This design comes from an exercise in tuning for small area and a short achievable clock period on the open sky130 flow, not from production work.
RTL that was checked went through simulation tests only; none was proved equivalent to the original.
Not every run is shown, and edits may drop behaviour that the tests do not exercise.
Function not checked in runs 7 and 8: the RTL went through the layout flow alone.
No driver is modelled on the clock port, so clocking that relies on it looks cheaper here than on a real chip.

**design/flow/flow/post_cts.tcl**
```tcl
set block [ord::get_db_block]
set clknet [[$block findBTerm clk] getNet]
set loads {}
foreach it [$clknet getITerms] { lappend loads $it }
if {[llength $loads] == 1} {
  set root [[lindex $loads 0] getInst]
  set master [[$root getMaster] getName]
  set out [$root findITerm X]
  if {[string match "sky130_fd_sc_hd__clkbuf_*" $master] && $out ne "NULL"} {
    set onet [$out getNet]
    set sinks {}
    foreach it [$onet getITerms] {
      if {[$it getInst] ne $root} { lappend sinks $it }
    }
    set ok [expr {[llength $sinks] <= 4 && [llength [$onet getBTerms]] == 0}]
    foreach it $sinks {
      if {![string match "sky130_fd_sc_hd__clkbuf_*" [[[$it getInst] getMaster] getName]]} { set ok 0 }
    }
    if {$ok} {
      puts "post_cts: removing root clock buffer [$root getName] ($master), port clk now feeds [llength $sinks] buffers"
      foreach it $sinks { $it disconnect; $it connect $clknet }
      [lindex $loads 0] disconnect
      odb::dbInst_destroy $root
      odb::dbNet_destroy $onet
    } else {
      puts "post_cts: root clock buffer kept"
    }
  }
}
```
**design/flow/standard.sh**
```bash
#!/bin/bash
# synth_recipe.tcl (not shown) runs the flow's synth.tcl, then flattens the netlist and writes it again
# the make line also repeats each setting of config.mk as NAME=value (left out here)
make -C /OpenROAD-flow-scripts/flow DESIGN_CONFIG=/design/flow/config.mk WORK_HOME=/design/flow/orfs CLKGATE_MAP_FILE= SYNTH_SCRIPT=/design/flow/synth_recipe.tcl "${@:-finish}"
```
**design/flow/design.v**
```verilog
module fa_m(input x, input y, input z, output s, output c);
    assign s = x ^ y ^ z;
    assign c = (x & y) | (x & z) | (y & z);
endmodule
module ha_m(input x, input y, output s, output c);
    assign s = x ^ y;
    assign c = x & y;
endmodule
module vedic_multiplier_32x32_pipelined(
    input clk,
    input [31:0] a, b,
    output reg [63:0] result_32x32
);
reg [31:0] a_r;
reg [223:0] r2;
reg one0, two0, neg0;
wire pp1;
wire pp2;
wire pp3;
wire pp4;
wire pp5;
wire pp6;
wire pp7;
wire pp8;
wire pp9;
wire pp10;
wire pp11;
wire pp12;
wire pp13;
wire pp14;
wire pp15;
wire pp16;
wire pp17;
wire pp18;
wire pp19;
wire pp20;
wire pp21;
wire pp22;
wire pp23;
wire pp24;
wire pp25;
wire pp26;
wire pp27;
wire pp28;
wire pp29;
wire pp30;
wire pp31;
wire pp32;
wire pp33;
wire ng34;
wire nn35;
reg one1, two1, neg1;
wire pp36;
wire pp37;
wire pp38;
wire pp39;
wire pp40;
wire pp41;
wire pp42;
wire pp43;
wire pp44;
wire pp45;
wire pp46;
wire pp47;
wire pp48;
wire pp49;
wire pp50;
wire pp51;
wire pp52;
wire pp53;
wire pp54;
wire pp55;
wire pp56;
wire pp57;
wire pp58;
wire pp59;
wire pp60;
wire pp61;
wire pp62;
wire pp63;
wire pp64;
wire pp65;
wire pp66;
wire pp67;
wire pp68;
wire ng69;
wire nn70;
reg one2, two2, neg2;
wire pp71;
wire pp72;
wire pp73;
wire pp74;
wire pp75;
wire pp76;
wire pp77;
wire pp78;
wire pp79;
wire pp80;
wire pp81;
wire pp82;
wire pp83;
wire pp84;
wire pp85;
wire pp86;
wire pp87;
wire pp88;
wire pp89;
wire pp90;
wire pp91;
wire pp92;
wire pp93;
wire pp94;
wire pp95;
wire pp96;
wire pp97;
wire pp98;
wire pp99;
wire pp100;
wire pp101;
wire pp102;
wire pp103;
wire ng104;
wire nn105;
reg one3, two3, neg3;
wire pp106;
wire pp107;
wire pp108;
wire pp109;
wire pp110;
wire pp111;
wire pp112;
wire pp113;
wire pp114;
wire pp115;
wire pp116;
wire pp117;
wire pp118;
wire pp119;
wire pp120;
wire pp121;
wire pp122;
wire pp123;
wire pp124;
wire pp125;
wire pp126;
wire pp127;
wire pp128;
wire pp129;
wire pp130;
wire pp131;
wire pp132;
wire pp133;
wire pp134;
wire pp135;
wire pp136;
wire pp137;
wire pp138;
wire ng139;
wire nn140;
reg one4, two4, neg4;
wire pp141;
wire pp142;
wire pp143;
wire pp144;
wire pp145;
wire pp146;
wire pp147;
wire pp148;
wire pp149;
wire pp150;
wire pp151;
wire pp152;
wire pp153;
wire pp154;
wire pp155;
wire pp156;
wire pp157;
wire pp158;
wire pp159;
wire pp160;
wire pp161;
wire pp162;
wire pp163;
wire pp164;
wire pp165;
wire pp166;
wire pp167;
wire pp168;
wire pp169;
wire pp170;
wire pp171;
wire pp172;
wire pp173;
wire ng174;
wire nn175;
reg one5, two5, neg5;
wire pp176;
wire pp177;
wire pp178;
wire pp179;
wire pp180;
wire pp181;
wire pp182;
wire pp183;
wire pp184;
wire pp185;
wire pp186;
wire pp187;
wire pp188;
wire pp189;
wire pp190;
wire pp191;
wire pp192;
wire pp193;
wire pp194;
wire pp195;
wire pp196;
wire pp197;
wire pp198;
wire pp199;
wire pp200;
wire pp201;
wire pp202;
wire pp203;
wire pp204;
wire pp205;
wire pp206;
wire pp207;
wire pp208;
wire ng209;
wire nn210;
reg one6, two6, neg6;
wire pp211;
wire pp212;
wire pp213;
wire pp214;
wire pp215;
wire pp216;
wire pp217;
wire pp218;
wire pp219;
wire pp220;
wire pp221;
wire pp222;
wire pp223;
wire pp224;
wire pp225;
wire pp226;
wire pp227;
wire pp228;
wire pp229;
wire pp230;
wire pp231;
wire pp232;
wire pp233;
wire pp234;
wire pp235;
wire pp236;
wire pp237;
wire pp238;
wire pp239;
wire pp240;
wire pp241;
wire pp242;
wire pp243;
wire ng244;
wire nn245;
reg one7, two7, neg7;
wire pp246;
wire pp247;
wire pp248;
wire pp249;
wire pp250;
wire pp251;
wire pp252;
wire pp253;
wire pp254;
wire pp255;
wire pp256;
wire pp257;
wire pp258;
wire pp259;
wire pp260;
wire pp261;
wire pp262;
wire pp263;
wire pp264;
wire pp265;
wire pp266;
wire pp267;
wire pp268;
wire pp269;
wire pp270;
wire pp271;
wire pp272;
wire pp273;
wire pp274;
wire pp275;
wire pp276;
wire pp277;
wire pp278;
wire ng279;
wire nn280;
reg one8, two8, neg8;
wire pp281;
wire pp282;
wire pp283;
wire pp284;
wire pp285;
wire pp286;
wire pp287;
wire pp288;
wire pp289;
wire pp290;
wire pp291;
wire pp292;
wire pp293;
wire pp294;
wire pp295;
wire pp296;
wire pp297;
wire pp298;
wire pp299;
wire pp300;
wire pp301;
wire pp302;
wire pp303;
wire pp304;
wire pp305;
wire pp306;
wire pp307;
wire pp308;
wire pp309;
wire pp310;
wire pp311;
wire pp312;
wire pp313;
wire ng314;
wire nn315;
reg one9, two9, neg9;
wire pp316;
wire pp317;
wire pp318;
wire pp319;
wire pp320;
wire pp321;
wire pp322;
wire pp323;
wire pp324;
wire pp325;
wire pp326;
wire pp327;
wire pp328;
wire pp329;
wire pp330;
wire pp331;
wire pp332;
wire pp333;
wire pp334;
wire pp335;
wire pp336;
wire pp337;
wire pp338;
wire pp339;
wire pp340;
wire pp341;
wire pp342;
wire pp343;
wire pp344;
wire pp345;
wire pp346;
wire pp347;
wire pp348;
wire ng349;
wire nn350;
reg one10, two10, neg10;
wire pp351;
wire pp352;
wire pp353;
wire pp354;
wire pp355;
wire pp356;
wire pp357;
wire pp358;
wire pp359;
wire pp360;
wire pp361;
wire pp362;
wire pp363;
wire pp364;
wire pp365;
wire pp366;
wire pp367;
wire pp368;
wire pp369;
wire pp370;
wire pp371;
wire pp372;
wire pp373;
wire pp374;
wire pp375;
wire pp376;
wire pp377;
wire pp378;
wire pp379;
wire pp380;
wire pp381;
wire pp382;
wire pp383;
wire ng384;
wire nn385;
reg one11, two11, neg11;
wire pp386;
wire pp387;
wire pp388;
wire pp389;
wire pp390;
wire pp391;
wire pp392;
wire pp393;
wire pp394;
wire pp395;
wire pp396;
wire pp397;
wire pp398;
wire pp399;
wire pp400;
wire pp401;
wire pp402;
wire pp403;
wire pp404;
wire pp405;
wire pp406;
wire pp407;
wire pp408;
wire pp409;
wire pp410;
wire pp411;
wire pp412;
wire pp413;
wire pp414;
wire pp415;
wire pp416;
wire pp417;
wire pp418;
wire ng419;
wire nn420;
reg one12, two12, neg12;
wire pp421;
wire pp422;
wire pp423;
wire pp424;
wire pp425;
wire pp426;
wire pp427;
wire pp428;
wire pp429;
wire pp430;
wire pp431;
wire pp432;
wire pp433;
wire pp434;
wire pp435;
wire pp436;
wire pp437;
wire pp438;
wire pp439;
wire pp440;
wire pp441;
wire pp442;
wire pp443;
wire pp444;
wire pp445;
wire pp446;
wire pp447;
wire pp448;
wire pp449;
wire pp450;
wire pp451;
wire pp452;
wire pp453;
wire ng454;
wire nn455;
reg one13, two13, neg13;
wire pp456;
wire pp457;
wire pp458;
wire pp459;
wire pp460;
wire pp461;
wire pp462;
wire pp463;
wire pp464;
wire pp465;
wire pp466;
wire pp467;
wire pp468;
wire pp469;
wire pp470;
wire pp471;
wire pp472;
wire pp473;
wire pp474;
wire pp475;
wire pp476;
wire pp477;
wire pp478;
wire pp479;
wire pp480;
wire pp481;
wire pp482;
wire pp483;
wire pp484;
wire pp485;
wire pp486;
wire pp487;
wire pp488;
wire ng489;
wire nn490;
reg one14, two14, neg14;
wire pp491;
wire pp492;
wire pp493;
wire pp494;
wire pp495;
wire pp496;
wire pp497;
wire pp498;
wire pp499;
wire pp500;
wire pp501;
wire pp502;
wire pp503;
wire pp504;
wire pp505;
wire pp506;
wire pp507;
wire pp508;
wire pp509;
wire pp510;
wire pp511;
wire pp512;
wire pp513;
wire pp514;
wire pp515;
wire pp516;
wire pp517;
wire pp518;
wire pp519;
wire pp520;
wire pp521;
wire pp522;
wire pp523;
wire ng524;
wire nn525;
reg one15, two15, neg15;
wire pp526;
wire pp527;
wire pp528;
wire pp529;
wire pp530;
wire pp531;
wire pp532;
wire pp533;
wire pp534;
wire pp535;
wire pp536;
wire pp537;
wire pp538;
wire pp539;
wire pp540;
wire pp541;
wire pp542;
wire pp543;
wire pp544;
wire pp545;
wire pp546;
wire pp547;
wire pp548;
wire pp549;
wire pp550;
wire pp551;
wire pp552;
wire pp553;
wire pp554;
wire pp555;
wire pp556;
wire pp557;
wire pp558;
wire ng559;
wire nn560;
reg one16, two16, neg16;
wire pp561;
wire pp562;
wire pp563;
wire pp564;
wire pp565;
wire pp566;
wire pp567;
wire pp568;
wire pp569;
wire pp570;
wire pp571;
wire pp572;
wire pp573;
wire pp574;
wire pp575;
wire pp576;
wire pp577;
wire pp578;
wire pp579;
wire pp580;
wire pp581;
wire pp582;
wire pp583;
wire pp584;
wire pp585;
wire pp586;
wire pp587;
wire pp588;
wire pp589;
wire pp590;
wire pp591;
wire pp592;
wire s593;
wire c594;
wire s595;
wire c596;
wire s597;
wire c598;
wire s599;
wire c600;
wire s601;
wire c602;
wire s603;
wire c604;
wire s605;
wire c606;
wire s607;
wire c608;
wire s609;
wire c610;
wire s611;
wire c612;
wire s613;
wire c614;
wire s615;
wire c616;
wire s617;
wire c618;
wire s619;
wire c620;
wire s621;
wire c622;
wire s623;
wire c624;
wire s625;
wire c626;
wire s627;
wire c628;
wire s629;
wire c630;
wire s631;
wire c632;
wire s633;
wire c634;
wire s635;
wire c636;
wire s637;
wire c638;
wire s639;
wire c640;
wire s641;
wire c642;
wire s643;
wire c644;
wire s645;
wire c646;
wire s647;
wire c648;
wire s649;
wire c650;
wire s651;
wire c652;
wire s653;
wire c654;
wire s655;
wire c656;
wire s657;
wire c658;
wire s659;
wire c660;
wire s661;
wire c662;
wire s663;
wire c664;
wire s665;
wire c666;
wire s667;
wire c668;
wire s669;
wire c670;
wire s671;
wire c672;
wire s673;
wire c674;
wire s675;
wire c676;
wire s677;
wire c678;
wire s679;
wire c680;
wire s681;
wire c682;
wire s683;
wire c684;
wire s685;
wire c686;
wire s687;
wire c688;
wire s689;
wire c690;
wire s691;
wire c692;
wire s693;
wire c694;
wire s695;
wire c696;
wire s697;
wire c698;
wire s699;
wire c700;
wire s701;
wire c702;
wire s703;
wire c704;
wire s705;
wire c706;
wire s707;
wire c708;
wire s709;
wire c710;
wire s711;
wire c712;
wire s713;
wire c714;
wire s715;
wire c716;
wire s717;
wire c718;
wire s719;
wire c720;
wire s721;
wire c722;
wire s723;
wire c724;
wire s725;
wire c726;
wire s727;
wire c728;
wire s729;
wire c730;
wire s731;
wire c732;
wire s733;
wire c734;
wire s735;
wire c736;
wire s737;
wire c738;
wire s739;
wire c740;
wire s741;
wire c742;
wire s743;
wire c744;
wire s745;
wire c746;
wire s747;
wire c748;
wire s749;
wire c750;
wire s751;
wire c752;
wire s753;
wire c754;
wire s755;
wire c756;
wire s757;
wire c758;
wire s759;
wire c760;
wire s761;
wire c762;
wire s763;
wire c764;
wire s765;
wire c766;
wire s767;
wire c768;
wire s769;
wire c770;
wire s771;
wire c772;
wire s773;
wire c774;
wire s775;
wire c776;
wire s777;
wire c778;
wire s779;
wire c780;
wire s781;
wire c782;
wire s783;
wire c784;
wire s785;
wire c786;
wire s787;
wire c788;
wire s789;
wire c790;
wire s791;
wire c792;
wire s793;
wire c794;
wire s795;
wire c796;
wire s797;
wire c798;
wire s799;
wire c800;
wire s801;
wire c802;
wire s803;
wire c804;
wire s805;
wire c806;
wire s807;
wire c808;
wire s809;
wire c810;
wire s811;
wire c812;
wire s813;
wire c814;
wire s815;
wire c816;
wire s817;
wire c818;
wire s819;
wire c820;
wire s821;
wire c822;
wire s823;
wire c824;
wire s825;
wire c826;
wire s827;
wire c828;
wire s829;
wire c830;
wire s831;
wire c832;
wire s833;
wire c834;
wire s835;
wire c836;
wire s837;
wire c838;
wire s839;
wire c840;
wire s841;
wire c842;
wire s843;
wire c844;
wire s845;
wire c846;
wire s847;
wire c848;
wire s849;
wire c850;
wire s851;
wire c852;
wire s853;
wire c854;
wire s855;
wire c856;
wire s857;
wire c858;
wire s859;
wire c860;
wire s861;
wire c862;
wire s863;
wire c864;
wire s865;
wire c866;
wire s867;
wire c868;
wire s869;
wire c870;
wire s871;
wire c872;
wire s873;
wire c874;
wire s875;
wire c876;
wire s877;
wire c878;
wire s879;
wire c880;
wire s881;
wire c882;
wire s883;
wire c884;
wire s885;
wire c886;
wire s887;
wire c888;
wire s889;
wire c890;
wire s891;
wire c892;
wire s893;
wire c894;
wire s895;
wire c896;
wire s897;
wire c898;
wire s899;
wire c900;
wire s901;
wire c902;
wire s903;
wire c904;
wire s905;
wire c906;
wire s907;
wire c908;
wire s909;
wire c910;
wire s911;
wire c912;
wire s913;
wire c914;
wire s915;
wire c916;
wire s917;
wire c918;
wire s919;
wire c920;
wire s921;
wire c922;
wire s923;
wire c924;
wire s925;
wire c926;
wire s927;
wire c928;
wire s929;
wire c930;
wire s931;
wire c932;
wire s933;
wire c934;
wire s935;
wire c936;
wire s937;
wire c938;
wire s939;
wire c940;
wire s941;
wire c942;
wire s943;
wire c944;
wire s945;
wire c946;
wire s947;
wire c948;
wire s949;
wire c950;
wire s951;
wire c952;
wire s953;
wire c954;
wire s955;
wire c956;
wire s957;
wire c958;
wire s959;
wire c960;
wire s961;
wire c962;
wire s963;
wire c964;
wire s965;
wire c966;
wire s967;
wire c968;
wire s969;
wire c970;
wire s971;
wire c972;
wire s973;
wire c974;
wire s975;
wire c976;
wire s977;
wire c978;
wire s979;
wire c980;
wire s981;
wire c982;
wire s983;
wire c984;
wire s985;
wire c986;
wire s987;
wire c988;
wire s989;
wire c990;
wire s991;
wire c992;
wire s993;
wire c994;
wire s995;
wire c996;
wire s997;
wire c998;
wire s999;
wire c1000;
wire s1001;
wire c1002;
wire s1003;
wire c1004;
wire s1005;
wire c1006;
wire s1007;
wire c1008;
wire s1009;
wire c1010;
wire s1011;
wire c1012;
wire s1013;
wire c1014;
wire s1015;
wire c1016;
wire s1017;
wire c1018;
wire s1019;
wire c1020;
wire s1021;
wire c1022;
wire s1023;
wire c1024;
wire s1025;
wire c1026;
wire s1027;
wire c1028;
wire s1029;
wire c1030;
wire s1031;
wire c1032;
wire s1033;
wire c1034;
wire s1035;
wire c1036;
wire s1037;
wire c1038;
wire s1039;
wire c1040;
wire s1041;
wire c1042;
wire s1043;
wire c1044;
wire s1045;
wire c1046;
wire s1047;
wire c1048;
wire s1049;
wire c1050;
wire s1051;
wire c1052;
wire s1053;
wire c1054;
wire s1055;
wire c1056;
wire s1057;
wire c1058;
wire s1059;
wire c1060;
wire s1061;
wire c1062;
wire s1063;
wire c1064;
wire s1065;
wire c1066;
wire s1067;
wire c1068;
wire s1069;
wire c1070;
wire s1071;
wire c1072;
wire s1073;
wire c1074;
wire s1075;
wire c1076;
wire s1077;
wire c1078;
wire s1079;
wire c1080;
wire s1081;
wire c1082;
wire s1083;
wire c1084;
wire s1085;
wire c1086;
wire s1087;
wire c1088;
wire s1089;
wire c1090;
wire s1091;
wire c1092;
wire s1093;
wire c1094;
wire s1095;
wire c1096;
wire s1097;
wire c1098;
wire s1099;
wire c1100;
wire s1101;
wire c1102;
wire s1103;
wire c1104;
wire s1105;
wire c1106;
wire s1107;
wire c1108;
wire s1109;
wire c1110;
wire s1111;
wire c1112;
wire s1113;
wire c1114;
wire s1115;
wire c1116;
wire s1117;
wire c1118;
wire s1119;
wire c1120;
wire s1121;
wire c1122;
wire s1123;
wire c1124;
wire s1125;
wire c1126;
wire s1127;
wire c1128;
wire s1129;
wire c1130;
wire s1131;
wire c1132;
wire s1133;
wire c1134;
wire s1135;
wire c1136;
wire s1137;
wire c1138;
wire s1139;
wire c1140;
wire s1141;
wire c1142;
wire s1143;
wire c1144;
wire s1145;
wire c1146;
wire s1147;
wire c1148;
wire s1149;
wire c1150;
wire s1151;
wire c1152;
wire s1153;
wire c1154;
wire s1155;
wire c1156;
wire s1157;
wire c1158;
wire s1159;
wire c1160;
wire s1161;
wire c1162;
wire s1163;
wire c1164;
wire s1165;
wire c1166;
wire s1167;
wire c1168;
wire s1169;
wire c1170;
wire s1171;
wire c1172;
wire s1173;
wire c1174;
wire s1175;
wire c1176;
wire s1177;
wire c1178;
wire s1179;
wire c1180;
wire s1181;
wire c1182;
wire s1183;
wire c1184;
wire s1185;
wire c1186;
wire s1187;
wire c1188;
wire s1189;
wire c1190;
wire s1191;
wire c1192;
wire s1193;
wire c1194;
wire s1195;
wire c1196;
wire s1197;
wire c1198;
wire s1199;
wire c1200;
wire s1201;
wire c1202;
wire s1203;
wire c1204;
wire s1205;
wire c1206;
wire s1207;
wire c1208;
wire s1209;
wire c1210;
wire s1211;
wire c1212;
wire s1213;
wire c1214;
wire s1215;
wire c1216;
wire s1217;
wire c1218;
wire s1219;
wire c1220;
wire s1221;
wire c1222;
wire s1223;
wire c1224;
wire s1225;
wire c1226;
wire s1227;
wire c1228;
wire s1229;
wire c1230;
wire s1231;
wire c1232;
wire s1233;
wire c1234;
wire s1235;
wire c1236;
wire s1237;
wire c1238;
wire s1239;
wire c1240;
wire s1241;
wire c1242;
wire s1243;
wire c1244;
wire s1245;
wire c1246;
wire s1247;
wire c1248;
wire s1249;
wire c1250;
wire s1251;
wire c1252;
wire s1253;
wire c1254;
wire s1255;
wire c1256;
wire s1257;
wire c1258;
wire s1259;
wire c1260;
wire s1261;
wire c1262;
wire s1263;
wire c1264;
wire s1265;
wire c1266;
wire s1267;
wire c1268;
wire s1269;
wire c1270;
wire s1271;
wire c1272;
wire s1273;
wire c1274;
wire s1275;
wire c1276;
wire s1277;
wire c1278;
wire s1279;
wire c1280;
wire s1281;
wire c1282;
wire s1283;
wire c1284;
wire s1285;
wire c1286;
wire s1287;
wire c1288;
wire s1289;
wire c1290;
wire s1291;
wire c1292;
wire s1293;
wire c1294;
wire s1295;
wire c1296;
wire s1297;
wire c1298;
wire s1299;
wire c1300;
wire s1301;
wire c1302;
wire s1303;
wire c1304;
wire s1305;
wire c1306;
wire s1307;
wire c1308;
wire s1309;
wire c1310;
wire s1311;
wire c1312;
wire s1313;
wire c1314;
wire s1315;
wire c1316;
wire s1317;
wire c1318;
wire s1319;
wire c1320;
wire s1321;
wire c1322;
wire s1323;
wire c1324;
wire s1325;
wire c1326;
wire s1327;
wire c1328;
wire s1329;
wire c1330;
wire s1331;
wire c1332;
wire s1333;
wire c1334;
wire s1335;
wire c1336;
wire s1337;
wire c1338;
wire s1339;
wire c1340;
wire s1341;
wire c1342;
wire s1343;
wire c1344;
wire s1345;
wire c1346;
wire s1347;
wire c1348;
wire s1349;
wire c1350;
wire s1351;
wire c1352;
wire s1353;
wire c1354;
wire s1355;
wire c1356;
wire s1357;
wire c1358;
wire s1359;
wire c1360;
wire s1361;
wire c1362;
wire s1363;
wire c1364;
wire s1365;
wire c1366;
wire s1367;
wire c1368;
wire s1369;
wire c1370;
wire s1371;
wire c1372;
wire s1373;
wire c1374;
wire s1375;
wire c1376;
wire s1377;
wire c1378;
wire s1379;
wire c1380;
wire s1381;
wire c1382;
wire s1383;
wire c1384;
wire s1385;
wire c1386;
wire s1387;
wire c1388;
wire s1389;
wire c1390;
wire s1391;
wire c1392;
wire s1393;
wire c1394;
wire s1395;
wire c1396;
wire s1397;
wire c1398;
wire s1399;
wire c1400;
wire s1401;
wire c1402;
wire s1403;
wire c1404;
wire s1405;
wire c1406;
wire s1407;
wire c1408;
wire s1409;
wire c1410;
wire s1411;
wire c1412;
wire s1413;
wire c1414;
wire s1415;
wire c1416;
wire s1417;
wire c1418;
wire s1419;
wire c1420;
wire s1421;
wire c1422;
wire s1423;
wire c1424;
wire s1425;
wire c1426;
wire s1427;
wire c1428;
wire s1429;
wire c1430;
wire s1431;
wire c1432;
wire s1433;
wire c1434;
wire s1435;
wire c1436;
wire s1437;
wire c1438;
wire s1439;
wire c1440;
wire s1441;
wire c1442;
wire s1443;
wire c1444;
wire s1445;
wire c1446;
wire s1447;
wire c1448;
wire s1449;
wire c1450;
wire s1451;
wire c1452;
wire s1453;
wire c1454;
wire s1455;
wire c1456;
wire s1457;
wire c1458;
wire s1459;
wire c1460;
wire s1461;
wire c1462;
wire s1463;
wire c1464;
wire s1465;
wire c1466;
wire s1467;
wire c1468;
wire s1469;
wire c1470;
wire s1471;
wire c1472;
wire s1473;
wire c1474;
wire s1475;
wire c1476;
wire s1477;
wire c1478;
wire s1479;
wire c1480;
wire s1481;
wire c1482;
wire s1483;
wire c1484;
wire s1485;
wire c1486;
wire s1487;
wire c1488;
wire s1489;
wire c1490;
wire s1491;
wire c1492;
wire s1493;
wire c1494;
wire s1495;
wire c1496;
wire s1497;
wire c1498;
wire s1499;
wire c1500;
wire s1501;
wire c1502;
wire s1503;
wire c1504;
wire s1505;
wire c1506;
wire s1507;
wire c1508;
wire s1509;
wire c1510;
wire s1511;
wire c1512;
wire s1513;
wire c1514;
wire s1515;
wire c1516;
wire s1517;
wire c1518;
wire s1519;
wire c1520;
wire s1521;
wire c1522;
wire s1523;
wire c1524;
wire s1525;
wire c1526;
wire s1527;
wire c1528;
wire s1529;
wire c1530;
wire s1531;
wire c1532;
wire s1533;
wire c1534;
wire s1535;
wire c1536;
wire s1537;
wire c1538;
wire s1539;
wire c1540;
wire s1541;
wire c1542;
wire s1543;
wire c1544;
wire s1545;
wire c1546;
wire s1547;
wire c1548;
wire s1549;
wire c1550;
wire s1551;
wire c1552;
wire s1553;
wire c1554;
wire s1555;
wire c1556;
wire s1557;
wire c1558;
wire s1559;
wire c1560;
wire s1561;
wire c1562;
wire s1563;
wire c1564;
wire s1565;
wire c1566;
wire s1567;
wire c1568;
wire s1569;
wire c1570;
wire s1571;
wire c1572;
wire s1573;
wire c1574;
wire s1575;
wire c1576;
wire s1577;
wire c1578;
wire s1579;
wire c1580;
wire s1581;
wire c1582;
wire s1583;
wire c1584;
wire s1585;
wire c1586;
wire s1587;
wire c1588;
wire s1589;
wire c1590;
wire s1591;
wire c1592;
wire s1593;
wire c1594;
wire s1595;
wire c1596;
wire s1597;
wire c1598;
wire s1599;
wire c1600;
wire s1601;
wire c1602;
wire s1603;
wire c1604;
wire s1605;
wire c1606;
wire s1607;
wire c1608;
wire s1609;
wire c1610;
wire s1611;
wire c1612;
wire s1613;
wire c1614;
wire s1615;
wire c1616;
wire s1617;
wire c1618;
wire s1619;
wire c1620;
wire s1621;
wire c1622;
wire s1623;
wire c1624;
wire s1625;
wire c1626;
wire s1627;
wire c1628;
wire s1629;
wire c1630;
wire s1631;
wire c1632;
wire s1633;
wire c1634;
wire s1635;
wire c1636;
wire s1637;
wire c1638;
wire s1639;
wire c1640;
wire s1641;
wire c1642;
wire s1643;
wire c1644;
wire s1645;
wire c1646;
wire s1647;
wire c1648;
wire s1649;
wire c1650;
wire s1651;
wire c1652;
wire s1653;
wire c1654;
wire s1655;
wire c1656;
wire g1657;
wire p1658;
wire g1659;
wire p1660;
wire g1661;
wire p1662;
wire g1663;
wire p1664;
wire g1665;
wire p1666;
wire g1667;
wire p1668;
wire g1669;
wire p1670;
wire g1671;
wire p1672;
wire g1673;
wire p1674;
wire g1675;
wire p1676;
wire g1677;
wire p1678;
wire g1679;
wire p1680;
wire g1681;
wire p1682;
wire g1683;
wire p1684;
wire g1685;
wire p1686;
wire g1687;
wire p1688;
wire g1689;
wire p1690;
wire g1691;
wire p1692;
wire g1693;
wire p1694;
wire g1695;
wire p1696;
wire g1697;
wire p1698;
wire g1699;
wire p1700;
wire g1701;
wire p1702;
wire k1703;
wire k1704;
wire k1705;
wire k1706;
wire k1707;
wire k1708;
wire k1709;
wire k1710;
wire k1711;
wire k1712;
wire k1713;
wire k1714;
wire k1715;
wire k1716;
wire k1717;
wire k1718;
wire k1719;
wire k1720;
wire k1721;
wire k1722;
wire k1723;
wire k1724;
wire k1725;
wire k1726;
wire k1727;
wire k1728;
wire k1729;
wire k1730;
wire k1731;
wire k1732;
wire k1733;
wire k1734;
wire k1735;
wire k1736;
wire k1737;
wire k1738;
wire k1739;
wire k1740;
wire k1741;
wire k1742;
wire k1743;
wire k1744;
wire k1745;
wire k1746;
wire k1747;
wire k1748;
wire k1749;
wire k1750;
wire k1751;
wire k1752;
wire k1753;
wire k1754;
wire k1755;
wire k1756;
wire k1757;
wire k1758;
wire k1759;
wire k1760;
wire k1761;
wire k1762;
wire k1763;
wire k1764;
wire k1765;
wire k1766;
wire k1767;
wire k1768;
wire k1769;
wire k1770;
wire k1771;
wire k1772;
wire k1773;
wire k1774;
wire k1775;
wire k1776;
wire k1777;
wire k1778;
wire k1779;
wire k1780;
wire k1781;
wire k1782;
wire k1783;
wire k1784;
wire k1785;
wire k1786;
wire k1787;
wire k1788;
wire k1789;
wire k1790;
wire k1791;
wire k1792;
wire k1793;
wire k1794;
wire k1795;
wire k1796;
wire k1797;
wire k1798;
wire k1799;
wire k1800;
wire k1801;
wire k1802;
wire k1803;
wire k1804;
wire k1805;
wire k1806;
wire k1807;
wire k1808;
wire k1809;
wire k1810;
wire k1811;
wire k1812;
wire k1813;
wire k1814;
wire k1815;
wire k1816;
wire k1817;
wire k1818;
wire k1819;
wire k1820;
wire k1821;
wire k1822;
wire k1823;
wire k1824;
wire k1825;
wire k1826;
wire k1827;
wire k1828;
wire k1829;
wire k1830;
wire k1831;
wire k1832;
wire k1833;
wire k1834;
wire k1835;
wire k1836;
wire k1837;
wire k1838;
wire k1839;
wire k1840;
wire k1841;
wire k1842;
wire k1843;
wire k1844;
wire k1845;
wire k1846;
wire k1847;
wire k1848;
wire k1849;
wire k1850;
wire k1851;
wire k1852;
wire k1853;
wire k1854;
wire k1855;
wire k1856;
wire k1857;
wire k1858;
wire k1859;
wire k1860;
wire k1861;
wire k1862;
wire k1863;
wire k1864;
wire k1865;
wire k1866;
wire k1867;
wire k1868;
wire k1869;
wire k1870;
wire k1871;
wire k1872;
wire k1873;
wire k1874;
wire k1875;
reg [100:0] r3;
wire g1876;
wire p1877;
wire g1878;
wire p1879;
wire g1880;
wire p1881;
wire g1882;
wire p1883;
wire g1884;
wire p1885;
wire g1886;
wire p1887;
wire g1888;
wire p1889;
wire g1890;
wire p1891;
wire g1892;
wire p1893;
wire g1894;
wire p1895;
wire g1896;
wire p1897;
wire g1898;
wire p1899;
wire g1900;
wire p1901;
wire g1902;
wire p1903;
wire g1904;
wire p1905;
wire g1906;
wire p1907;
wire g1908;
wire p1909;
wire g1910;
wire p1911;
wire g1912;
wire p1913;
wire g1914;
wire p1915;
wire g1916;
wire p1917;
wire g1918;
wire p1919;
wire g1920;
wire p1921;
wire g1922;
wire p1923;
wire g1924;
wire p1925;
wire g1926;
wire p1927;
wire g1928;
wire p1929;
wire g1930;
wire p1931;
wire g1932;
wire p1933;
wire g1934;
wire p1935;
wire g1936;
wire p1937;
wire g1938;
wire p1939;
wire g1940;
wire p1941;
wire g1942;
wire p1943;
wire g1944;
wire p1945;
wire g1946;
wire p1947;
wire k1948;
wire k1949;
wire k1950;
wire k1951;
wire k1952;
wire k1953;
wire k1954;
wire k1955;
wire k1956;
wire k1957;
wire k1958;
wire k1959;
wire k1960;
wire k1961;
wire k1962;
wire k1963;
wire k1964;
wire k1965;
wire k1966;
wire k1967;
wire k1968;
wire k1969;
wire k1970;
wire k1971;
wire k1972;
wire k1973;
wire k1974;
wire k1975;
wire k1976;
wire k1977;
wire k1978;
wire k1979;
wire k1980;
wire k1981;
wire k1982;
wire k1983;
wire k1984;
wire k1985;
wire k1986;
wire k1987;
wire k1988;
wire k1989;
wire k1990;
wire k1991;
wire k1992;
wire k1993;
wire k1994;
wire k1995;
wire k1996;
wire k1997;
wire k1998;
wire k1999;
wire k2000;
wire k2001;
wire k2002;
wire k2003;
wire k2004;
wire k2005;
wire k2006;
wire k2007;
wire k2008;
wire k2009;
wire k2010;
wire k2011;
wire k2012;
wire k2013;
wire k2014;
wire k2015;
wire k2016;
wire k2017;
wire k2018;
wire k2019;
wire k2020;
wire k2021;
wire k2022;
wire k2023;
wire k2024;
wire k2025;
wire k2026;
wire k2027;
wire k2028;
wire k2029;
wire k2030;
wire k2031;
wire k2032;
wire k2033;
wire k2034;
wire k2035;
wire k2036;
wire k2037;
wire k2038;
wire k2039;
wire k2040;
wire k2041;
wire k2042;
wire k2043;
wire k2044;
wire k2045;
wire k2046;
wire k2047;
wire k2048;
wire k2049;
wire k2050;
wire k2051;
wire k2052;
wire k2053;
wire k2054;
wire k2055;
wire k2056;
wire k2057;
wire k2058;
wire k2059;
wire k2060;
wire k2061;
wire k2062;
wire k2063;
wire k2064;
wire k2065;
wire k2066;
wire k2067;
wire k2068;
wire k2069;
wire k2070;
wire k2071;
wire k2072;
wire k2073;
wire k2074;
wire k2075;
wire k2076;
wire k2077;
wire k2078;
wire k2079;
wire k2080;
wire k2081;
wire k2082;
wire k2083;
wire k2084;
wire k2085;
wire k2086;
wire k2087;
wire k2088;
wire k2089;
wire k2090;
wire k2091;
wire k2092;
wire k2093;
wire k2094;
wire k2095;
wire k2096;
wire k2097;
wire k2098;
wire k2099;
wire k2100;
wire k2101;
wire k2102;
wire k2103;
wire k2104;
wire k2105;
wire k2106;
wire k2107;
wire k2108;
wire k2109;
wire k2110;
wire k2111;
wire k2112;
wire k2113;
wire k2114;
wire k2115;
wire k2116;
wire k2117;
wire k2118;
wire k2119;
wire k2120;
wire k2121;
wire k2122;
wire k2123;
wire k2124;
wire k2125;
wire k2126;
wire k2127;
wire k2128;
wire k2129;
wire k2130;
wire k2131;
wire k2132;
wire k2133;
wire k2134;
wire k2135;
wire k2136;
wire k2137;
wire k2138;
wire k2139;
wire k2140;
wire k2141;
wire k2142;
reg [63:0] p3;
wire [63:0] prod;
always @(posedge clk) begin
  a_r <= ~a;
end
  always @(posedge clk) one0 <= ~(b[0] ^ 1'b0);
  always @(posedge clk) two0 <= ~((b[1] & ~b[0] & ~1'b0) | (~b[1] & b[0] & 1'b0));
  always @(posedge clk) neg0 <= b[1];
assign pp1 = ~((one0 | a_r[0])) ^ neg0;
assign pp2 = ~((one0 | a_r[1]) & (two0 | a_r[0])) ^ neg0;
assign pp3 = ~((one0 | a_r[2]) & (two0 | a_r[1])) ^ neg0;
assign pp4 = ~((one0 | a_r[3]) & (two0 | a_r[2])) ^ neg0;
assign pp5 = ~((one0 | a_r[4]) & (two0 | a_r[3])) ^ neg0;
assign pp6 = ~((one0 | a_r[5]) & (two0 | a_r[4])) ^ neg0;
assign pp7 = ~((one0 | a_r[6]) & (two0 | a_r[5])) ^ neg0;
assign pp8 = ~((one0 | a_r[7]) & (two0 | a_r[6])) ^ neg0;
assign pp9 = ~((one0 | a_r[8]) & (two0 | a_r[7])) ^ neg0;
assign pp10 = ~((one0 | a_r[9]) & (two0 | a_r[8])) ^ neg0;
assign pp11 = ~((one0 | a_r[10]) & (two0 | a_r[9])) ^ neg0;
assign pp12 = ~((one0 | a_r[11]) & (two0 | a_r[10])) ^ neg0;
assign pp13 = ~((one0 | a_r[12]) & (two0 | a_r[11])) ^ neg0;
assign pp14 = ~((one0 | a_r[13]) & (two0 | a_r[12])) ^ neg0;
assign pp15 = ~((one0 | a_r[14]) & (two0 | a_r[13])) ^ neg0;
assign pp16 = ~((one0 | a_r[15]) & (two0 | a_r[14])) ^ neg0;
assign pp17 = ~((one0 | a_r[16]) & (two0 | a_r[15])) ^ neg0;
assign pp18 = ~((one0 | a_r[17]) & (two0 | a_r[16])) ^ neg0;
assign pp19 = ~((one0 | a_r[18]) & (two0 | a_r[17])) ^ neg0;
assign pp20 = ~((one0 | a_r[19]) & (two0 | a_r[18])) ^ neg0;
assign pp21 = ~((one0 | a_r[20]) & (two0 | a_r[19])) ^ neg0;
assign pp22 = ~((one0 | a_r[21]) & (two0 | a_r[20])) ^ neg0;
assign pp23 = ~((one0 | a_r[22]) & (two0 | a_r[21])) ^ neg0;
assign pp24 = ~((one0 | a_r[23]) & (two0 | a_r[22])) ^ neg0;
assign pp25 = ~((one0 | a_r[24]) & (two0 | a_r[23])) ^ neg0;
assign pp26 = ~((one0 | a_r[25]) & (two0 | a_r[24])) ^ neg0;
assign pp27 = ~((one0 | a_r[26]) & (two0 | a_r[25])) ^ neg0;
assign pp28 = ~((one0 | a_r[27]) & (two0 | a_r[26])) ^ neg0;
assign pp29 = ~((one0 | a_r[28]) & (two0 | a_r[27])) ^ neg0;
assign pp30 = ~((one0 | a_r[29]) & (two0 | a_r[28])) ^ neg0;
assign pp31 = ~((one0 | a_r[30]) & (two0 | a_r[29])) ^ neg0;
assign pp32 = ~((one0 | a_r[31]) & (two0 | a_r[30])) ^ neg0;
assign pp33 = ~((two0 | a_r[31])) ^ neg0;
assign ng34 = neg0;
assign nn35 = ~neg0;
  always @(posedge clk) one1 <= ~(b[2] ^ b[1]);
  always @(posedge clk) two1 <= ~((b[3] & ~b[2] & ~b[1]) | (~b[3] & b[2] & b[1]));
  always @(posedge clk) neg1 <= b[3];
assign pp36 = ~((one1 | a_r[0])) ^ neg1;
assign pp37 = ~((one1 | a_r[1]) & (two1 | a_r[0])) ^ neg1;
assign pp38 = ~((one1 | a_r[2]) & (two1 | a_r[1])) ^ neg1;
assign pp39 = ~((one1 | a_r[3]) & (two1 | a_r[2])) ^ neg1;
assign pp40 = ~((one1 | a_r[4]) & (two1 | a_r[3])) ^ neg1;
assign pp41 = ~((one1 | a_r[5]) & (two1 | a_r[4])) ^ neg1;
assign pp42 = ~((one1 | a_r[6]) & (two1 | a_r[5])) ^ neg1;
assign pp43 = ~((one1 | a_r[7]) & (two1 | a_r[6])) ^ neg1;
assign pp44 = ~((one1 | a_r[8]) & (two1 | a_r[7])) ^ neg1;
assign pp45 = ~((one1 | a_r[9]) & (two1 | a_r[8])) ^ neg1;
assign pp46 = ~((one1 | a_r[10]) & (two1 | a_r[9])) ^ neg1;
assign pp47 = ~((one1 | a_r[11]) & (two1 | a_r[10])) ^ neg1;
assign pp48 = ~((one1 | a_r[12]) & (two1 | a_r[11])) ^ neg1;
assign pp49 = ~((one1 | a_r[13]) & (two1 | a_r[12])) ^ neg1;
assign pp50 = ~((one1 | a_r[14]) & (two1 | a_r[13])) ^ neg1;
assign pp51 = ~((one1 | a_r[15]) & (two1 | a_r[14])) ^ neg1;
assign pp52 = ~((one1 | a_r[16]) & (two1 | a_r[15])) ^ neg1;
assign pp53 = ~((one1 | a_r[17]) & (two1 | a_r[16])) ^ neg1;
assign pp54 = ~((one1 | a_r[18]) & (two1 | a_r[17])) ^ neg1;
assign pp55 = ~((one1 | a_r[19]) & (two1 | a_r[18])) ^ neg1;
assign pp56 = ~((one1 | a_r[20]) & (two1 | a_r[19])) ^ neg1;
assign pp57 = ~((one1 | a_r[21]) & (two1 | a_r[20])) ^ neg1;
assign pp58 = ~((one1 | a_r[22]) & (two1 | a_r[21])) ^ neg1;
assign pp59 = ~((one1 | a_r[23]) & (two1 | a_r[22])) ^ neg1;
assign pp60 = ~((one1 | a_r[24]) & (two1 | a_r[23])) ^ neg1;
assign pp61 = ~((one1 | a_r[25]) & (two1 | a_r[24])) ^ neg1;
assign pp62 = ~((one1 | a_r[26]) & (two1 | a_r[25])) ^ neg1;
assign pp63 = ~((one1 | a_r[27]) & (two1 | a_r[26])) ^ neg1;
assign pp64 = ~((one1 | a_r[28]) & (two1 | a_r[27])) ^ neg1;
assign pp65 = ~((one1 | a_r[29]) & (two1 | a_r[28])) ^ neg1;
assign pp66 = ~((one1 | a_r[30]) & (two1 | a_r[29])) ^ neg1;
assign pp67 = ~((one1 | a_r[31]) & (two1 | a_r[30])) ^ neg1;
assign pp68 = ~((two1 | a_r[31])) ^ neg1;
assign ng69 = neg1;
assign nn70 = ~neg1;
  always @(posedge clk) one2 <= ~(b[4] ^ b[3]);
  always @(posedge clk) two2 <= ~((b[5] & ~b[4] & ~b[3]) | (~b[5] & b[4] & b[3]));
  always @(posedge clk) neg2 <= b[5];
assign pp71 = ~((one2 | a_r[0])) ^ neg2;
assign pp72 = ~((one2 | a_r[1]) & (two2 | a_r[0])) ^ neg2;
assign pp73 = ~((one2 | a_r[2]) & (two2 | a_r[1])) ^ neg2;
assign pp74 = ~((one2 | a_r[3]) & (two2 | a_r[2])) ^ neg2;
assign pp75 = ~((one2 | a_r[4]) & (two2 | a_r[3])) ^ neg2;
assign pp76 = ~((one2 | a_r[5]) & (two2 | a_r[4])) ^ neg2;
assign pp77 = ~((one2 | a_r[6]) & (two2 | a_r[5])) ^ neg2;
assign pp78 = ~((one2 | a_r[7]) & (two2 | a_r[6])) ^ neg2;
assign pp79 = ~((one2 | a_r[8]) & (two2 | a_r[7])) ^ neg2;
assign pp80 = ~((one2 | a_r[9]) & (two2 | a_r[8])) ^ neg2;
assign pp81 = ~((one2 | a_r[10]) & (two2 | a_r[9])) ^ neg2;
assign pp82 = ~((one2 | a_r[11]) & (two2 | a_r[10])) ^ neg2;
assign pp83 = ~((one2 | a_r[12]) & (two2 | a_r[11])) ^ neg2;
assign pp84 = ~((one2 | a_r[13]) & (two2 | a_r[12])) ^ neg2;
assign pp85 = ~((one2 | a_r[14]) & (two2 | a_r[13])) ^ neg2;
assign pp86 = ~((one2 | a_r[15]) & (two2 | a_r[14])) ^ neg2;
assign pp87 = ~((one2 | a_r[16]) & (two2 | a_r[15])) ^ neg2;
assign pp88 = ~((one2 | a_r[17]) & (two2 | a_r[16])) ^ neg2;
assign pp89 = ~((one2 | a_r[18]) & (two2 | a_r[17])) ^ neg2;
assign pp90 = ~((one2 | a_r[19]) & (two2 | a_r[18])) ^ neg2;
assign pp91 = ~((one2 | a_r[20]) & (two2 | a_r[19])) ^ neg2;
assign pp92 = ~((one2 | a_r[21]) & (two2 | a_r[20])) ^ neg2;
assign pp93 = ~((one2 | a_r[22]) & (two2 | a_r[21])) ^ neg2;
assign pp94 = ~((one2 | a_r[23]) & (two2 | a_r[22])) ^ neg2;
assign pp95 = ~((one2 | a_r[24]) & (two2 | a_r[23])) ^ neg2;
assign pp96 = ~((one2 | a_r[25]) & (two2 | a_r[24])) ^ neg2;
assign pp97 = ~((one2 | a_r[26]) & (two2 | a_r[25])) ^ neg2;
assign pp98 = ~((one2 | a_r[27]) & (two2 | a_r[26])) ^ neg2;
assign pp99 = ~((one2 | a_r[28]) & (two2 | a_r[27])) ^ neg2;
assign pp100 = ~((one2 | a_r[29]) & (two2 | a_r[28])) ^ neg2;
assign pp101 = ~((one2 | a_r[30]) & (two2 | a_r[29])) ^ neg2;
assign pp102 = ~((one2 | a_r[31]) & (two2 | a_r[30])) ^ neg2;
assign pp103 = ~((two2 | a_r[31])) ^ neg2;
assign ng104 = neg2;
assign nn105 = ~neg2;
  always @(posedge clk) one3 <= ~(b[6] ^ b[5]);
  always @(posedge clk) two3 <= ~((b[7] & ~b[6] & ~b[5]) | (~b[7] & b[6] & b[5]));
  always @(posedge clk) neg3 <= b[7];
assign pp106 = ~((one3 | a_r[0])) ^ neg3;
assign pp107 = ~((one3 | a_r[1]) & (two3 | a_r[0])) ^ neg3;
assign pp108 = ~((one3 | a_r[2]) & (two3 | a_r[1])) ^ neg3;
assign pp109 = ~((one3 | a_r[3]) & (two3 | a_r[2])) ^ neg3;
assign pp110 = ~((one3 | a_r[4]) & (two3 | a_r[3])) ^ neg3;
assign pp111 = ~((one3 | a_r[5]) & (two3 | a_r[4])) ^ neg3;
assign pp112 = ~((one3 | a_r[6]) & (two3 | a_r[5])) ^ neg3;
assign pp113 = ~((one3 | a_r[7]) & (two3 | a_r[6])) ^ neg3;
assign pp114 = ~((one3 | a_r[8]) & (two3 | a_r[7])) ^ neg3;
assign pp115 = ~((one3 | a_r[9]) & (two3 | a_r[8])) ^ neg3;
assign pp116 = ~((one3 | a_r[10]) & (two3 | a_r[9])) ^ neg3;
assign pp117 = ~((one3 | a_r[11]) & (two3 | a_r[10])) ^ neg3;
assign pp118 = ~((one3 | a_r[12]) & (two3 | a_r[11])) ^ neg3;
assign pp119 = ~((one3 | a_r[13]) & (two3 | a_r[12])) ^ neg3;
assign pp120 = ~((one3 | a_r[14]) & (two3 | a_r[13])) ^ neg3;
assign pp121 = ~((one3 | a_r[15]) & (two3 | a_r[14])) ^ neg3;
assign pp122 = ~((one3 | a_r[16]) & (two3 | a_r[15])) ^ neg3;
assign pp123 = ~((one3 | a_r[17]) & (two3 | a_r[16])) ^ neg3;
assign pp124 = ~((one3 | a_r[18]) & (two3 | a_r[17])) ^ neg3;
assign pp125 = ~((one3 | a_r[19]) & (two3 | a_r[18])) ^ neg3;
assign pp126 = ~((one3 | a_r[20]) & (two3 | a_r[19])) ^ neg3;
assign pp127 = ~((one3 | a_r[21]) & (two3 | a_r[20])) ^ neg3;
assign pp128 = ~((one3 | a_r[22]) & (two3 | a_r[21])) ^ neg3;
assign pp129 = ~((one3 | a_r[23]) & (two3 | a_r[22])) ^ neg3;
assign pp130 = ~((one3 | a_r[24]) & (two3 | a_r[23])) ^ neg3;
assign pp131 = ~((one3 | a_r[25]) & (two3 | a_r[24])) ^ neg3;
assign pp132 = ~((one3 | a_r[26]) & (two3 | a_r[25])) ^ neg3;
assign pp133 = ~((one3 | a_r[27]) & (two3 | a_r[26])) ^ neg3;
assign pp134 = ~((one3 | a_r[28]) & (two3 | a_r[27])) ^ neg3;
assign pp135 = ~((one3 | a_r[29]) & (two3 | a_r[28])) ^ neg3;
assign pp136 = ~((one3 | a_r[30]) & (two3 | a_r[29])) ^ neg3;
assign pp137 = ~((one3 | a_r[31]) & (two3 | a_r[30])) ^ neg3;
assign pp138 = ~((two3 | a_r[31])) ^ neg3;
assign ng139 = neg3;
assign nn140 = ~neg3;
  always @(posedge clk) one4 <= ~(b[8] ^ b[7]);
  always @(posedge clk) two4 <= ~((b[9] & ~b[8] & ~b[7]) | (~b[9] & b[8] & b[7]));
  always @(posedge clk) neg4 <= b[9];
assign pp141 = ~((one4 | a_r[0])) ^ neg4;
assign pp142 = ~((one4 | a_r[1]) & (two4 | a_r[0])) ^ neg4;
assign pp143 = ~((one4 | a_r[2]) & (two4 | a_r[1])) ^ neg4;
assign pp144 = ~((one4 | a_r[3]) & (two4 | a_r[2])) ^ neg4;
assign pp145 = ~((one4 | a_r[4]) & (two4 | a_r[3])) ^ neg4;
assign pp146 = ~((one4 | a_r[5]) & (two4 | a_r[4])) ^ neg4;
assign pp147 = ~((one4 | a_r[6]) & (two4 | a_r[5])) ^ neg4;
assign pp148 = ~((one4 | a_r[7]) & (two4 | a_r[6])) ^ neg4;
assign pp149 = ~((one4 | a_r[8]) & (two4 | a_r[7])) ^ neg4;
assign pp150 = ~((one4 | a_r[9]) & (two4 | a_r[8])) ^ neg4;
assign pp151 = ~((one4 | a_r[10]) & (two4 | a_r[9])) ^ neg4;
assign pp152 = ~((one4 | a_r[11]) & (two4 | a_r[10])) ^ neg4;
assign pp153 = ~((one4 | a_r[12]) & (two4 | a_r[11])) ^ neg4;
assign pp154 = ~((one4 | a_r[13]) & (two4 | a_r[12])) ^ neg4;
assign pp155 = ~((one4 | a_r[14]) & (two4 | a_r[13])) ^ neg4;
assign pp156 = ~((one4 | a_r[15]) & (two4 | a_r[14])) ^ neg4;
assign pp157 = ~((one4 | a_r[16]) & (two4 | a_r[15])) ^ neg4;
assign pp158 = ~((one4 | a_r[17]) & (two4 | a_r[16])) ^ neg4;
assign pp159 = ~((one4 | a_r[18]) & (two4 | a_r[17])) ^ neg4;
assign pp160 = ~((one4 | a_r[19]) & (two4 | a_r[18])) ^ neg4;
assign pp161 = ~((one4 | a_r[20]) & (two4 | a_r[19])) ^ neg4;
assign pp162 = ~((one4 | a_r[21]) & (two4 | a_r[20])) ^ neg4;
assign pp163 = ~((one4 | a_r[22]) & (two4 | a_r[21])) ^ neg4;
assign pp164 = ~((one4 | a_r[23]) & (two4 | a_r[22])) ^ neg4;
assign pp165 = ~((one4 | a_r[24]) & (two4 | a_r[23])) ^ neg4;
assign pp166 = ~((one4 | a_r[25]) & (two4 | a_r[24])) ^ neg4;
assign pp167 = ~((one4 | a_r[26]) & (two4 | a_r[25])) ^ neg4;
assign pp168 = ~((one4 | a_r[27]) & (two4 | a_r[26])) ^ neg4;
assign pp169 = ~((one4 | a_r[28]) & (two4 | a_r[27])) ^ neg4;
assign pp170 = ~((one4 | a_r[29]) & (two4 | a_r[28])) ^ neg4;
assign pp171 = ~((one4 | a_r[30]) & (two4 | a_r[29])) ^ neg4;
assign pp172 = ~((one4 | a_r[31]) & (two4 | a_r[30])) ^ neg4;
assign pp173 = ~((two4 | a_r[31])) ^ neg4;
assign ng174 = neg4;
assign nn175 = ~neg4;
  always @(posedge clk) one5 <= ~(b[10] ^ b[9]);
  always @(posedge clk) two5 <= ~((b[11] & ~b[10] & ~b[9]) | (~b[11] & b[10] & b[9]));
  always @(posedge clk) neg5 <= b[11];
assign pp176 = ~((one5 | a_r[0])) ^ neg5;
assign pp177 = ~((one5 | a_r[1]) & (two5 | a_r[0])) ^ neg5;
assign pp178 = ~((one5 | a_r[2]) & (two5 | a_r[1])) ^ neg5;
assign pp179 = ~((one5 | a_r[3]) & (two5 | a_r[2])) ^ neg5;
assign pp180 = ~((one5 | a_r[4]) & (two5 | a_r[3])) ^ neg5;
assign pp181 = ~((one5 | a_r[5]) & (two5 | a_r[4])) ^ neg5;
assign pp182 = ~((one5 | a_r[6]) & (two5 | a_r[5])) ^ neg5;
assign pp183 = ~((one5 | a_r[7]) & (two5 | a_r[6])) ^ neg5;
assign pp184 = ~((one5 | a_r[8]) & (two5 | a_r[7])) ^ neg5;
assign pp185 = ~((one5 | a_r[9]) & (two5 | a_r[8])) ^ neg5;
assign pp186 = ~((one5 | a_r[10]) & (two5 | a_r[9])) ^ neg5;
assign pp187 = ~((one5 | a_r[11]) & (two5 | a_r[10])) ^ neg5;
assign pp188 = ~((one5 | a_r[12]) & (two5 | a_r[11])) ^ neg5;
assign pp189 = ~((one5 | a_r[13]) & (two5 | a_r[12])) ^ neg5;
assign pp190 = ~((one5 | a_r[14]) & (two5 | a_r[13])) ^ neg5;
assign pp191 = ~((one5 | a_r[15]) & (two5 | a_r[14])) ^ neg5;
assign pp192 = ~((one5 | a_r[16]) & (two5 | a_r[15])) ^ neg5;
assign pp193 = ~((one5 | a_r[17]) & (two5 | a_r[16])) ^ neg5;
assign pp194 = ~((one5 | a_r[18]) & (two5 | a_r[17])) ^ neg5;
assign pp195 = ~((one5 | a_r[19]) & (two5 | a_r[18])) ^ neg5;
assign pp196 = ~((one5 | a_r[20]) & (two5 | a_r[19])) ^ neg5;
assign pp197 = ~((one5 | a_r[21]) & (two5 | a_r[20])) ^ neg5;
assign pp198 = ~((one5 | a_r[22]) & (two5 | a_r[21])) ^ neg5;
assign pp199 = ~((one5 | a_r[23]) & (two5 | a_r[22])) ^ neg5;
assign pp200 = ~((one5 | a_r[24]) & (two5 | a_r[23])) ^ neg5;
assign pp201 = ~((one5 | a_r[25]) & (two5 | a_r[24])) ^ neg5;
assign pp202 = ~((one5 | a_r[26]) & (two5 | a_r[25])) ^ neg5;
assign pp203 = ~((one5 | a_r[27]) & (two5 | a_r[26])) ^ neg5;
assign pp204 = ~((one5 | a_r[28]) & (two5 | a_r[27])) ^ neg5;
assign pp205 = ~((one5 | a_r[29]) & (two5 | a_r[28])) ^ neg5;
assign pp206 = ~((one5 | a_r[30]) & (two5 | a_r[29])) ^ neg5;
assign pp207 = ~((one5 | a_r[31]) & (two5 | a_r[30])) ^ neg5;
assign pp208 = ~((two5 | a_r[31])) ^ neg5;
assign ng209 = neg5;
assign nn210 = ~neg5;
  always @(posedge clk) one6 <= ~(b[12] ^ b[11]);
  always @(posedge clk) two6 <= ~((b[13] & ~b[12] & ~b[11]) | (~b[13] & b[12] & b[11]));
  always @(posedge clk) neg6 <= b[13];
assign pp211 = ~((one6 | a_r[0])) ^ neg6;
assign pp212 = ~((one6 | a_r[1]) & (two6 | a_r[0])) ^ neg6;
assign pp213 = ~((one6 | a_r[2]) & (two6 | a_r[1])) ^ neg6;
assign pp214 = ~((one6 | a_r[3]) & (two6 | a_r[2])) ^ neg6;
assign pp215 = ~((one6 | a_r[4]) & (two6 | a_r[3])) ^ neg6;
assign pp216 = ~((one6 | a_r[5]) & (two6 | a_r[4])) ^ neg6;
assign pp217 = ~((one6 | a_r[6]) & (two6 | a_r[5])) ^ neg6;
assign pp218 = ~((one6 | a_r[7]) & (two6 | a_r[6])) ^ neg6;
assign pp219 = ~((one6 | a_r[8]) & (two6 | a_r[7])) ^ neg6;
assign pp220 = ~((one6 | a_r[9]) & (two6 | a_r[8])) ^ neg6;
assign pp221 = ~((one6 | a_r[10]) & (two6 | a_r[9])) ^ neg6;
assign pp222 = ~((one6 | a_r[11]) & (two6 | a_r[10])) ^ neg6;
assign pp223 = ~((one6 | a_r[12]) & (two6 | a_r[11])) ^ neg6;
assign pp224 = ~((one6 | a_r[13]) & (two6 | a_r[12])) ^ neg6;
assign pp225 = ~((one6 | a_r[14]) & (two6 | a_r[13])) ^ neg6;
assign pp226 = ~((one6 | a_r[15]) & (two6 | a_r[14])) ^ neg6;
assign pp227 = ~((one6 | a_r[16]) & (two6 | a_r[15])) ^ neg6;
assign pp228 = ~((one6 | a_r[17]) & (two6 | a_r[16])) ^ neg6;
assign pp229 = ~((one6 | a_r[18]) & (two6 | a_r[17])) ^ neg6;
assign pp230 = ~((one6 | a_r[19]) & (two6 | a_r[18])) ^ neg6;
assign pp231 = ~((one6 | a_r[20]) & (two6 | a_r[19])) ^ neg6;
assign pp232 = ~((one6 | a_r[21]) & (two6 | a_r[20])) ^ neg6;
assign pp233 = ~((one6 | a_r[22]) & (two6 | a_r[21])) ^ neg6;
assign pp234 = ~((one6 | a_r[23]) & (two6 | a_r[22])) ^ neg6;
assign pp235 = ~((one6 | a_r[24]) & (two6 | a_r[23])) ^ neg6;
assign pp236 = ~((one6 | a_r[25]) & (two6 | a_r[24])) ^ neg6;
assign pp237 = ~((one6 | a_r[26]) & (two6 | a_r[25])) ^ neg6;
assign pp238 = ~((one6 | a_r[27]) & (two6 | a_r[26])) ^ neg6;
assign pp239 = ~((one6 | a_r[28]) & (two6 | a_r[27])) ^ neg6;
assign pp240 = ~((one6 | a_r[29]) & (two6 | a_r[28])) ^ neg6;
assign pp241 = ~((one6 | a_r[30]) & (two6 | a_r[29])) ^ neg6;
assign pp242 = ~((one6 | a_r[31]) & (two6 | a_r[30])) ^ neg6;
assign pp243 = ~((two6 | a_r[31])) ^ neg6;
assign ng244 = neg6;
assign nn245 = ~neg6;
  always @(posedge clk) one7 <= ~(b[14] ^ b[13]);
  always @(posedge clk) two7 <= ~((b[15] & ~b[14] & ~b[13]) | (~b[15] & b[14] & b[13]));
  always @(posedge clk) neg7 <= b[15];
assign pp246 = ~((one7 | a_r[0])) ^ neg7;
assign pp247 = ~((one7 | a_r[1]) & (two7 | a_r[0])) ^ neg7;
assign pp248 = ~((one7 | a_r[2]) & (two7 | a_r[1])) ^ neg7;
assign pp249 = ~((one7 | a_r[3]) & (two7 | a_r[2])) ^ neg7;
assign pp250 = ~((one7 | a_r[4]) & (two7 | a_r[3])) ^ neg7;
assign pp251 = ~((one7 | a_r[5]) & (two7 | a_r[4])) ^ neg7;
assign pp252 = ~((one7 | a_r[6]) & (two7 | a_r[5])) ^ neg7;
assign pp253 = ~((one7 | a_r[7]) & (two7 | a_r[6])) ^ neg7;
assign pp254 = ~((one7 | a_r[8]) & (two7 | a_r[7])) ^ neg7;
assign pp255 = ~((one7 | a_r[9]) & (two7 | a_r[8])) ^ neg7;
assign pp256 = ~((one7 | a_r[10]) & (two7 | a_r[9])) ^ neg7;
assign pp257 = ~((one7 | a_r[11]) & (two7 | a_r[10])) ^ neg7;
assign pp258 = ~((one7 | a_r[12]) & (two7 | a_r[11])) ^ neg7;
assign pp259 = ~((one7 | a_r[13]) & (two7 | a_r[12])) ^ neg7;
assign pp260 = ~((one7 | a_r[14]) & (two7 | a_r[13])) ^ neg7;
assign pp261 = ~((one7 | a_r[15]) & (two7 | a_r[14])) ^ neg7;
assign pp262 = ~((one7 | a_r[16]) & (two7 | a_r[15])) ^ neg7;
assign pp263 = ~((one7 | a_r[17]) & (two7 | a_r[16])) ^ neg7;
assign pp264 = ~((one7 | a_r[18]) & (two7 | a_r[17])) ^ neg7;
assign pp265 = ~((one7 | a_r[19]) & (two7 | a_r[18])) ^ neg7;
assign pp266 = ~((one7 | a_r[20]) & (two7 | a_r[19])) ^ neg7;
assign pp267 = ~((one7 | a_r[21]) & (two7 | a_r[20])) ^ neg7;
assign pp268 = ~((one7 | a_r[22]) & (two7 | a_r[21])) ^ neg7;
assign pp269 = ~((one7 | a_r[23]) & (two7 | a_r[22])) ^ neg7;
assign pp270 = ~((one7 | a_r[24]) & (two7 | a_r[23])) ^ neg7;
assign pp271 = ~((one7 | a_r[25]) & (two7 | a_r[24])) ^ neg7;
assign pp272 = ~((one7 | a_r[26]) & (two7 | a_r[25])) ^ neg7;
assign pp273 = ~((one7 | a_r[27]) & (two7 | a_r[26])) ^ neg7;
assign pp274 = ~((one7 | a_r[28]) & (two7 | a_r[27])) ^ neg7;
assign pp275 = ~((one7 | a_r[29]) & (two7 | a_r[28])) ^ neg7;
assign pp276 = ~((one7 | a_r[30]) & (two7 | a_r[29])) ^ neg7;
assign pp277 = ~((one7 | a_r[31]) & (two7 | a_r[30])) ^ neg7;
assign pp278 = ~((two7 | a_r[31])) ^ neg7;
assign ng279 = neg7;
assign nn280 = ~neg7;
  always @(posedge clk) one8 <= ~(b[16] ^ b[15]);
  always @(posedge clk) two8 <= ~((b[17] & ~b[16] & ~b[15]) | (~b[17] & b[16] & b[15]));
  always @(posedge clk) neg8 <= b[17];
assign pp281 = ~((one8 | a_r[0])) ^ neg8;
assign pp282 = ~((one8 | a_r[1]) & (two8 | a_r[0])) ^ neg8;
assign pp283 = ~((one8 | a_r[2]) & (two8 | a_r[1])) ^ neg8;
assign pp284 = ~((one8 | a_r[3]) & (two8 | a_r[2])) ^ neg8;
assign pp285 = ~((one8 | a_r[4]) & (two8 | a_r[3])) ^ neg8;
assign pp286 = ~((one8 | a_r[5]) & (two8 | a_r[4])) ^ neg8;
assign pp287 = ~((one8 | a_r[6]) & (two8 | a_r[5])) ^ neg8;
assign pp288 = ~((one8 | a_r[7]) & (two8 | a_r[6])) ^ neg8;
assign pp289 = ~((one8 | a_r[8]) & (two8 | a_r[7])) ^ neg8;
assign pp290 = ~((one8 | a_r[9]) & (two8 | a_r[8])) ^ neg8;
assign pp291 = ~((one8 | a_r[10]) & (two8 | a_r[9])) ^ neg8;
assign pp292 = ~((one8 | a_r[11]) & (two8 | a_r[10])) ^ neg8;
assign pp293 = ~((one8 | a_r[12]) & (two8 | a_r[11])) ^ neg8;
assign pp294 = ~((one8 | a_r[13]) & (two8 | a_r[12])) ^ neg8;
assign pp295 = ~((one8 | a_r[14]) & (two8 | a_r[13])) ^ neg8;
assign pp296 = ~((one8 | a_r[15]) & (two8 | a_r[14])) ^ neg8;
assign pp297 = ~((one8 | a_r[16]) & (two8 | a_r[15])) ^ neg8;
assign pp298 = ~((one8 | a_r[17]) & (two8 | a_r[16])) ^ neg8;
assign pp299 = ~((one8 | a_r[18]) & (two8 | a_r[17])) ^ neg8;
assign pp300 = ~((one8 | a_r[19]) & (two8 | a_r[18])) ^ neg8;
assign pp301 = ~((one8 | a_r[20]) & (two8 | a_r[19])) ^ neg8;
assign pp302 = ~((one8 | a_r[21]) & (two8 | a_r[20])) ^ neg8;
assign pp303 = ~((one8 | a_r[22]) & (two8 | a_r[21])) ^ neg8;
assign pp304 = ~((one8 | a_r[23]) & (two8 | a_r[22])) ^ neg8;
assign pp305 = ~((one8 | a_r[24]) & (two8 | a_r[23])) ^ neg8;
assign pp306 = ~((one8 | a_r[25]) & (two8 | a_r[24])) ^ neg8;
assign pp307 = ~((one8 | a_r[26]) & (two8 | a_r[25])) ^ neg8;
assign pp308 = ~((one8 | a_r[27]) & (two8 | a_r[26])) ^ neg8;
assign pp309 = ~((one8 | a_r[28]) & (two8 | a_r[27])) ^ neg8;
assign pp310 = ~((one8 | a_r[29]) & (two8 | a_r[28])) ^ neg8;
assign pp311 = ~((one8 | a_r[30]) & (two8 | a_r[29])) ^ neg8;
assign pp312 = ~((one8 | a_r[31]) & (two8 | a_r[30])) ^ neg8;
assign pp313 = ~((two8 | a_r[31])) ^ neg8;
assign ng314 = neg8;
assign nn315 = ~neg8;
  always @(posedge clk) one9 <= ~(b[18] ^ b[17]);
  always @(posedge clk) two9 <= ~((b[19] & ~b[18] & ~b[17]) | (~b[19] & b[18] & b[17]));
  always @(posedge clk) neg9 <= b[19];
assign pp316 = ~((one9 | a_r[0])) ^ neg9;
assign pp317 = ~((one9 | a_r[1]) & (two9 | a_r[0])) ^ neg9;
assign pp318 = ~((one9 | a_r[2]) & (two9 | a_r[1])) ^ neg9;
assign pp319 = ~((one9 | a_r[3]) & (two9 | a_r[2])) ^ neg9;
assign pp320 = ~((one9 | a_r[4]) & (two9 | a_r[3])) ^ neg9;
assign pp321 = ~((one9 | a_r[5]) & (two9 | a_r[4])) ^ neg9;
assign pp322 = ~((one9 | a_r[6]) & (two9 | a_r[5])) ^ neg9;
assign pp323 = ~((one9 | a_r[7]) & (two9 | a_r[6])) ^ neg9;
assign pp324 = ~((one9 | a_r[8]) & (two9 | a_r[7])) ^ neg9;
assign pp325 = ~((one9 | a_r[9]) & (two9 | a_r[8])) ^ neg9;
assign pp326 = ~((one9 | a_r[10]) & (two9 | a_r[9])) ^ neg9;
assign pp327 = ~((one9 | a_r[11]) & (two9 | a_r[10])) ^ neg9;
assign pp328 = ~((one9 | a_r[12]) & (two9 | a_r[11])) ^ neg9;
assign pp329 = ~((one9 | a_r[13]) & (two9 | a_r[12])) ^ neg9;
assign pp330 = ~((one9 | a_r[14]) & (two9 | a_r[13])) ^ neg9;
assign pp331 = ~((one9 | a_r[15]) & (two9 | a_r[14])) ^ neg9;
assign pp332 = ~((one9 | a_r[16]) & (two9 | a_r[15])) ^ neg9;
assign pp333 = ~((one9 | a_r[17]) & (two9 | a_r[16])) ^ neg9;
assign pp334 = ~((one9 | a_r[18]) & (two9 | a_r[17])) ^ neg9;
assign pp335 = ~((one9 | a_r[19]) & (two9 | a_r[18])) ^ neg9;
assign pp336 = ~((one9 | a_r[20]) & (two9 | a_r[19])) ^ neg9;
assign pp337 = ~((one9 | a_r[21]) & (two9 | a_r[20])) ^ neg9;
assign pp338 = ~((one9 | a_r[22]) & (two9 | a_r[21])) ^ neg9;
assign pp339 = ~((one9 | a_r[23]) & (two9 | a_r[22])) ^ neg9;
assign pp340 = ~((one9 | a_r[24]) & (two9 | a_r[23])) ^ neg9;
assign pp341 = ~((one9 | a_r[25]) & (two9 | a_r[24])) ^ neg9;
assign pp342 = ~((one9 | a_r[26]) & (two9 | a_r[25])) ^ neg9;
assign pp343 = ~((one9 | a_r[27]) & (two9 | a_r[26])) ^ neg9;
assign pp344 = ~((one9 | a_r[28]) & (two9 | a_r[27])) ^ neg9;
assign pp345 = ~((one9 | a_r[29]) & (two9 | a_r[28])) ^ neg9;
assign pp346 = ~((one9 | a_r[30]) & (two9 | a_r[29])) ^ neg9;
assign pp347 = ~((one9 | a_r[31]) & (two9 | a_r[30])) ^ neg9;
assign pp348 = ~((two9 | a_r[31])) ^ neg9;
assign ng349 = neg9;
assign nn350 = ~neg9;
  always @(posedge clk) one10 <= ~(b[20] ^ b[19]);
  always @(posedge clk) two10 <= ~((b[21] & ~b[20] & ~b[19]) | (~b[21] & b[20] & b[19]));
  always @(posedge clk) neg10 <= b[21];
assign pp351 = ~((one10 | a_r[0])) ^ neg10;
assign pp352 = ~((one10 | a_r[1]) & (two10 | a_r[0])) ^ neg10;
assign pp353 = ~((one10 | a_r[2]) & (two10 | a_r[1])) ^ neg10;
assign pp354 = ~((one10 | a_r[3]) & (two10 | a_r[2])) ^ neg10;
assign pp355 = ~((one10 | a_r[4]) & (two10 | a_r[3])) ^ neg10;
assign pp356 = ~((one10 | a_r[5]) & (two10 | a_r[4])) ^ neg10;
assign pp357 = ~((one10 | a_r[6]) & (two10 | a_r[5])) ^ neg10;
assign pp358 = ~((one10 | a_r[7]) & (two10 | a_r[6])) ^ neg10;
assign pp359 = ~((one10 | a_r[8]) & (two10 | a_r[7])) ^ neg10;
assign pp360 = ~((one10 | a_r[9]) & (two10 | a_r[8])) ^ neg10;
assign pp361 = ~((one10 | a_r[10]) & (two10 | a_r[9])) ^ neg10;
assign pp362 = ~((one10 | a_r[11]) & (two10 | a_r[10])) ^ neg10;
assign pp363 = ~((one10 | a_r[12]) & (two10 | a_r[11])) ^ neg10;
assign pp364 = ~((one10 | a_r[13]) & (two10 | a_r[12])) ^ neg10;
assign pp365 = ~((one10 | a_r[14]) & (two10 | a_r[13])) ^ neg10;
assign pp366 = ~((one10 | a_r[15]) & (two10 | a_r[14])) ^ neg10;
assign pp367 = ~((one10 | a_r[16]) & (two10 | a_r[15])) ^ neg10;
assign pp368 = ~((one10 | a_r[17]) & (two10 | a_r[16])) ^ neg10;
assign pp369 = ~((one10 | a_r[18]) & (two10 | a_r[17])) ^ neg10;
assign pp370 = ~((one10 | a_r[19]) & (two10 | a_r[18])) ^ neg10;
assign pp371 = ~((one10 | a_r[20]) & (two10 | a_r[19])) ^ neg10;
assign pp372 = ~((one10 | a_r[21]) & (two10 | a_r[20])) ^ neg10;
assign pp373 = ~((one10 | a_r[22]) & (two10 | a_r[21])) ^ neg10;
assign pp374 = ~((one10 | a_r[23]) & (two10 | a_r[22])) ^ neg10;
assign pp375 = ~((one10 | a_r[24]) & (two10 | a_r[23])) ^ neg10;
assign pp376 = ~((one10 | a_r[25]) & (two10 | a_r[24])) ^ neg10;
assign pp377 = ~((one10 | a_r[26]) & (two10 | a_r[25])) ^ neg10;
assign pp378 = ~((one10 | a_r[27]) & (two10 | a_r[26])) ^ neg10;
assign pp379 = ~((one10 | a_r[28]) & (two10 | a_r[27])) ^ neg10;
assign pp380 = ~((one10 | a_r[29]) & (two10 | a_r[28])) ^ neg10;
assign pp381 = ~((one10 | a_r[30]) & (two10 | a_r[29])) ^ neg10;
assign pp382 = ~((one10 | a_r[31]) & (two10 | a_r[30])) ^ neg10;
assign pp383 = ~((two10 | a_r[31])) ^ neg10;
assign ng384 = neg10;
assign nn385 = ~neg10;
  always @(posedge clk) one11 <= ~(b[22] ^ b[21]);
  always @(posedge clk) two11 <= ~((b[23] & ~b[22] & ~b[21]) | (~b[23] & b[22] & b[21]));
  always @(posedge clk) neg11 <= b[23];
assign pp386 = ~((one11 | a_r[0])) ^ neg11;
assign pp387 = ~((one11 | a_r[1]) & (two11 | a_r[0])) ^ neg11;
assign pp388 = ~((one11 | a_r[2]) & (two11 | a_r[1])) ^ neg11;
assign pp389 = ~((one11 | a_r[3]) & (two11 | a_r[2])) ^ neg11;
assign pp390 = ~((one11 | a_r[4]) & (two11 | a_r[3])) ^ neg11;
assign pp391 = ~((one11 | a_r[5]) & (two11 | a_r[4])) ^ neg11;
assign pp392 = ~((one11 | a_r[6]) & (two11 | a_r[5])) ^ neg11;
assign pp393 = ~((one11 | a_r[7]) & (two11 | a_r[6])) ^ neg11;
assign pp394 = ~((one11 | a_r[8]) & (two11 | a_r[7])) ^ neg11;
assign pp395 = ~((one11 | a_r[9]) & (two11 | a_r[8])) ^ neg11;
assign pp396 = ~((one11 | a_r[10]) & (two11 | a_r[9])) ^ neg11;
assign pp397 = ~((one11 | a_r[11]) & (two11 | a_r[10])) ^ neg11;
assign pp398 = ~((one11 | a_r[12]) & (two11 | a_r[11])) ^ neg11;
assign pp399 = ~((one11 | a_r[13]) & (two11 | a_r[12])) ^ neg11;
assign pp400 = ~((one11 | a_r[14]) & (two11 | a_r[13])) ^ neg11;
assign pp401 = ~((one11 | a_r[15]) & (two11 | a_r[14])) ^ neg11;
assign pp402 = ~((one11 | a_r[16]) & (two11 | a_r[15])) ^ neg11;
assign pp403 = ~((one11 | a_r[17]) & (two11 | a_r[16])) ^ neg11;
assign pp404 = ~((one11 | a_r[18]) & (two11 | a_r[17])) ^ neg11;
assign pp405 = ~((one11 | a_r[19]) & (two11 | a_r[18])) ^ neg11;
assign pp406 = ~((one11 | a_r[20]) & (two11 | a_r[19])) ^ neg11;
assign pp407 = ~((one11 | a_r[21]) & (two11 | a_r[20])) ^ neg11;
assign pp408 = ~((one11 | a_r[22]) & (two11 | a_r[21])) ^ neg11;
assign pp409 = ~((one11 | a_r[23]) & (two11 | a_r[22])) ^ neg11;
assign pp410 = ~((one11 | a_r[24]) & (two11 | a_r[23])) ^ neg11;
assign pp411 = ~((one11 | a_r[25]) & (two11 | a_r[24])) ^ neg11;
assign pp412 = ~((one11 | a_r[26]) & (two11 | a_r[25])) ^ neg11;
assign pp413 = ~((one11 | a_r[27]) & (two11 | a_r[26])) ^ neg11;
assign pp414 = ~((one11 | a_r[28]) & (two11 | a_r[27])) ^ neg11;
assign pp415 = ~((one11 | a_r[29]) & (two11 | a_r[28])) ^ neg11;
assign pp416 = ~((one11 | a_r[30]) & (two11 | a_r[29])) ^ neg11;
assign pp417 = ~((one11 | a_r[31]) & (two11 | a_r[30])) ^ neg11;
assign pp418 = ~((two11 | a_r[31])) ^ neg11;
assign ng419 = neg11;
assign nn420 = ~neg11;
  always @(posedge clk) one12 <= ~(b[24] ^ b[23]);
  always @(posedge clk) two12 <= ~((b[25] & ~b[24] & ~b[23]) | (~b[25] & b[24] & b[23]));
  always @(posedge clk) neg12 <= b[25];
assign pp421 = ~((one12 | a_r[0])) ^ neg12;
assign pp422 = ~((one12 | a_r[1]) & (two12 | a_r[0])) ^ neg12;
assign pp423 = ~((one12 | a_r[2]) & (two12 | a_r[1])) ^ neg12;
assign pp424 = ~((one12 | a_r[3]) & (two12 | a_r[2])) ^ neg12;
assign pp425 = ~((one12 | a_r[4]) & (two12 | a_r[3])) ^ neg12;
assign pp426 = ~((one12 | a_r[5]) & (two12 | a_r[4])) ^ neg12;
assign pp427 = ~((one12 | a_r[6]) & (two12 | a_r[5])) ^ neg12;
assign pp428 = ~((one12 | a_r[7]) & (two12 | a_r[6])) ^ neg12;
assign pp429 = ~((one12 | a_r[8]) & (two12 | a_r[7])) ^ neg12;
assign pp430 = ~((one12 | a_r[9]) & (two12 | a_r[8])) ^ neg12;
assign pp431 = ~((one12 | a_r[10]) & (two12 | a_r[9])) ^ neg12;
assign pp432 = ~((one12 | a_r[11]) & (two12 | a_r[10])) ^ neg12;
assign pp433 = ~((one12 | a_r[12]) & (two12 | a_r[11])) ^ neg12;
assign pp434 = ~((one12 | a_r[13]) & (two12 | a_r[12])) ^ neg12;
assign pp435 = ~((one12 | a_r[14]) & (two12 | a_r[13])) ^ neg12;
assign pp436 = ~((one12 | a_r[15]) & (two12 | a_r[14])) ^ neg12;
assign pp437 = ~((one12 | a_r[16]) & (two12 | a_r[15])) ^ neg12;
assign pp438 = ~((one12 | a_r[17]) & (two12 | a_r[16])) ^ neg12;
assign pp439 = ~((one12 | a_r[18]) & (two12 | a_r[17])) ^ neg12;
assign pp440 = ~((one12 | a_r[19]) & (two12 | a_r[18])) ^ neg12;
assign pp441 = ~((one12 | a_r[20]) & (two12 | a_r[19])) ^ neg12;
assign pp442 = ~((one12 | a_r[21]) & (two12 | a_r[20])) ^ neg12;
assign pp443 = ~((one12 | a_r[22]) & (two12 | a_r[21])) ^ neg12;
assign pp444 = ~((one12 | a_r[23]) & (two12 | a_r[22])) ^ neg12;
assign pp445 = ~((one12 | a_r[24]) & (two12 | a_r[23])) ^ neg12;
assign pp446 = ~((one12 | a_r[25]) & (two12 | a_r[24])) ^ neg12;
assign pp447 = ~((one12 | a_r[26]) & (two12 | a_r[25])) ^ neg12;
assign pp448 = ~((one12 | a_r[27]) & (two12 | a_r[26])) ^ neg12;
assign pp449 = ~((one12 | a_r[28]) & (two12 | a_r[27])) ^ neg12;
assign pp450 = ~((one12 | a_r[29]) & (two12 | a_r[28])) ^ neg12;
assign pp451 = ~((one12 | a_r[30]) & (two12 | a_r[29])) ^ neg12;
assign pp452 = ~((one12 | a_r[31]) & (two12 | a_r[30])) ^ neg12;
assign pp453 = ~((two12 | a_r[31])) ^ neg12;
assign ng454 = neg12;
assign nn455 = ~neg12;
  always @(posedge clk) one13 <= ~(b[26] ^ b[25]);
  always @(posedge clk) two13 <= ~((b[27] & ~b[26] & ~b[25]) | (~b[27] & b[26] & b[25]));
  always @(posedge clk) neg13 <= b[27];
assign pp456 = ~((one13 | a_r[0])) ^ neg13;
assign pp457 = ~((one13 | a_r[1]) & (two13 | a_r[0])) ^ neg13;
assign pp458 = ~((one13 | a_r[2]) & (two13 | a_r[1])) ^ neg13;
assign pp459 = ~((one13 | a_r[3]) & (two13 | a_r[2])) ^ neg13;
assign pp460 = ~((one13 | a_r[4]) & (two13 | a_r[3])) ^ neg13;
assign pp461 = ~((one13 | a_r[5]) & (two13 | a_r[4])) ^ neg13;
assign pp462 = ~((one13 | a_r[6]) & (two13 | a_r[5])) ^ neg13;
assign pp463 = ~((one13 | a_r[7]) & (two13 | a_r[6])) ^ neg13;
assign pp464 = ~((one13 | a_r[8]) & (two13 | a_r[7])) ^ neg13;
assign pp465 = ~((one13 | a_r[9]) & (two13 | a_r[8])) ^ neg13;
assign pp466 = ~((one13 | a_r[10]) & (two13 | a_r[9])) ^ neg13;
assign pp467 = ~((one13 | a_r[11]) & (two13 | a_r[10])) ^ neg13;
assign pp468 = ~((one13 | a_r[12]) & (two13 | a_r[11])) ^ neg13;
assign pp469 = ~((one13 | a_r[13]) & (two13 | a_r[12])) ^ neg13;
assign pp470 = ~((one13 | a_r[14]) & (two13 | a_r[13])) ^ neg13;
assign pp471 = ~((one13 | a_r[15]) & (two13 | a_r[14])) ^ neg13;
assign pp472 = ~((one13 | a_r[16]) & (two13 | a_r[15])) ^ neg13;
assign pp473 = ~((one13 | a_r[17]) & (two13 | a_r[16])) ^ neg13;
assign pp474 = ~((one13 | a_r[18]) & (two13 | a_r[17])) ^ neg13;
assign pp475 = ~((one13 | a_r[19]) & (two13 | a_r[18])) ^ neg13;
assign pp476 = ~((one13 | a_r[20]) & (two13 | a_r[19])) ^ neg13;
assign pp477 = ~((one13 | a_r[21]) & (two13 | a_r[20])) ^ neg13;
assign pp478 = ~((one13 | a_r[22]) & (two13 | a_r[21])) ^ neg13;
assign pp479 = ~((one13 | a_r[23]) & (two13 | a_r[22])) ^ neg13;
assign pp480 = ~((one13 | a_r[24]) & (two13 | a_r[23])) ^ neg13;
assign pp481 = ~((one13 | a_r[25]) & (two13 | a_r[24])) ^ neg13;
assign pp482 = ~((one13 | a_r[26]) & (two13 | a_r[25])) ^ neg13;
assign pp483 = ~((one13 | a_r[27]) & (two13 | a_r[26])) ^ neg13;
assign pp484 = ~((one13 | a_r[28]) & (two13 | a_r[27])) ^ neg13;
assign pp485 = ~((one13 | a_r[29]) & (two13 | a_r[28])) ^ neg13;
assign pp486 = ~((one13 | a_r[30]) & (two13 | a_r[29])) ^ neg13;
assign pp487 = ~((one13 | a_r[31]) & (two13 | a_r[30])) ^ neg13;
assign pp488 = ~((two13 | a_r[31])) ^ neg13;
assign ng489 = neg13;
assign nn490 = ~neg13;
  always @(posedge clk) one14 <= ~(b[28] ^ b[27]);
  always @(posedge clk) two14 <= ~((b[29] & ~b[28] & ~b[27]) | (~b[29] & b[28] & b[27]));
  always @(posedge clk) neg14 <= b[29];
assign pp491 = ~((one14 | a_r[0])) ^ neg14;
assign pp492 = ~((one14 | a_r[1]) & (two14 | a_r[0])) ^ neg14;
assign pp493 = ~((one14 | a_r[2]) & (two14 | a_r[1])) ^ neg14;
assign pp494 = ~((one14 | a_r[3]) & (two14 | a_r[2])) ^ neg14;
assign pp495 = ~((one14 | a_r[4]) & (two14 | a_r[3])) ^ neg14;
assign pp496 = ~((one14 | a_r[5]) & (two14 | a_r[4])) ^ neg14;
assign pp497 = ~((one14 | a_r[6]) & (two14 | a_r[5])) ^ neg14;
assign pp498 = ~((one14 | a_r[7]) & (two14 | a_r[6])) ^ neg14;
assign pp499 = ~((one14 | a_r[8]) & (two14 | a_r[7])) ^ neg14;
assign pp500 = ~((one14 | a_r[9]) & (two14 | a_r[8])) ^ neg14;
assign pp501 = ~((one14 | a_r[10]) & (two14 | a_r[9])) ^ neg14;
assign pp502 = ~((one14 | a_r[11]) & (two14 | a_r[10])) ^ neg14;
assign pp503 = ~((one14 | a_r[12]) & (two14 | a_r[11])) ^ neg14;
assign pp504 = ~((one14 | a_r[13]) & (two14 | a_r[12])) ^ neg14;
assign pp505 = ~((one14 | a_r[14]) & (two14 | a_r[13])) ^ neg14;
assign pp506 = ~((one14 | a_r[15]) & (two14 | a_r[14])) ^ neg14;
assign pp507 = ~((one14 | a_r[16]) & (two14 | a_r[15])) ^ neg14;
assign pp508 = ~((one14 | a_r[17]) & (two14 | a_r[16])) ^ neg14;
assign pp509 = ~((one14 | a_r[18]) & (two14 | a_r[17])) ^ neg14;
assign pp510 = ~((one14 | a_r[19]) & (two14 | a_r[18])) ^ neg14;
assign pp511 = ~((one14 | a_r[20]) & (two14 | a_r[19])) ^ neg14;
assign pp512 = ~((one14 | a_r[21]) & (two14 | a_r[20])) ^ neg14;
assign pp513 = ~((one14 | a_r[22]) & (two14 | a_r[21])) ^ neg14;
assign pp514 = ~((one14 | a_r[23]) & (two14 | a_r[22])) ^ neg14;
assign pp515 = ~((one14 | a_r[24]) & (two14 | a_r[23])) ^ neg14;
assign pp516 = ~((one14 | a_r[25]) & (two14 | a_r[24])) ^ neg14;
assign pp517 = ~((one14 | a_r[26]) & (two14 | a_r[25])) ^ neg14;
assign pp518 = ~((one14 | a_r[27]) & (two14 | a_r[26])) ^ neg14;
assign pp519 = ~((one14 | a_r[28]) & (two14 | a_r[27])) ^ neg14;
assign pp520 = ~((one14 | a_r[29]) & (two14 | a_r[28])) ^ neg14;
assign pp521 = ~((one14 | a_r[30]) & (two14 | a_r[29])) ^ neg14;
assign pp522 = ~((one14 | a_r[31]) & (two14 | a_r[30])) ^ neg14;
assign pp523 = ~((two14 | a_r[31])) ^ neg14;
assign ng524 = neg14;
assign nn525 = ~neg14;
  always @(posedge clk) one15 <= ~(b[30] ^ b[29]);
  always @(posedge clk) two15 <= ~((b[31] & ~b[30] & ~b[29]) | (~b[31] & b[30] & b[29]));
  always @(posedge clk) neg15 <= b[31];
assign pp526 = ~((one15 | a_r[0])) ^ neg15;
assign pp527 = ~((one15 | a_r[1]) & (two15 | a_r[0])) ^ neg15;
assign pp528 = ~((one15 | a_r[2]) & (two15 | a_r[1])) ^ neg15;
assign pp529 = ~((one15 | a_r[3]) & (two15 | a_r[2])) ^ neg15;
assign pp530 = ~((one15 | a_r[4]) & (two15 | a_r[3])) ^ neg15;
assign pp531 = ~((one15 | a_r[5]) & (two15 | a_r[4])) ^ neg15;
assign pp532 = ~((one15 | a_r[6]) & (two15 | a_r[5])) ^ neg15;
assign pp533 = ~((one15 | a_r[7]) & (two15 | a_r[6])) ^ neg15;
assign pp534 = ~((one15 | a_r[8]) & (two15 | a_r[7])) ^ neg15;
assign pp535 = ~((one15 | a_r[9]) & (two15 | a_r[8])) ^ neg15;
assign pp536 = ~((one15 | a_r[10]) & (two15 | a_r[9])) ^ neg15;
assign pp537 = ~((one15 | a_r[11]) & (two15 | a_r[10])) ^ neg15;
assign pp538 = ~((one15 | a_r[12]) & (two15 | a_r[11])) ^ neg15;
assign pp539 = ~((one15 | a_r[13]) & (two15 | a_r[12])) ^ neg15;
assign pp540 = ~((one15 | a_r[14]) & (two15 | a_r[13])) ^ neg15;
assign pp541 = ~((one15 | a_r[15]) & (two15 | a_r[14])) ^ neg15;
assign pp542 = ~((one15 | a_r[16]) & (two15 | a_r[15])) ^ neg15;
assign pp543 = ~((one15 | a_r[17]) & (two15 | a_r[16])) ^ neg15;
assign pp544 = ~((one15 | a_r[18]) & (two15 | a_r[17])) ^ neg15;
assign pp545 = ~((one15 | a_r[19]) & (two15 | a_r[18])) ^ neg15;
assign pp546 = ~((one15 | a_r[20]) & (two15 | a_r[19])) ^ neg15;
assign pp547 = ~((one15 | a_r[21]) & (two15 | a_r[20])) ^ neg15;
assign pp548 = ~((one15 | a_r[22]) & (two15 | a_r[21])) ^ neg15;
assign pp549 = ~((one15 | a_r[23]) & (two15 | a_r[22])) ^ neg15;
assign pp550 = ~((one15 | a_r[24]) & (two15 | a_r[23])) ^ neg15;
assign pp551 = ~((one15 | a_r[25]) & (two15 | a_r[24])) ^ neg15;
assign pp552 = ~((one15 | a_r[26]) & (two15 | a_r[25])) ^ neg15;
assign pp553 = ~((one15 | a_r[27]) & (two15 | a_r[26])) ^ neg15;
assign pp554 = ~((one15 | a_r[28]) & (two15 | a_r[27])) ^ neg15;
assign pp555 = ~((one15 | a_r[29]) & (two15 | a_r[28])) ^ neg15;
assign pp556 = ~((one15 | a_r[30]) & (two15 | a_r[29])) ^ neg15;
assign pp557 = ~((one15 | a_r[31]) & (two15 | a_r[30])) ^ neg15;
assign pp558 = ~((two15 | a_r[31])) ^ neg15;
assign ng559 = neg15;
assign nn560 = ~neg15;
  always @(posedge clk) one16 <= ~(1'b0 ^ b[31]);
  always @(posedge clk) two16 <= ~((1'b0 & ~1'b0 & ~b[31]) | (~1'b0 & 1'b0 & b[31]));
  always @(posedge clk) neg16 <= 1'b0;
assign pp561 = ~((one16 | a_r[0]));
assign pp562 = ~((one16 | a_r[1]) & (two16 | a_r[0]));
assign pp563 = ~((one16 | a_r[2]) & (two16 | a_r[1]));
assign pp564 = ~((one16 | a_r[3]) & (two16 | a_r[2]));
assign pp565 = ~((one16 | a_r[4]) & (two16 | a_r[3]));
assign pp566 = ~((one16 | a_r[5]) & (two16 | a_r[4]));
assign pp567 = ~((one16 | a_r[6]) & (two16 | a_r[5]));
assign pp568 = ~((one16 | a_r[7]) & (two16 | a_r[6]));
assign pp569 = ~((one16 | a_r[8]) & (two16 | a_r[7]));
assign pp570 = ~((one16 | a_r[9]) & (two16 | a_r[8]));
assign pp571 = ~((one16 | a_r[10]) & (two16 | a_r[9]));
assign pp572 = ~((one16 | a_r[11]) & (two16 | a_r[10]));
assign pp573 = ~((one16 | a_r[12]) & (two16 | a_r[11]));
assign pp574 = ~((one16 | a_r[13]) & (two16 | a_r[12]));
assign pp575 = ~((one16 | a_r[14]) & (two16 | a_r[13]));
assign pp576 = ~((one16 | a_r[15]) & (two16 | a_r[14]));
assign pp577 = ~((one16 | a_r[16]) & (two16 | a_r[15]));
assign pp578 = ~((one16 | a_r[17]) & (two16 | a_r[16]));
assign pp579 = ~((one16 | a_r[18]) & (two16 | a_r[17]));
assign pp580 = ~((one16 | a_r[19]) & (two16 | a_r[18]));
assign pp581 = ~((one16 | a_r[20]) & (two16 | a_r[19]));
assign pp582 = ~((one16 | a_r[21]) & (two16 | a_r[20]));
assign pp583 = ~((one16 | a_r[22]) & (two16 | a_r[21]));
assign pp584 = ~((one16 | a_r[23]) & (two16 | a_r[22]));
assign pp585 = ~((one16 | a_r[24]) & (two16 | a_r[23]));
assign pp586 = ~((one16 | a_r[25]) & (two16 | a_r[24]));
assign pp587 = ~((one16 | a_r[26]) & (two16 | a_r[25]));
assign pp588 = ~((one16 | a_r[27]) & (two16 | a_r[26]));
assign pp589 = ~((one16 | a_r[28]) & (two16 | a_r[27]));
assign pp590 = ~((one16 | a_r[29]) & (two16 | a_r[28]));
assign pp591 = ~((one16 | a_r[30]) & (two16 | a_r[29]));
assign pp592 = ~((one16 | a_r[31]) & (two16 | a_r[30]));
fa_m us593 (.x(ng69), .y(pp3), .z(pp36), .s(s593), .c(c594));
fa_m us595 (.x(pp4), .y(pp37), .z(c594), .s(s595), .c(c596));
fa_m us597 (.x(ng104), .y(pp5), .z(pp38), .s(s597), .c(c598));
fa_m us599 (.x(pp71), .y(s597), .z(c596), .s(s599), .c(c600));
fa_m us601 (.x(pp6), .y(pp39), .z(pp72), .s(s601), .c(c602));
fa_m us603 (.x(ng139), .y(pp7), .z(pp40), .s(s603), .c(c604));
fa_m us605 (.x(pp73), .y(pp106), .z(c602), .s(s605), .c(c606));
fa_m us607 (.x(pp8), .y(pp41), .z(pp74), .s(s607), .c(c608));
fa_m us609 (.x(pp107), .y(c604), .z(s607), .s(s609), .c(c610));
fa_m us611 (.x(ng174), .y(pp9), .z(pp42), .s(s611), .c(c612));
fa_m us613 (.x(pp75), .y(pp108), .z(pp141), .s(s613), .c(c614));
fa_m us615 (.x(c608), .y(s611), .z(s613), .s(s615), .c(c616));
fa_m us617 (.x(pp10), .y(pp43), .z(pp76), .s(s617), .c(c618));
fa_m us619 (.x(pp109), .y(pp142), .z(c612), .s(s619), .c(c620));
fa_m us621 (.x(c614), .y(s617), .z(s619), .s(s621), .c(c622));
fa_m us623 (.x(ng209), .y(pp11), .z(pp44), .s(s623), .c(c624));
fa_m us625 (.x(pp77), .y(pp110), .z(pp143), .s(s625), .c(c626));
fa_m us627 (.x(pp176), .y(c618), .z(s623), .s(s627), .c(c628));
fa_m us629 (.x(s625), .y(c620), .z(s627), .s(s629), .c(c630));
fa_m us631 (.x(pp12), .y(pp45), .z(pp78), .s(s631), .c(c632));
fa_m us633 (.x(pp111), .y(pp144), .z(pp177), .s(s633), .c(c634));
fa_m us635 (.x(c624), .y(c626), .z(s631), .s(s635), .c(c636));
fa_m us637 (.x(s633), .y(c628), .z(s635), .s(s637), .c(c638));
fa_m us639 (.x(ng244), .y(pp13), .z(pp46), .s(s639), .c(c640));
fa_m us641 (.x(pp79), .y(pp112), .z(pp145), .s(s641), .c(c642));
fa_m us643 (.x(pp178), .y(pp211), .z(c632), .s(s643), .c(c644));
fa_m us645 (.x(c634), .y(s639), .z(s641), .s(s645), .c(c646));
fa_m us647 (.x(s643), .y(c636), .z(s645), .s(s647), .c(c648));
fa_m us649 (.x(pp14), .y(pp47), .z(pp80), .s(s649), .c(c650));
fa_m us651 (.x(pp113), .y(pp146), .z(pp179), .s(s651), .c(c652));
fa_m us653 (.x(pp212), .y(c640), .z(c642), .s(s653), .c(c654));
fa_m us655 (.x(s649), .y(s651), .z(c644), .s(s655), .c(c656));
fa_m us657 (.x(ng279), .y(pp15), .z(pp48), .s(s657), .c(c658));
fa_m us659 (.x(pp81), .y(pp114), .z(pp147), .s(s659), .c(c660));
fa_m us661 (.x(pp180), .y(pp213), .z(pp246), .s(s661), .c(c662));
fa_m us663 (.x(c650), .y(c652), .z(s657), .s(s663), .c(c664));
fa_m us665 (.x(s659), .y(s661), .z(c654), .s(s665), .c(c666));
fa_m us667 (.x(pp16), .y(pp49), .z(pp82), .s(s667), .c(c668));
fa_m us669 (.x(pp115), .y(pp148), .z(pp181), .s(s669), .c(c670));
fa_m us671 (.x(pp214), .y(pp247), .z(c658), .s(s671), .c(c672));
fa_m us673 (.x(c660), .y(c662), .z(s667), .s(s673), .c(c674));
fa_m us675 (.x(s669), .y(s671), .z(c664), .s(s675), .c(c676));
fa_m us677 (.x(ng314), .y(pp17), .z(pp50), .s(s677), .c(c678));
fa_m us679 (.x(pp83), .y(pp116), .z(pp149), .s(s679), .c(c680));
fa_m us681 (.x(pp182), .y(pp215), .z(pp248), .s(s681), .c(c682));
fa_m us683 (.x(pp281), .y(c668), .z(c670), .s(s683), .c(c684));
fa_m us685 (.x(s677), .y(s679), .z(s681), .s(s685), .c(c686));
fa_m us687 (.x(c672), .y(s683), .z(c674), .s(s687), .c(c688));
fa_m us689 (.x(pp18), .y(pp51), .z(pp84), .s(s689), .c(c690));
fa_m us691 (.x(pp117), .y(pp150), .z(pp183), .s(s691), .c(c692));
fa_m us693 (.x(pp216), .y(pp249), .z(pp282), .s(s693), .c(c694));
fa_m us695 (.x(c678), .y(c680), .z(c682), .s(s695), .c(c696));
fa_m us697 (.x(s689), .y(s691), .z(s693), .s(s697), .c(c698));
fa_m us699 (.x(c684), .y(s695), .z(c686), .s(s699), .c(c700));
fa_m us701 (.x(ng349), .y(pp19), .z(pp52), .s(s701), .c(c702));
fa_m us703 (.x(pp85), .y(pp118), .z(pp151), .s(s703), .c(c704));
fa_m us705 (.x(pp184), .y(pp217), .z(pp250), .s(s705), .c(c706));
fa_m us707 (.x(pp283), .y(pp316), .z(c690), .s(s707), .c(c708));
fa_m us709 (.x(c692), .y(c694), .z(s701), .s(s709), .c(c710));
fa_m us711 (.x(s703), .y(s705), .z(c696), .s(s711), .c(c712));
fa_m us713 (.x(s707), .y(c698), .z(s709), .s(s713), .c(c714));
fa_m us715 (.x(pp20), .y(pp53), .z(pp86), .s(s715), .c(c716));
fa_m us717 (.x(pp119), .y(pp152), .z(pp185), .s(s717), .c(c718));
fa_m us719 (.x(pp218), .y(pp251), .z(pp284), .s(s719), .c(c720));
fa_m us721 (.x(pp317), .y(c702), .z(c704), .s(s721), .c(c722));
fa_m us723 (.x(c706), .y(s715), .z(s717), .s(s723), .c(c724));
fa_m us725 (.x(s719), .y(c708), .z(s721), .s(s725), .c(c726));
fa_m us727 (.x(ng384), .y(pp21), .z(pp54), .s(s727), .c(c728));
fa_m us729 (.x(pp87), .y(pp120), .z(pp153), .s(s729), .c(c730));
fa_m us731 (.x(pp186), .y(pp219), .z(pp252), .s(s731), .c(c732));
fa_m us733 (.x(pp285), .y(pp318), .z(pp351), .s(s733), .c(c734));
fa_m us735 (.x(c716), .y(c718), .z(c720), .s(s735), .c(c736));
fa_m us737 (.x(s727), .y(s729), .z(s731), .s(s737), .c(c738));
fa_m us739 (.x(s733), .y(c722), .z(s735), .s(s739), .c(c740));
fa_m us741 (.x(pp22), .y(pp55), .z(pp88), .s(s741), .c(c742));
fa_m us743 (.x(pp121), .y(pp154), .z(pp187), .s(s743), .c(c744));
fa_m us745 (.x(pp220), .y(pp253), .z(pp286), .s(s745), .c(c746));
fa_m us747 (.x(pp319), .y(pp352), .z(c728), .s(s747), .c(c748));
fa_m us749 (.x(c730), .y(c732), .z(c734), .s(s749), .c(c750));
fa_m us751 (.x(s741), .y(s743), .z(s745), .s(s751), .c(c752));
fa_m us753 (.x(c736), .y(s747), .z(s749), .s(s753), .c(c754));
fa_m us755 (.x(ng419), .y(pp23), .z(pp56), .s(s755), .c(c756));
fa_m us757 (.x(pp89), .y(pp122), .z(pp155), .s(s757), .c(c758));
fa_m us759 (.x(pp188), .y(pp221), .z(pp254), .s(s759), .c(c760));
fa_m us761 (.x(pp287), .y(pp320), .z(pp353), .s(s761), .c(c762));
fa_m us763 (.x(pp386), .y(c742), .z(c744), .s(s763), .c(c764));
fa_m us765 (.x(c746), .y(s755), .z(s757), .s(s765), .c(c766));
fa_m us767 (.x(s759), .y(s761), .z(c748), .s(s767), .c(c768));
fa_m us769 (.x(c750), .y(s763), .z(c752), .s(s769), .c(c770));
fa_m us771 (.x(pp24), .y(pp57), .z(pp90), .s(s771), .c(c772));
fa_m us773 (.x(pp123), .y(pp156), .z(pp189), .s(s773), .c(c774));
fa_m us775 (.x(pp222), .y(pp255), .z(pp288), .s(s775), .c(c776));
fa_m us777 (.x(pp321), .y(pp354), .z(pp387), .s(s777), .c(c778));
fa_m us779 (.x(c756), .y(c758), .z(c760), .s(s779), .c(c780));
fa_m us781 (.x(c762), .y(s771), .z(s773), .s(s781), .c(c782));
fa_m us783 (.x(s775), .y(s777), .z(c764), .s(s783), .c(c784));
fa_m us785 (.x(s779), .y(c766), .z(s781), .s(s785), .c(c786));
fa_m us787 (.x(ng454), .y(pp25), .z(pp58), .s(s787), .c(c788));
fa_m us789 (.x(pp91), .y(pp124), .z(pp157), .s(s789), .c(c790));
fa_m us791 (.x(pp190), .y(pp223), .z(pp256), .s(s791), .c(c792));
fa_m us793 (.x(pp289), .y(pp322), .z(pp355), .s(s793), .c(c794));
fa_m us795 (.x(pp388), .y(pp421), .z(c772), .s(s795), .c(c796));
fa_m us797 (.x(c774), .y(c776), .z(c778), .s(s797), .c(c798));
fa_m us799 (.x(s787), .y(s789), .z(s791), .s(s799), .c(c800));
fa_m us801 (.x(s793), .y(c780), .z(s795), .s(s801), .c(c802));
fa_m us803 (.x(s797), .y(c782), .z(s799), .s(s803), .c(c804));
fa_m us805 (.x(pp26), .y(pp59), .z(pp92), .s(s805), .c(c806));
fa_m us807 (.x(pp125), .y(pp158), .z(pp191), .s(s807), .c(c808));
fa_m us809 (.x(pp224), .y(pp257), .z(pp290), .s(s809), .c(c810));
fa_m us811 (.x(pp323), .y(pp356), .z(pp389), .s(s811), .c(c812));
fa_m us813 (.x(pp422), .y(c788), .z(c790), .s(s813), .c(c814));
fa_m us815 (.x(c792), .y(c794), .z(s805), .s(s815), .c(c816));
fa_m us817 (.x(s807), .y(s809), .z(s811), .s(s817), .c(c818));
fa_m us819 (.x(c796), .y(c798), .z(s813), .s(s819), .c(c820));
fa_m us821 (.x(c800), .y(s815), .z(s817), .s(s821), .c(c822));
fa_m us823 (.x(ng489), .y(pp27), .z(pp60), .s(s823), .c(c824));
fa_m us825 (.x(pp93), .y(pp126), .z(pp159), .s(s825), .c(c826));
fa_m us827 (.x(pp192), .y(pp225), .z(pp258), .s(s827), .c(c828));
fa_m us829 (.x(pp291), .y(pp324), .z(pp357), .s(s829), .c(c830));
fa_m us831 (.x(pp390), .y(pp423), .z(pp456), .s(s831), .c(c832));
fa_m us833 (.x(c806), .y(c808), .z(c810), .s(s833), .c(c834));
fa_m us835 (.x(c812), .y(s823), .z(s825), .s(s835), .c(c836));
fa_m us837 (.x(s827), .y(s829), .z(s831), .s(s837), .c(c838));
fa_m us839 (.x(c814), .y(s833), .z(c816), .s(s839), .c(c840));
fa_m us841 (.x(c818), .y(s835), .z(s837), .s(s841), .c(c842));
fa_m us843 (.x(pp28), .y(pp61), .z(pp94), .s(s843), .c(c844));
fa_m us845 (.x(pp127), .y(pp160), .z(pp193), .s(s845), .c(c846));
fa_m us847 (.x(pp226), .y(pp259), .z(pp292), .s(s847), .c(c848));
fa_m us849 (.x(pp325), .y(pp358), .z(pp391), .s(s849), .c(c850));
fa_m us851 (.x(pp424), .y(pp457), .z(c824), .s(s851), .c(c852));
fa_m us853 (.x(c826), .y(c828), .z(c830), .s(s853), .c(c854));
fa_m us855 (.x(c832), .y(s843), .z(s845), .s(s855), .c(c856));
fa_m us857 (.x(s847), .y(s849), .z(c834), .s(s857), .c(c858));
fa_m us859 (.x(s851), .y(s853), .z(c836), .s(s859), .c(c860));
fa_m us861 (.x(ng524), .y(pp29), .z(pp62), .s(s861), .c(c862));
fa_m us863 (.x(pp95), .y(pp128), .z(pp161), .s(s863), .c(c864));
fa_m us865 (.x(pp194), .y(pp227), .z(pp260), .s(s865), .c(c866));
fa_m us867 (.x(pp293), .y(pp326), .z(pp359), .s(s867), .c(c868));
fa_m us869 (.x(pp392), .y(pp425), .z(pp458), .s(s869), .c(c870));
fa_m us871 (.x(pp491), .y(c844), .z(c846), .s(s871), .c(c872));
fa_m us873 (.x(c848), .y(c850), .z(s861), .s(s873), .c(c874));
fa_m us875 (.x(s863), .y(s865), .z(s867), .s(s875), .c(c876));
fa_m us877 (.x(s869), .y(c852), .z(c854), .s(s877), .c(c878));
fa_m us879 (.x(s871), .y(c856), .z(s873), .s(s879), .c(c880));
fa_m us881 (.x(pp30), .y(pp63), .z(pp96), .s(s881), .c(c882));
fa_m us883 (.x(pp129), .y(pp162), .z(pp195), .s(s883), .c(c884));
fa_m us885 (.x(pp228), .y(pp261), .z(pp294), .s(s885), .c(c886));
fa_m us887 (.x(pp327), .y(pp360), .z(pp393), .s(s887), .c(c888));
fa_m us889 (.x(pp426), .y(pp459), .z(pp492), .s(s889), .c(c890));
fa_m us891 (.x(c862), .y(c864), .z(c866), .s(s891), .c(c892));
fa_m us893 (.x(c868), .y(c870), .z(s881), .s(s893), .c(c894));
fa_m us895 (.x(s883), .y(s885), .z(s887), .s(s895), .c(c896));
fa_m us897 (.x(s889), .y(c872), .z(s891), .s(s897), .c(c898));
fa_m us899 (.x(c874), .y(c876), .z(s893), .s(s899), .c(c900));
fa_m us901 (.x(ng559), .y(pp31), .z(pp64), .s(s901), .c(c902));
fa_m us903 (.x(pp97), .y(pp130), .z(pp163), .s(s903), .c(c904));
fa_m us905 (.x(pp196), .y(pp229), .z(pp262), .s(s905), .c(c906));
fa_m us907 (.x(pp295), .y(pp328), .z(pp361), .s(s907), .c(c908));
fa_m us909 (.x(pp394), .y(pp427), .z(pp460), .s(s909), .c(c910));
fa_m us911 (.x(pp493), .y(pp526), .z(c882), .s(s911), .c(c912));
fa_m us913 (.x(c884), .y(c886), .z(c888), .s(s913), .c(c914));
fa_m us915 (.x(c890), .y(s901), .z(s903), .s(s915), .c(c916));
fa_m us917 (.x(s905), .y(s907), .z(s909), .s(s917), .c(c918));
fa_m us919 (.x(c892), .y(s911), .z(s913), .s(s919), .c(c920));
fa_m us921 (.x(c894), .y(c896), .z(s915), .s(s921), .c(c922));
fa_m us923 (.x(pp32), .y(pp65), .z(pp98), .s(s923), .c(c924));
fa_m us925 (.x(pp131), .y(pp164), .z(pp197), .s(s925), .c(c926));
fa_m us927 (.x(pp230), .y(pp263), .z(pp296), .s(s927), .c(c928));
fa_m us929 (.x(pp329), .y(pp362), .z(pp395), .s(s929), .c(c930));
fa_m us931 (.x(pp428), .y(pp461), .z(pp494), .s(s931), .c(c932));
fa_m us933 (.x(pp527), .y(c902), .z(c904), .s(s933), .c(c934));
fa_m us935 (.x(c906), .y(c908), .z(c910), .s(s935), .c(c936));
fa_m us937 (.x(s923), .y(s925), .z(s927), .s(s937), .c(c938));
fa_m us939 (.x(s929), .y(s931), .z(c912), .s(s939), .c(c940));
fa_m us941 (.x(c914), .y(s933), .z(s935), .s(s941), .c(c942));
fa_m us943 (.x(c916), .y(c918), .z(s937), .s(s943), .c(c944));
fa_m us945 (.x(pp33), .y(pp66), .z(pp99), .s(s945), .c(c946));
fa_m us947 (.x(pp132), .y(pp165), .z(pp198), .s(s947), .c(c948));
fa_m us949 (.x(pp231), .y(pp264), .z(pp297), .s(s949), .c(c950));
fa_m us951 (.x(pp330), .y(pp363), .z(pp396), .s(s951), .c(c952));
fa_m us953 (.x(pp429), .y(pp462), .z(pp495), .s(s953), .c(c954));
fa_m us955 (.x(pp528), .y(pp561), .z(c924), .s(s955), .c(c956));
fa_m us957 (.x(c926), .y(c928), .z(c930), .s(s957), .c(c958));
fa_m us959 (.x(c932), .y(s945), .z(s947), .s(s959), .c(c960));
fa_m us961 (.x(s949), .y(s951), .z(s953), .s(s961), .c(c962));
fa_m us963 (.x(c934), .y(c936), .z(s955), .s(s963), .c(c964));
fa_m us965 (.x(s957), .y(c938), .z(s959), .s(s965), .c(c966));
assign s967 = ~(nn35 ^ pp67);
assign c968 = nn35 | pp67;
fa_m us969 (.x(pp100), .y(pp133), .z(pp166), .s(s969), .c(c970));
fa_m us971 (.x(pp199), .y(pp232), .z(pp265), .s(s971), .c(c972));
fa_m us973 (.x(pp298), .y(pp331), .z(pp364), .s(s973), .c(c974));
fa_m us975 (.x(pp397), .y(pp430), .z(pp463), .s(s975), .c(c976));
fa_m us977 (.x(pp496), .y(pp529), .z(pp562), .s(s977), .c(c978));
fa_m us979 (.x(s967), .y(c946), .z(c948), .s(s979), .c(c980));
fa_m us981 (.x(c950), .y(c952), .z(c954), .s(s981), .c(c982));
fa_m us983 (.x(s969), .y(s971), .z(s973), .s(s983), .c(c984));
fa_m us985 (.x(s975), .y(s977), .z(c956), .s(s985), .c(c986));
fa_m us987 (.x(c958), .y(s979), .z(s981), .s(s987), .c(c988));
fa_m us989 (.x(c960), .y(c962), .z(s983), .s(s989), .c(c990));
assign s991 = ~(pp68 ^ pp101);
assign c992 = pp68 | pp101;
fa_m us993 (.x(pp134), .y(pp167), .z(pp200), .s(s993), .c(c994));
fa_m us995 (.x(pp233), .y(pp266), .z(pp299), .s(s995), .c(c996));
fa_m us997 (.x(pp332), .y(pp365), .z(pp398), .s(s997), .c(c998));
fa_m us999 (.x(pp431), .y(pp464), .z(pp497), .s(s999), .c(c1000));
fa_m us1001 (.x(pp530), .y(pp563), .z(c968), .s(s1001), .c(c1002));
fa_m us1003 (.x(s991), .y(c970), .z(c972), .s(s1003), .c(c1004));
fa_m us1005 (.x(c974), .y(c976), .z(c978), .s(s1005), .c(c1006));
fa_m us1007 (.x(s993), .y(s995), .z(s997), .s(s1007), .c(c1008));
fa_m us1009 (.x(s999), .y(s1001), .z(c980), .s(s1009), .c(c1010));
fa_m us1011 (.x(c982), .y(s1003), .z(s1005), .s(s1011), .c(c1012));
fa_m us1013 (.x(nn70), .y(pp102), .z(pp135), .s(s1013), .c(c1014));
fa_m us1015 (.x(pp168), .y(pp201), .z(pp234), .s(s1015), .c(c1016));
fa_m us1017 (.x(pp267), .y(pp300), .z(pp333), .s(s1017), .c(c1018));
fa_m us1019 (.x(pp366), .y(pp399), .z(pp432), .s(s1019), .c(c1020));
fa_m us1021 (.x(pp465), .y(pp498), .z(pp531), .s(s1021), .c(c1022));
fa_m us1023 (.x(pp564), .y(c992), .z(c994), .s(s1023), .c(c1024));
fa_m us1025 (.x(c996), .y(c998), .z(c1000), .s(s1025), .c(c1026));
fa_m us1027 (.x(s1013), .y(s1015), .z(s1017), .s(s1027), .c(c1028));
fa_m us1029 (.x(s1019), .y(s1021), .z(c1002), .s(s1029), .c(c1030));
fa_m us1031 (.x(c1004), .y(c1006), .z(s1023), .s(s1031), .c(c1032));
fa_m us1033 (.x(s1025), .y(c1008), .z(s1027), .s(s1033), .c(c1034));
assign s1035 = ~(pp103 ^ pp136);
assign c1036 = pp103 | pp136;
fa_m us1037 (.x(pp169), .y(pp202), .z(pp235), .s(s1037), .c(c1038));
fa_m us1039 (.x(pp268), .y(pp301), .z(pp334), .s(s1039), .c(c1040));
fa_m us1041 (.x(pp367), .y(pp400), .z(pp433), .s(s1041), .c(c1042));
fa_m us1043 (.x(pp466), .y(pp499), .z(pp532), .s(s1043), .c(c1044));
fa_m us1045 (.x(pp565), .y(s1035), .z(c1014), .s(s1045), .c(c1046));
fa_m us1047 (.x(c1016), .y(c1018), .z(c1020), .s(s1047), .c(c1048));
fa_m us1049 (.x(c1022), .y(s1037), .z(s1039), .s(s1049), .c(c1050));
fa_m us1051 (.x(s1041), .y(s1043), .z(c1024), .s(s1051), .c(c1052));
fa_m us1053 (.x(c1026), .y(s1045), .z(s1047), .s(s1053), .c(c1054));
fa_m us1055 (.x(c1028), .y(c1030), .z(s1049), .s(s1055), .c(c1056));
fa_m us1057 (.x(nn105), .y(pp137), .z(pp170), .s(s1057), .c(c1058));
fa_m us1059 (.x(pp203), .y(pp236), .z(pp269), .s(s1059), .c(c1060));
fa_m us1061 (.x(pp302), .y(pp335), .z(pp368), .s(s1061), .c(c1062));
fa_m us1063 (.x(pp401), .y(pp434), .z(pp467), .s(s1063), .c(c1064));
fa_m us1065 (.x(pp500), .y(pp533), .z(pp566), .s(s1065), .c(c1066));
fa_m us1067 (.x(c1036), .y(c1038), .z(c1040), .s(s1067), .c(c1068));
fa_m us1069 (.x(c1042), .y(c1044), .z(s1057), .s(s1069), .c(c1070));
fa_m us1071 (.x(s1059), .y(s1061), .z(s1063), .s(s1071), .c(c1072));
fa_m us1073 (.x(s1065), .y(c1046), .z(c1048), .s(s1073), .c(c1074));
fa_m us1075 (.x(s1067), .y(c1050), .z(s1069), .s(s1075), .c(c1076));
assign s1077 = ~(pp138 ^ pp171);
assign c1078 = pp138 | pp171;
fa_m us1079 (.x(pp204), .y(pp237), .z(pp270), .s(s1079), .c(c1080));
fa_m us1081 (.x(pp303), .y(pp336), .z(pp369), .s(s1081), .c(c1082));
fa_m us1083 (.x(pp402), .y(pp435), .z(pp468), .s(s1083), .c(c1084));
fa_m us1085 (.x(pp501), .y(pp534), .z(pp567), .s(s1085), .c(c1086));
fa_m us1087 (.x(s1077), .y(c1058), .z(c1060), .s(s1087), .c(c1088));
fa_m us1089 (.x(c1062), .y(c1064), .z(c1066), .s(s1089), .c(c1090));
fa_m us1091 (.x(s1079), .y(s1081), .z(s1083), .s(s1091), .c(c1092));
fa_m us1093 (.x(s1085), .y(c1068), .z(s1087), .s(s1093), .c(c1094));
fa_m us1095 (.x(s1089), .y(c1070), .z(c1072), .s(s1095), .c(c1096));
fa_m us1097 (.x(nn140), .y(pp172), .z(pp205), .s(s1097), .c(c1098));
fa_m us1099 (.x(pp238), .y(pp271), .z(pp304), .s(s1099), .c(c1100));
fa_m us1101 (.x(pp337), .y(pp370), .z(pp403), .s(s1101), .c(c1102));
fa_m us1103 (.x(pp436), .y(pp469), .z(pp502), .s(s1103), .c(c1104));
fa_m us1105 (.x(pp535), .y(pp568), .z(c1078), .s(s1105), .c(c1106));
fa_m us1107 (.x(c1080), .y(c1082), .z(c1084), .s(s1107), .c(c1108));
fa_m us1109 (.x(c1086), .y(s1097), .z(s1099), .s(s1109), .c(c1110));
fa_m us1111 (.x(s1101), .y(s1103), .z(s1105), .s(s1111), .c(c1112));
fa_m us1113 (.x(c1088), .y(c1090), .z(s1107), .s(s1113), .c(c1114));
assign s1115 = ~(pp173 ^ pp206);
assign c1116 = pp173 | pp206;
fa_m us1117 (.x(pp239), .y(pp272), .z(pp305), .s(s1117), .c(c1118));
fa_m us1119 (.x(pp338), .y(pp371), .z(pp404), .s(s1119), .c(c1120));
fa_m us1121 (.x(pp437), .y(pp470), .z(pp503), .s(s1121), .c(c1122));
fa_m us1123 (.x(pp536), .y(pp569), .z(s1115), .s(s1123), .c(c1124));
fa_m us1125 (.x(c1098), .y(c1100), .z(c1102), .s(s1125), .c(c1126));
fa_m us1127 (.x(c1104), .y(s1117), .z(s1119), .s(s1127), .c(c1128));
fa_m us1129 (.x(s1121), .y(c1106), .z(s1123), .s(s1129), .c(c1130));
fa_m us1131 (.x(c1108), .y(s1125), .z(c1110), .s(s1131), .c(c1132));
fa_m us1133 (.x(nn175), .y(pp207), .z(pp240), .s(s1133), .c(c1134));
fa_m us1135 (.x(pp273), .y(pp306), .z(pp339), .s(s1135), .c(c1136));
fa_m us1137 (.x(pp372), .y(pp405), .z(pp438), .s(s1137), .c(c1138));
fa_m us1139 (.x(pp471), .y(pp504), .z(pp537), .s(s1139), .c(c1140));
fa_m us1141 (.x(pp570), .y(c1116), .z(c1118), .s(s1141), .c(c1142));
fa_m us1143 (.x(c1120), .y(c1122), .z(s1133), .s(s1143), .c(c1144));
fa_m us1145 (.x(s1135), .y(s1137), .z(s1139), .s(s1145), .c(c1146));
fa_m us1147 (.x(c1124), .y(c1126), .z(s1141), .s(s1147), .c(c1148));
fa_m us1149 (.x(c1128), .y(s1143), .z(s1145), .s(s1149), .c(c1150));
assign s1151 = ~(pp208 ^ pp241);
assign c1152 = pp208 | pp241;
fa_m us1153 (.x(pp274), .y(pp307), .z(pp340), .s(s1153), .c(c1154));
fa_m us1155 (.x(pp373), .y(pp406), .z(pp439), .s(s1155), .c(c1156));
fa_m us1157 (.x(pp472), .y(pp505), .z(pp538), .s(s1157), .c(c1158));
fa_m us1159 (.x(pp571), .y(s1151), .z(c1134), .s(s1159), .c(c1160));
fa_m us1161 (.x(c1136), .y(c1138), .z(c1140), .s(s1161), .c(c1162));
fa_m us1163 (.x(s1153), .y(s1155), .z(s1157), .s(s1163), .c(c1164));
fa_m us1165 (.x(c1142), .y(s1159), .z(s1161), .s(s1165), .c(c1166));
fa_m us1167 (.x(c1144), .y(c1146), .z(s1163), .s(s1167), .c(c1168));
fa_m us1169 (.x(nn210), .y(pp242), .z(pp275), .s(s1169), .c(c1170));
fa_m us1171 (.x(pp308), .y(pp341), .z(pp374), .s(s1171), .c(c1172));
fa_m us1173 (.x(pp407), .y(pp440), .z(pp473), .s(s1173), .c(c1174));
fa_m us1175 (.x(pp506), .y(pp539), .z(pp572), .s(s1175), .c(c1176));
fa_m us1177 (.x(c1152), .y(c1154), .z(c1156), .s(s1177), .c(c1178));
fa_m us1179 (.x(c1158), .y(s1169), .z(s1171), .s(s1179), .c(c1180));
fa_m us1181 (.x(s1173), .y(s1175), .z(c1160), .s(s1181), .c(c1182));
fa_m us1183 (.x(c1162), .y(s1177), .z(c1164), .s(s1183), .c(c1184));
assign s1185 = ~(pp243 ^ pp276);
assign c1186 = pp243 | pp276;
fa_m us1187 (.x(pp309), .y(pp342), .z(pp375), .s(s1187), .c(c1188));
fa_m us1189 (.x(pp408), .y(pp441), .z(pp474), .s(s1189), .c(c1190));
fa_m us1191 (.x(pp507), .y(pp540), .z(pp573), .s(s1191), .c(c1192));
fa_m us1193 (.x(s1185), .y(c1170), .z(c1172), .s(s1193), .c(c1194));
fa_m us1195 (.x(c1174), .y(c1176), .z(s1187), .s(s1195), .c(c1196));
fa_m us1197 (.x(s1189), .y(s1191), .z(c1178), .s(s1197), .c(c1198));
fa_m us1199 (.x(s1193), .y(c1180), .z(s1195), .s(s1199), .c(c1200));
fa_m us1201 (.x(nn245), .y(pp277), .z(pp310), .s(s1201), .c(c1202));
fa_m us1203 (.x(pp343), .y(pp376), .z(pp409), .s(s1203), .c(c1204));
fa_m us1205 (.x(pp442), .y(pp475), .z(pp508), .s(s1205), .c(c1206));
fa_m us1207 (.x(pp541), .y(pp574), .z(c1186), .s(s1207), .c(c1208));
fa_m us1209 (.x(c1188), .y(c1190), .z(c1192), .s(s1209), .c(c1210));
fa_m us1211 (.x(s1201), .y(s1203), .z(s1205), .s(s1211), .c(c1212));
fa_m us1213 (.x(s1207), .y(c1194), .z(s1209), .s(s1213), .c(c1214));
assign s1215 = ~(pp278 ^ pp311);
assign c1216 = pp278 | pp311;
fa_m us1217 (.x(pp344), .y(pp377), .z(pp410), .s(s1217), .c(c1218));
fa_m us1219 (.x(pp443), .y(pp476), .z(pp509), .s(s1219), .c(c1220));
fa_m us1221 (.x(pp542), .y(pp575), .z(s1215), .s(s1221), .c(c1222));
fa_m us1223 (.x(c1202), .y(c1204), .z(c1206), .s(s1223), .c(c1224));
fa_m us1225 (.x(s1217), .y(s1219), .z(c1208), .s(s1225), .c(c1226));
fa_m us1227 (.x(s1221), .y(c1210), .z(s1223), .s(s1227), .c(c1228));
fa_m us1229 (.x(nn280), .y(pp312), .z(pp345), .s(s1229), .c(c1230));
fa_m us1231 (.x(pp378), .y(pp411), .z(pp444), .s(s1231), .c(c1232));
fa_m us1233 (.x(pp477), .y(pp510), .z(pp543), .s(s1233), .c(c1234));
fa_m us1235 (.x(pp576), .y(c1216), .z(c1218), .s(s1235), .c(c1236));
fa_m us1237 (.x(c1220), .y(s1229), .z(s1231), .s(s1237), .c(c1238));
fa_m us1239 (.x(s1233), .y(c1222), .z(c1224), .s(s1239), .c(c1240));
fa_m us1241 (.x(s1235), .y(c1226), .z(s1237), .s(s1241), .c(c1242));
assign s1243 = ~(pp313 ^ pp346);
assign c1244 = pp313 | pp346;
fa_m us1245 (.x(pp379), .y(pp412), .z(pp445), .s(s1245), .c(c1246));
fa_m us1247 (.x(pp478), .y(pp511), .z(pp544), .s(s1247), .c(c1248));
fa_m us1249 (.x(pp577), .y(s1243), .z(c1230), .s(s1249), .c(c1250));
fa_m us1251 (.x(c1232), .y(c1234), .z(s1245), .s(s1251), .c(c1252));
fa_m us1253 (.x(s1247), .y(c1236), .z(s1249), .s(s1253), .c(c1254));
fa_m us1255 (.x(nn315), .y(pp347), .z(pp380), .s(s1255), .c(c1256));
fa_m us1257 (.x(pp413), .y(pp446), .z(pp479), .s(s1257), .c(c1258));
fa_m us1259 (.x(pp512), .y(pp545), .z(pp578), .s(s1259), .c(c1260));
fa_m us1261 (.x(c1244), .y(c1246), .z(c1248), .s(s1261), .c(c1262));
fa_m us1263 (.x(s1255), .y(s1257), .z(s1259), .s(s1263), .c(c1264));
fa_m us1265 (.x(c1250), .y(s1261), .z(c1252), .s(s1265), .c(c1266));
assign s1267 = ~(pp348 ^ pp381);
assign c1268 = pp348 | pp381;
fa_m us1269 (.x(pp414), .y(pp447), .z(pp480), .s(s1269), .c(c1270));
fa_m us1271 (.x(pp513), .y(pp546), .z(pp579), .s(s1271), .c(c1272));
fa_m us1273 (.x(s1267), .y(c1256), .z(c1258), .s(s1273), .c(c1274));
fa_m us1275 (.x(c1260), .y(s1269), .z(s1271), .s(s1275), .c(c1276));
fa_m us1277 (.x(c1262), .y(s1273), .z(c1264), .s(s1277), .c(c1278));
fa_m us1279 (.x(nn350), .y(pp382), .z(pp415), .s(s1279), .c(c1280));
fa_m us1281 (.x(pp448), .y(pp481), .z(pp514), .s(s1281), .c(c1282));
fa_m us1283 (.x(pp547), .y(pp580), .z(c1268), .s(s1283), .c(c1284));
fa_m us1285 (.x(c1270), .y(c1272), .z(s1279), .s(s1285), .c(c1286));
fa_m us1287 (.x(s1281), .y(s1283), .z(c1274), .s(s1287), .c(c1288));
assign s1289 = ~(pp383 ^ pp416);
assign c1290 = pp383 | pp416;
fa_m us1291 (.x(pp449), .y(pp482), .z(pp515), .s(s1291), .c(c1292));
fa_m us1293 (.x(pp548), .y(pp581), .z(s1289), .s(s1293), .c(c1294));
fa_m us1295 (.x(c1280), .y(c1282), .z(s1291), .s(s1295), .c(c1296));
fa_m us1297 (.x(c1284), .y(s1293), .z(c1286), .s(s1297), .c(c1298));
fa_m us1299 (.x(nn385), .y(pp417), .z(pp450), .s(s1299), .c(c1300));
fa_m us1301 (.x(pp483), .y(pp516), .z(pp549), .s(s1301), .c(c1302));
fa_m us1303 (.x(pp582), .y(c1290), .z(c1292), .s(s1303), .c(c1304));
fa_m us1305 (.x(s1299), .y(s1301), .z(c1294), .s(s1305), .c(c1306));
assign s1307 = ~(pp418 ^ pp451);
assign c1308 = pp418 | pp451;
fa_m us1309 (.x(pp484), .y(pp517), .z(pp550), .s(s1309), .c(c1310));
fa_m us1311 (.x(pp583), .y(s1307), .z(c1300), .s(s1311), .c(c1312));
fa_m us1313 (.x(c1302), .y(s1309), .z(c1304), .s(s1313), .c(c1314));
fa_m us1315 (.x(nn420), .y(pp452), .z(pp485), .s(s1315), .c(c1316));
fa_m us1317 (.x(pp518), .y(pp551), .z(pp584), .s(s1317), .c(c1318));
fa_m us1319 (.x(c1308), .y(c1310), .z(s1315), .s(s1319), .c(c1320));
fa_m us1321 (.x(s1317), .y(c1312), .z(s1319), .s(s1321), .c(c1322));
assign s1323 = ~(pp453 ^ pp486);
assign c1324 = pp453 | pp486;
fa_m us1325 (.x(pp519), .y(pp552), .z(pp585), .s(s1325), .c(c1326));
fa_m us1327 (.x(s1323), .y(c1316), .z(c1318), .s(s1327), .c(c1328));
fa_m us1329 (.x(s1325), .y(s1327), .z(c1320), .s(s1329), .c(c1330));
fa_m us1331 (.x(nn455), .y(pp487), .z(pp520), .s(s1331), .c(c1332));
fa_m us1333 (.x(pp553), .y(pp586), .z(c1324), .s(s1333), .c(c1334));
fa_m us1335 (.x(c1326), .y(s1331), .z(s1333), .s(s1335), .c(c1336));
assign s1337 = ~(pp488 ^ pp521);
assign c1338 = pp488 | pp521;
fa_m us1339 (.x(pp554), .y(pp587), .z(s1337), .s(s1339), .c(c1340));
fa_m us1341 (.x(c1332), .y(c1334), .z(s1339), .s(s1341), .c(c1342));
fa_m us1343 (.x(nn490), .y(pp522), .z(pp555), .s(s1343), .c(c1344));
fa_m us1345 (.x(pp588), .y(c1338), .z(s1343), .s(s1345), .c(c1346));
assign s1347 = ~(pp523 ^ pp556);
assign c1348 = pp523 | pp556;
fa_m us1349 (.x(pp589), .y(s1347), .z(c1344), .s(s1349), .c(c1350));
fa_m us1351 (.x(nn525), .y(pp557), .z(pp590), .s(s1351), .c(c1352));
fa_m us1353 (.x(c1348), .y(s1351), .z(c1350), .s(s1353), .c(c1354));
assign s1355 = ~(pp558 ^ pp591);
assign c1356 = pp558 | pp591;
fa_m us1357 (.x(nn560), .y(pp592), .z(c1356), .s(s1357), .c(c1358));
ha_m us1359 (.x(ng34), .y(pp1), .s(s1359), .c(c1360));
ha_m us1361 (.x(pp2), .y(c1360), .s(s1361), .c(c1362));
ha_m us1363 (.x(c1362), .y(s593), .s(s1363), .c(c1364));
ha_m us1365 (.x(c1364), .y(s595), .s(s1365), .c(c1366));
ha_m us1367 (.x(c1366), .y(s599), .s(s1367), .c(c1368));
always @(posedge clk) begin
  r2[0] <= s1359;
  r2[1] <= s1361;
  r2[2] <= s1363;
  r2[3] <= s1365;
  r2[4] <= s1367;
  r2[5] <= c598;
  r2[6] <= s601;
  r2[7] <= c600;
  r2[8] <= c1368;
  r2[9] <= s603;
  r2[10] <= s605;
  r2[11] <= c606;
  r2[12] <= s609;
  r2[13] <= c610;
  r2[14] <= s615;
  r2[15] <= c616;
  r2[16] <= s621;
  r2[17] <= c622;
  r2[18] <= s629;
  r2[19] <= c630;
  r2[20] <= s637;
  r2[21] <= c638;
  r2[22] <= s647;
  r2[23] <= s653;
  r2[24] <= c646;
  r2[25] <= s655;
  r2[26] <= c648;
  r2[27] <= s663;
  r2[28] <= c656;
  r2[29] <= s665;
  r2[30] <= s673;
  r2[31] <= c666;
  r2[32] <= s675;
  r2[33] <= s685;
  r2[34] <= c676;
  r2[35] <= s687;
  r2[36] <= s697;
  r2[37] <= c688;
  r2[38] <= s699;
  r2[39] <= s711;
  r2[40] <= c700;
  r2[41] <= s713;
  r2[42] <= c710;
  r2[43] <= s723;
  r2[44] <= c712;
  r2[45] <= s725;
  r2[46] <= c714;
  r2[47] <= c724;
  r2[48] <= s737;
  r2[49] <= c726;
  r2[50] <= s739;
  r2[51] <= c738;
  r2[52] <= s751;
  r2[53] <= c740;
  r2[54] <= s753;
  r2[55] <= s765;
  r2[56] <= c754;
  r2[57] <= s767;
  r2[58] <= s769;
  r2[59] <= c768;
  r2[60] <= s783;
  r2[61] <= c770;
  r2[62] <= s785;
  r2[63] <= c784;
  r2[64] <= s801;
  r2[65] <= c786;
  r2[66] <= s803;
  r2[67] <= c802;
  r2[68] <= s819;
  r2[69] <= c804;
  r2[70] <= s821;
  r2[71] <= c820;
  r2[72] <= c822;
  r2[73] <= s839;
  r2[74] <= s841;
  r2[75] <= c838;
  r2[76] <= s855;
  r2[77] <= s857;
  r2[78] <= c840;
  r2[79] <= c842;
  r2[80] <= s859;
  r2[81] <= s875;
  r2[82] <= c858;
  r2[83] <= s877;
  r2[84] <= c860;
  r2[85] <= s879;
  r2[86] <= s895;
  r2[87] <= c878;
  r2[88] <= s897;
  r2[89] <= c880;
  r2[90] <= s899;
  r2[91] <= s917;
  r2[92] <= c898;
  r2[93] <= s919;
  r2[94] <= c900;
  r2[95] <= s921;
  r2[96] <= c920;
  r2[97] <= s939;
  r2[98] <= s941;
  r2[99] <= c922;
  r2[100] <= s943;
  r2[101] <= s961;
  r2[102] <= c940;
  r2[103] <= c942;
  r2[104] <= s963;
  r2[105] <= c944;
  r2[106] <= s965;
  r2[107] <= c964;
  r2[108] <= s985;
  r2[109] <= s987;
  r2[110] <= c966;
  r2[111] <= s989;
  r2[112] <= c984;
  r2[113] <= s1007;
  r2[114] <= c986;
  r2[115] <= c988;
  r2[116] <= s1009;
  r2[117] <= s1011;
  r2[118] <= c990;
  r2[119] <= s1029;
  r2[120] <= c1010;
  r2[121] <= c1012;
  r2[122] <= s1031;
  r2[123] <= s1033;
  r2[124] <= c1032;
  r2[125] <= s1051;
  r2[126] <= s1053;
  r2[127] <= c1034;
  r2[128] <= s1055;
  r2[129] <= s1071;
  r2[130] <= c1052;
  r2[131] <= c1054;
  r2[132] <= s1073;
  r2[133] <= c1056;
  r2[134] <= s1075;
  r2[135] <= s1091;
  r2[136] <= c1074;
  r2[137] <= s1093;
  r2[138] <= c1076;
  r2[139] <= s1095;
  r2[140] <= c1092;
  r2[141] <= s1109;
  r2[142] <= s1111;
  r2[143] <= c1094;
  r2[144] <= c1096;
  r2[145] <= s1113;
  r2[146] <= s1127;
  r2[147] <= c1112;
  r2[148] <= s1129;
  r2[149] <= c1114;
  r2[150] <= s1131;
  r2[151] <= c1130;
  r2[152] <= c1132;
  r2[153] <= s1147;
  r2[154] <= s1149;
  r2[155] <= c1148;
  r2[156] <= s1165;
  r2[157] <= c1150;
  r2[158] <= s1167;
  r2[159] <= s1179;
  r2[160] <= c1166;
  r2[161] <= s1181;
  r2[162] <= c1168;
  r2[163] <= s1183;
  r2[164] <= c1182;
  r2[165] <= s1197;
  r2[166] <= c1184;
  r2[167] <= s1199;
  r2[168] <= c1196;
  r2[169] <= s1211;
  r2[170] <= c1198;
  r2[171] <= s1213;
  r2[172] <= c1200;
  r2[173] <= c1212;
  r2[174] <= s1225;
  r2[175] <= c1214;
  r2[176] <= s1227;
  r2[177] <= c1228;
  r2[178] <= s1239;
  r2[179] <= s1241;
  r2[180] <= c1238;
  r2[181] <= s1251;
  r2[182] <= c1240;
  r2[183] <= s1253;
  r2[184] <= c1242;
  r2[185] <= s1263;
  r2[186] <= c1254;
  r2[187] <= s1265;
  r2[188] <= s1275;
  r2[189] <= c1266;
  r2[190] <= s1277;
  r2[191] <= c1276;
  r2[192] <= s1285;
  r2[193] <= s1287;
  r2[194] <= c1278;
  r2[195] <= s1295;
  r2[196] <= c1288;
  r2[197] <= s1297;
  r2[198] <= s1303;
  r2[199] <= c1296;
  r2[200] <= s1305;
  r2[201] <= c1298;
  r2[202] <= s1311;
  r2[203] <= c1306;
  r2[204] <= s1313;
  r2[205] <= c1314;
  r2[206] <= s1321;
  r2[207] <= c1322;
  r2[208] <= s1329;
  r2[209] <= c1328;
  r2[210] <= s1335;
  r2[211] <= c1330;
  r2[212] <= c1336;
  r2[213] <= s1341;
  r2[214] <= c1340;
  r2[215] <= s1345;
  r2[216] <= c1342;
  r2[217] <= s1349;
  r2[218] <= c1346;
  r2[219] <= s1353;
  r2[220] <= s1355;
  r2[221] <= c1352;
  r2[222] <= c1354;
  r2[223] <= s1357;
end
ha_m us1369 (.x(r2[112]), .y(r2[113]), .s(s1369), .c(c1370));
ha_m us1371 (.x(r2[42]), .y(r2[43]), .s(s1371), .c(c1372));
ha_m us1373 (.x(r2[47]), .y(r2[48]), .s(s1373), .c(c1374));
ha_m us1375 (.x(r2[51]), .y(r2[52]), .s(s1375), .c(c1376));
ha_m us1377 (.x(r2[55]), .y(r2[56]), .s(s1377), .c(c1378));
ha_m us1379 (.x(r2[59]), .y(r2[60]), .s(s1379), .c(c1380));
ha_m us1381 (.x(r2[63]), .y(r2[64]), .s(s1381), .c(c1382));
ha_m us1383 (.x(r2[67]), .y(r2[68]), .s(s1383), .c(c1384));
ha_m us1385 (.x(r2[71]), .y(r2[72]), .s(s1385), .c(c1386));
fa_m us1387 (.x(r2[75]), .y(r2[76]), .z(r2[77]), .s(s1387), .c(c1388));
ha_m us1389 (.x(r2[78]), .y(r2[79]), .s(s1389), .c(c1390));
fa_m us1391 (.x(r2[81]), .y(r2[82]), .z(r2[83]), .s(s1391), .c(c1392));
ha_m us1393 (.x(r2[84]), .y(r2[85]), .s(s1393), .c(c1394));
fa_m us1395 (.x(r2[86]), .y(r2[87]), .z(r2[88]), .s(s1395), .c(c1396));
ha_m us1397 (.x(r2[89]), .y(r2[90]), .s(s1397), .c(c1398));
fa_m us1399 (.x(r2[91]), .y(r2[92]), .z(r2[93]), .s(s1399), .c(c1400));
ha_m us1401 (.x(r2[94]), .y(r2[95]), .s(s1401), .c(c1402));
fa_m us1403 (.x(r2[96]), .y(r2[97]), .z(r2[98]), .s(s1403), .c(c1404));
ha_m us1405 (.x(r2[99]), .y(r2[100]), .s(s1405), .c(c1406));
fa_m us1407 (.x(r2[101]), .y(r2[102]), .z(r2[103]), .s(s1407), .c(c1408));
fa_m us1409 (.x(r2[104]), .y(r2[105]), .z(r2[106]), .s(s1409), .c(c1410));
fa_m us1411 (.x(r2[107]), .y(r2[108]), .z(r2[109]), .s(s1411), .c(c1412));
ha_m us1413 (.x(r2[110]), .y(r2[111]), .s(s1413), .c(c1414));
fa_m us1415 (.x(r2[114]), .y(r2[115]), .z(r2[116]), .s(s1415), .c(c1416));
fa_m us1417 (.x(r2[117]), .y(r2[118]), .z(s1369), .s(s1417), .c(c1418));
fa_m us1419 (.x(r2[119]), .y(r2[120]), .z(r2[121]), .s(s1419), .c(c1420));
fa_m us1421 (.x(r2[122]), .y(r2[123]), .z(c1370), .s(s1421), .c(c1422));
fa_m us1423 (.x(r2[124]), .y(r2[125]), .z(r2[126]), .s(s1423), .c(c1424));
ha_m us1425 (.x(r2[127]), .y(r2[128]), .s(s1425), .c(c1426));
fa_m us1427 (.x(r2[129]), .y(r2[130]), .z(r2[131]), .s(s1427), .c(c1428));
fa_m us1429 (.x(r2[132]), .y(r2[133]), .z(r2[134]), .s(s1429), .c(c1430));
fa_m us1431 (.x(r2[135]), .y(r2[136]), .z(r2[137]), .s(s1431), .c(c1432));
ha_m us1433 (.x(r2[138]), .y(r2[139]), .s(s1433), .c(c1434));
fa_m us1435 (.x(r2[140]), .y(r2[141]), .z(r2[142]), .s(s1435), .c(c1436));
fa_m us1437 (.x(r2[143]), .y(r2[144]), .z(r2[145]), .s(s1437), .c(c1438));
fa_m us1439 (.x(r2[146]), .y(r2[147]), .z(r2[148]), .s(s1439), .c(c1440));
ha_m us1441 (.x(r2[149]), .y(r2[150]), .s(s1441), .c(c1442));
fa_m us1443 (.x(r2[151]), .y(r2[152]), .z(r2[153]), .s(s1443), .c(c1444));
ha_m us1445 (.x(r2[155]), .y(r2[156]), .s(s1445), .c(c1446));
fa_m us1447 (.x(r2[159]), .y(r2[160]), .z(r2[161]), .s(s1447), .c(c1448));
ha_m us1449 (.x(r2[164]), .y(r2[165]), .s(s1449), .c(c1450));
fa_m us1451 (.x(r2[168]), .y(r2[169]), .z(r2[170]), .s(s1451), .c(c1452));
ha_m us1453 (.x(r2[173]), .y(r2[174]), .s(s1453), .c(c1454));
ha_m us1455 (.x(r2[180]), .y(r2[181]), .s(s1455), .c(c1456));
ha_m us1457 (.x(r2[5]), .y(r2[6]), .s(s1457), .c(c1458));
ha_m us1459 (.x(r2[23]), .y(r2[24]), .s(s1459), .c(c1460));
ha_m us1461 (.x(r2[27]), .y(r2[28]), .s(s1461), .c(c1462));
ha_m us1463 (.x(r2[30]), .y(r2[31]), .s(s1463), .c(c1464));
ha_m us1465 (.x(r2[33]), .y(r2[34]), .s(s1465), .c(c1466));
ha_m us1467 (.x(r2[36]), .y(r2[37]), .s(s1467), .c(c1468));
ha_m us1469 (.x(r2[39]), .y(r2[40]), .s(s1469), .c(c1470));
fa_m us1471 (.x(r2[44]), .y(r2[45]), .z(r2[46]), .s(s1471), .c(c1472));
fa_m us1473 (.x(r2[49]), .y(r2[50]), .z(c1372), .s(s1473), .c(c1474));
fa_m us1475 (.x(r2[53]), .y(r2[54]), .z(c1374), .s(s1475), .c(c1476));
fa_m us1477 (.x(r2[57]), .y(r2[58]), .z(c1376), .s(s1477), .c(c1478));
fa_m us1479 (.x(r2[61]), .y(r2[62]), .z(c1378), .s(s1479), .c(c1480));
fa_m us1481 (.x(r2[65]), .y(r2[66]), .z(c1380), .s(s1481), .c(c1482));
fa_m us1483 (.x(r2[69]), .y(r2[70]), .z(c1382), .s(s1483), .c(c1484));
fa_m us1485 (.x(r2[73]), .y(r2[74]), .z(c1384), .s(s1485), .c(c1486));
fa_m us1487 (.x(r2[80]), .y(c1386), .z(s1389), .s(s1487), .c(c1488));
fa_m us1489 (.x(c1390), .y(s1393), .z(c1388), .s(s1489), .c(c1490));
fa_m us1491 (.x(c1394), .y(s1397), .z(c1392), .s(s1491), .c(c1492));
fa_m us1493 (.x(c1398), .y(s1401), .z(c1396), .s(s1493), .c(c1494));
fa_m us1495 (.x(c1402), .y(s1405), .z(c1400), .s(s1495), .c(c1496));
fa_m us1497 (.x(c1406), .y(c1404), .z(s1407), .s(s1497), .c(c1498));
fa_m us1499 (.x(s1413), .y(c1408), .z(c1410), .s(s1499), .c(c1500));
fa_m us1501 (.x(c1414), .y(c1412), .z(s1415), .s(s1501), .c(c1502));
fa_m us1503 (.x(c1416), .y(s1419), .z(c1418), .s(s1503), .c(c1504));
fa_m us1505 (.x(s1425), .y(c1420), .z(s1423), .s(s1505), .c(c1506));
fa_m us1507 (.x(c1426), .y(c1424), .z(s1427), .s(s1507), .c(c1508));
fa_m us1509 (.x(s1433), .y(c1428), .z(c1430), .s(s1509), .c(c1510));
fa_m us1511 (.x(c1434), .y(c1432), .z(s1435), .s(s1511), .c(c1512));
fa_m us1513 (.x(s1441), .y(c1436), .z(c1438), .s(s1513), .c(c1514));
fa_m us1515 (.x(r2[154]), .y(c1442), .z(c1440), .s(s1515), .c(c1516));
fa_m us1517 (.x(r2[157]), .y(r2[158]), .z(s1445), .s(s1517), .c(c1518));
fa_m us1519 (.x(r2[162]), .y(r2[163]), .z(c1446), .s(s1519), .c(c1520));
fa_m us1521 (.x(r2[166]), .y(r2[167]), .z(s1449), .s(s1521), .c(c1522));
fa_m us1523 (.x(r2[171]), .y(r2[172]), .z(c1450), .s(s1523), .c(c1524));
fa_m us1525 (.x(r2[175]), .y(r2[176]), .z(s1453), .s(s1525), .c(c1526));
fa_m us1527 (.x(r2[177]), .y(r2[178]), .z(r2[179]), .s(s1527), .c(c1528));
fa_m us1529 (.x(r2[182]), .y(r2[183]), .z(r2[184]), .s(s1529), .c(c1530));
fa_m us1531 (.x(r2[185]), .y(r2[186]), .z(r2[187]), .s(s1531), .c(c1532));
ha_m us1533 (.x(r2[188]), .y(r2[189]), .s(s1533), .c(c1534));
fa_m us1535 (.x(r2[191]), .y(r2[192]), .z(r2[193]), .s(s1535), .c(c1536));
ha_m us1537 (.x(r2[195]), .y(r2[196]), .s(s1537), .c(c1538));
fa_m us1539 (.x(r2[198]), .y(r2[199]), .z(r2[200]), .s(s1539), .c(c1540));
ha_m us1541 (.x(r2[202]), .y(r2[203]), .s(s1541), .c(c1542));
ha_m us1543 (.x(r2[7]), .y(r2[8]), .s(s1543), .c(c1544));
fa_m us1545 (.x(r2[9]), .y(r2[10]), .z(c1458), .s(s1545), .c(c1546));
ha_m us1547 (.x(r2[11]), .y(r2[12]), .s(s1547), .c(c1548));
ha_m us1549 (.x(r2[13]), .y(r2[14]), .s(s1549), .c(c1550));
ha_m us1551 (.x(r2[15]), .y(r2[16]), .s(s1551), .c(c1552));
ha_m us1553 (.x(r2[17]), .y(r2[18]), .s(s1553), .c(c1554));
ha_m us1555 (.x(r2[19]), .y(r2[20]), .s(s1555), .c(c1556));
ha_m us1557 (.x(r2[21]), .y(r2[22]), .s(s1557), .c(c1558));
fa_m us1559 (.x(r2[25]), .y(r2[26]), .z(s1459), .s(s1559), .c(c1560));
fa_m us1561 (.x(r2[29]), .y(c1460), .z(s1461), .s(s1561), .c(c1562));
fa_m us1563 (.x(r2[32]), .y(c1462), .z(s1463), .s(s1563), .c(c1564));
fa_m us1565 (.x(r2[35]), .y(c1464), .z(s1465), .s(s1565), .c(c1566));
fa_m us1567 (.x(r2[38]), .y(c1466), .z(s1467), .s(s1567), .c(c1568));
fa_m us1569 (.x(r2[41]), .y(c1468), .z(s1469), .s(s1569), .c(c1570));
fa_m us1571 (.x(c1470), .y(s1371), .z(s1471), .s(s1571), .c(c1572));
fa_m us1573 (.x(s1373), .y(c1472), .z(s1473), .s(s1573), .c(c1574));
fa_m us1575 (.x(s1375), .y(c1474), .z(s1475), .s(s1575), .c(c1576));
fa_m us1577 (.x(s1377), .y(c1476), .z(s1477), .s(s1577), .c(c1578));
fa_m us1579 (.x(s1379), .y(c1478), .z(s1479), .s(s1579), .c(c1580));
fa_m us1581 (.x(s1381), .y(c1480), .z(s1481), .s(s1581), .c(c1582));
fa_m us1583 (.x(s1383), .y(c1482), .z(s1483), .s(s1583), .c(c1584));
fa_m us1585 (.x(s1385), .y(c1484), .z(s1485), .s(s1585), .c(c1586));
fa_m us1587 (.x(s1387), .y(c1486), .z(s1487), .s(s1587), .c(c1588));
fa_m us1589 (.x(s1391), .y(c1488), .z(s1489), .s(s1589), .c(c1590));
fa_m us1591 (.x(s1395), .y(c1490), .z(s1491), .s(s1591), .c(c1592));
fa_m us1593 (.x(s1399), .y(c1492), .z(s1493), .s(s1593), .c(c1594));
fa_m us1595 (.x(s1403), .y(c1494), .z(s1495), .s(s1595), .c(c1596));
fa_m us1597 (.x(s1409), .y(c1496), .z(s1497), .s(s1597), .c(c1598));
fa_m us1599 (.x(s1411), .y(c1498), .z(s1499), .s(s1599), .c(c1600));
fa_m us1601 (.x(s1417), .y(c1500), .z(s1501), .s(s1601), .c(c1602));
fa_m us1603 (.x(s1421), .y(c1502), .z(s1503), .s(s1603), .c(c1604));
fa_m us1605 (.x(c1422), .y(s1505), .z(c1504), .s(s1605), .c(c1606));
fa_m us1607 (.x(s1429), .y(c1506), .z(s1507), .s(s1607), .c(c1608));
fa_m us1609 (.x(s1431), .y(c1508), .z(s1509), .s(s1609), .c(c1610));
fa_m us1611 (.x(s1437), .y(c1510), .z(s1511), .s(s1611), .c(c1612));
fa_m us1613 (.x(s1439), .y(c1512), .z(s1513), .s(s1613), .c(c1614));
fa_m us1615 (.x(s1443), .y(c1514), .z(s1515), .s(s1615), .c(c1616));
fa_m us1617 (.x(c1444), .y(s1517), .z(c1516), .s(s1617), .c(c1618));
fa_m us1619 (.x(s1447), .y(c1518), .z(s1519), .s(s1619), .c(c1620));
fa_m us1621 (.x(c1448), .y(c1520), .z(s1521), .s(s1621), .c(c1622));
fa_m us1623 (.x(s1451), .y(c1522), .z(s1523), .s(s1623), .c(c1624));
fa_m us1625 (.x(c1452), .y(c1524), .z(s1525), .s(s1625), .c(c1626));
fa_m us1627 (.x(c1454), .y(s1527), .z(c1526), .s(s1627), .c(c1628));
fa_m us1629 (.x(s1455), .y(c1528), .z(s1529), .s(s1629), .c(c1630));
fa_m us1631 (.x(c1456), .y(c1530), .z(s1531), .s(s1631), .c(c1632));
fa_m us1633 (.x(r2[190]), .y(s1533), .z(c1532), .s(s1633), .c(c1634));
fa_m us1635 (.x(r2[194]), .y(c1534), .z(s1535), .s(s1635), .c(c1636));
fa_m us1637 (.x(r2[197]), .y(s1537), .z(c1536), .s(s1637), .c(c1638));
fa_m us1639 (.x(r2[201]), .y(c1538), .z(s1539), .s(s1639), .c(c1640));
fa_m us1641 (.x(r2[204]), .y(s1541), .z(c1540), .s(s1641), .c(c1642));
fa_m us1643 (.x(r2[205]), .y(r2[206]), .z(c1542), .s(s1643), .c(c1644));
ha_m us1645 (.x(r2[207]), .y(r2[208]), .s(s1645), .c(c1646));
fa_m us1647 (.x(r2[209]), .y(r2[210]), .z(r2[211]), .s(s1647), .c(c1648));
ha_m us1649 (.x(r2[212]), .y(r2[213]), .s(s1649), .c(c1650));
fa_m us1651 (.x(r2[214]), .y(r2[215]), .z(r2[216]), .s(s1651), .c(c1652));
ha_m us1653 (.x(r2[217]), .y(r2[218]), .s(s1653), .c(c1654));
ha_m us1655 (.x(r2[220]), .y(r2[221]), .s(s1655), .c(c1656));
ha_m ug1657 (.x(s1543), .y(s1457), .s(p1658), .c(g1657));
ha_m ug1659 (.x(c1544), .y(s1545), .s(p1660), .c(g1659));
ha_m ug1661 (.x(c1546), .y(s1547), .s(p1662), .c(g1661));
ha_m ug1663 (.x(c1548), .y(s1549), .s(p1664), .c(g1663));
ha_m ug1665 (.x(c1550), .y(s1551), .s(p1666), .c(g1665));
ha_m ug1667 (.x(c1552), .y(s1553), .s(p1668), .c(g1667));
ha_m ug1669 (.x(c1554), .y(s1555), .s(p1670), .c(g1669));
ha_m ug1671 (.x(c1556), .y(s1557), .s(p1672), .c(g1671));
ha_m ug1673 (.x(c1558), .y(s1559), .s(p1674), .c(g1673));
ha_m ug1675 (.x(c1560), .y(s1561), .s(p1676), .c(g1675));
ha_m ug1677 (.x(c1562), .y(s1563), .s(p1678), .c(g1677));
ha_m ug1679 (.x(c1564), .y(s1565), .s(p1680), .c(g1679));
ha_m ug1681 (.x(c1566), .y(s1567), .s(p1682), .c(g1681));
ha_m ug1683 (.x(c1568), .y(s1569), .s(p1684), .c(g1683));
ha_m ug1685 (.x(c1570), .y(s1571), .s(p1686), .c(g1685));
ha_m ug1687 (.x(c1572), .y(s1573), .s(p1688), .c(g1687));
ha_m ug1689 (.x(c1574), .y(s1575), .s(p1690), .c(g1689));
ha_m ug1691 (.x(c1576), .y(s1577), .s(p1692), .c(g1691));
ha_m ug1693 (.x(c1578), .y(s1579), .s(p1694), .c(g1693));
ha_m ug1695 (.x(c1580), .y(s1581), .s(p1696), .c(g1695));
ha_m ug1697 (.x(c1582), .y(s1583), .s(p1698), .c(g1697));
ha_m ug1699 (.x(c1584), .y(s1585), .s(p1700), .c(g1699));
ha_m ug1701 (.x(c1586), .y(s1587), .s(p1702), .c(g1701));
assign k1703 = r2[2] & r2[1];
assign k1704 = r2[4] & r2[3];
assign k1705 = p1660 & g1657;
assign k1706 = g1659 | (p1660 & g1657);
assign k1707 = p1660 & p1658;
assign k1708 = p1664 & g1661;
assign k1709 = g1663 | (p1664 & g1661);
assign k1710 = p1664 & p1662;
assign k1711 = p1668 & g1665;
assign k1712 = g1667 | (p1668 & g1665);
assign k1713 = p1668 & p1666;
assign k1714 = p1672 & g1669;
assign k1715 = g1671 | (p1672 & g1669);
assign k1716 = p1672 & p1670;
assign k1717 = p1676 & g1673;
assign k1718 = g1675 | (p1676 & g1673);
assign k1719 = p1676 & p1674;
assign k1720 = p1680 & g1677;
assign k1721 = g1679 | (p1680 & g1677);
assign k1722 = p1680 & p1678;
assign k1723 = p1684 & g1681;
assign k1724 = g1683 | (p1684 & g1681);
assign k1725 = p1684 & p1682;
assign k1726 = p1688 & g1685;
assign k1727 = g1687 | (p1688 & g1685);
assign k1728 = p1688 & p1686;
assign k1729 = p1692 & g1689;
assign k1730 = g1691 | (p1692 & g1689);
assign k1731 = p1692 & p1690;
assign k1732 = p1696 & g1693;
assign k1733 = g1695 | (p1696 & g1693);
assign k1734 = p1696 & p1694;
assign k1735 = p1700 & g1697;
assign k1736 = g1699 | (p1700 & g1697);
assign k1737 = p1700 & p1698;
assign k1738 = p1658 & k1704;
assign k1739 = k1707 & k1704;
assign k1740 = p1666 & k1709;
assign k1741 = g1665 | (p1666 & k1709);
assign k1742 = p1666 & k1710;
assign k1743 = k1713 & k1709;
assign k1744 = k1712 | (k1713 & k1709);
assign k1745 = k1713 & k1710;
assign k1746 = p1674 & k1715;
assign k1747 = g1673 | (p1674 & k1715);
assign k1748 = p1674 & k1716;
assign k1749 = k1719 & k1715;
assign k1750 = k1718 | (k1719 & k1715);
assign k1751 = k1719 & k1716;
assign k1752 = p1682 & k1721;
assign k1753 = g1681 | (p1682 & k1721);
assign k1754 = p1682 & k1722;
assign k1755 = k1725 & k1721;
assign k1756 = k1724 | (k1725 & k1721);
assign k1757 = k1725 & k1722;
assign k1758 = p1690 & k1727;
assign k1759 = g1689 | (p1690 & k1727);
assign k1760 = p1690 & k1728;
assign k1761 = k1731 & k1727;
assign k1762 = k1730 | (k1731 & k1727);
assign k1763 = k1731 & k1728;
assign k1764 = p1698 & k1733;
assign k1765 = g1697 | (p1698 & k1733);
assign k1766 = p1698 & k1734;
assign k1767 = k1737 & k1733;
assign k1768 = k1736 | (k1737 & k1733);
assign k1769 = k1737 & k1734;
assign k1770 = p1670 & k1744;
assign k1771 = g1669 | (p1670 & k1744);
assign k1772 = p1670 & k1745;
assign k1773 = k1716 & k1744;
assign k1774 = k1715 | (k1716 & k1744);
assign k1775 = k1716 & k1745;
assign k1776 = k1748 & k1744;
assign k1777 = k1747 | (k1748 & k1744);
assign k1778 = k1748 & k1745;
assign k1779 = k1751 & k1744;
assign k1780 = k1750 | (k1751 & k1744);
assign k1781 = k1751 & k1745;
assign k1782 = p1686 & k1756;
assign k1783 = g1685 | (p1686 & k1756);
assign k1784 = p1686 & k1757;
assign k1785 = k1728 & k1756;
assign k1786 = k1727 | (k1728 & k1756);
assign k1787 = k1728 & k1757;
assign k1788 = k1760 & k1756;
assign k1789 = k1759 | (k1760 & k1756);
assign k1790 = k1760 & k1757;
assign k1791 = k1763 & k1756;
assign k1792 = k1762 | (k1763 & k1756);
assign k1793 = k1763 & k1757;
assign k1794 = p1702 & k1768;
assign k1795 = g1701 | (p1702 & k1768);
assign k1796 = p1702 & k1769;
assign k1797 = p1662 & k1706;
assign k1798 = g1661 | (p1662 & k1706);
assign k1799 = k1710 & k1706;
assign k1800 = k1709 | (k1710 & k1706);
assign k1801 = k1742 & k1706;
assign k1802 = k1741 | (k1742 & k1706);
assign k1803 = k1745 & k1706;
assign k1804 = k1744 | (k1745 & k1706);
assign k1805 = k1772 & k1706;
assign k1806 = k1771 | (k1772 & k1706);
assign k1807 = k1775 & k1706;
assign k1808 = k1774 | (k1775 & k1706);
assign k1809 = k1778 & k1706;
assign k1810 = k1777 | (k1778 & k1706);
assign k1811 = k1781 & k1706;
assign k1812 = k1780 | (k1781 & k1706);
assign k1813 = p1694 & k1792;
assign k1814 = g1693 | (p1694 & k1792);
assign k1815 = p1694 & k1793;
assign k1816 = k1734 & k1792;
assign k1817 = k1733 | (k1734 & k1792);
assign k1818 = k1734 & k1793;
assign k1819 = k1766 & k1792;
assign k1820 = k1765 | (k1766 & k1792);
assign k1821 = k1766 & k1793;
assign k1822 = k1769 & k1792;
assign k1823 = k1768 | (k1769 & k1792);
assign k1824 = k1769 & k1793;
assign k1825 = k1796 & k1792;
assign k1826 = k1795 | (k1796 & k1792);
assign k1827 = k1796 & k1793;
assign k1828 = p1678 & k1812;
assign k1829 = g1677 | (p1678 & k1812);
assign k1830 = k1722 & k1812;
assign k1831 = k1721 | (k1722 & k1812);
assign k1832 = k1754 & k1812;
assign k1833 = k1753 | (k1754 & k1812);
assign k1834 = k1757 & k1812;
assign k1835 = k1756 | (k1757 & k1812);
assign k1836 = k1784 & k1812;
assign k1837 = k1783 | (k1784 & k1812);
assign k1838 = k1787 & k1812;
assign k1839 = k1786 | (k1787 & k1812);
assign k1840 = k1790 & k1812;
assign k1841 = k1789 | (k1790 & k1812);
assign k1842 = k1793 & k1812;
assign k1843 = k1792 | (k1793 & k1812);
assign k1844 = k1815 & k1812;
assign k1845 = k1814 | (k1815 & k1812);
assign k1846 = k1818 & k1812;
assign k1847 = k1817 | (k1818 & k1812);
assign k1848 = k1821 & k1812;
assign k1849 = k1820 | (k1821 & k1812);
assign k1850 = k1824 & k1812;
assign k1851 = k1823 | (k1824 & k1812);
assign k1852 = k1827 & k1812;
assign k1853 = k1826 | (k1827 & k1812);
assign k1854 = p1660 ^ g1657;
assign k1855 = p1662 ^ k1706;
assign k1856 = p1664 ^ k1798;
assign k1857 = p1666 ^ k1800;
assign k1858 = p1668 ^ k1802;
assign k1859 = p1670 ^ k1804;
assign k1860 = p1672 ^ k1806;
assign k1861 = p1674 ^ k1808;
assign k1862 = p1676 ^ k1810;
assign k1863 = p1678 ^ k1812;
assign k1864 = p1680 ^ k1829;
assign k1865 = p1682 ^ k1831;
assign k1866 = p1684 ^ k1833;
assign k1867 = p1686 ^ k1835;
assign k1868 = p1688 ^ k1837;
assign k1869 = p1690 ^ k1839;
assign k1870 = p1692 ^ k1841;
assign k1871 = p1694 ^ k1843;
assign k1872 = p1696 ^ k1845;
assign k1873 = p1698 ^ k1847;
assign k1874 = p1700 ^ k1849;
assign k1875 = p1702 ^ k1851;
always @(posedge clk) begin
  r3[0] <= r2[0];
  r3[1] <= r2[1];
  r3[2] <= r2[2];
  r3[3] <= r2[3];
  r3[4] <= r2[4];
  r3[5] <= p1658;
  r3[6] <= k1854;
  r3[7] <= k1855;
  r3[8] <= k1856;
  r3[9] <= k1857;
  r3[10] <= k1858;
  r3[11] <= k1859;
  r3[12] <= k1860;
  r3[13] <= k1861;
  r3[14] <= k1862;
  r3[15] <= k1863;
  r3[16] <= k1864;
  r3[17] <= k1865;
  r3[18] <= k1866;
  r3[19] <= k1867;
  r3[20] <= k1868;
  r3[21] <= k1869;
  r3[22] <= k1870;
  r3[23] <= k1871;
  r3[24] <= k1872;
  r3[25] <= k1873;
  r3[26] <= k1874;
  r3[27] <= k1875;
  r3[28] <= k1853;
  r3[29] <= c1588;
  r3[30] <= c1590;
  r3[31] <= c1592;
  r3[32] <= c1594;
  r3[33] <= c1596;
  r3[34] <= c1598;
  r3[35] <= c1600;
  r3[36] <= c1602;
  r3[37] <= c1604;
  r3[38] <= c1606;
  r3[39] <= c1608;
  r3[40] <= c1610;
  r3[41] <= c1612;
  r3[42] <= c1614;
  r3[43] <= c1616;
  r3[44] <= c1618;
  r3[45] <= c1620;
  r3[46] <= c1622;
  r3[47] <= c1624;
  r3[48] <= c1626;
  r3[49] <= c1628;
  r3[50] <= c1630;
  r3[51] <= c1632;
  r3[52] <= c1634;
  r3[53] <= c1636;
  r3[54] <= c1638;
  r3[55] <= c1640;
  r3[56] <= c1642;
  r3[57] <= c1644;
  r3[58] <= c1646;
  r3[59] <= c1648;
  r3[60] <= c1650;
  r3[61] <= c1652;
  r3[62] <= c1654;
  r3[63] <= s1655;
  r3[64] <= c1656;
  r3[65] <= s1589;
  r3[66] <= s1591;
  r3[67] <= s1593;
  r3[68] <= s1595;
  r3[69] <= s1597;
  r3[70] <= s1599;
  r3[71] <= s1601;
  r3[72] <= s1603;
  r3[73] <= s1605;
  r3[74] <= s1607;
  r3[75] <= s1609;
  r3[76] <= s1611;
  r3[77] <= s1613;
  r3[78] <= s1615;
  r3[79] <= s1617;
  r3[80] <= s1619;
  r3[81] <= s1621;
  r3[82] <= s1623;
  r3[83] <= s1625;
  r3[84] <= s1627;
  r3[85] <= s1629;
  r3[86] <= s1631;
  r3[87] <= s1633;
  r3[88] <= s1635;
  r3[89] <= s1637;
  r3[90] <= s1639;
  r3[91] <= s1641;
  r3[92] <= s1643;
  r3[93] <= s1645;
  r3[94] <= s1647;
  r3[95] <= s1649;
  r3[96] <= s1651;
  r3[97] <= s1653;
  r3[98] <= r2[219];
  r3[99] <= r2[222];
  r3[100] <= r2[223];
end
ha_m ug1876 (.x(r3[29]), .y(r3[65]), .s(p1877), .c(g1876));
ha_m ug1878 (.x(r3[30]), .y(r3[66]), .s(p1879), .c(g1878));
ha_m ug1880 (.x(r3[31]), .y(r3[67]), .s(p1881), .c(g1880));
ha_m ug1882 (.x(r3[32]), .y(r3[68]), .s(p1883), .c(g1882));
ha_m ug1884 (.x(r3[33]), .y(r3[69]), .s(p1885), .c(g1884));
ha_m ug1886 (.x(r3[34]), .y(r3[70]), .s(p1887), .c(g1886));
ha_m ug1888 (.x(r3[35]), .y(r3[71]), .s(p1889), .c(g1888));
ha_m ug1890 (.x(r3[36]), .y(r3[72]), .s(p1891), .c(g1890));
ha_m ug1892 (.x(r3[37]), .y(r3[73]), .s(p1893), .c(g1892));
ha_m ug1894 (.x(r3[38]), .y(r3[74]), .s(p1895), .c(g1894));
ha_m ug1896 (.x(r3[39]), .y(r3[75]), .s(p1897), .c(g1896));
ha_m ug1898 (.x(r3[40]), .y(r3[76]), .s(p1899), .c(g1898));
ha_m ug1900 (.x(r3[41]), .y(r3[77]), .s(p1901), .c(g1900));
ha_m ug1902 (.x(r3[42]), .y(r3[78]), .s(p1903), .c(g1902));
ha_m ug1904 (.x(r3[43]), .y(r3[79]), .s(p1905), .c(g1904));
ha_m ug1906 (.x(r3[44]), .y(r3[80]), .s(p1907), .c(g1906));
ha_m ug1908 (.x(r3[45]), .y(r3[81]), .s(p1909), .c(g1908));
ha_m ug1910 (.x(r3[46]), .y(r3[82]), .s(p1911), .c(g1910));
ha_m ug1912 (.x(r3[47]), .y(r3[83]), .s(p1913), .c(g1912));
ha_m ug1914 (.x(r3[48]), .y(r3[84]), .s(p1915), .c(g1914));
ha_m ug1916 (.x(r3[49]), .y(r3[85]), .s(p1917), .c(g1916));
ha_m ug1918 (.x(r3[50]), .y(r3[86]), .s(p1919), .c(g1918));
ha_m ug1920 (.x(r3[51]), .y(r3[87]), .s(p1921), .c(g1920));
ha_m ug1922 (.x(r3[52]), .y(r3[88]), .s(p1923), .c(g1922));
ha_m ug1924 (.x(r3[53]), .y(r3[89]), .s(p1925), .c(g1924));
ha_m ug1926 (.x(r3[54]), .y(r3[90]), .s(p1927), .c(g1926));
ha_m ug1928 (.x(r3[55]), .y(r3[91]), .s(p1929), .c(g1928));
ha_m ug1930 (.x(r3[56]), .y(r3[92]), .s(p1931), .c(g1930));
ha_m ug1932 (.x(r3[57]), .y(r3[93]), .s(p1933), .c(g1932));
ha_m ug1934 (.x(r3[58]), .y(r3[94]), .s(p1935), .c(g1934));
ha_m ug1936 (.x(r3[59]), .y(r3[95]), .s(p1937), .c(g1936));
ha_m ug1938 (.x(r3[60]), .y(r3[96]), .s(p1939), .c(g1938));
ha_m ug1940 (.x(r3[61]), .y(r3[97]), .s(p1941), .c(g1940));
ha_m ug1942 (.x(r3[62]), .y(r3[98]), .s(p1943), .c(g1942));
ha_m ug1944 (.x(r3[63]), .y(r3[99]), .s(p1945), .c(g1944));
ha_m ug1946 (.x(r3[64]), .y(r3[100]), .s(p1947), .c(g1946));
assign k1948 = p1877 & r3[28];
assign k1949 = g1876 | (p1877 & r3[28]);
assign k1950 = p1881 & g1878;
assign k1951 = g1880 | (p1881 & g1878);
assign k1952 = p1881 & p1879;
assign k1953 = p1885 & g1882;
assign k1954 = g1884 | (p1885 & g1882);
assign k1955 = p1885 & p1883;
assign k1956 = p1889 & g1886;
assign k1957 = g1888 | (p1889 & g1886);
assign k1958 = p1889 & p1887;
assign k1959 = p1893 & g1890;
assign k1960 = g1892 | (p1893 & g1890);
assign k1961 = p1893 & p1891;
assign k1962 = p1897 & g1894;
assign k1963 = g1896 | (p1897 & g1894);
assign k1964 = p1897 & p1895;
assign k1965 = p1901 & g1898;
assign k1966 = g1900 | (p1901 & g1898);
assign k1967 = p1901 & p1899;
assign k1968 = p1905 & g1902;
assign k1969 = g1904 | (p1905 & g1902);
assign k1970 = p1905 & p1903;
assign k1971 = p1909 & g1906;
assign k1972 = g1908 | (p1909 & g1906);
assign k1973 = p1909 & p1907;
assign k1974 = p1913 & g1910;
assign k1975 = g1912 | (p1913 & g1910);
assign k1976 = p1913 & p1911;
assign k1977 = p1917 & g1914;
assign k1978 = g1916 | (p1917 & g1914);
assign k1979 = p1917 & p1915;
assign k1980 = p1921 & g1918;
assign k1981 = g1920 | (p1921 & g1918);
assign k1982 = p1921 & p1919;
assign k1983 = p1925 & g1922;
assign k1984 = g1924 | (p1925 & g1922);
assign k1985 = p1925 & p1923;
assign k1986 = p1929 & g1926;
assign k1987 = g1928 | (p1929 & g1926);
assign k1988 = p1929 & p1927;
assign k1989 = p1933 & g1930;
assign k1990 = g1932 | (p1933 & g1930);
assign k1991 = p1933 & p1931;
assign k1992 = p1937 & g1934;
assign k1993 = g1936 | (p1937 & g1934);
assign k1994 = p1937 & p1935;
assign k1995 = p1941 & g1938;
assign k1996 = g1940 | (p1941 & g1938);
assign k1997 = p1941 & p1939;
assign k1998 = p1945 & g1942;
assign k1999 = g1944 | (p1945 & g1942);
assign k2000 = p1945 & p1943;
assign k2001 = k1952 & k1949;
assign k2002 = k1951 | (k1952 & k1949);
assign k2003 = k1958 & k1954;
assign k2004 = k1957 | (k1958 & k1954);
assign k2005 = k1958 & k1955;
assign k2006 = k1964 & k1960;
assign k2007 = k1963 | (k1964 & k1960);
assign k2008 = k1964 & k1961;
assign k2009 = k1970 & k1966;
assign k2010 = k1969 | (k1970 & k1966);
assign k2011 = k1970 & k1967;
assign k2012 = k1976 & k1972;
assign k2013 = k1975 | (k1976 & k1972);
assign k2014 = k1976 & k1973;
assign k2015 = k1982 & k1978;
assign k2016 = k1981 | (k1982 & k1978);
assign k2017 = k1982 & k1979;
assign k2018 = k1988 & k1984;
assign k2019 = k1987 | (k1988 & k1984);
assign k2020 = k1988 & k1985;
assign k2021 = k1994 & k1990;
assign k2022 = k1993 | (k1994 & k1990);
assign k2023 = k1994 & k1991;
assign k2024 = k2000 & k1996;
assign k2025 = k1999 | (k2000 & k1996);
assign k2026 = k2000 & k1997;
assign k2027 = k2005 & k2002;
assign k2028 = k2004 | (k2005 & k2002);
assign k2029 = k2011 & k2007;
assign k2030 = k2010 | (k2011 & k2007);
assign k2031 = k2011 & k2008;
assign k2032 = k2017 & k2013;
assign k2033 = k2016 | (k2017 & k2013);
assign k2034 = k2017 & k2014;
assign k2035 = k2023 & k2019;
assign k2036 = k2022 | (k2023 & k2019);
assign k2037 = k2023 & k2020;
assign k2038 = k2031 & k2028;
assign k2039 = k2030 | (k2031 & k2028);
assign k2040 = k2037 & k2033;
assign k2041 = k2036 | (k2037 & k2033);
assign k2042 = k2037 & k2034;
assign k2043 = k2042 & k2039;
assign k2044 = k2041 | (k2042 & k2039);
assign k2045 = k2034 & k2039;
assign k2046 = k2033 | (k2034 & k2039);
assign k2047 = k2008 & k2028;
assign k2048 = k2007 | (k2008 & k2028);
assign k2049 = k2014 & k2039;
assign k2050 = k2013 | (k2014 & k2039);
assign k2051 = k2020 & k2046;
assign k2052 = k2019 | (k2020 & k2046);
assign k2053 = k2026 & k2044;
assign k2054 = k2025 | (k2026 & k2044);
assign k2055 = k1955 & k2002;
assign k2056 = k1954 | (k1955 & k2002);
assign k2057 = k1961 & k2028;
assign k2058 = k1960 | (k1961 & k2028);
assign k2059 = k1967 & k2048;
assign k2060 = k1966 | (k1967 & k2048);
assign k2061 = k1973 & k2039;
assign k2062 = k1972 | (k1973 & k2039);
assign k2063 = k1979 & k2050;
assign k2064 = k1978 | (k1979 & k2050);
assign k2065 = k1985 & k2046;
assign k2066 = k1984 | (k1985 & k2046);
assign k2067 = k1991 & k2052;
assign k2068 = k1990 | (k1991 & k2052);
assign k2069 = k1997 & k2044;
assign k2070 = k1996 | (k1997 & k2044);
assign k2071 = p1879 & k1949;
assign k2072 = g1878 | (p1879 & k1949);
assign k2073 = p1883 & k2002;
assign k2074 = g1882 | (p1883 & k2002);
assign k2075 = p1887 & k2056;
assign k2076 = g1886 | (p1887 & k2056);
assign k2077 = p1891 & k2028;
assign k2078 = g1890 | (p1891 & k2028);
assign k2079 = p1895 & k2058;
assign k2080 = g1894 | (p1895 & k2058);
assign k2081 = p1899 & k2048;
assign k2082 = g1898 | (p1899 & k2048);
assign k2083 = p1903 & k2060;
assign k2084 = g1902 | (p1903 & k2060);
assign k2085 = p1907 & k2039;
assign k2086 = g1906 | (p1907 & k2039);
assign k2087 = p1911 & k2062;
assign k2088 = g1910 | (p1911 & k2062);
assign k2089 = p1915 & k2050;
assign k2090 = g1914 | (p1915 & k2050);
assign k2091 = p1919 & k2064;
assign k2092 = g1918 | (p1919 & k2064);
assign k2093 = p1923 & k2046;
assign k2094 = g1922 | (p1923 & k2046);
assign k2095 = p1927 & k2066;
assign k2096 = g1926 | (p1927 & k2066);
assign k2097 = p1931 & k2052;
assign k2098 = g1930 | (p1931 & k2052);
assign k2099 = p1935 & k2068;
assign k2100 = g1934 | (p1935 & k2068);
assign k2101 = p1939 & k2044;
assign k2102 = g1938 | (p1939 & k2044);
assign k2103 = p1943 & k2070;
assign k2104 = g1942 | (p1943 & k2070);
assign k2105 = p1947 & k2054;
assign k2106 = g1946 | (p1947 & k2054);
assign k2107 = p1877 ^ r3[28];
assign k2108 = p1879 ^ k1949;
assign k2109 = p1881 ^ k2072;
assign k2110 = p1883 ^ k2002;
assign k2111 = p1885 ^ k2074;
assign k2112 = p1887 ^ k2056;
assign k2113 = p1889 ^ k2076;
assign k2114 = p1891 ^ k2028;
assign k2115 = p1893 ^ k2078;
assign k2116 = p1895 ^ k2058;
assign k2117 = p1897 ^ k2080;
assign k2118 = p1899 ^ k2048;
assign k2119 = p1901 ^ k2082;
assign k2120 = p1903 ^ k2060;
assign k2121 = p1905 ^ k2084;
assign k2122 = p1907 ^ k2039;
assign k2123 = p1909 ^ k2086;
assign k2124 = p1911 ^ k2062;
assign k2125 = p1913 ^ k2088;
assign k2126 = p1915 ^ k2050;
assign k2127 = p1917 ^ k2090;
assign k2128 = p1919 ^ k2064;
assign k2129 = p1921 ^ k2092;
assign k2130 = p1923 ^ k2046;
assign k2131 = p1925 ^ k2094;
assign k2132 = p1927 ^ k2066;
assign k2133 = p1929 ^ k2096;
assign k2134 = p1931 ^ k2052;
assign k2135 = p1933 ^ k2098;
assign k2136 = p1935 ^ k2068;
assign k2137 = p1937 ^ k2100;
assign k2138 = p1939 ^ k2044;
assign k2139 = p1941 ^ k2102;
assign k2140 = p1943 ^ k2070;
assign k2141 = p1945 ^ k2104;
assign k2142 = p1947 ^ k2054;
always @(posedge clk) begin
  p3[0] <= r3[0];
  p3[1] <= r3[1];
  p3[2] <= r3[2];
  p3[3] <= r3[3];
  p3[4] <= r3[4];
  p3[5] <= r3[5];
  p3[6] <= r3[6];
  p3[7] <= r3[7];
  p3[8] <= r3[8];
  p3[9] <= r3[9];
  p3[10] <= r3[10];
  p3[11] <= r3[11];
  p3[12] <= r3[12];
  p3[13] <= r3[13];
  p3[14] <= r3[14];
  p3[15] <= r3[15];
  p3[16] <= r3[16];
  p3[17] <= r3[17];
  p3[18] <= r3[18];
  p3[19] <= r3[19];
  p3[20] <= r3[20];
  p3[21] <= r3[21];
  p3[22] <= r3[22];
  p3[23] <= r3[23];
  p3[24] <= r3[24];
  p3[25] <= r3[25];
  p3[26] <= r3[26];
  p3[27] <= r3[27];
  p3[28] <= k2107;
  p3[29] <= k2108;
  p3[30] <= k2109;
  p3[31] <= k2110;
  p3[32] <= k2111;
  p3[33] <= k2112;
  p3[34] <= k2113;
  p3[35] <= k2114;
  p3[36] <= k2115;
  p3[37] <= k2116;
  p3[38] <= k2117;
  p3[39] <= k2118;
  p3[40] <= k2119;
  p3[41] <= k2120;
  p3[42] <= k2121;
  p3[43] <= k2122;
  p3[44] <= k2123;
  p3[45] <= k2124;
  p3[46] <= k2125;
  p3[47] <= k2126;
  p3[48] <= k2127;
  p3[49] <= k2128;
  p3[50] <= k2129;
  p3[51] <= k2130;
  p3[52] <= k2131;
  p3[53] <= k2132;
  p3[54] <= k2133;
  p3[55] <= k2134;
  p3[56] <= k2135;
  p3[57] <= k2136;
  p3[58] <= k2137;
  p3[59] <= k2138;
  p3[60] <= k2139;
  p3[61] <= k2140;
  p3[62] <= k2141;
  p3[63] <= k2142;
end
assign prod = {p3[63], p3[62], p3[61], p3[60], p3[59], p3[58], p3[57], p3[56], p3[55], p3[54], p3[53], p3[52], p3[51], p3[50], p3[49], p3[48], p3[47], p3[46], p3[45], p3[44], p3[43], p3[42], p3[41], p3[40], p3[39], p3[38], p3[37], p3[36], p3[35], p3[34], p3[33], p3[32], p3[31], p3[30], p3[29], p3[28], p3[27], p3[26], p3[25], p3[24], p3[23], p3[22], p3[21], p3[20], p3[19], p3[18], p3[17], p3[16], p3[15], p3[14], p3[13], p3[12], p3[11], p3[10], p3[9], p3[8], p3[7], p3[6], p3[5], p3[4], p3[3], p3[2], p3[1], p3[0]};
always @(posedge clk) begin
  result_32x32 <= prod;
end
endmodule
```
**design/flow/flow/run.sh**
```bash
#!/bin/bash
# Own layout flow: the standard ORFS flow (standard.sh, unchanged synthesis)
# with two changes:
#  - the I/O port buffers are sky130_fd_sc_hd__buf_2 cells instead of the
#    delay-cell buffer that buffer_ports picks by default;
#  - after CTS, post_cts.tcl drops the clock tree's root buffer when it only
#    feeds the few first-level clock buffers (one stage less for every register).
# make's full output goes to standard_flow.log here; ORFS keeps each step's log
# under orfs/logs/.
set -euo pipefail
here=$(pwd)
bash standard.sh "BUFFER_PORTS_ARGS=-buffer_cell sky130_fd_sc_hd__buf_2" \
  "POST_CTS_TCL=$here/flow/post_cts.tcl" finish > standard_flow.log 2>&1
```
**design/flow/config.mk**
```make
export PLATFORM = sky130hd
export DESIGN_NAME = vedic_multiplier_32x32_pipelined
export DESIGN_NICKNAME = vedic_multiplier_32x32_pipelined
export VERILOG_FILES = /design/flow/design.v
export SDC_FILE = /design/flow/constraint.sdc
export NUM_CORES = 4
export LEC_CHECK = 0
export ABC_AREA = 1
export CAP_MARGIN = 50
export CORE_MARGIN = 2
export CORE_UTILIZATION = 55
export CTS_CLUSTER_DIAMETER = 120
export CTS_CLUSTER_SIZE = 26
export SLEW_MARGIN = 70
export SYNTH_HIERARCHICAL = 1
export SYNTH_MINIMUM_KEEP_SIZE = 0
```
**design/flow/constraint.sdc**
```tcl
create_clock -name core_clock -period 11.5 [get_ports {clk}]
set_input_delay 2.3000 -clock core_clock [delete_from_list [all_inputs] [get_ports {clk}]]
set_output_delay 2.3000 -clock core_clock [all_outputs]
set_load 0.01 [all_outputs]
```
==> impl_metrics.toml, run 1 <==
[layout]
regMostFlops = "r2"
syn2layout_area_growth_pct = 8.51
layout.nets = 3631

[synthesis]
syn_area_mm2 = 0.0332
synth-edff-count = 0
synth_compound_area_frac = 0.104
syn_area_per_cell_um2 = 11.1
synth_top_area_share = 0.322
ys_async_sr_fraction = 0
synth_common_cells = "xor2_1 (535), dfxtp_1 (534), o22ai_1 (496), fa_1 (468), clkbuf_1 (234)"
synthMuxAreaShare = 0
synth-xor-area-share = 0.150

[grt]
busiest_layer = "met2"
grt_pass1_vias = 25000
grt-ovfl-total = 0
grt_max_degree = 34
grt_pass1_wl_um = 148000
met1_usage = 0.410

[route]
ant_nets = 0
drt-wirelength-per-cell_um = 25.8
wl_met2_um = 43200
wl_met1_um = 37900
viasPerCell = 6.27
vias = 23500

[floorplan]
die_h_um = 250
dieArea_mm2 = 0.0624
start_util = 0.553
placementRows = 90
num_io_pins = 129

[timing]
slew_violations = 0
setup_viol = 0
maxSlewHeadroom = 0.681
min_period_over_period = 0.282
final_hold_viol_count = 0
max_freq_mhz = 309
skew_ns = 0.0484

[critical_path]
critPathMaxStageDelay_ns = 0.33
critPathLaunch = "result_32x32[17]"
worst_ep_arrival_time_ns = 0.94
cp-end-kind = "output port"
critPathKind = "flip-flop to output port"
crit_buf_inv = 1
crit_required_ns = 9.20
start_kind = "flip-flop"

[outcome]
status = "finished clean"

[worst_hold_path]
min-delay-start = "p3[14]"
==> run 1: stage by stage <==
step	utilization	instance area, um2
after floorplan	-	33200
after global placement	0.569	34200
after detailed placement	0.586	35200
after global routing	0.600	36000
final	0.601	36000
==> run 1: Yosys stat by module, one instance, submodules excluded <==
module                            cells  area (um2)
vedic_multiplier_32x32_pipelined   2424       22500
ha_m                                  1        12.5
fa_m                                  1        20.0
==> run 1: layout by cell type, fill, tap and decap left out, drive strengths merged, types with 2 or more instances in the layout <==
master	count
nand2	137
o21bai	3
o22ai	496
nand4	2
dfxtp	534
clkbuf	29
or2	2
ha	144
xor2	535
nor3	3
a31o	4
xnor2	34
buf	221
a21oi	41
clkinv	2
nand3	29
nor2	132
a21o	3
inv	135
o21ai	5
fa	468
==> run 1: cell type report <==
type / count / area (um2)
clock buffers: 28 / 594
multi-input cells: 2039 / 20900
fillers: 4912 / 24000
inverters: 134 / 503
flip-flops and latches: 534 / 10800
diodes: 1 / 2.50
repair buffers: 222 / 2280
well taps: 782 / 978
clock inverters: 3 / 32.5
### Cells by drive strength, run 1

(2 px per um)
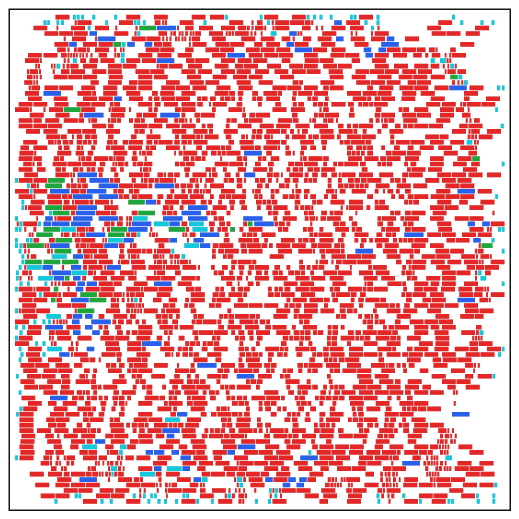
legend:
  red:
    size: x1 and smaller
    cells: 2643
    share: 89%
    most_used: xor2_1
  cyan:
    size: x2
    cells: 172
    share: 5.8%
    most_used: buf_2
  green:
    size: x3 and x4
    cells: 31
    share: 1.0%
    most_used: dfxtp_4
  blue:
    size: x6 and larger
    cells: 114
    share: 3.9%
    most_used: buf_6
cell area after layout: 0.0360 mm2
Non-clock buffers: 222

### Layout detail, run 1

Region (115, 65) to (135, 85) um. Cells in gray, sequential cells in the stronger gray; small squares are vias.
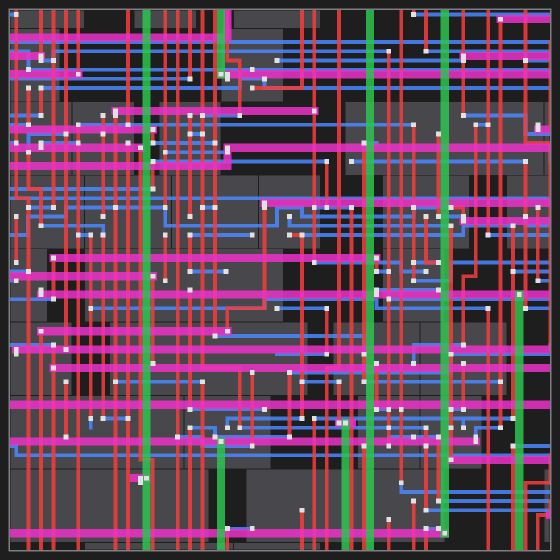
legend:
  magenta:
    layer: M3
  red:
    layer: M2
  green:
    layer: M4
  blue:
    layer: M1
cells with their middle in the window: 24
most frequent: o22ai_1 (9), xor2_1 (9), fa_1 (5)
sequential cells in the window: 0

### Congestion heat map, run 1

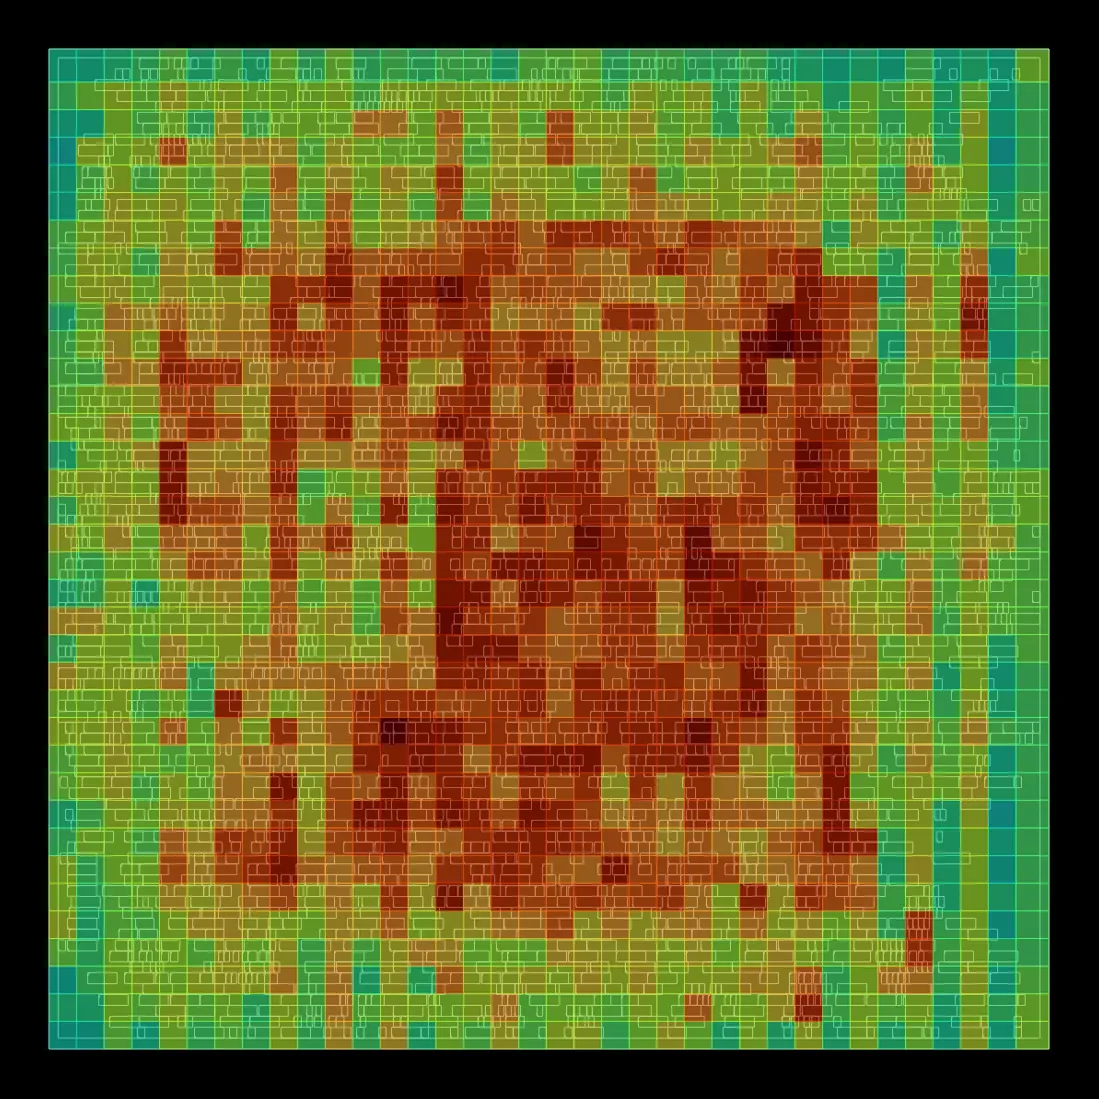
M2 GR Usage: 0.475
Util after Layout: 0.601

==> inputs of run 2 (changes only) <==
--- a/design/flow/config.mk
+++ b/design/flow/config.mk
@@ -6,11 +6,11 @@
 export NUM_CORES = 4
 export LEC_CHECK = 0
 export ABC_AREA = 1
-export CAP_MARGIN = 50
+export CAP_MARGIN = 20
 export CORE_MARGIN = 2
 export CORE_UTILIZATION = 55
 export CTS_CLUSTER_DIAMETER = 120
 export CTS_CLUSTER_SIZE = 26
-export SLEW_MARGIN = 70
+export SLEW_MARGIN = 30
 export SYNTH_HIERARCHICAL = 1
 export SYNTH_MINIMUM_KEEP_SIZE = 0
### Cells by drive strength, run 2

(2 px per um)
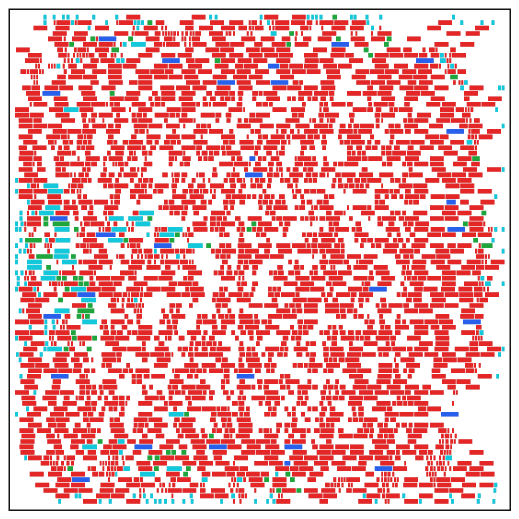
legend:
  blue:
    size: x6 and larger
    cells: 29
    share: 0.99%
    most_used: clkbuf_16
  red:
    size: x1 and smaller
    cells: 2642
    share: 90%
    most_used: xor2_1
  green:
    size: x3 and x4
    cells: 70
    share: 2.4%
    most_used: buf_4
  cyan:
    size: x2
    cells: 186
    share: 6.4%
    most_used: buf_2
post-route setup slack: 8.27 ns
Non-clock buffers: 188
area delta synth->final: 5.00%
cell area after layout: 0.0349 mm2

### Layout detail, run 2

Region (115, 65) to (135, 85) um. Cells in gray, sequential cells in the stronger gray; small squares are vias.
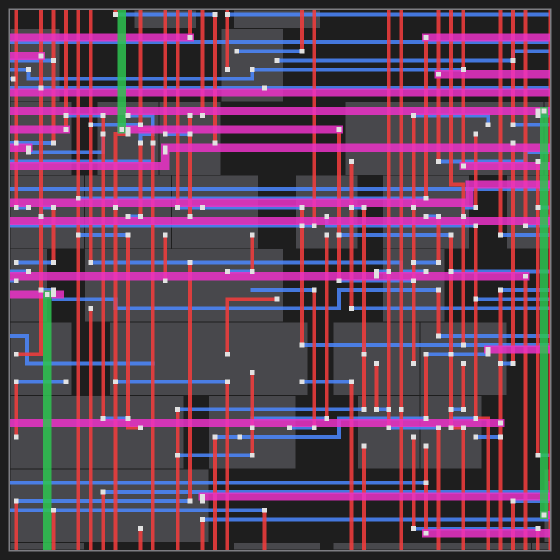
legend:
  green:
    layer: M4
  magenta:
    layer: M3
  red:
    layer: M2
  blue:
    layer: M1
cells with their middle in the window: 23
sequential cells in the window: 0
most frequent: o22ai_1 (9), xor2_1 (9), fa_1 (4)

==> impl_metrics.toml, run 2 <==
[timing]
final_hold_viol_count = 0
setup_viol = 0
slew_violations = 0
skew_ns = 0.0509

[critical_path]
worst_ep_arrival_time_ns = 0.93
start_kind = "flip-flop"
cp-end-kind = "output port"
crit_required_ns = 9.20
critPathLaunch = "result_32x32[6]"
critPathMaxStageDelay_ns = 0.33

[synthesis]
synth-edff-count = 0
syn_area_mm2 = 0.0332
synth_common_cells = "xor2_1 (535), dfxtp_1 (534), o22ai_1 (496), fa_1 (468), clkbuf_1 (234)"
synth_top_area_share = 0.322
ys_async_sr_fraction = 0

[floorplan]
num_io_pins = 129
dieArea_mm2 = 0.0624
start_util = 0.553
die_h_um = 250

[grt]
grt_pass1_wl_um = 148000
grt-ovfl-total = 0
grt_max_degree = 36
grtUsageMet2 = 0.474
met1_usage = 0.410

[layout]
finish.utilization = 0.581
layout.nets = 3598
final_cell_mix = "xor2_1 (535), dfxtp_1 (497), o22ai_1 (496), fa_1 (468), ha_1 (144)"

[worst_hold_path]
min-delay-start = "p3[13]"

[route]
wl_met2_um = 42500
ant_nets = 0
vias = 23200

[placement]
dpl_cell_area_mm2 = 0.0342

[outcome]
status = "finished clean"
[run 2: cell counts after synthesis]
No cell type changed its count.
[run 2: area by class of cell]
type	count	area [um2]
clock buffers	26	618
well taps	782	978
diodes	1	2.50
multi-input cells	2039	20900
fillers	5062	25100
clock inverters	6	58.8
flip-flops and latches	534	10700
inverters	134	503
repair buffers	188	1110
[run 2: modules after synthesis (local to each module, per instance)]
module                            cells  flops+latches  area, um2  copies in the design
fa_m                                  1              0       20.0                   468
ha_m                                  1              0       12.5                   107
vedic_multiplier_32x32_pipelined   2424            534      22500                     1
[run 2: worst reg2reg max path: cells and delay by family (launching register included)]
kind,cells,cell delay (ns)
adder cells (fa/ha/maj),3,1.50
AO/OA/AOI/OAI,1,0.27
XOR/XNOR,1,0.39
flip-flops,1,0.97
[run 2: cells by family after synthesis]
logic type	Yosys count	synth area share
AO/OA/AOI/OAI	553	0.104
XOR/XNOR	569	0.150
adder cells (fa/ha/maj)	612	0.336
buffers and inverters	426	0.0502
flip-flops	534	0.322
AND/OR/NAND/NOR	305	0.0381
==> inputs of run 3 (changes only) <==
--- a/design/flow/config.mk
+++ b/design/flow/config.mk
@@ -6,11 +6,12 @@
 export NUM_CORES = 4
 export LEC_CHECK = 0
 export ABC_AREA = 1
-export CAP_MARGIN = 20
+export CAP_MARGIN = 30
 export CORE_MARGIN = 2
 export CORE_UTILIZATION = 55
 export CTS_CLUSTER_DIAMETER = 120
 export CTS_CLUSTER_SIZE = 26
-export SLEW_MARGIN = 30
+export GPL_TIMING_DRIVEN = 0
+export SLEW_MARGIN = 50
 export SYNTH_HIERARCHICAL = 1
 export SYNTH_MINIMUM_KEEP_SIZE = 0
### Layout detail, run 3

Region (115, 65) to (135, 85) um. Cells in gray, sequential cells in the stronger gray; small squares are vias.
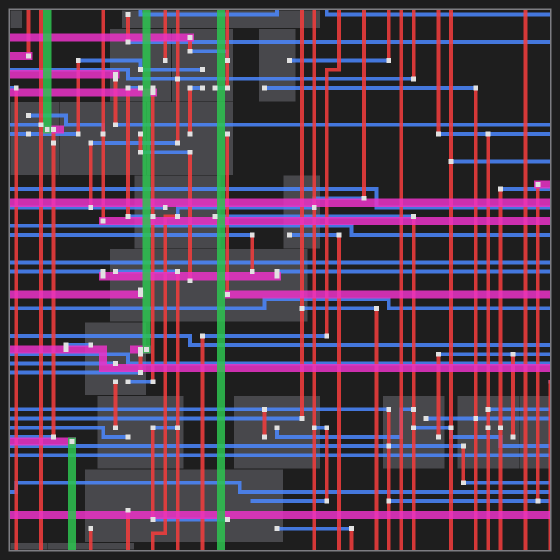
legend:
  magenta:
    layer: M3
  red:
    layer: M2
  green:
    layer: M4
  blue:
    layer: M1
most frequent: o22ai_1 (6), xor2_1 (5)
sequential cells in the window: 0
cells with their middle in the window: 15

### Cells by drive strength, run 3

(2 px per um)
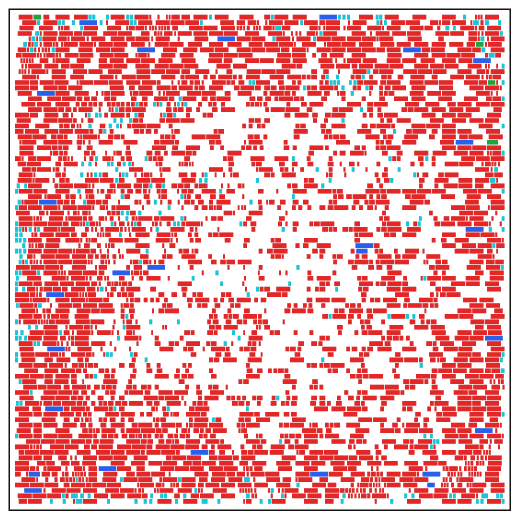
Non-clock buffers: 420
cell area after layout: 0.0356 mm2
area delta synth->final: 7.05%
post-route setup slack: 7.82 ns

==> impl_metrics.toml, run 3 <==
[floorplan]
start_util = 0.553
die_h_um = 250
num_io_pins = 129
dieArea_mm2 = 0.0624

[critical_path]
cp-end-kind = "flip-flop"
worst_ep_arrival_time_ns = 4.00
critPathLaunch = "a_r[8]"
crit_required_ns = 11.82
critPathMaxStageDelay_ns = 0.65

[route]
drt_wl_total_um = 116000
wl_met2_um = 50600
vias = 24300

[synthesis]
synth_top_area_share = 0.322
synth_top_family_by_area = "adder cells"
synth-simple-area-share = 0.0381
synth-xor-area-share = 0.150
syn_area_mm2 = 0.0332
synth_common_cells = "xor2_1 (535), dfxtp_1 (534), o22ai_1 (496), fa_1 (468), clkbuf_1 (234)"
ys_async_sr_fraction = 0
synth_compound_area_frac = 0.104
synth-edff-count = 0
synth-adder-area-share = 0.336

[grt]
grt_pass1_wl_um = 169000
met1_usage = 0.526
grt_max_degree = 27
grt_use_total = 0.372
grtUsageMet2 = 0.562
grt-ovfl-total = 0

[outcome]
status = "finished clean"

[timing]
setup_viol = 0
final_hold_viol_count = 0

[layout]
largest_register_ffs = 224
final_cell_mix = "xor2_1 (535), dfxtp_1 (534), o22ai_1 (496), fa_1 (468), buf_2 (177)"
run 3: cell counts after synthesis:
No cell type changed its count.
run 3: final cells by class:
class / instances / area (um2)
buffer: 292 / 1280
timing repair buffer: 128 / 641
multi-input combinational: 2039 / 20900
tap: 782 / 978
inverter: 134 / 503
clock buffer: 23 / 576
clock inverter: 2 / 32.5
fill: 4914 / 24500
sequential: 534 / 10700
antenna: 1 / 2.50
run 3: metrics by stage:
stage               area [um2]   util
detailed placement       34900  0.582
floorplan                33200      -
finish                   35600  0.592
global route             35600  0.592
global placement         34800  0.580
run 3: how the worst min path moves through the flow:
| stage | from | end | cells past startpoint | slack (ns) |
|---|---|---|---|---|
| after global placement | p3[23] | result_32x32[23] | 0 | 0.31 |
| after floorplan | r3[0] | p3[0] | 0 | 0.31 |
| after global routing | p3[11] | result_32x32[11] | 0 | 0.32 |
| after detailed placement | r3[3] | p3[3] | 0 | 0.31 |
| final | p3[11] | result_32x32[11] | 0 | 0.31 |
run 3: modules after synthesis, one instance, submodules excluded:
module | cell area (um2) | flip-flops and latches
fa_m | 20.0 | 0
ha_m | 12.5 | 0
vedic_multiplier_32x32_pipelined | 22500 | 534
==> inputs of run 4 (changes only) <==
--- a/design/flow/config.mk
+++ b/design/flow/config.mk
@@ -11,7 +11,6 @@
 export CORE_UTILIZATION = 55
 export CTS_CLUSTER_DIAMETER = 120
 export CTS_CLUSTER_SIZE = 26
-export GPL_TIMING_DRIVEN = 0
 export SLEW_MARGIN = 50
 export SYNTH_HIERARCHICAL = 1
 export SYNTH_MINIMUM_KEEP_SIZE = 0
### Layout detail, run 4

Region (115, 65) to (135, 85) um. Cells in gray, sequential cells in the stronger gray; small squares are vias.
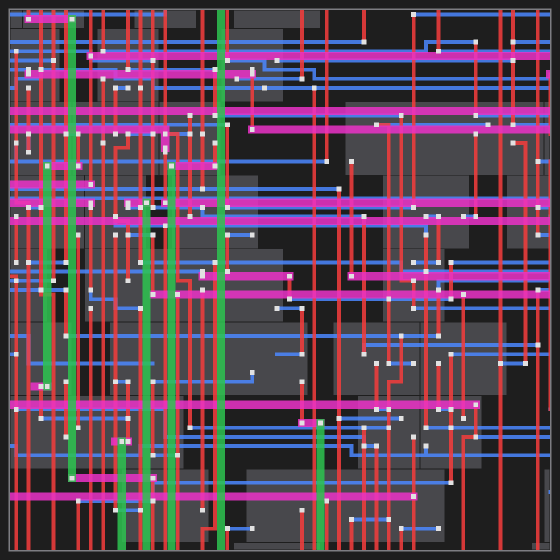
legend:
  green:
    layer: M4
  magenta:
    layer: M3
  red:
    layer: M2
  blue:
    layer: M1
most frequent: o22ai_1 (9), xor2_1 (9), fa_1 (5)
sequential cells in the window: 0
cells with their middle in the window: 23

### Cell classes on the final placement, run 4

(3 px per um)
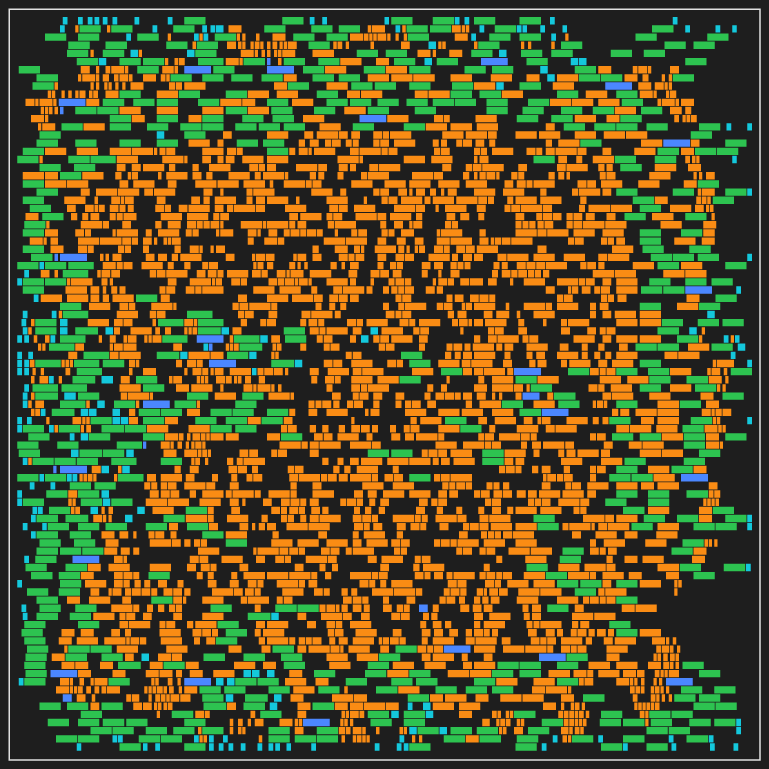
legend:
  green:
    class: registers
    cells: 534
    share_of_their_area: 32%
  orange:
    class: remaining logic cells
    cells: 2173
    share_of_their_area: 63%
  blue:
    class: clock drivers and dummy loads
    cells: 32
    share_of_their_area: 1.9%
  cyan:
    class: remaining buffers and delay cells
    cells: 187
    share_of_their_area: 3.2%

==> impl_metrics.toml, run 4 <==
[layout]
final_cell_mix = "xor2_1 (535), dfxtp_1 (497), o22ai_1 (496), fa_1 (468), ha_1 (144)"
seq_area_mm2 = 0.0108
design_area_mm2 = 0.0349
finish.utilization = 0.581
multiInputGateArea_mm2 = 0.0209
largest_register_ffs = 224
syn2layout_area_growth_pct = 4.94

[floorplan]
start_util = 0.553
dieArea_mm2 = 0.0624
num_io_pins = 129

[synthesis]
synth_common_cells = "xor2_1 (535), dfxtp_1 (534), o22ai_1 (496), fa_1 (468), clkbuf_1 (234)"
syn_area_mm2 = 0.0332

[timing]
fin_ws_ns = 8.28
setup_viol = 0

[grt]
grt_use_total = 0.310
grt_max_degree = 36
grt_pass1_wl_um = 148000
met1_usage = 0.415
grt-ovfl-total = 0
grtUsageMet2 = 0.476

[worst_hold_path]
worstHoldPathCells = 0
min-delay-start = "r3[11]"
hold_end = "p3[11]"

[placement]
dpl_cell_area_mm2 = 0.0342

[critical_path]
critPathMaxStageDelay_ns = 0.34
cp-end-kind = "output port"
crit_required_ns = 9.20
worst_ep_arrival_time_ns = 0.92

[outcome]
status = "finished clean"

[route]
wl_met2_um = 42700
drt_wl_total_um = 96600
-- run 4: cell counts after synthesis --
Identical to the previous run, type by type.
-- run 4: area by class of cell --
class / instances / share of cell area
Multi-Input combinational cell: 2039 / 0.598
Sequential cell: 534 / 0.310
Timing Repair Buffer: 187 / 0.0313
Tap cell: 782 / 0.0281
Clock buffer: 29 / 0.0172
Inverter: 134 / 0.0144
Clock inverter: 3 / 0.000969
Antenna cell: 1 / 0.0000718
-- run 4: worst max-delay path by stage --
stage	end	depth (start not counted)	start
2_1_floorplan	r2[4]	8	a_r[1]
6_report	result_32x32[63]	1	result_32x32[63]
3_5_place_dp	r2[128]	8	neg1
3_3_place_gp	r2[4]	6	two0
5_1_grt	result_32x32[63]	1	result_32x32[63]
-- run 4: cells by family (layout without fill, tap and decap cells) --
| logic type | after synthesis | in the layout | share of synthesized area |
|---|---|---|---|
| adder cells (fa/ha/maj) | 612 | 612 | 0.336 |
| XOR/XNOR | 569 | 569 | 0.150 |
| AO/OA/AOI/OAI | 553 | 553 | 0.104 |
| flip-flops | 534 | 534 | 0.322 |
| buffers and inverters | 426 | 353 | 0.0502 |
| AND/OR/NAND/NOR | 305 | 305 | 0.0381 |
| other | 0 | 1 | 0 |
==> inputs of run 5 (changes only) <==
--- a/design/flow/config.mk
+++ b/design/flow/config.mk
@@ -11,6 +11,7 @@
 export CORE_UTILIZATION = 55
 export CTS_CLUSTER_DIAMETER = 120
 export CTS_CLUSTER_SIZE = 26
+export PLACE_DENSITY = 0.75
 export SLEW_MARGIN = 50
 export SYNTH_HIERARCHICAL = 1
 export SYNTH_MINIMUM_KEEP_SIZE = 0
### Cell classes on the final placement, run 5

(3 px per um)
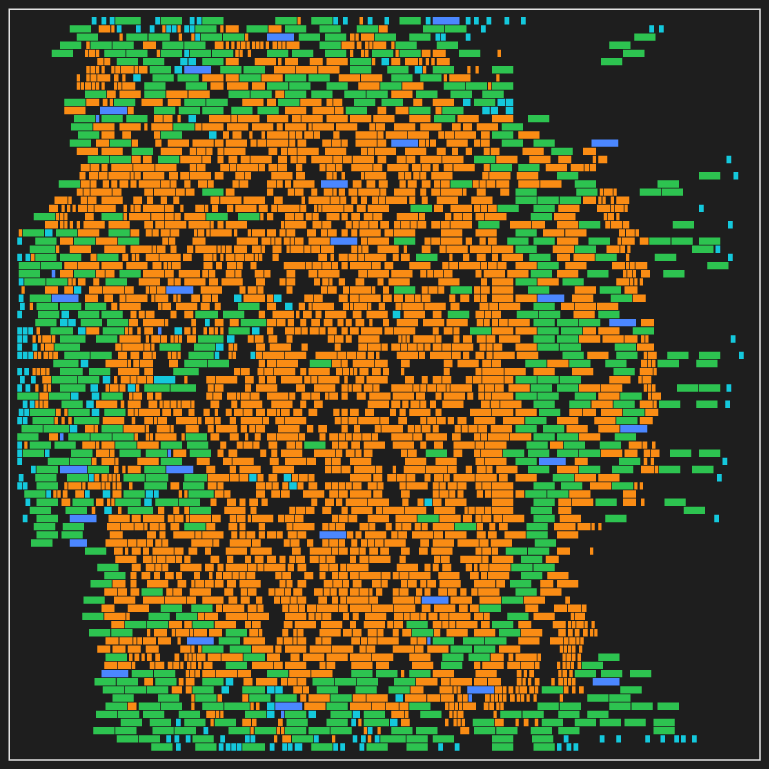
Core ar.: 0.0600 mm2
Std-Cell Rows: 90
cell area after layout: 0.0349 mm2
Util after Layout: 0.581
sequential cell area share: 0.309

### Congestion heat map, run 5

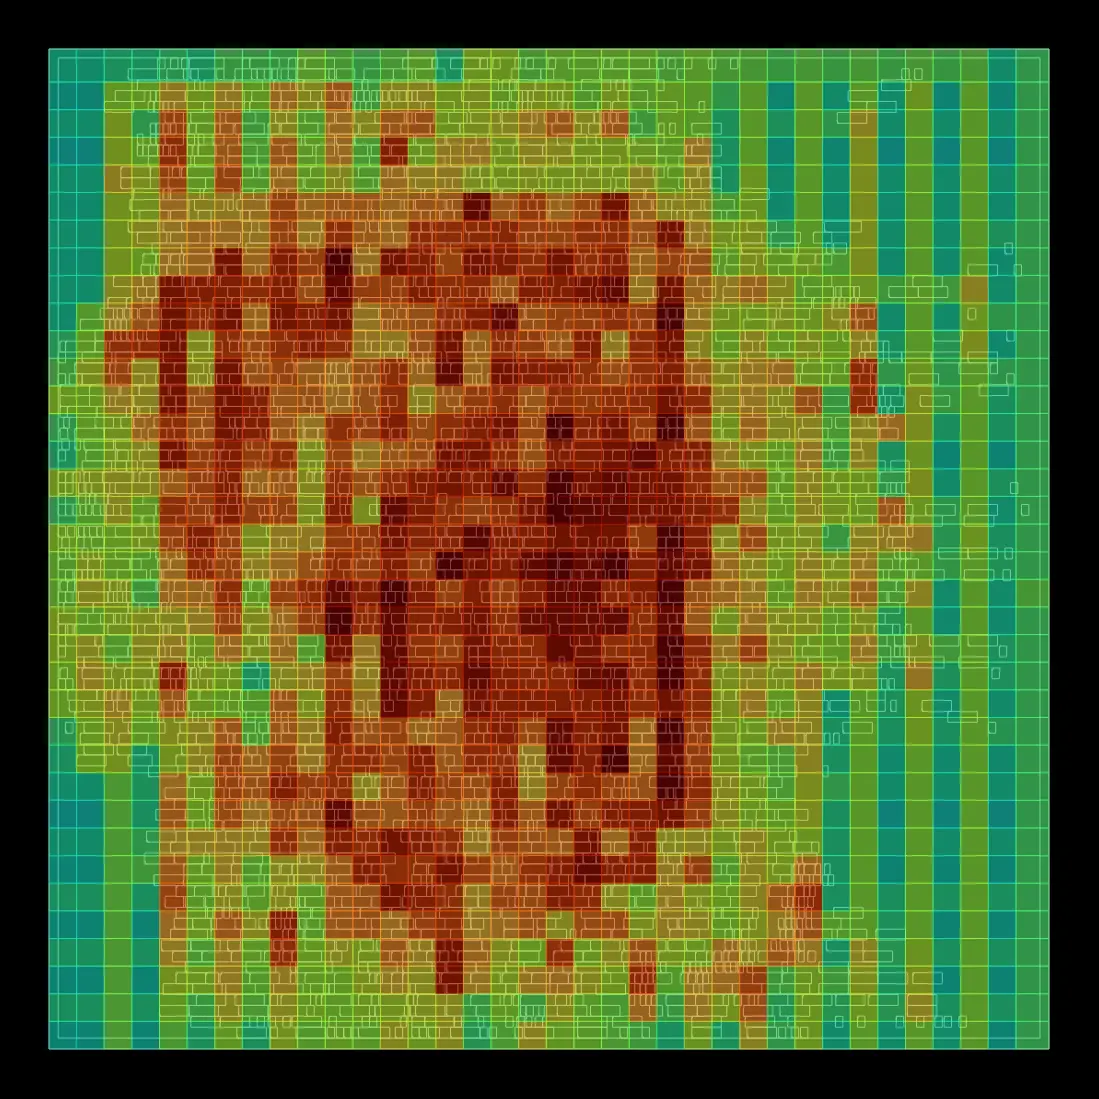
average wire per standard cell: 24.6 um
M1 GR Usage: 0.373
Total GRT Usage: 0.291
gr busiest metal: met2
M2 GR Usage: 0.442

==> impl_metrics.toml, run 5 <==
[layout]
final_cell_mix = "xor2_1 (535), dfxtp_1 (501), o22ai_1 (496), fa_1 (468), ha_1 (144)"
drive_above_1_share = 0.0930
largest_register_ffs = 224
syn2layout_area_growth_pct = 4.99

[synthesis]
synth_top_family_by_area = "adder cells"
synth_compound_area_frac = 0.104
synthMuxAreaShare = 0
ys_ff_latch = 534
synthFlopType = "dfxtp_1"
synth_common_cells = "xor2_1 (535), dfxtp_1 (534), o22ai_1 (496), fa_1 (468), clkbuf_1 (234)"
synth-adder-area-share = 0.336
syn_area_mm2 = 0.0332
synth-simple-area-share = 0.0381
synth-xor-area-share = 0.150
synth.area.top_cells = "dfxtp_1 (32%), fa_1 (28%), xor2_1 (14%)"

[route]
wl_met2_um = 39400
viasPerCell = 6.47
ant_nets = 0

[outcome]
status = "finished clean"

[grt]
grt_max_degree = 36
grt-ovfl-total = 0

[floorplan]
num_io_pins = 129
dieArea_mm2 = 0.0624

[placement]
dpl_cell_area_mm2 = 0.0342
io_buffers = 128

[timing]
fin_ws_ns = 8.07
setup_viol = 0

[worst_hold_path]
hold_class = "flip-flop to flip-flop"

[critical_path]
crit_required_ns = 11.84
[run 5: worst paths after layout]
kind	start	to	slack [ns]	cells after the start
worst max register to register	one8	r2[100]	8.07	6
worst max-delay path	one8	r2[100]	8.07	6
worst min register to register	p3[0]	result_32x32[0]	0.33	0
worst min-delay path	p3[0]	result_32x32[0]	0.33	0
[run 5: worst max-delay path: stages (launching register included)]
cell and delay, ns:
dfxtp_1 0.81, buf_4 0.47, o22ai_1 0.16, xor2_1 0.20
fa_1 0.52, fa_1 0.68, fa_1 0.47
[run 5: cell type report]
type	count	area [um2]	share of cell area
Tap cell	782	978	0.0281
Timing Repair Buffer	185	1080	0.0310
Clock buffer	32	631	0.0181
Multi-Input combinational cell	2039	20900	0.598
Clock inverter	1	16.3	0.000466
Antenna cell	7	17.5	0.000502
Inverter	134	503	0.0144
Sequential cell	534	10800	0.309
[run 5: Yosys stat by module, one instance, submodules excluded]
module,cells,cell area (um2),copies in the design
ha_m,1,12.5,107
fa_m,1,20.0,468
vedic_multiplier_32x32_pipelined,2424,22500,1
==> run 6: too many edits to list; what changed since run 5 <==
design/flow/design.v: 4198 -> 3117 lines; modules unchanged: 2
  vedic_multiplier_32x32_pipelined: edited, 4190 -> 3109 lines
==> design/flow/run.sh (new file) <==
#!/bin/bash
# synth_recipe.tcl (not shown) runs the flow's synth.tcl, then flattens the netlist and writes it again
# the make line also repeats each setting of config.mk as NAME=value (left out here)
make -C /OpenROAD-flow-scripts/flow DESIGN_CONFIG=/design/flow/config.mk WORK_HOME=/design/flow/orfs CLKGATE_MAP_FILE= SYNTH_SCRIPT=/design/flow/synth_recipe.tcl finish
--- a/design/flow/config.mk
+++ b/design/flow/config.mk
@@ -7,11 +7,8 @@
 export LEC_CHECK = 0
 export ABC_AREA = 1
-export CAP_MARGIN = 30
+export CAP_MARGIN = 20
 export CORE_MARGIN = 2
 export CORE_UTILIZATION = 55
-export CTS_CLUSTER_DIAMETER = 120
-export CTS_CLUSTER_SIZE = 26
-export PLACE_DENSITY = 0.75
-export SLEW_MARGIN = 50
+export SLEW_MARGIN = 20
 export SYNTH_HIERARCHICAL = 1
 export SYNTH_MINIMUM_KEEP_SIZE = 0
removed: design/flow/flow/run.sh
removed: design/flow/flow/post_cts.tcl
removed: design/flow/standard.sh
### Cell classes on the final placement, run 6

(3 px per um)
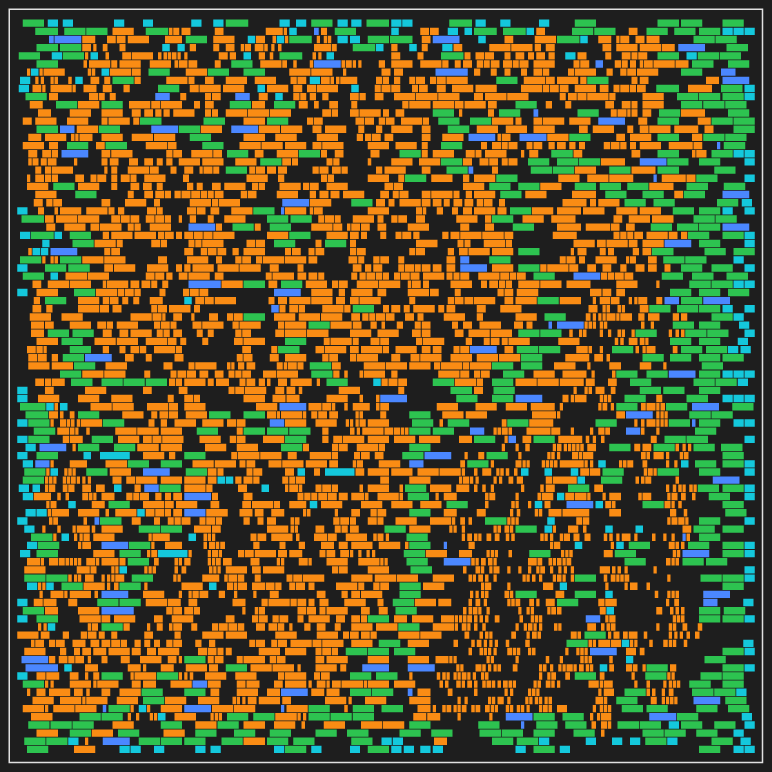
Core ar.: 0.0602 mm2
sequential cell area share: 0.258
cell area after layout: 0.0373 mm2
Util after Layout: 0.619

### Congestion heat map, run 6

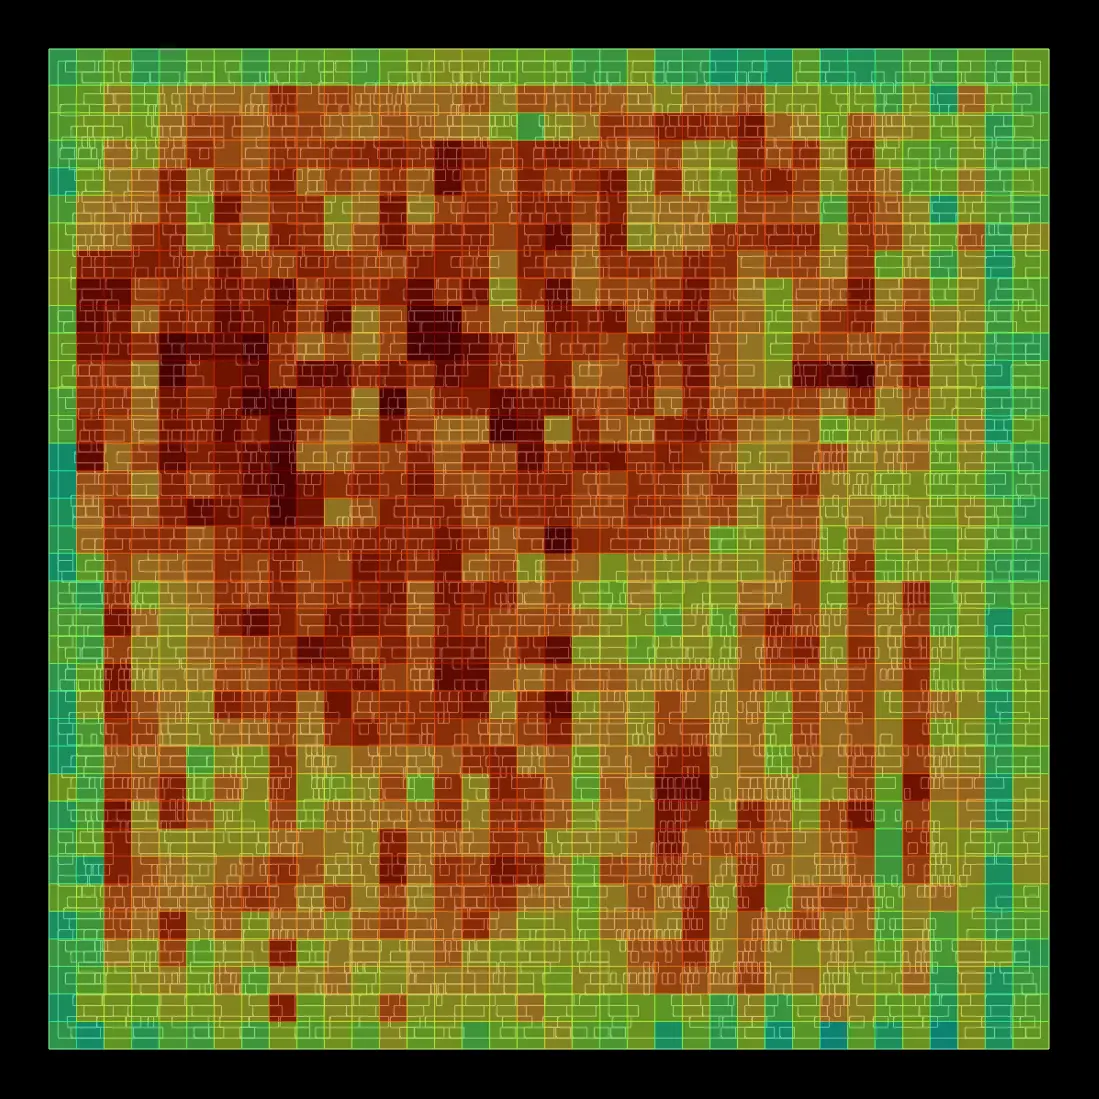
M2 GR Usage: 0.594
Total GRT Usage: 0.379
M1 GR Usage: 0.462
average wire per standard cell: 29.1 um
met3 GRT Util: 0.126

==> impl_metrics.toml, run 6 <==
[outcome]
status = "finished clean"

[critical_path]
cp_top_family = "adder cells"
r2r-start = "r2[6]"
critical_path.slowest_cell = "fa_2"
critPathMaxStageDelay_ns = 0.58
critPathLaunch = "r2[6]"
crit_buf_inv = 3
crit_top_cell = "fa_2"
ff2ff_path_depth = 35

[grt]
busiest_layer = "met2"
grt-ovfl-total = 0
grt_max_degree = 39

[worst_hold_path]
hold_class = "flip-flop to flip-flop"
worstHoldPathCells = 0
min-delay-start = "p4[53]"

[floorplan]
placementRows = 90
n_tap_cell = 782
dieArea_mm2 = 0.0628
num_io_pins = 129

[layout]
multi_input_cells = 2257
final_cell_mix = "xor2_1 (537), fa_1 (483), o22ai_1 (466), dfxtp_1 (462), nand2_1 (330)"
clk_share = 0.0465
drive_above_1_share = 0.106
buf_share = 0.0508
multiInputGateArea_mm2 = 0.0221
n_sequential_cell = 480

[route]
viasPerCell = 6.36
ant_nets = 0

[synthesis]
synth.area.top_cells = "fa_1 (31%), dfxtp_1 (29%), xor2_1 (14%)"
syn_area_mm2 = 0.0334

[timing]
fin_ws_ns = 0.137
setup_viol = 0

[power]
run 6: repair_timing:
item                                    CTS  global route
endpoints found under the setup margin   32            32
endpoints found under the hold margin     0             0
pin swaps                                20            36
buffers inserted                          0             1
resized for setup                        10            38
run 6: worst paths after layout:
check,endpoint,slack [ns]
max,p3[36],0.14
min,result_32x32[53],0.32
max reg2reg,p3[36],0.14
min reg2reg,result_32x32[53],0.32
run 6: cell families (layout without fill, tap and decap cells):
logic type	Yosys count	count (layout)	share of synthesized area
simple gates	591	591	0.0738
compound gates	565	565	0.110
xor+xnor	552	552	0.145
fa+ha+maj	549	549	0.320
buf+inv	525	555	0.0645
flops	480	480	0.287
other cells	0	3	0
## Run 7: large edit since run 6, in outline
design/flow/design.v: 3117 -> 4024 lines; modules unchanged: 2
  vedic_multiplier_32x32_pipelined: edited, 3109 -> 4016 lines
### Cell classes on the final placement, run 7

(3 px per um)
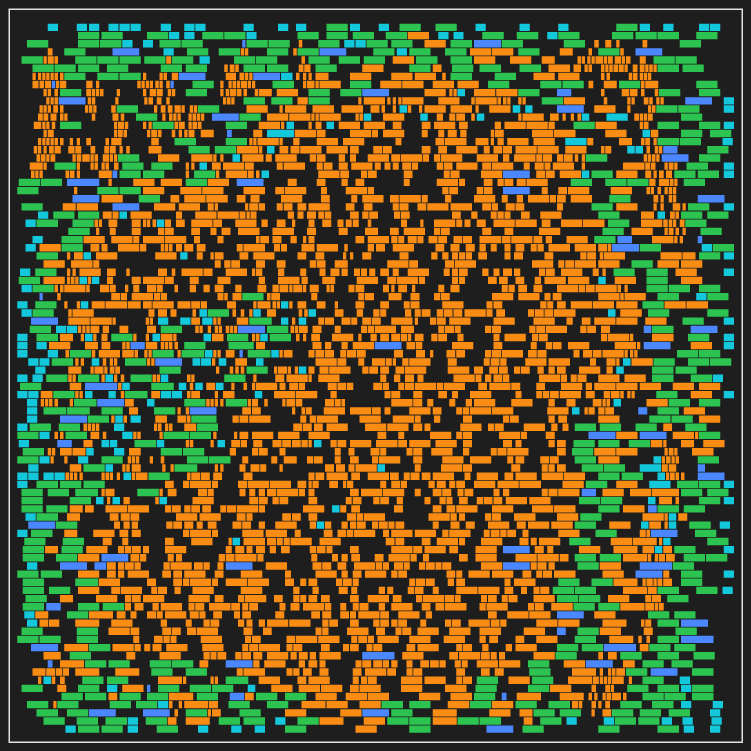
legend:
  cyan:
    class: remaining buffers and delay cells
    cells: 219
    share_of_their_area: 5.9%
  orange:
    class: remaining logic cells
    cells: 2290
    share_of_their_area: 63%
  green:
    class: registers
    cells: 447
    share_of_their_area: 26%
  blue:
    class: clock drivers and dummy loads
    cells: 80
    share_of_their_area: 4.7%
Std-Cell Rows: 87
sequential cell area share: 0.254
cell area after layout: 0.0354 mm2

### Congestion heat map, run 7

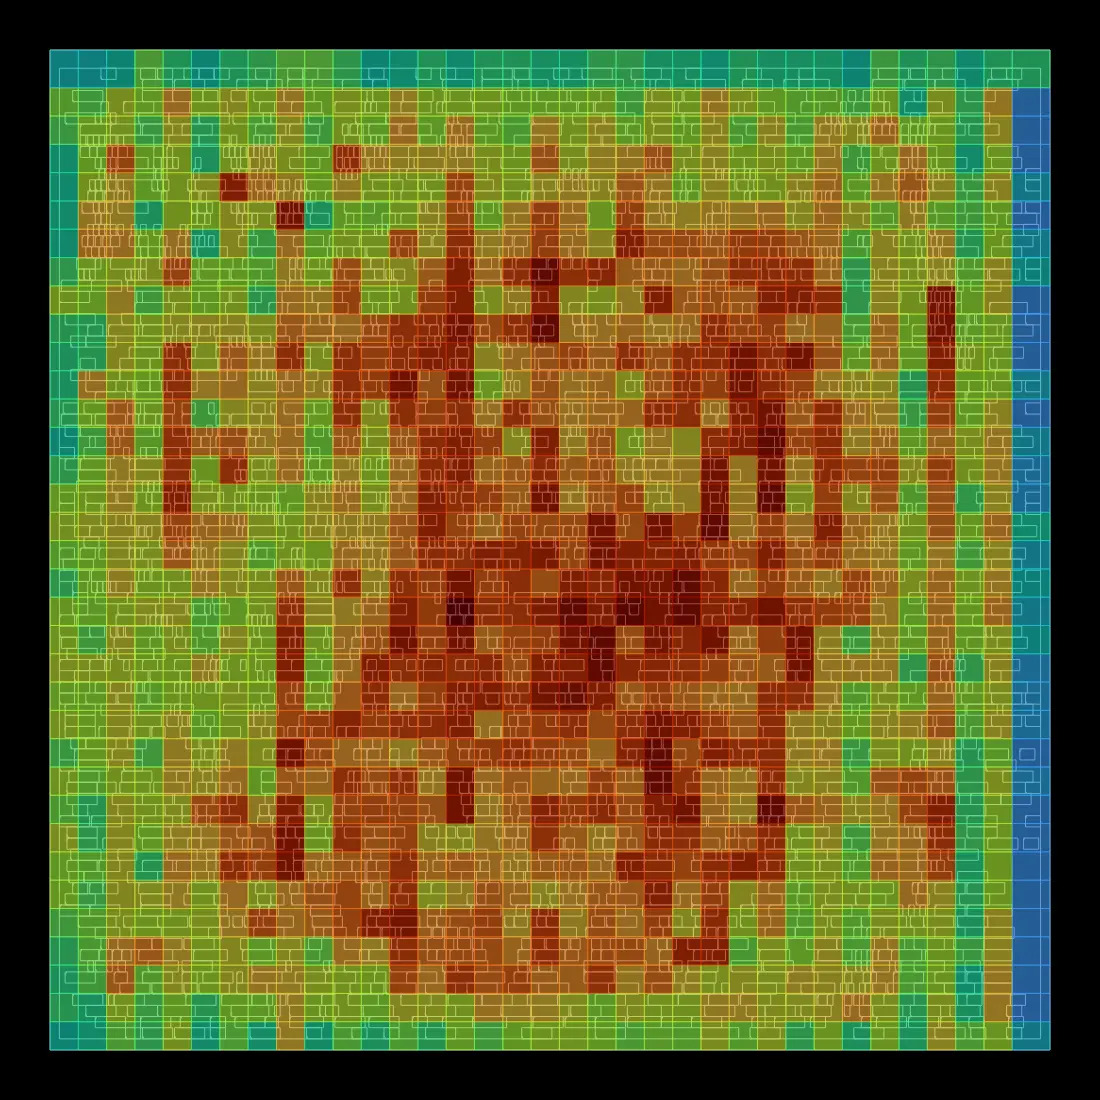
Total GRT Usage: 0.318
met3 GRT Util: 0.110
M1 GR Usage: 0.431
average wire per standard cell: 24.9 um

==> impl_metrics.toml, run 7 <==
[synthesis]
syn_area_mm2 = 0.0316
ys_warn_count = 7

[layout]
final_cell_mix = "xor2_1 (540), o22ai_1 (496), fa_1 (484), dfxtp_1 (432), inv_1 (250)"
drive_above_1_share = 0.0853
multiInputGateArea_mm2 = 0.0208
finish.utilization = 0.625

[route]
ant_nets = 0
viasPerCell = 6.07
dr_wl_met3_um = 11300

[worst_hold_path]
hold_class = "flip-flop to flip-flop"
min-delay-start = "p4[18]"
hold_end = "result_32x32[18]"

[floorplan]
num_io_pins = 129
dieArea_mm2 = 0.0594
die_x_um = 244
coreArea_mm2 = 0.0566

[critical_path]
critical_path.slowest_cell = "fa_2"
critPathLaunch = "r2[8]"
r2r-start = "r2[8]"
crit_end = "p3[55]"
reg2reg_to = "p3[55]"
cp_top_family = "adder cells"
crit_buf_inv = 2
r2r_slack_ns = 0.19
critPathMaxStageDelay_ns = 0.41
ff2ff_path_depth = 37
crit_top_cell = "fa_2"

[placement]
gp_congestion = 0.916

[clocking]
cts_buffers = 47
cts-root-buf = "clkbuf_16"

[grt]
grtUsageMet2 = 0.472
busiest_layer = "met2"
grt-ovfl-total = 0
grt_max_degree = 44

[timing]
fin_ws_ns = 0.195
setup_viol = 0

[outcome]
status = "finished clean"
[run 7: cell count changes after synthesis, sizes merged, moves of 20 or more]
| cell | before | now |
|---|---|---|
| a21oi | 36 | 13 |
| buf | 215 | 23 |
| clkbuf | 48 | 240 |
| dfxtp | 480 | 447 |
| nand2 | 359 | 223 |
| nor2 | 150 | 90 |
| o21ai | 32 | 12 |
[run 7: area by class of cell]
class,count,area share
Clock inverter,17,0.00729
Sequential cell,447,0.254
Inverter,256,0.0272
Clock buffer,63,0.0384
Timing Repair Buffer,219,0.0576
Tap cell,756,0.0268
Antenna cell,1,0.0000708
Multi-Input combinational cell,2034,0.589
[run 7: logic make-up after synthesis]
logic type / after synthesis / share of synthesized area
adder cells (fa/ha/maj): 552 / 0.339
XOR/XNOR: 548 / 0.152
AO/OA/AOI/OAI: 531 / 0.105
buffers and inverters: 519 / 0.0632
flip-flops: 447 / 0.283
AND/OR/NAND/NOR: 388 / 0.0528
multiplexers: 15 / 0.00534
[run 7: what timing repair did]
item,in CTS,in global routing
pin swaps,11,37
resized for setup,8,17
cloned,0,2
setup endpoints to repair,31,30
setup buffers,0,2
==> run 8: too many edits to list; what changed since run 7 <==
design/flow/design.v: 4024 -> 4297 lines; modules unchanged: 2
  vedic_multiplier_32x32_pipelined: edited, 4016 -> 4289 lines
==> design/flow/flow/run.sh (new file) <==
#!/bin/bash
# Own layout flow: the standard ORFS flow (standard.sh, unchanged synthesis),
# with the I/O port buffers made of sky130_fd_sc_hd__buf_2 cells instead of the
# delay-cell buffer that buffer_ports picks by default.
# make's full output goes to standard_flow.log here; ORFS keeps each step's log
# under orfs/logs/.
set -euo pipefail
bash standard.sh "BUFFER_PORTS_ARGS=-buffer_cell sky130_fd_sc_hd__buf_2" finish > standard_flow.log 2>&1
==> design/flow/standard.sh (new file) <==
#!/bin/bash
# synth_recipe.tcl (not shown) runs the flow's synth.tcl, then flattens the netlist and writes it again
# the make line also repeats each setting of config.mk as NAME=value (left out here)
make -C /OpenROAD-flow-scripts/flow DESIGN_CONFIG=/design/flow/config.mk WORK_HOME=/design/flow/orfs CLKGATE_MAP_FILE= SYNTH_SCRIPT=/design/flow/synth_recipe.tcl "${@:-finish}"
--- a/design/flow/config.mk
+++ b/design/flow/config.mk
@@ -7,8 +7,8 @@
 export LEC_CHECK = 0
 export ABC_AREA = 1
-export CAP_MARGIN = 20
+export CAP_MARGIN = 50
 export CORE_MARGIN = 2
-export CORE_UTILIZATION = 55
-export SLEW_MARGIN = 20
+export CORE_UTILIZATION = 65
+export SLEW_MARGIN = 70
 export SYNTH_HIERARCHICAL = 1
 export SYNTH_MINIMUM_KEEP_SIZE = 0
removed: design/flow/run.sh
### Cell classes on the final placement, run 8

(3 px per um)
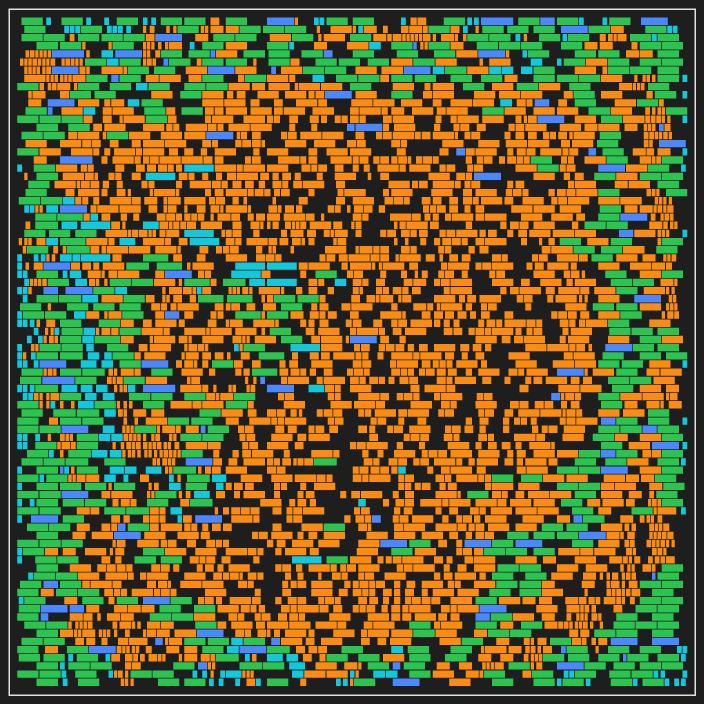
legend:
  blue:
    class: clock drivers and dummy loads
    cells: 93
    share_of_their_area: 5.0%
  cyan:
    class: remaining buffers and delay cells
    cells: 211
    share_of_their_area: 5.1%
  green:
    class: registers
    cells: 497
    share_of_their_area: 29%
  orange:
    class: remaining logic cells
    cells: 2232
    share_of_their_area: 61%

### CTS result over the die, run 8

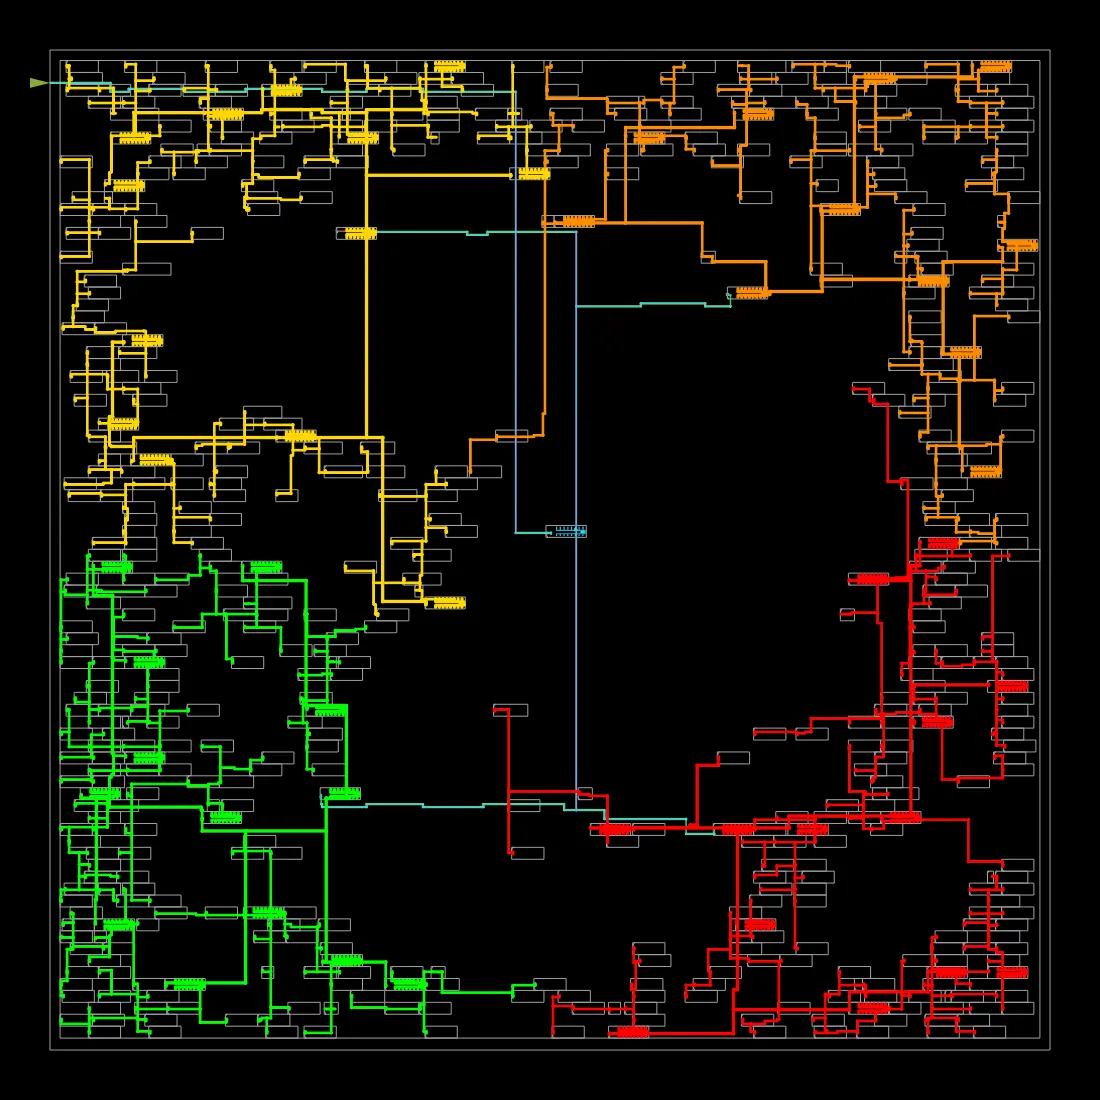
H-Tree Depth: 2
number of sequential cells: 497
root buffer selected by CTS: clkbuf_16
# clock sinks: 497

==> impl_metrics.toml, run 8 <==
[critical_path]
crit_top_cell = "fa_1"
crit_buf_inv = 0
r2r-start = "r2[77]"
crit_end = "r3[32]"
critPathLaunch = "r2[77]"
critPathMaxStageDelay_ns = 0.55
r2r_slack_ns = 8.11
cp_top_family = "adder cells"
reg2reg_to = "r3[32]"
ff2ff_path_depth = 11

[layout]
final_cell_mix = "xor2_1 (547), o22ai_1 (496), fa_1 (469), dfxtp_1 (466), nand2_1 (149)"
multi_input_area_share = 0.584
antenna_cells = 2
buf_share = 0.0501
nNonClkInverters = 144
multiInputGateArea_mm2 = 0.0210
num-clock-buffers = 66
drive_above_1_share = 0.120
syn2layout_area_growth_pct = 10.1
largest_cell_class = "multi-input gates"
finish.utilization = 0.721

[grt]
grt_use_total = 0.367
grt_max_degree = 36
grt-ovfl-total = 0

[synthesis]
syn_area_mm2 = 0.0327

[clocking]
post-cts-setup-buffers = 0
cts_buffers = 51

[floorplan]
coreArea_mm2 = 0.0499
dieArea_mm2 = 0.0521
placementRows = 82
die_x_um = 228

[timing]
setup_viol = 0

[route]
drt-wirelength-per-cell_um = 25.4
viasPerCell = 6.43
ant_nets = 0

[worst_hold_path]
min-delay-start = "p3[8]"
hold_class = "flip-flop to flip-flop"

[outcome]
status = "finished clean"
[run 8: changes by cell type after synthesis, moves of 15 or more]
cell | before | now
dfxtp_1 | 447 | 497
buf_2 | 16 | 48
nand4_1 | 24 | 1
xnor2_1 | 8 | 26
mux2_2 | 15 | 0
nand2_1 | 216 | 149
ha_1 | 42 | 129
inv_1 | 253 | 141
a21oi_1 | 13 | 64
fa_1 | 510 | 469
nor2_1 | 86 | 125
[run 8: worst min path at each step]
stage	to	slack (ns)
detailed placement	p3[22]	0.31
global route	result_32x32[8]	0.32
finish	result_32x32[8]	0.32
global placement	result_32x32[12]	0.31
floorplan	p3[0]	0.31
CTS	result_32x32[8]	0.32
[run 8: kinds of logic after synthesis]
family          count (synthesis)  share of synthesized area
compound gates                574                      0.108
xor+xnor                      573                      0.154
fa+ha+maj                     598                      0.337
buf+inv                       436                     0.0523
flops                         497                      0.305
simple gates                  343                     0.0447
[run 8: metal layers]
| layer | GRT usage | part of all wire |
|---|---|---|
| met3 | 0.122 | 0.13 |
| met4 | 0.160 | 0.048 |
| met1 | 0.483 | 0.38 |
| met5 | 0 | 0.00046 |
| met2 | 0.557 | 0.44 |

==> gallery <==
Clock distribution.
(2 px per um)
(a)
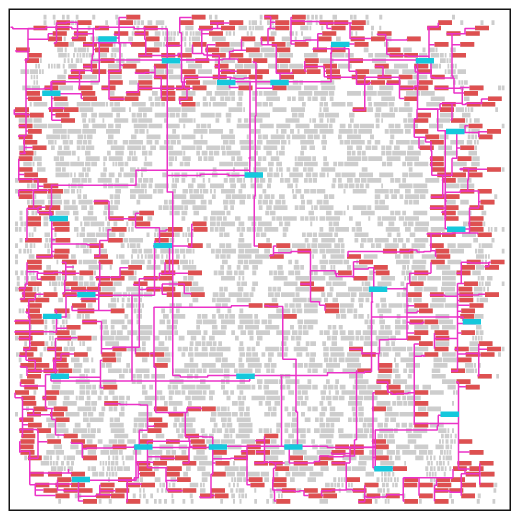
(b)
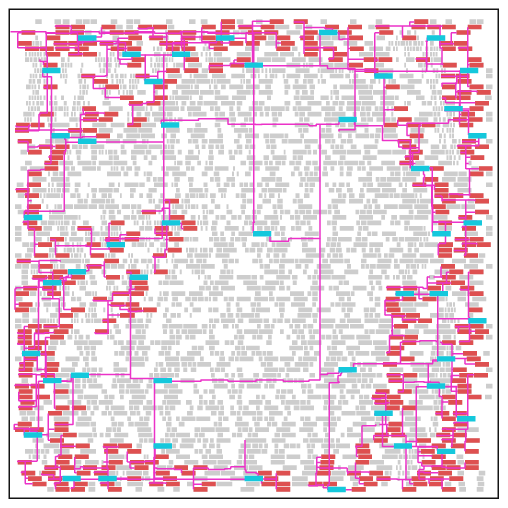
(c)
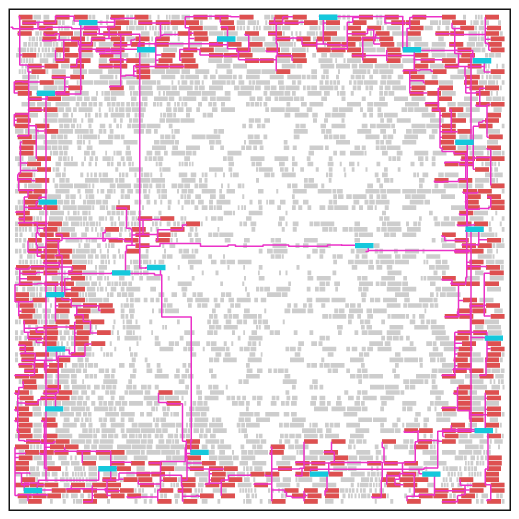
(d)
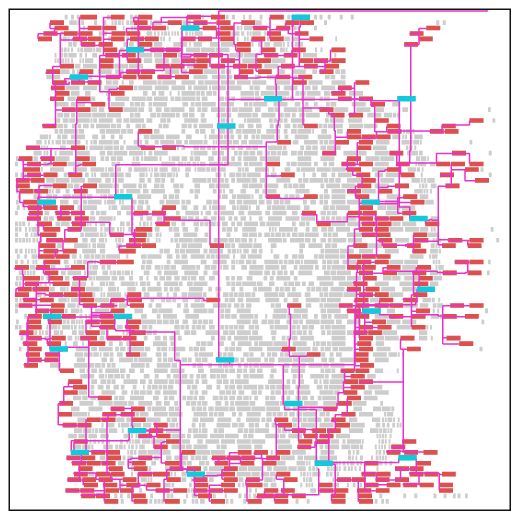
(e)
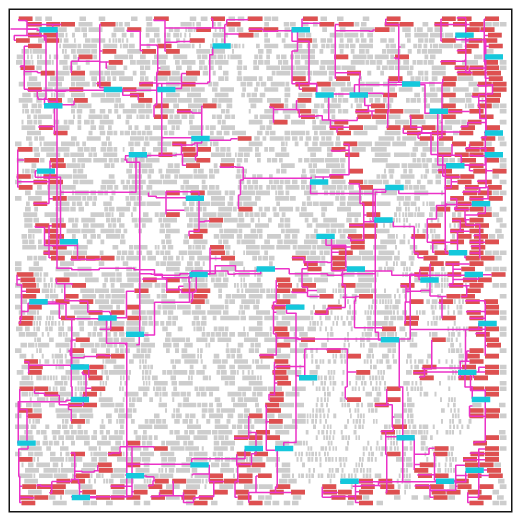
(b): run 7
(c): run 3
(e): run 6
(d): run 5
(a): run 2

Key to (b):
legend:
  red:
    item: flip-flops
    count: 447
  cyan:
    item: clock-net drivers
    count: 47
  magenta:
    item: clock wires
    length: 5520 um
routed clock nets: 48
flops lie: widely spread


## Gallery

Cells by drive strength.
(2 px per um)
Plate I
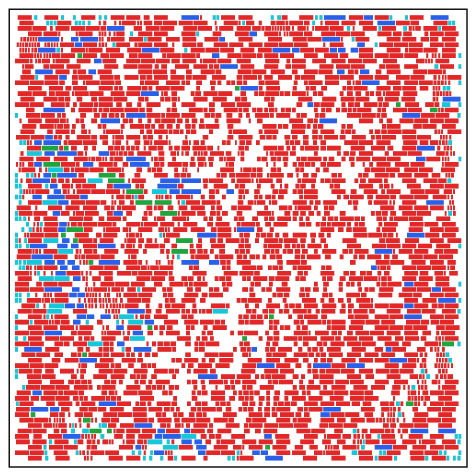
Plate II
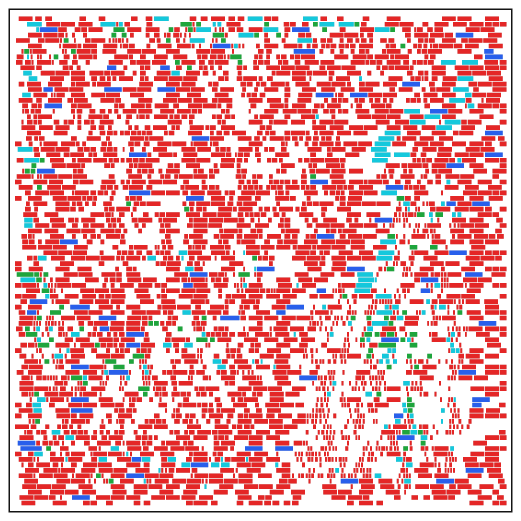
Plate III
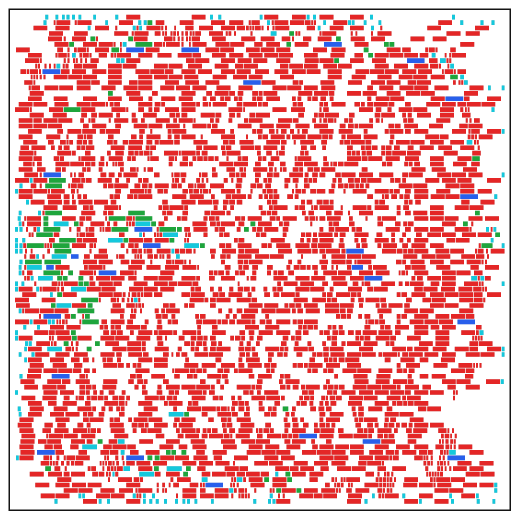
Plate IV
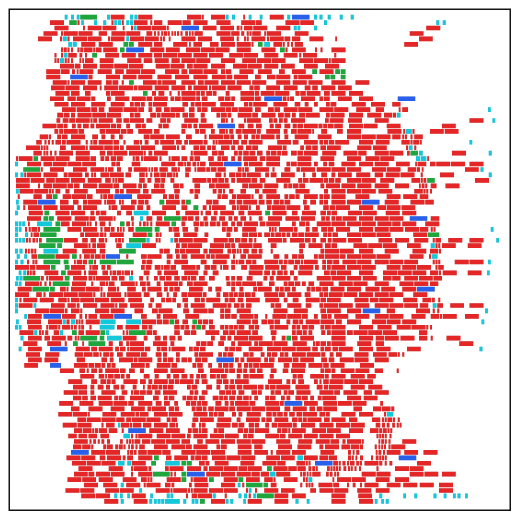
Plate V
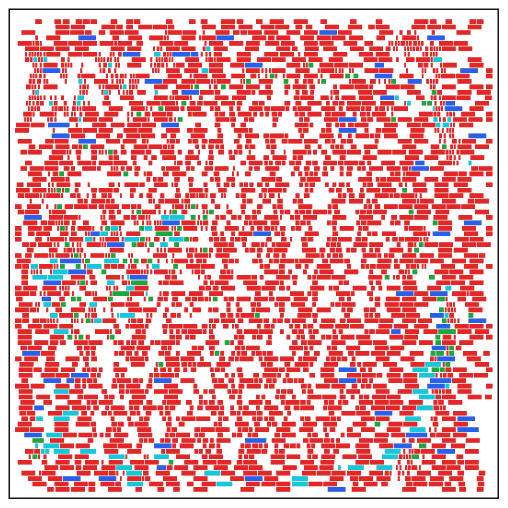
run 8 -> Plate I
run 4 -> Plate III
run 5 -> Plate IV
run 6 -> Plate II
run 7 -> Plate V

## afterwards: timing with drivers on the ports
Ports are ideal in the flow. The routed layouts listed here were re-timed in OpenROAD.
Step 1 assumes that a clkbuf_16 drives the clock port and a buf_2 every other input.
Step 2, shift: input delay + t, output delay - t, t = (earliest + latest rising clock arrival at the registers) / 2. This alone moves slack from input paths to output paths.
Three values: ideal ports, drivers, drivers and shift; two values: the first two.
run	t (ns)	slack for setup (ns)	worst setup path at the end
run 1	0.557	8.262 / 8.174 / 8.549	register to register
run 2	0.555	8.265 / 8.178 / 8.274	register to register
run 3	0.532	7.816 / 7.816 / 7.816	register to register
run 4	0.530	8.283 / 8.200 / 8.382	register to register
run 5	0.532	8.073 / 8.073 / 8.073	register to register
run 6	0.690	0.137 / 0.137 / 0.137	register to register
run 7	0.651	0.195 / 0.195 / 0.195	register to register
run 8	0.655	8.114 / 8.074 / 8.114	register to register
After both steps every run listed still meets setup and hold.
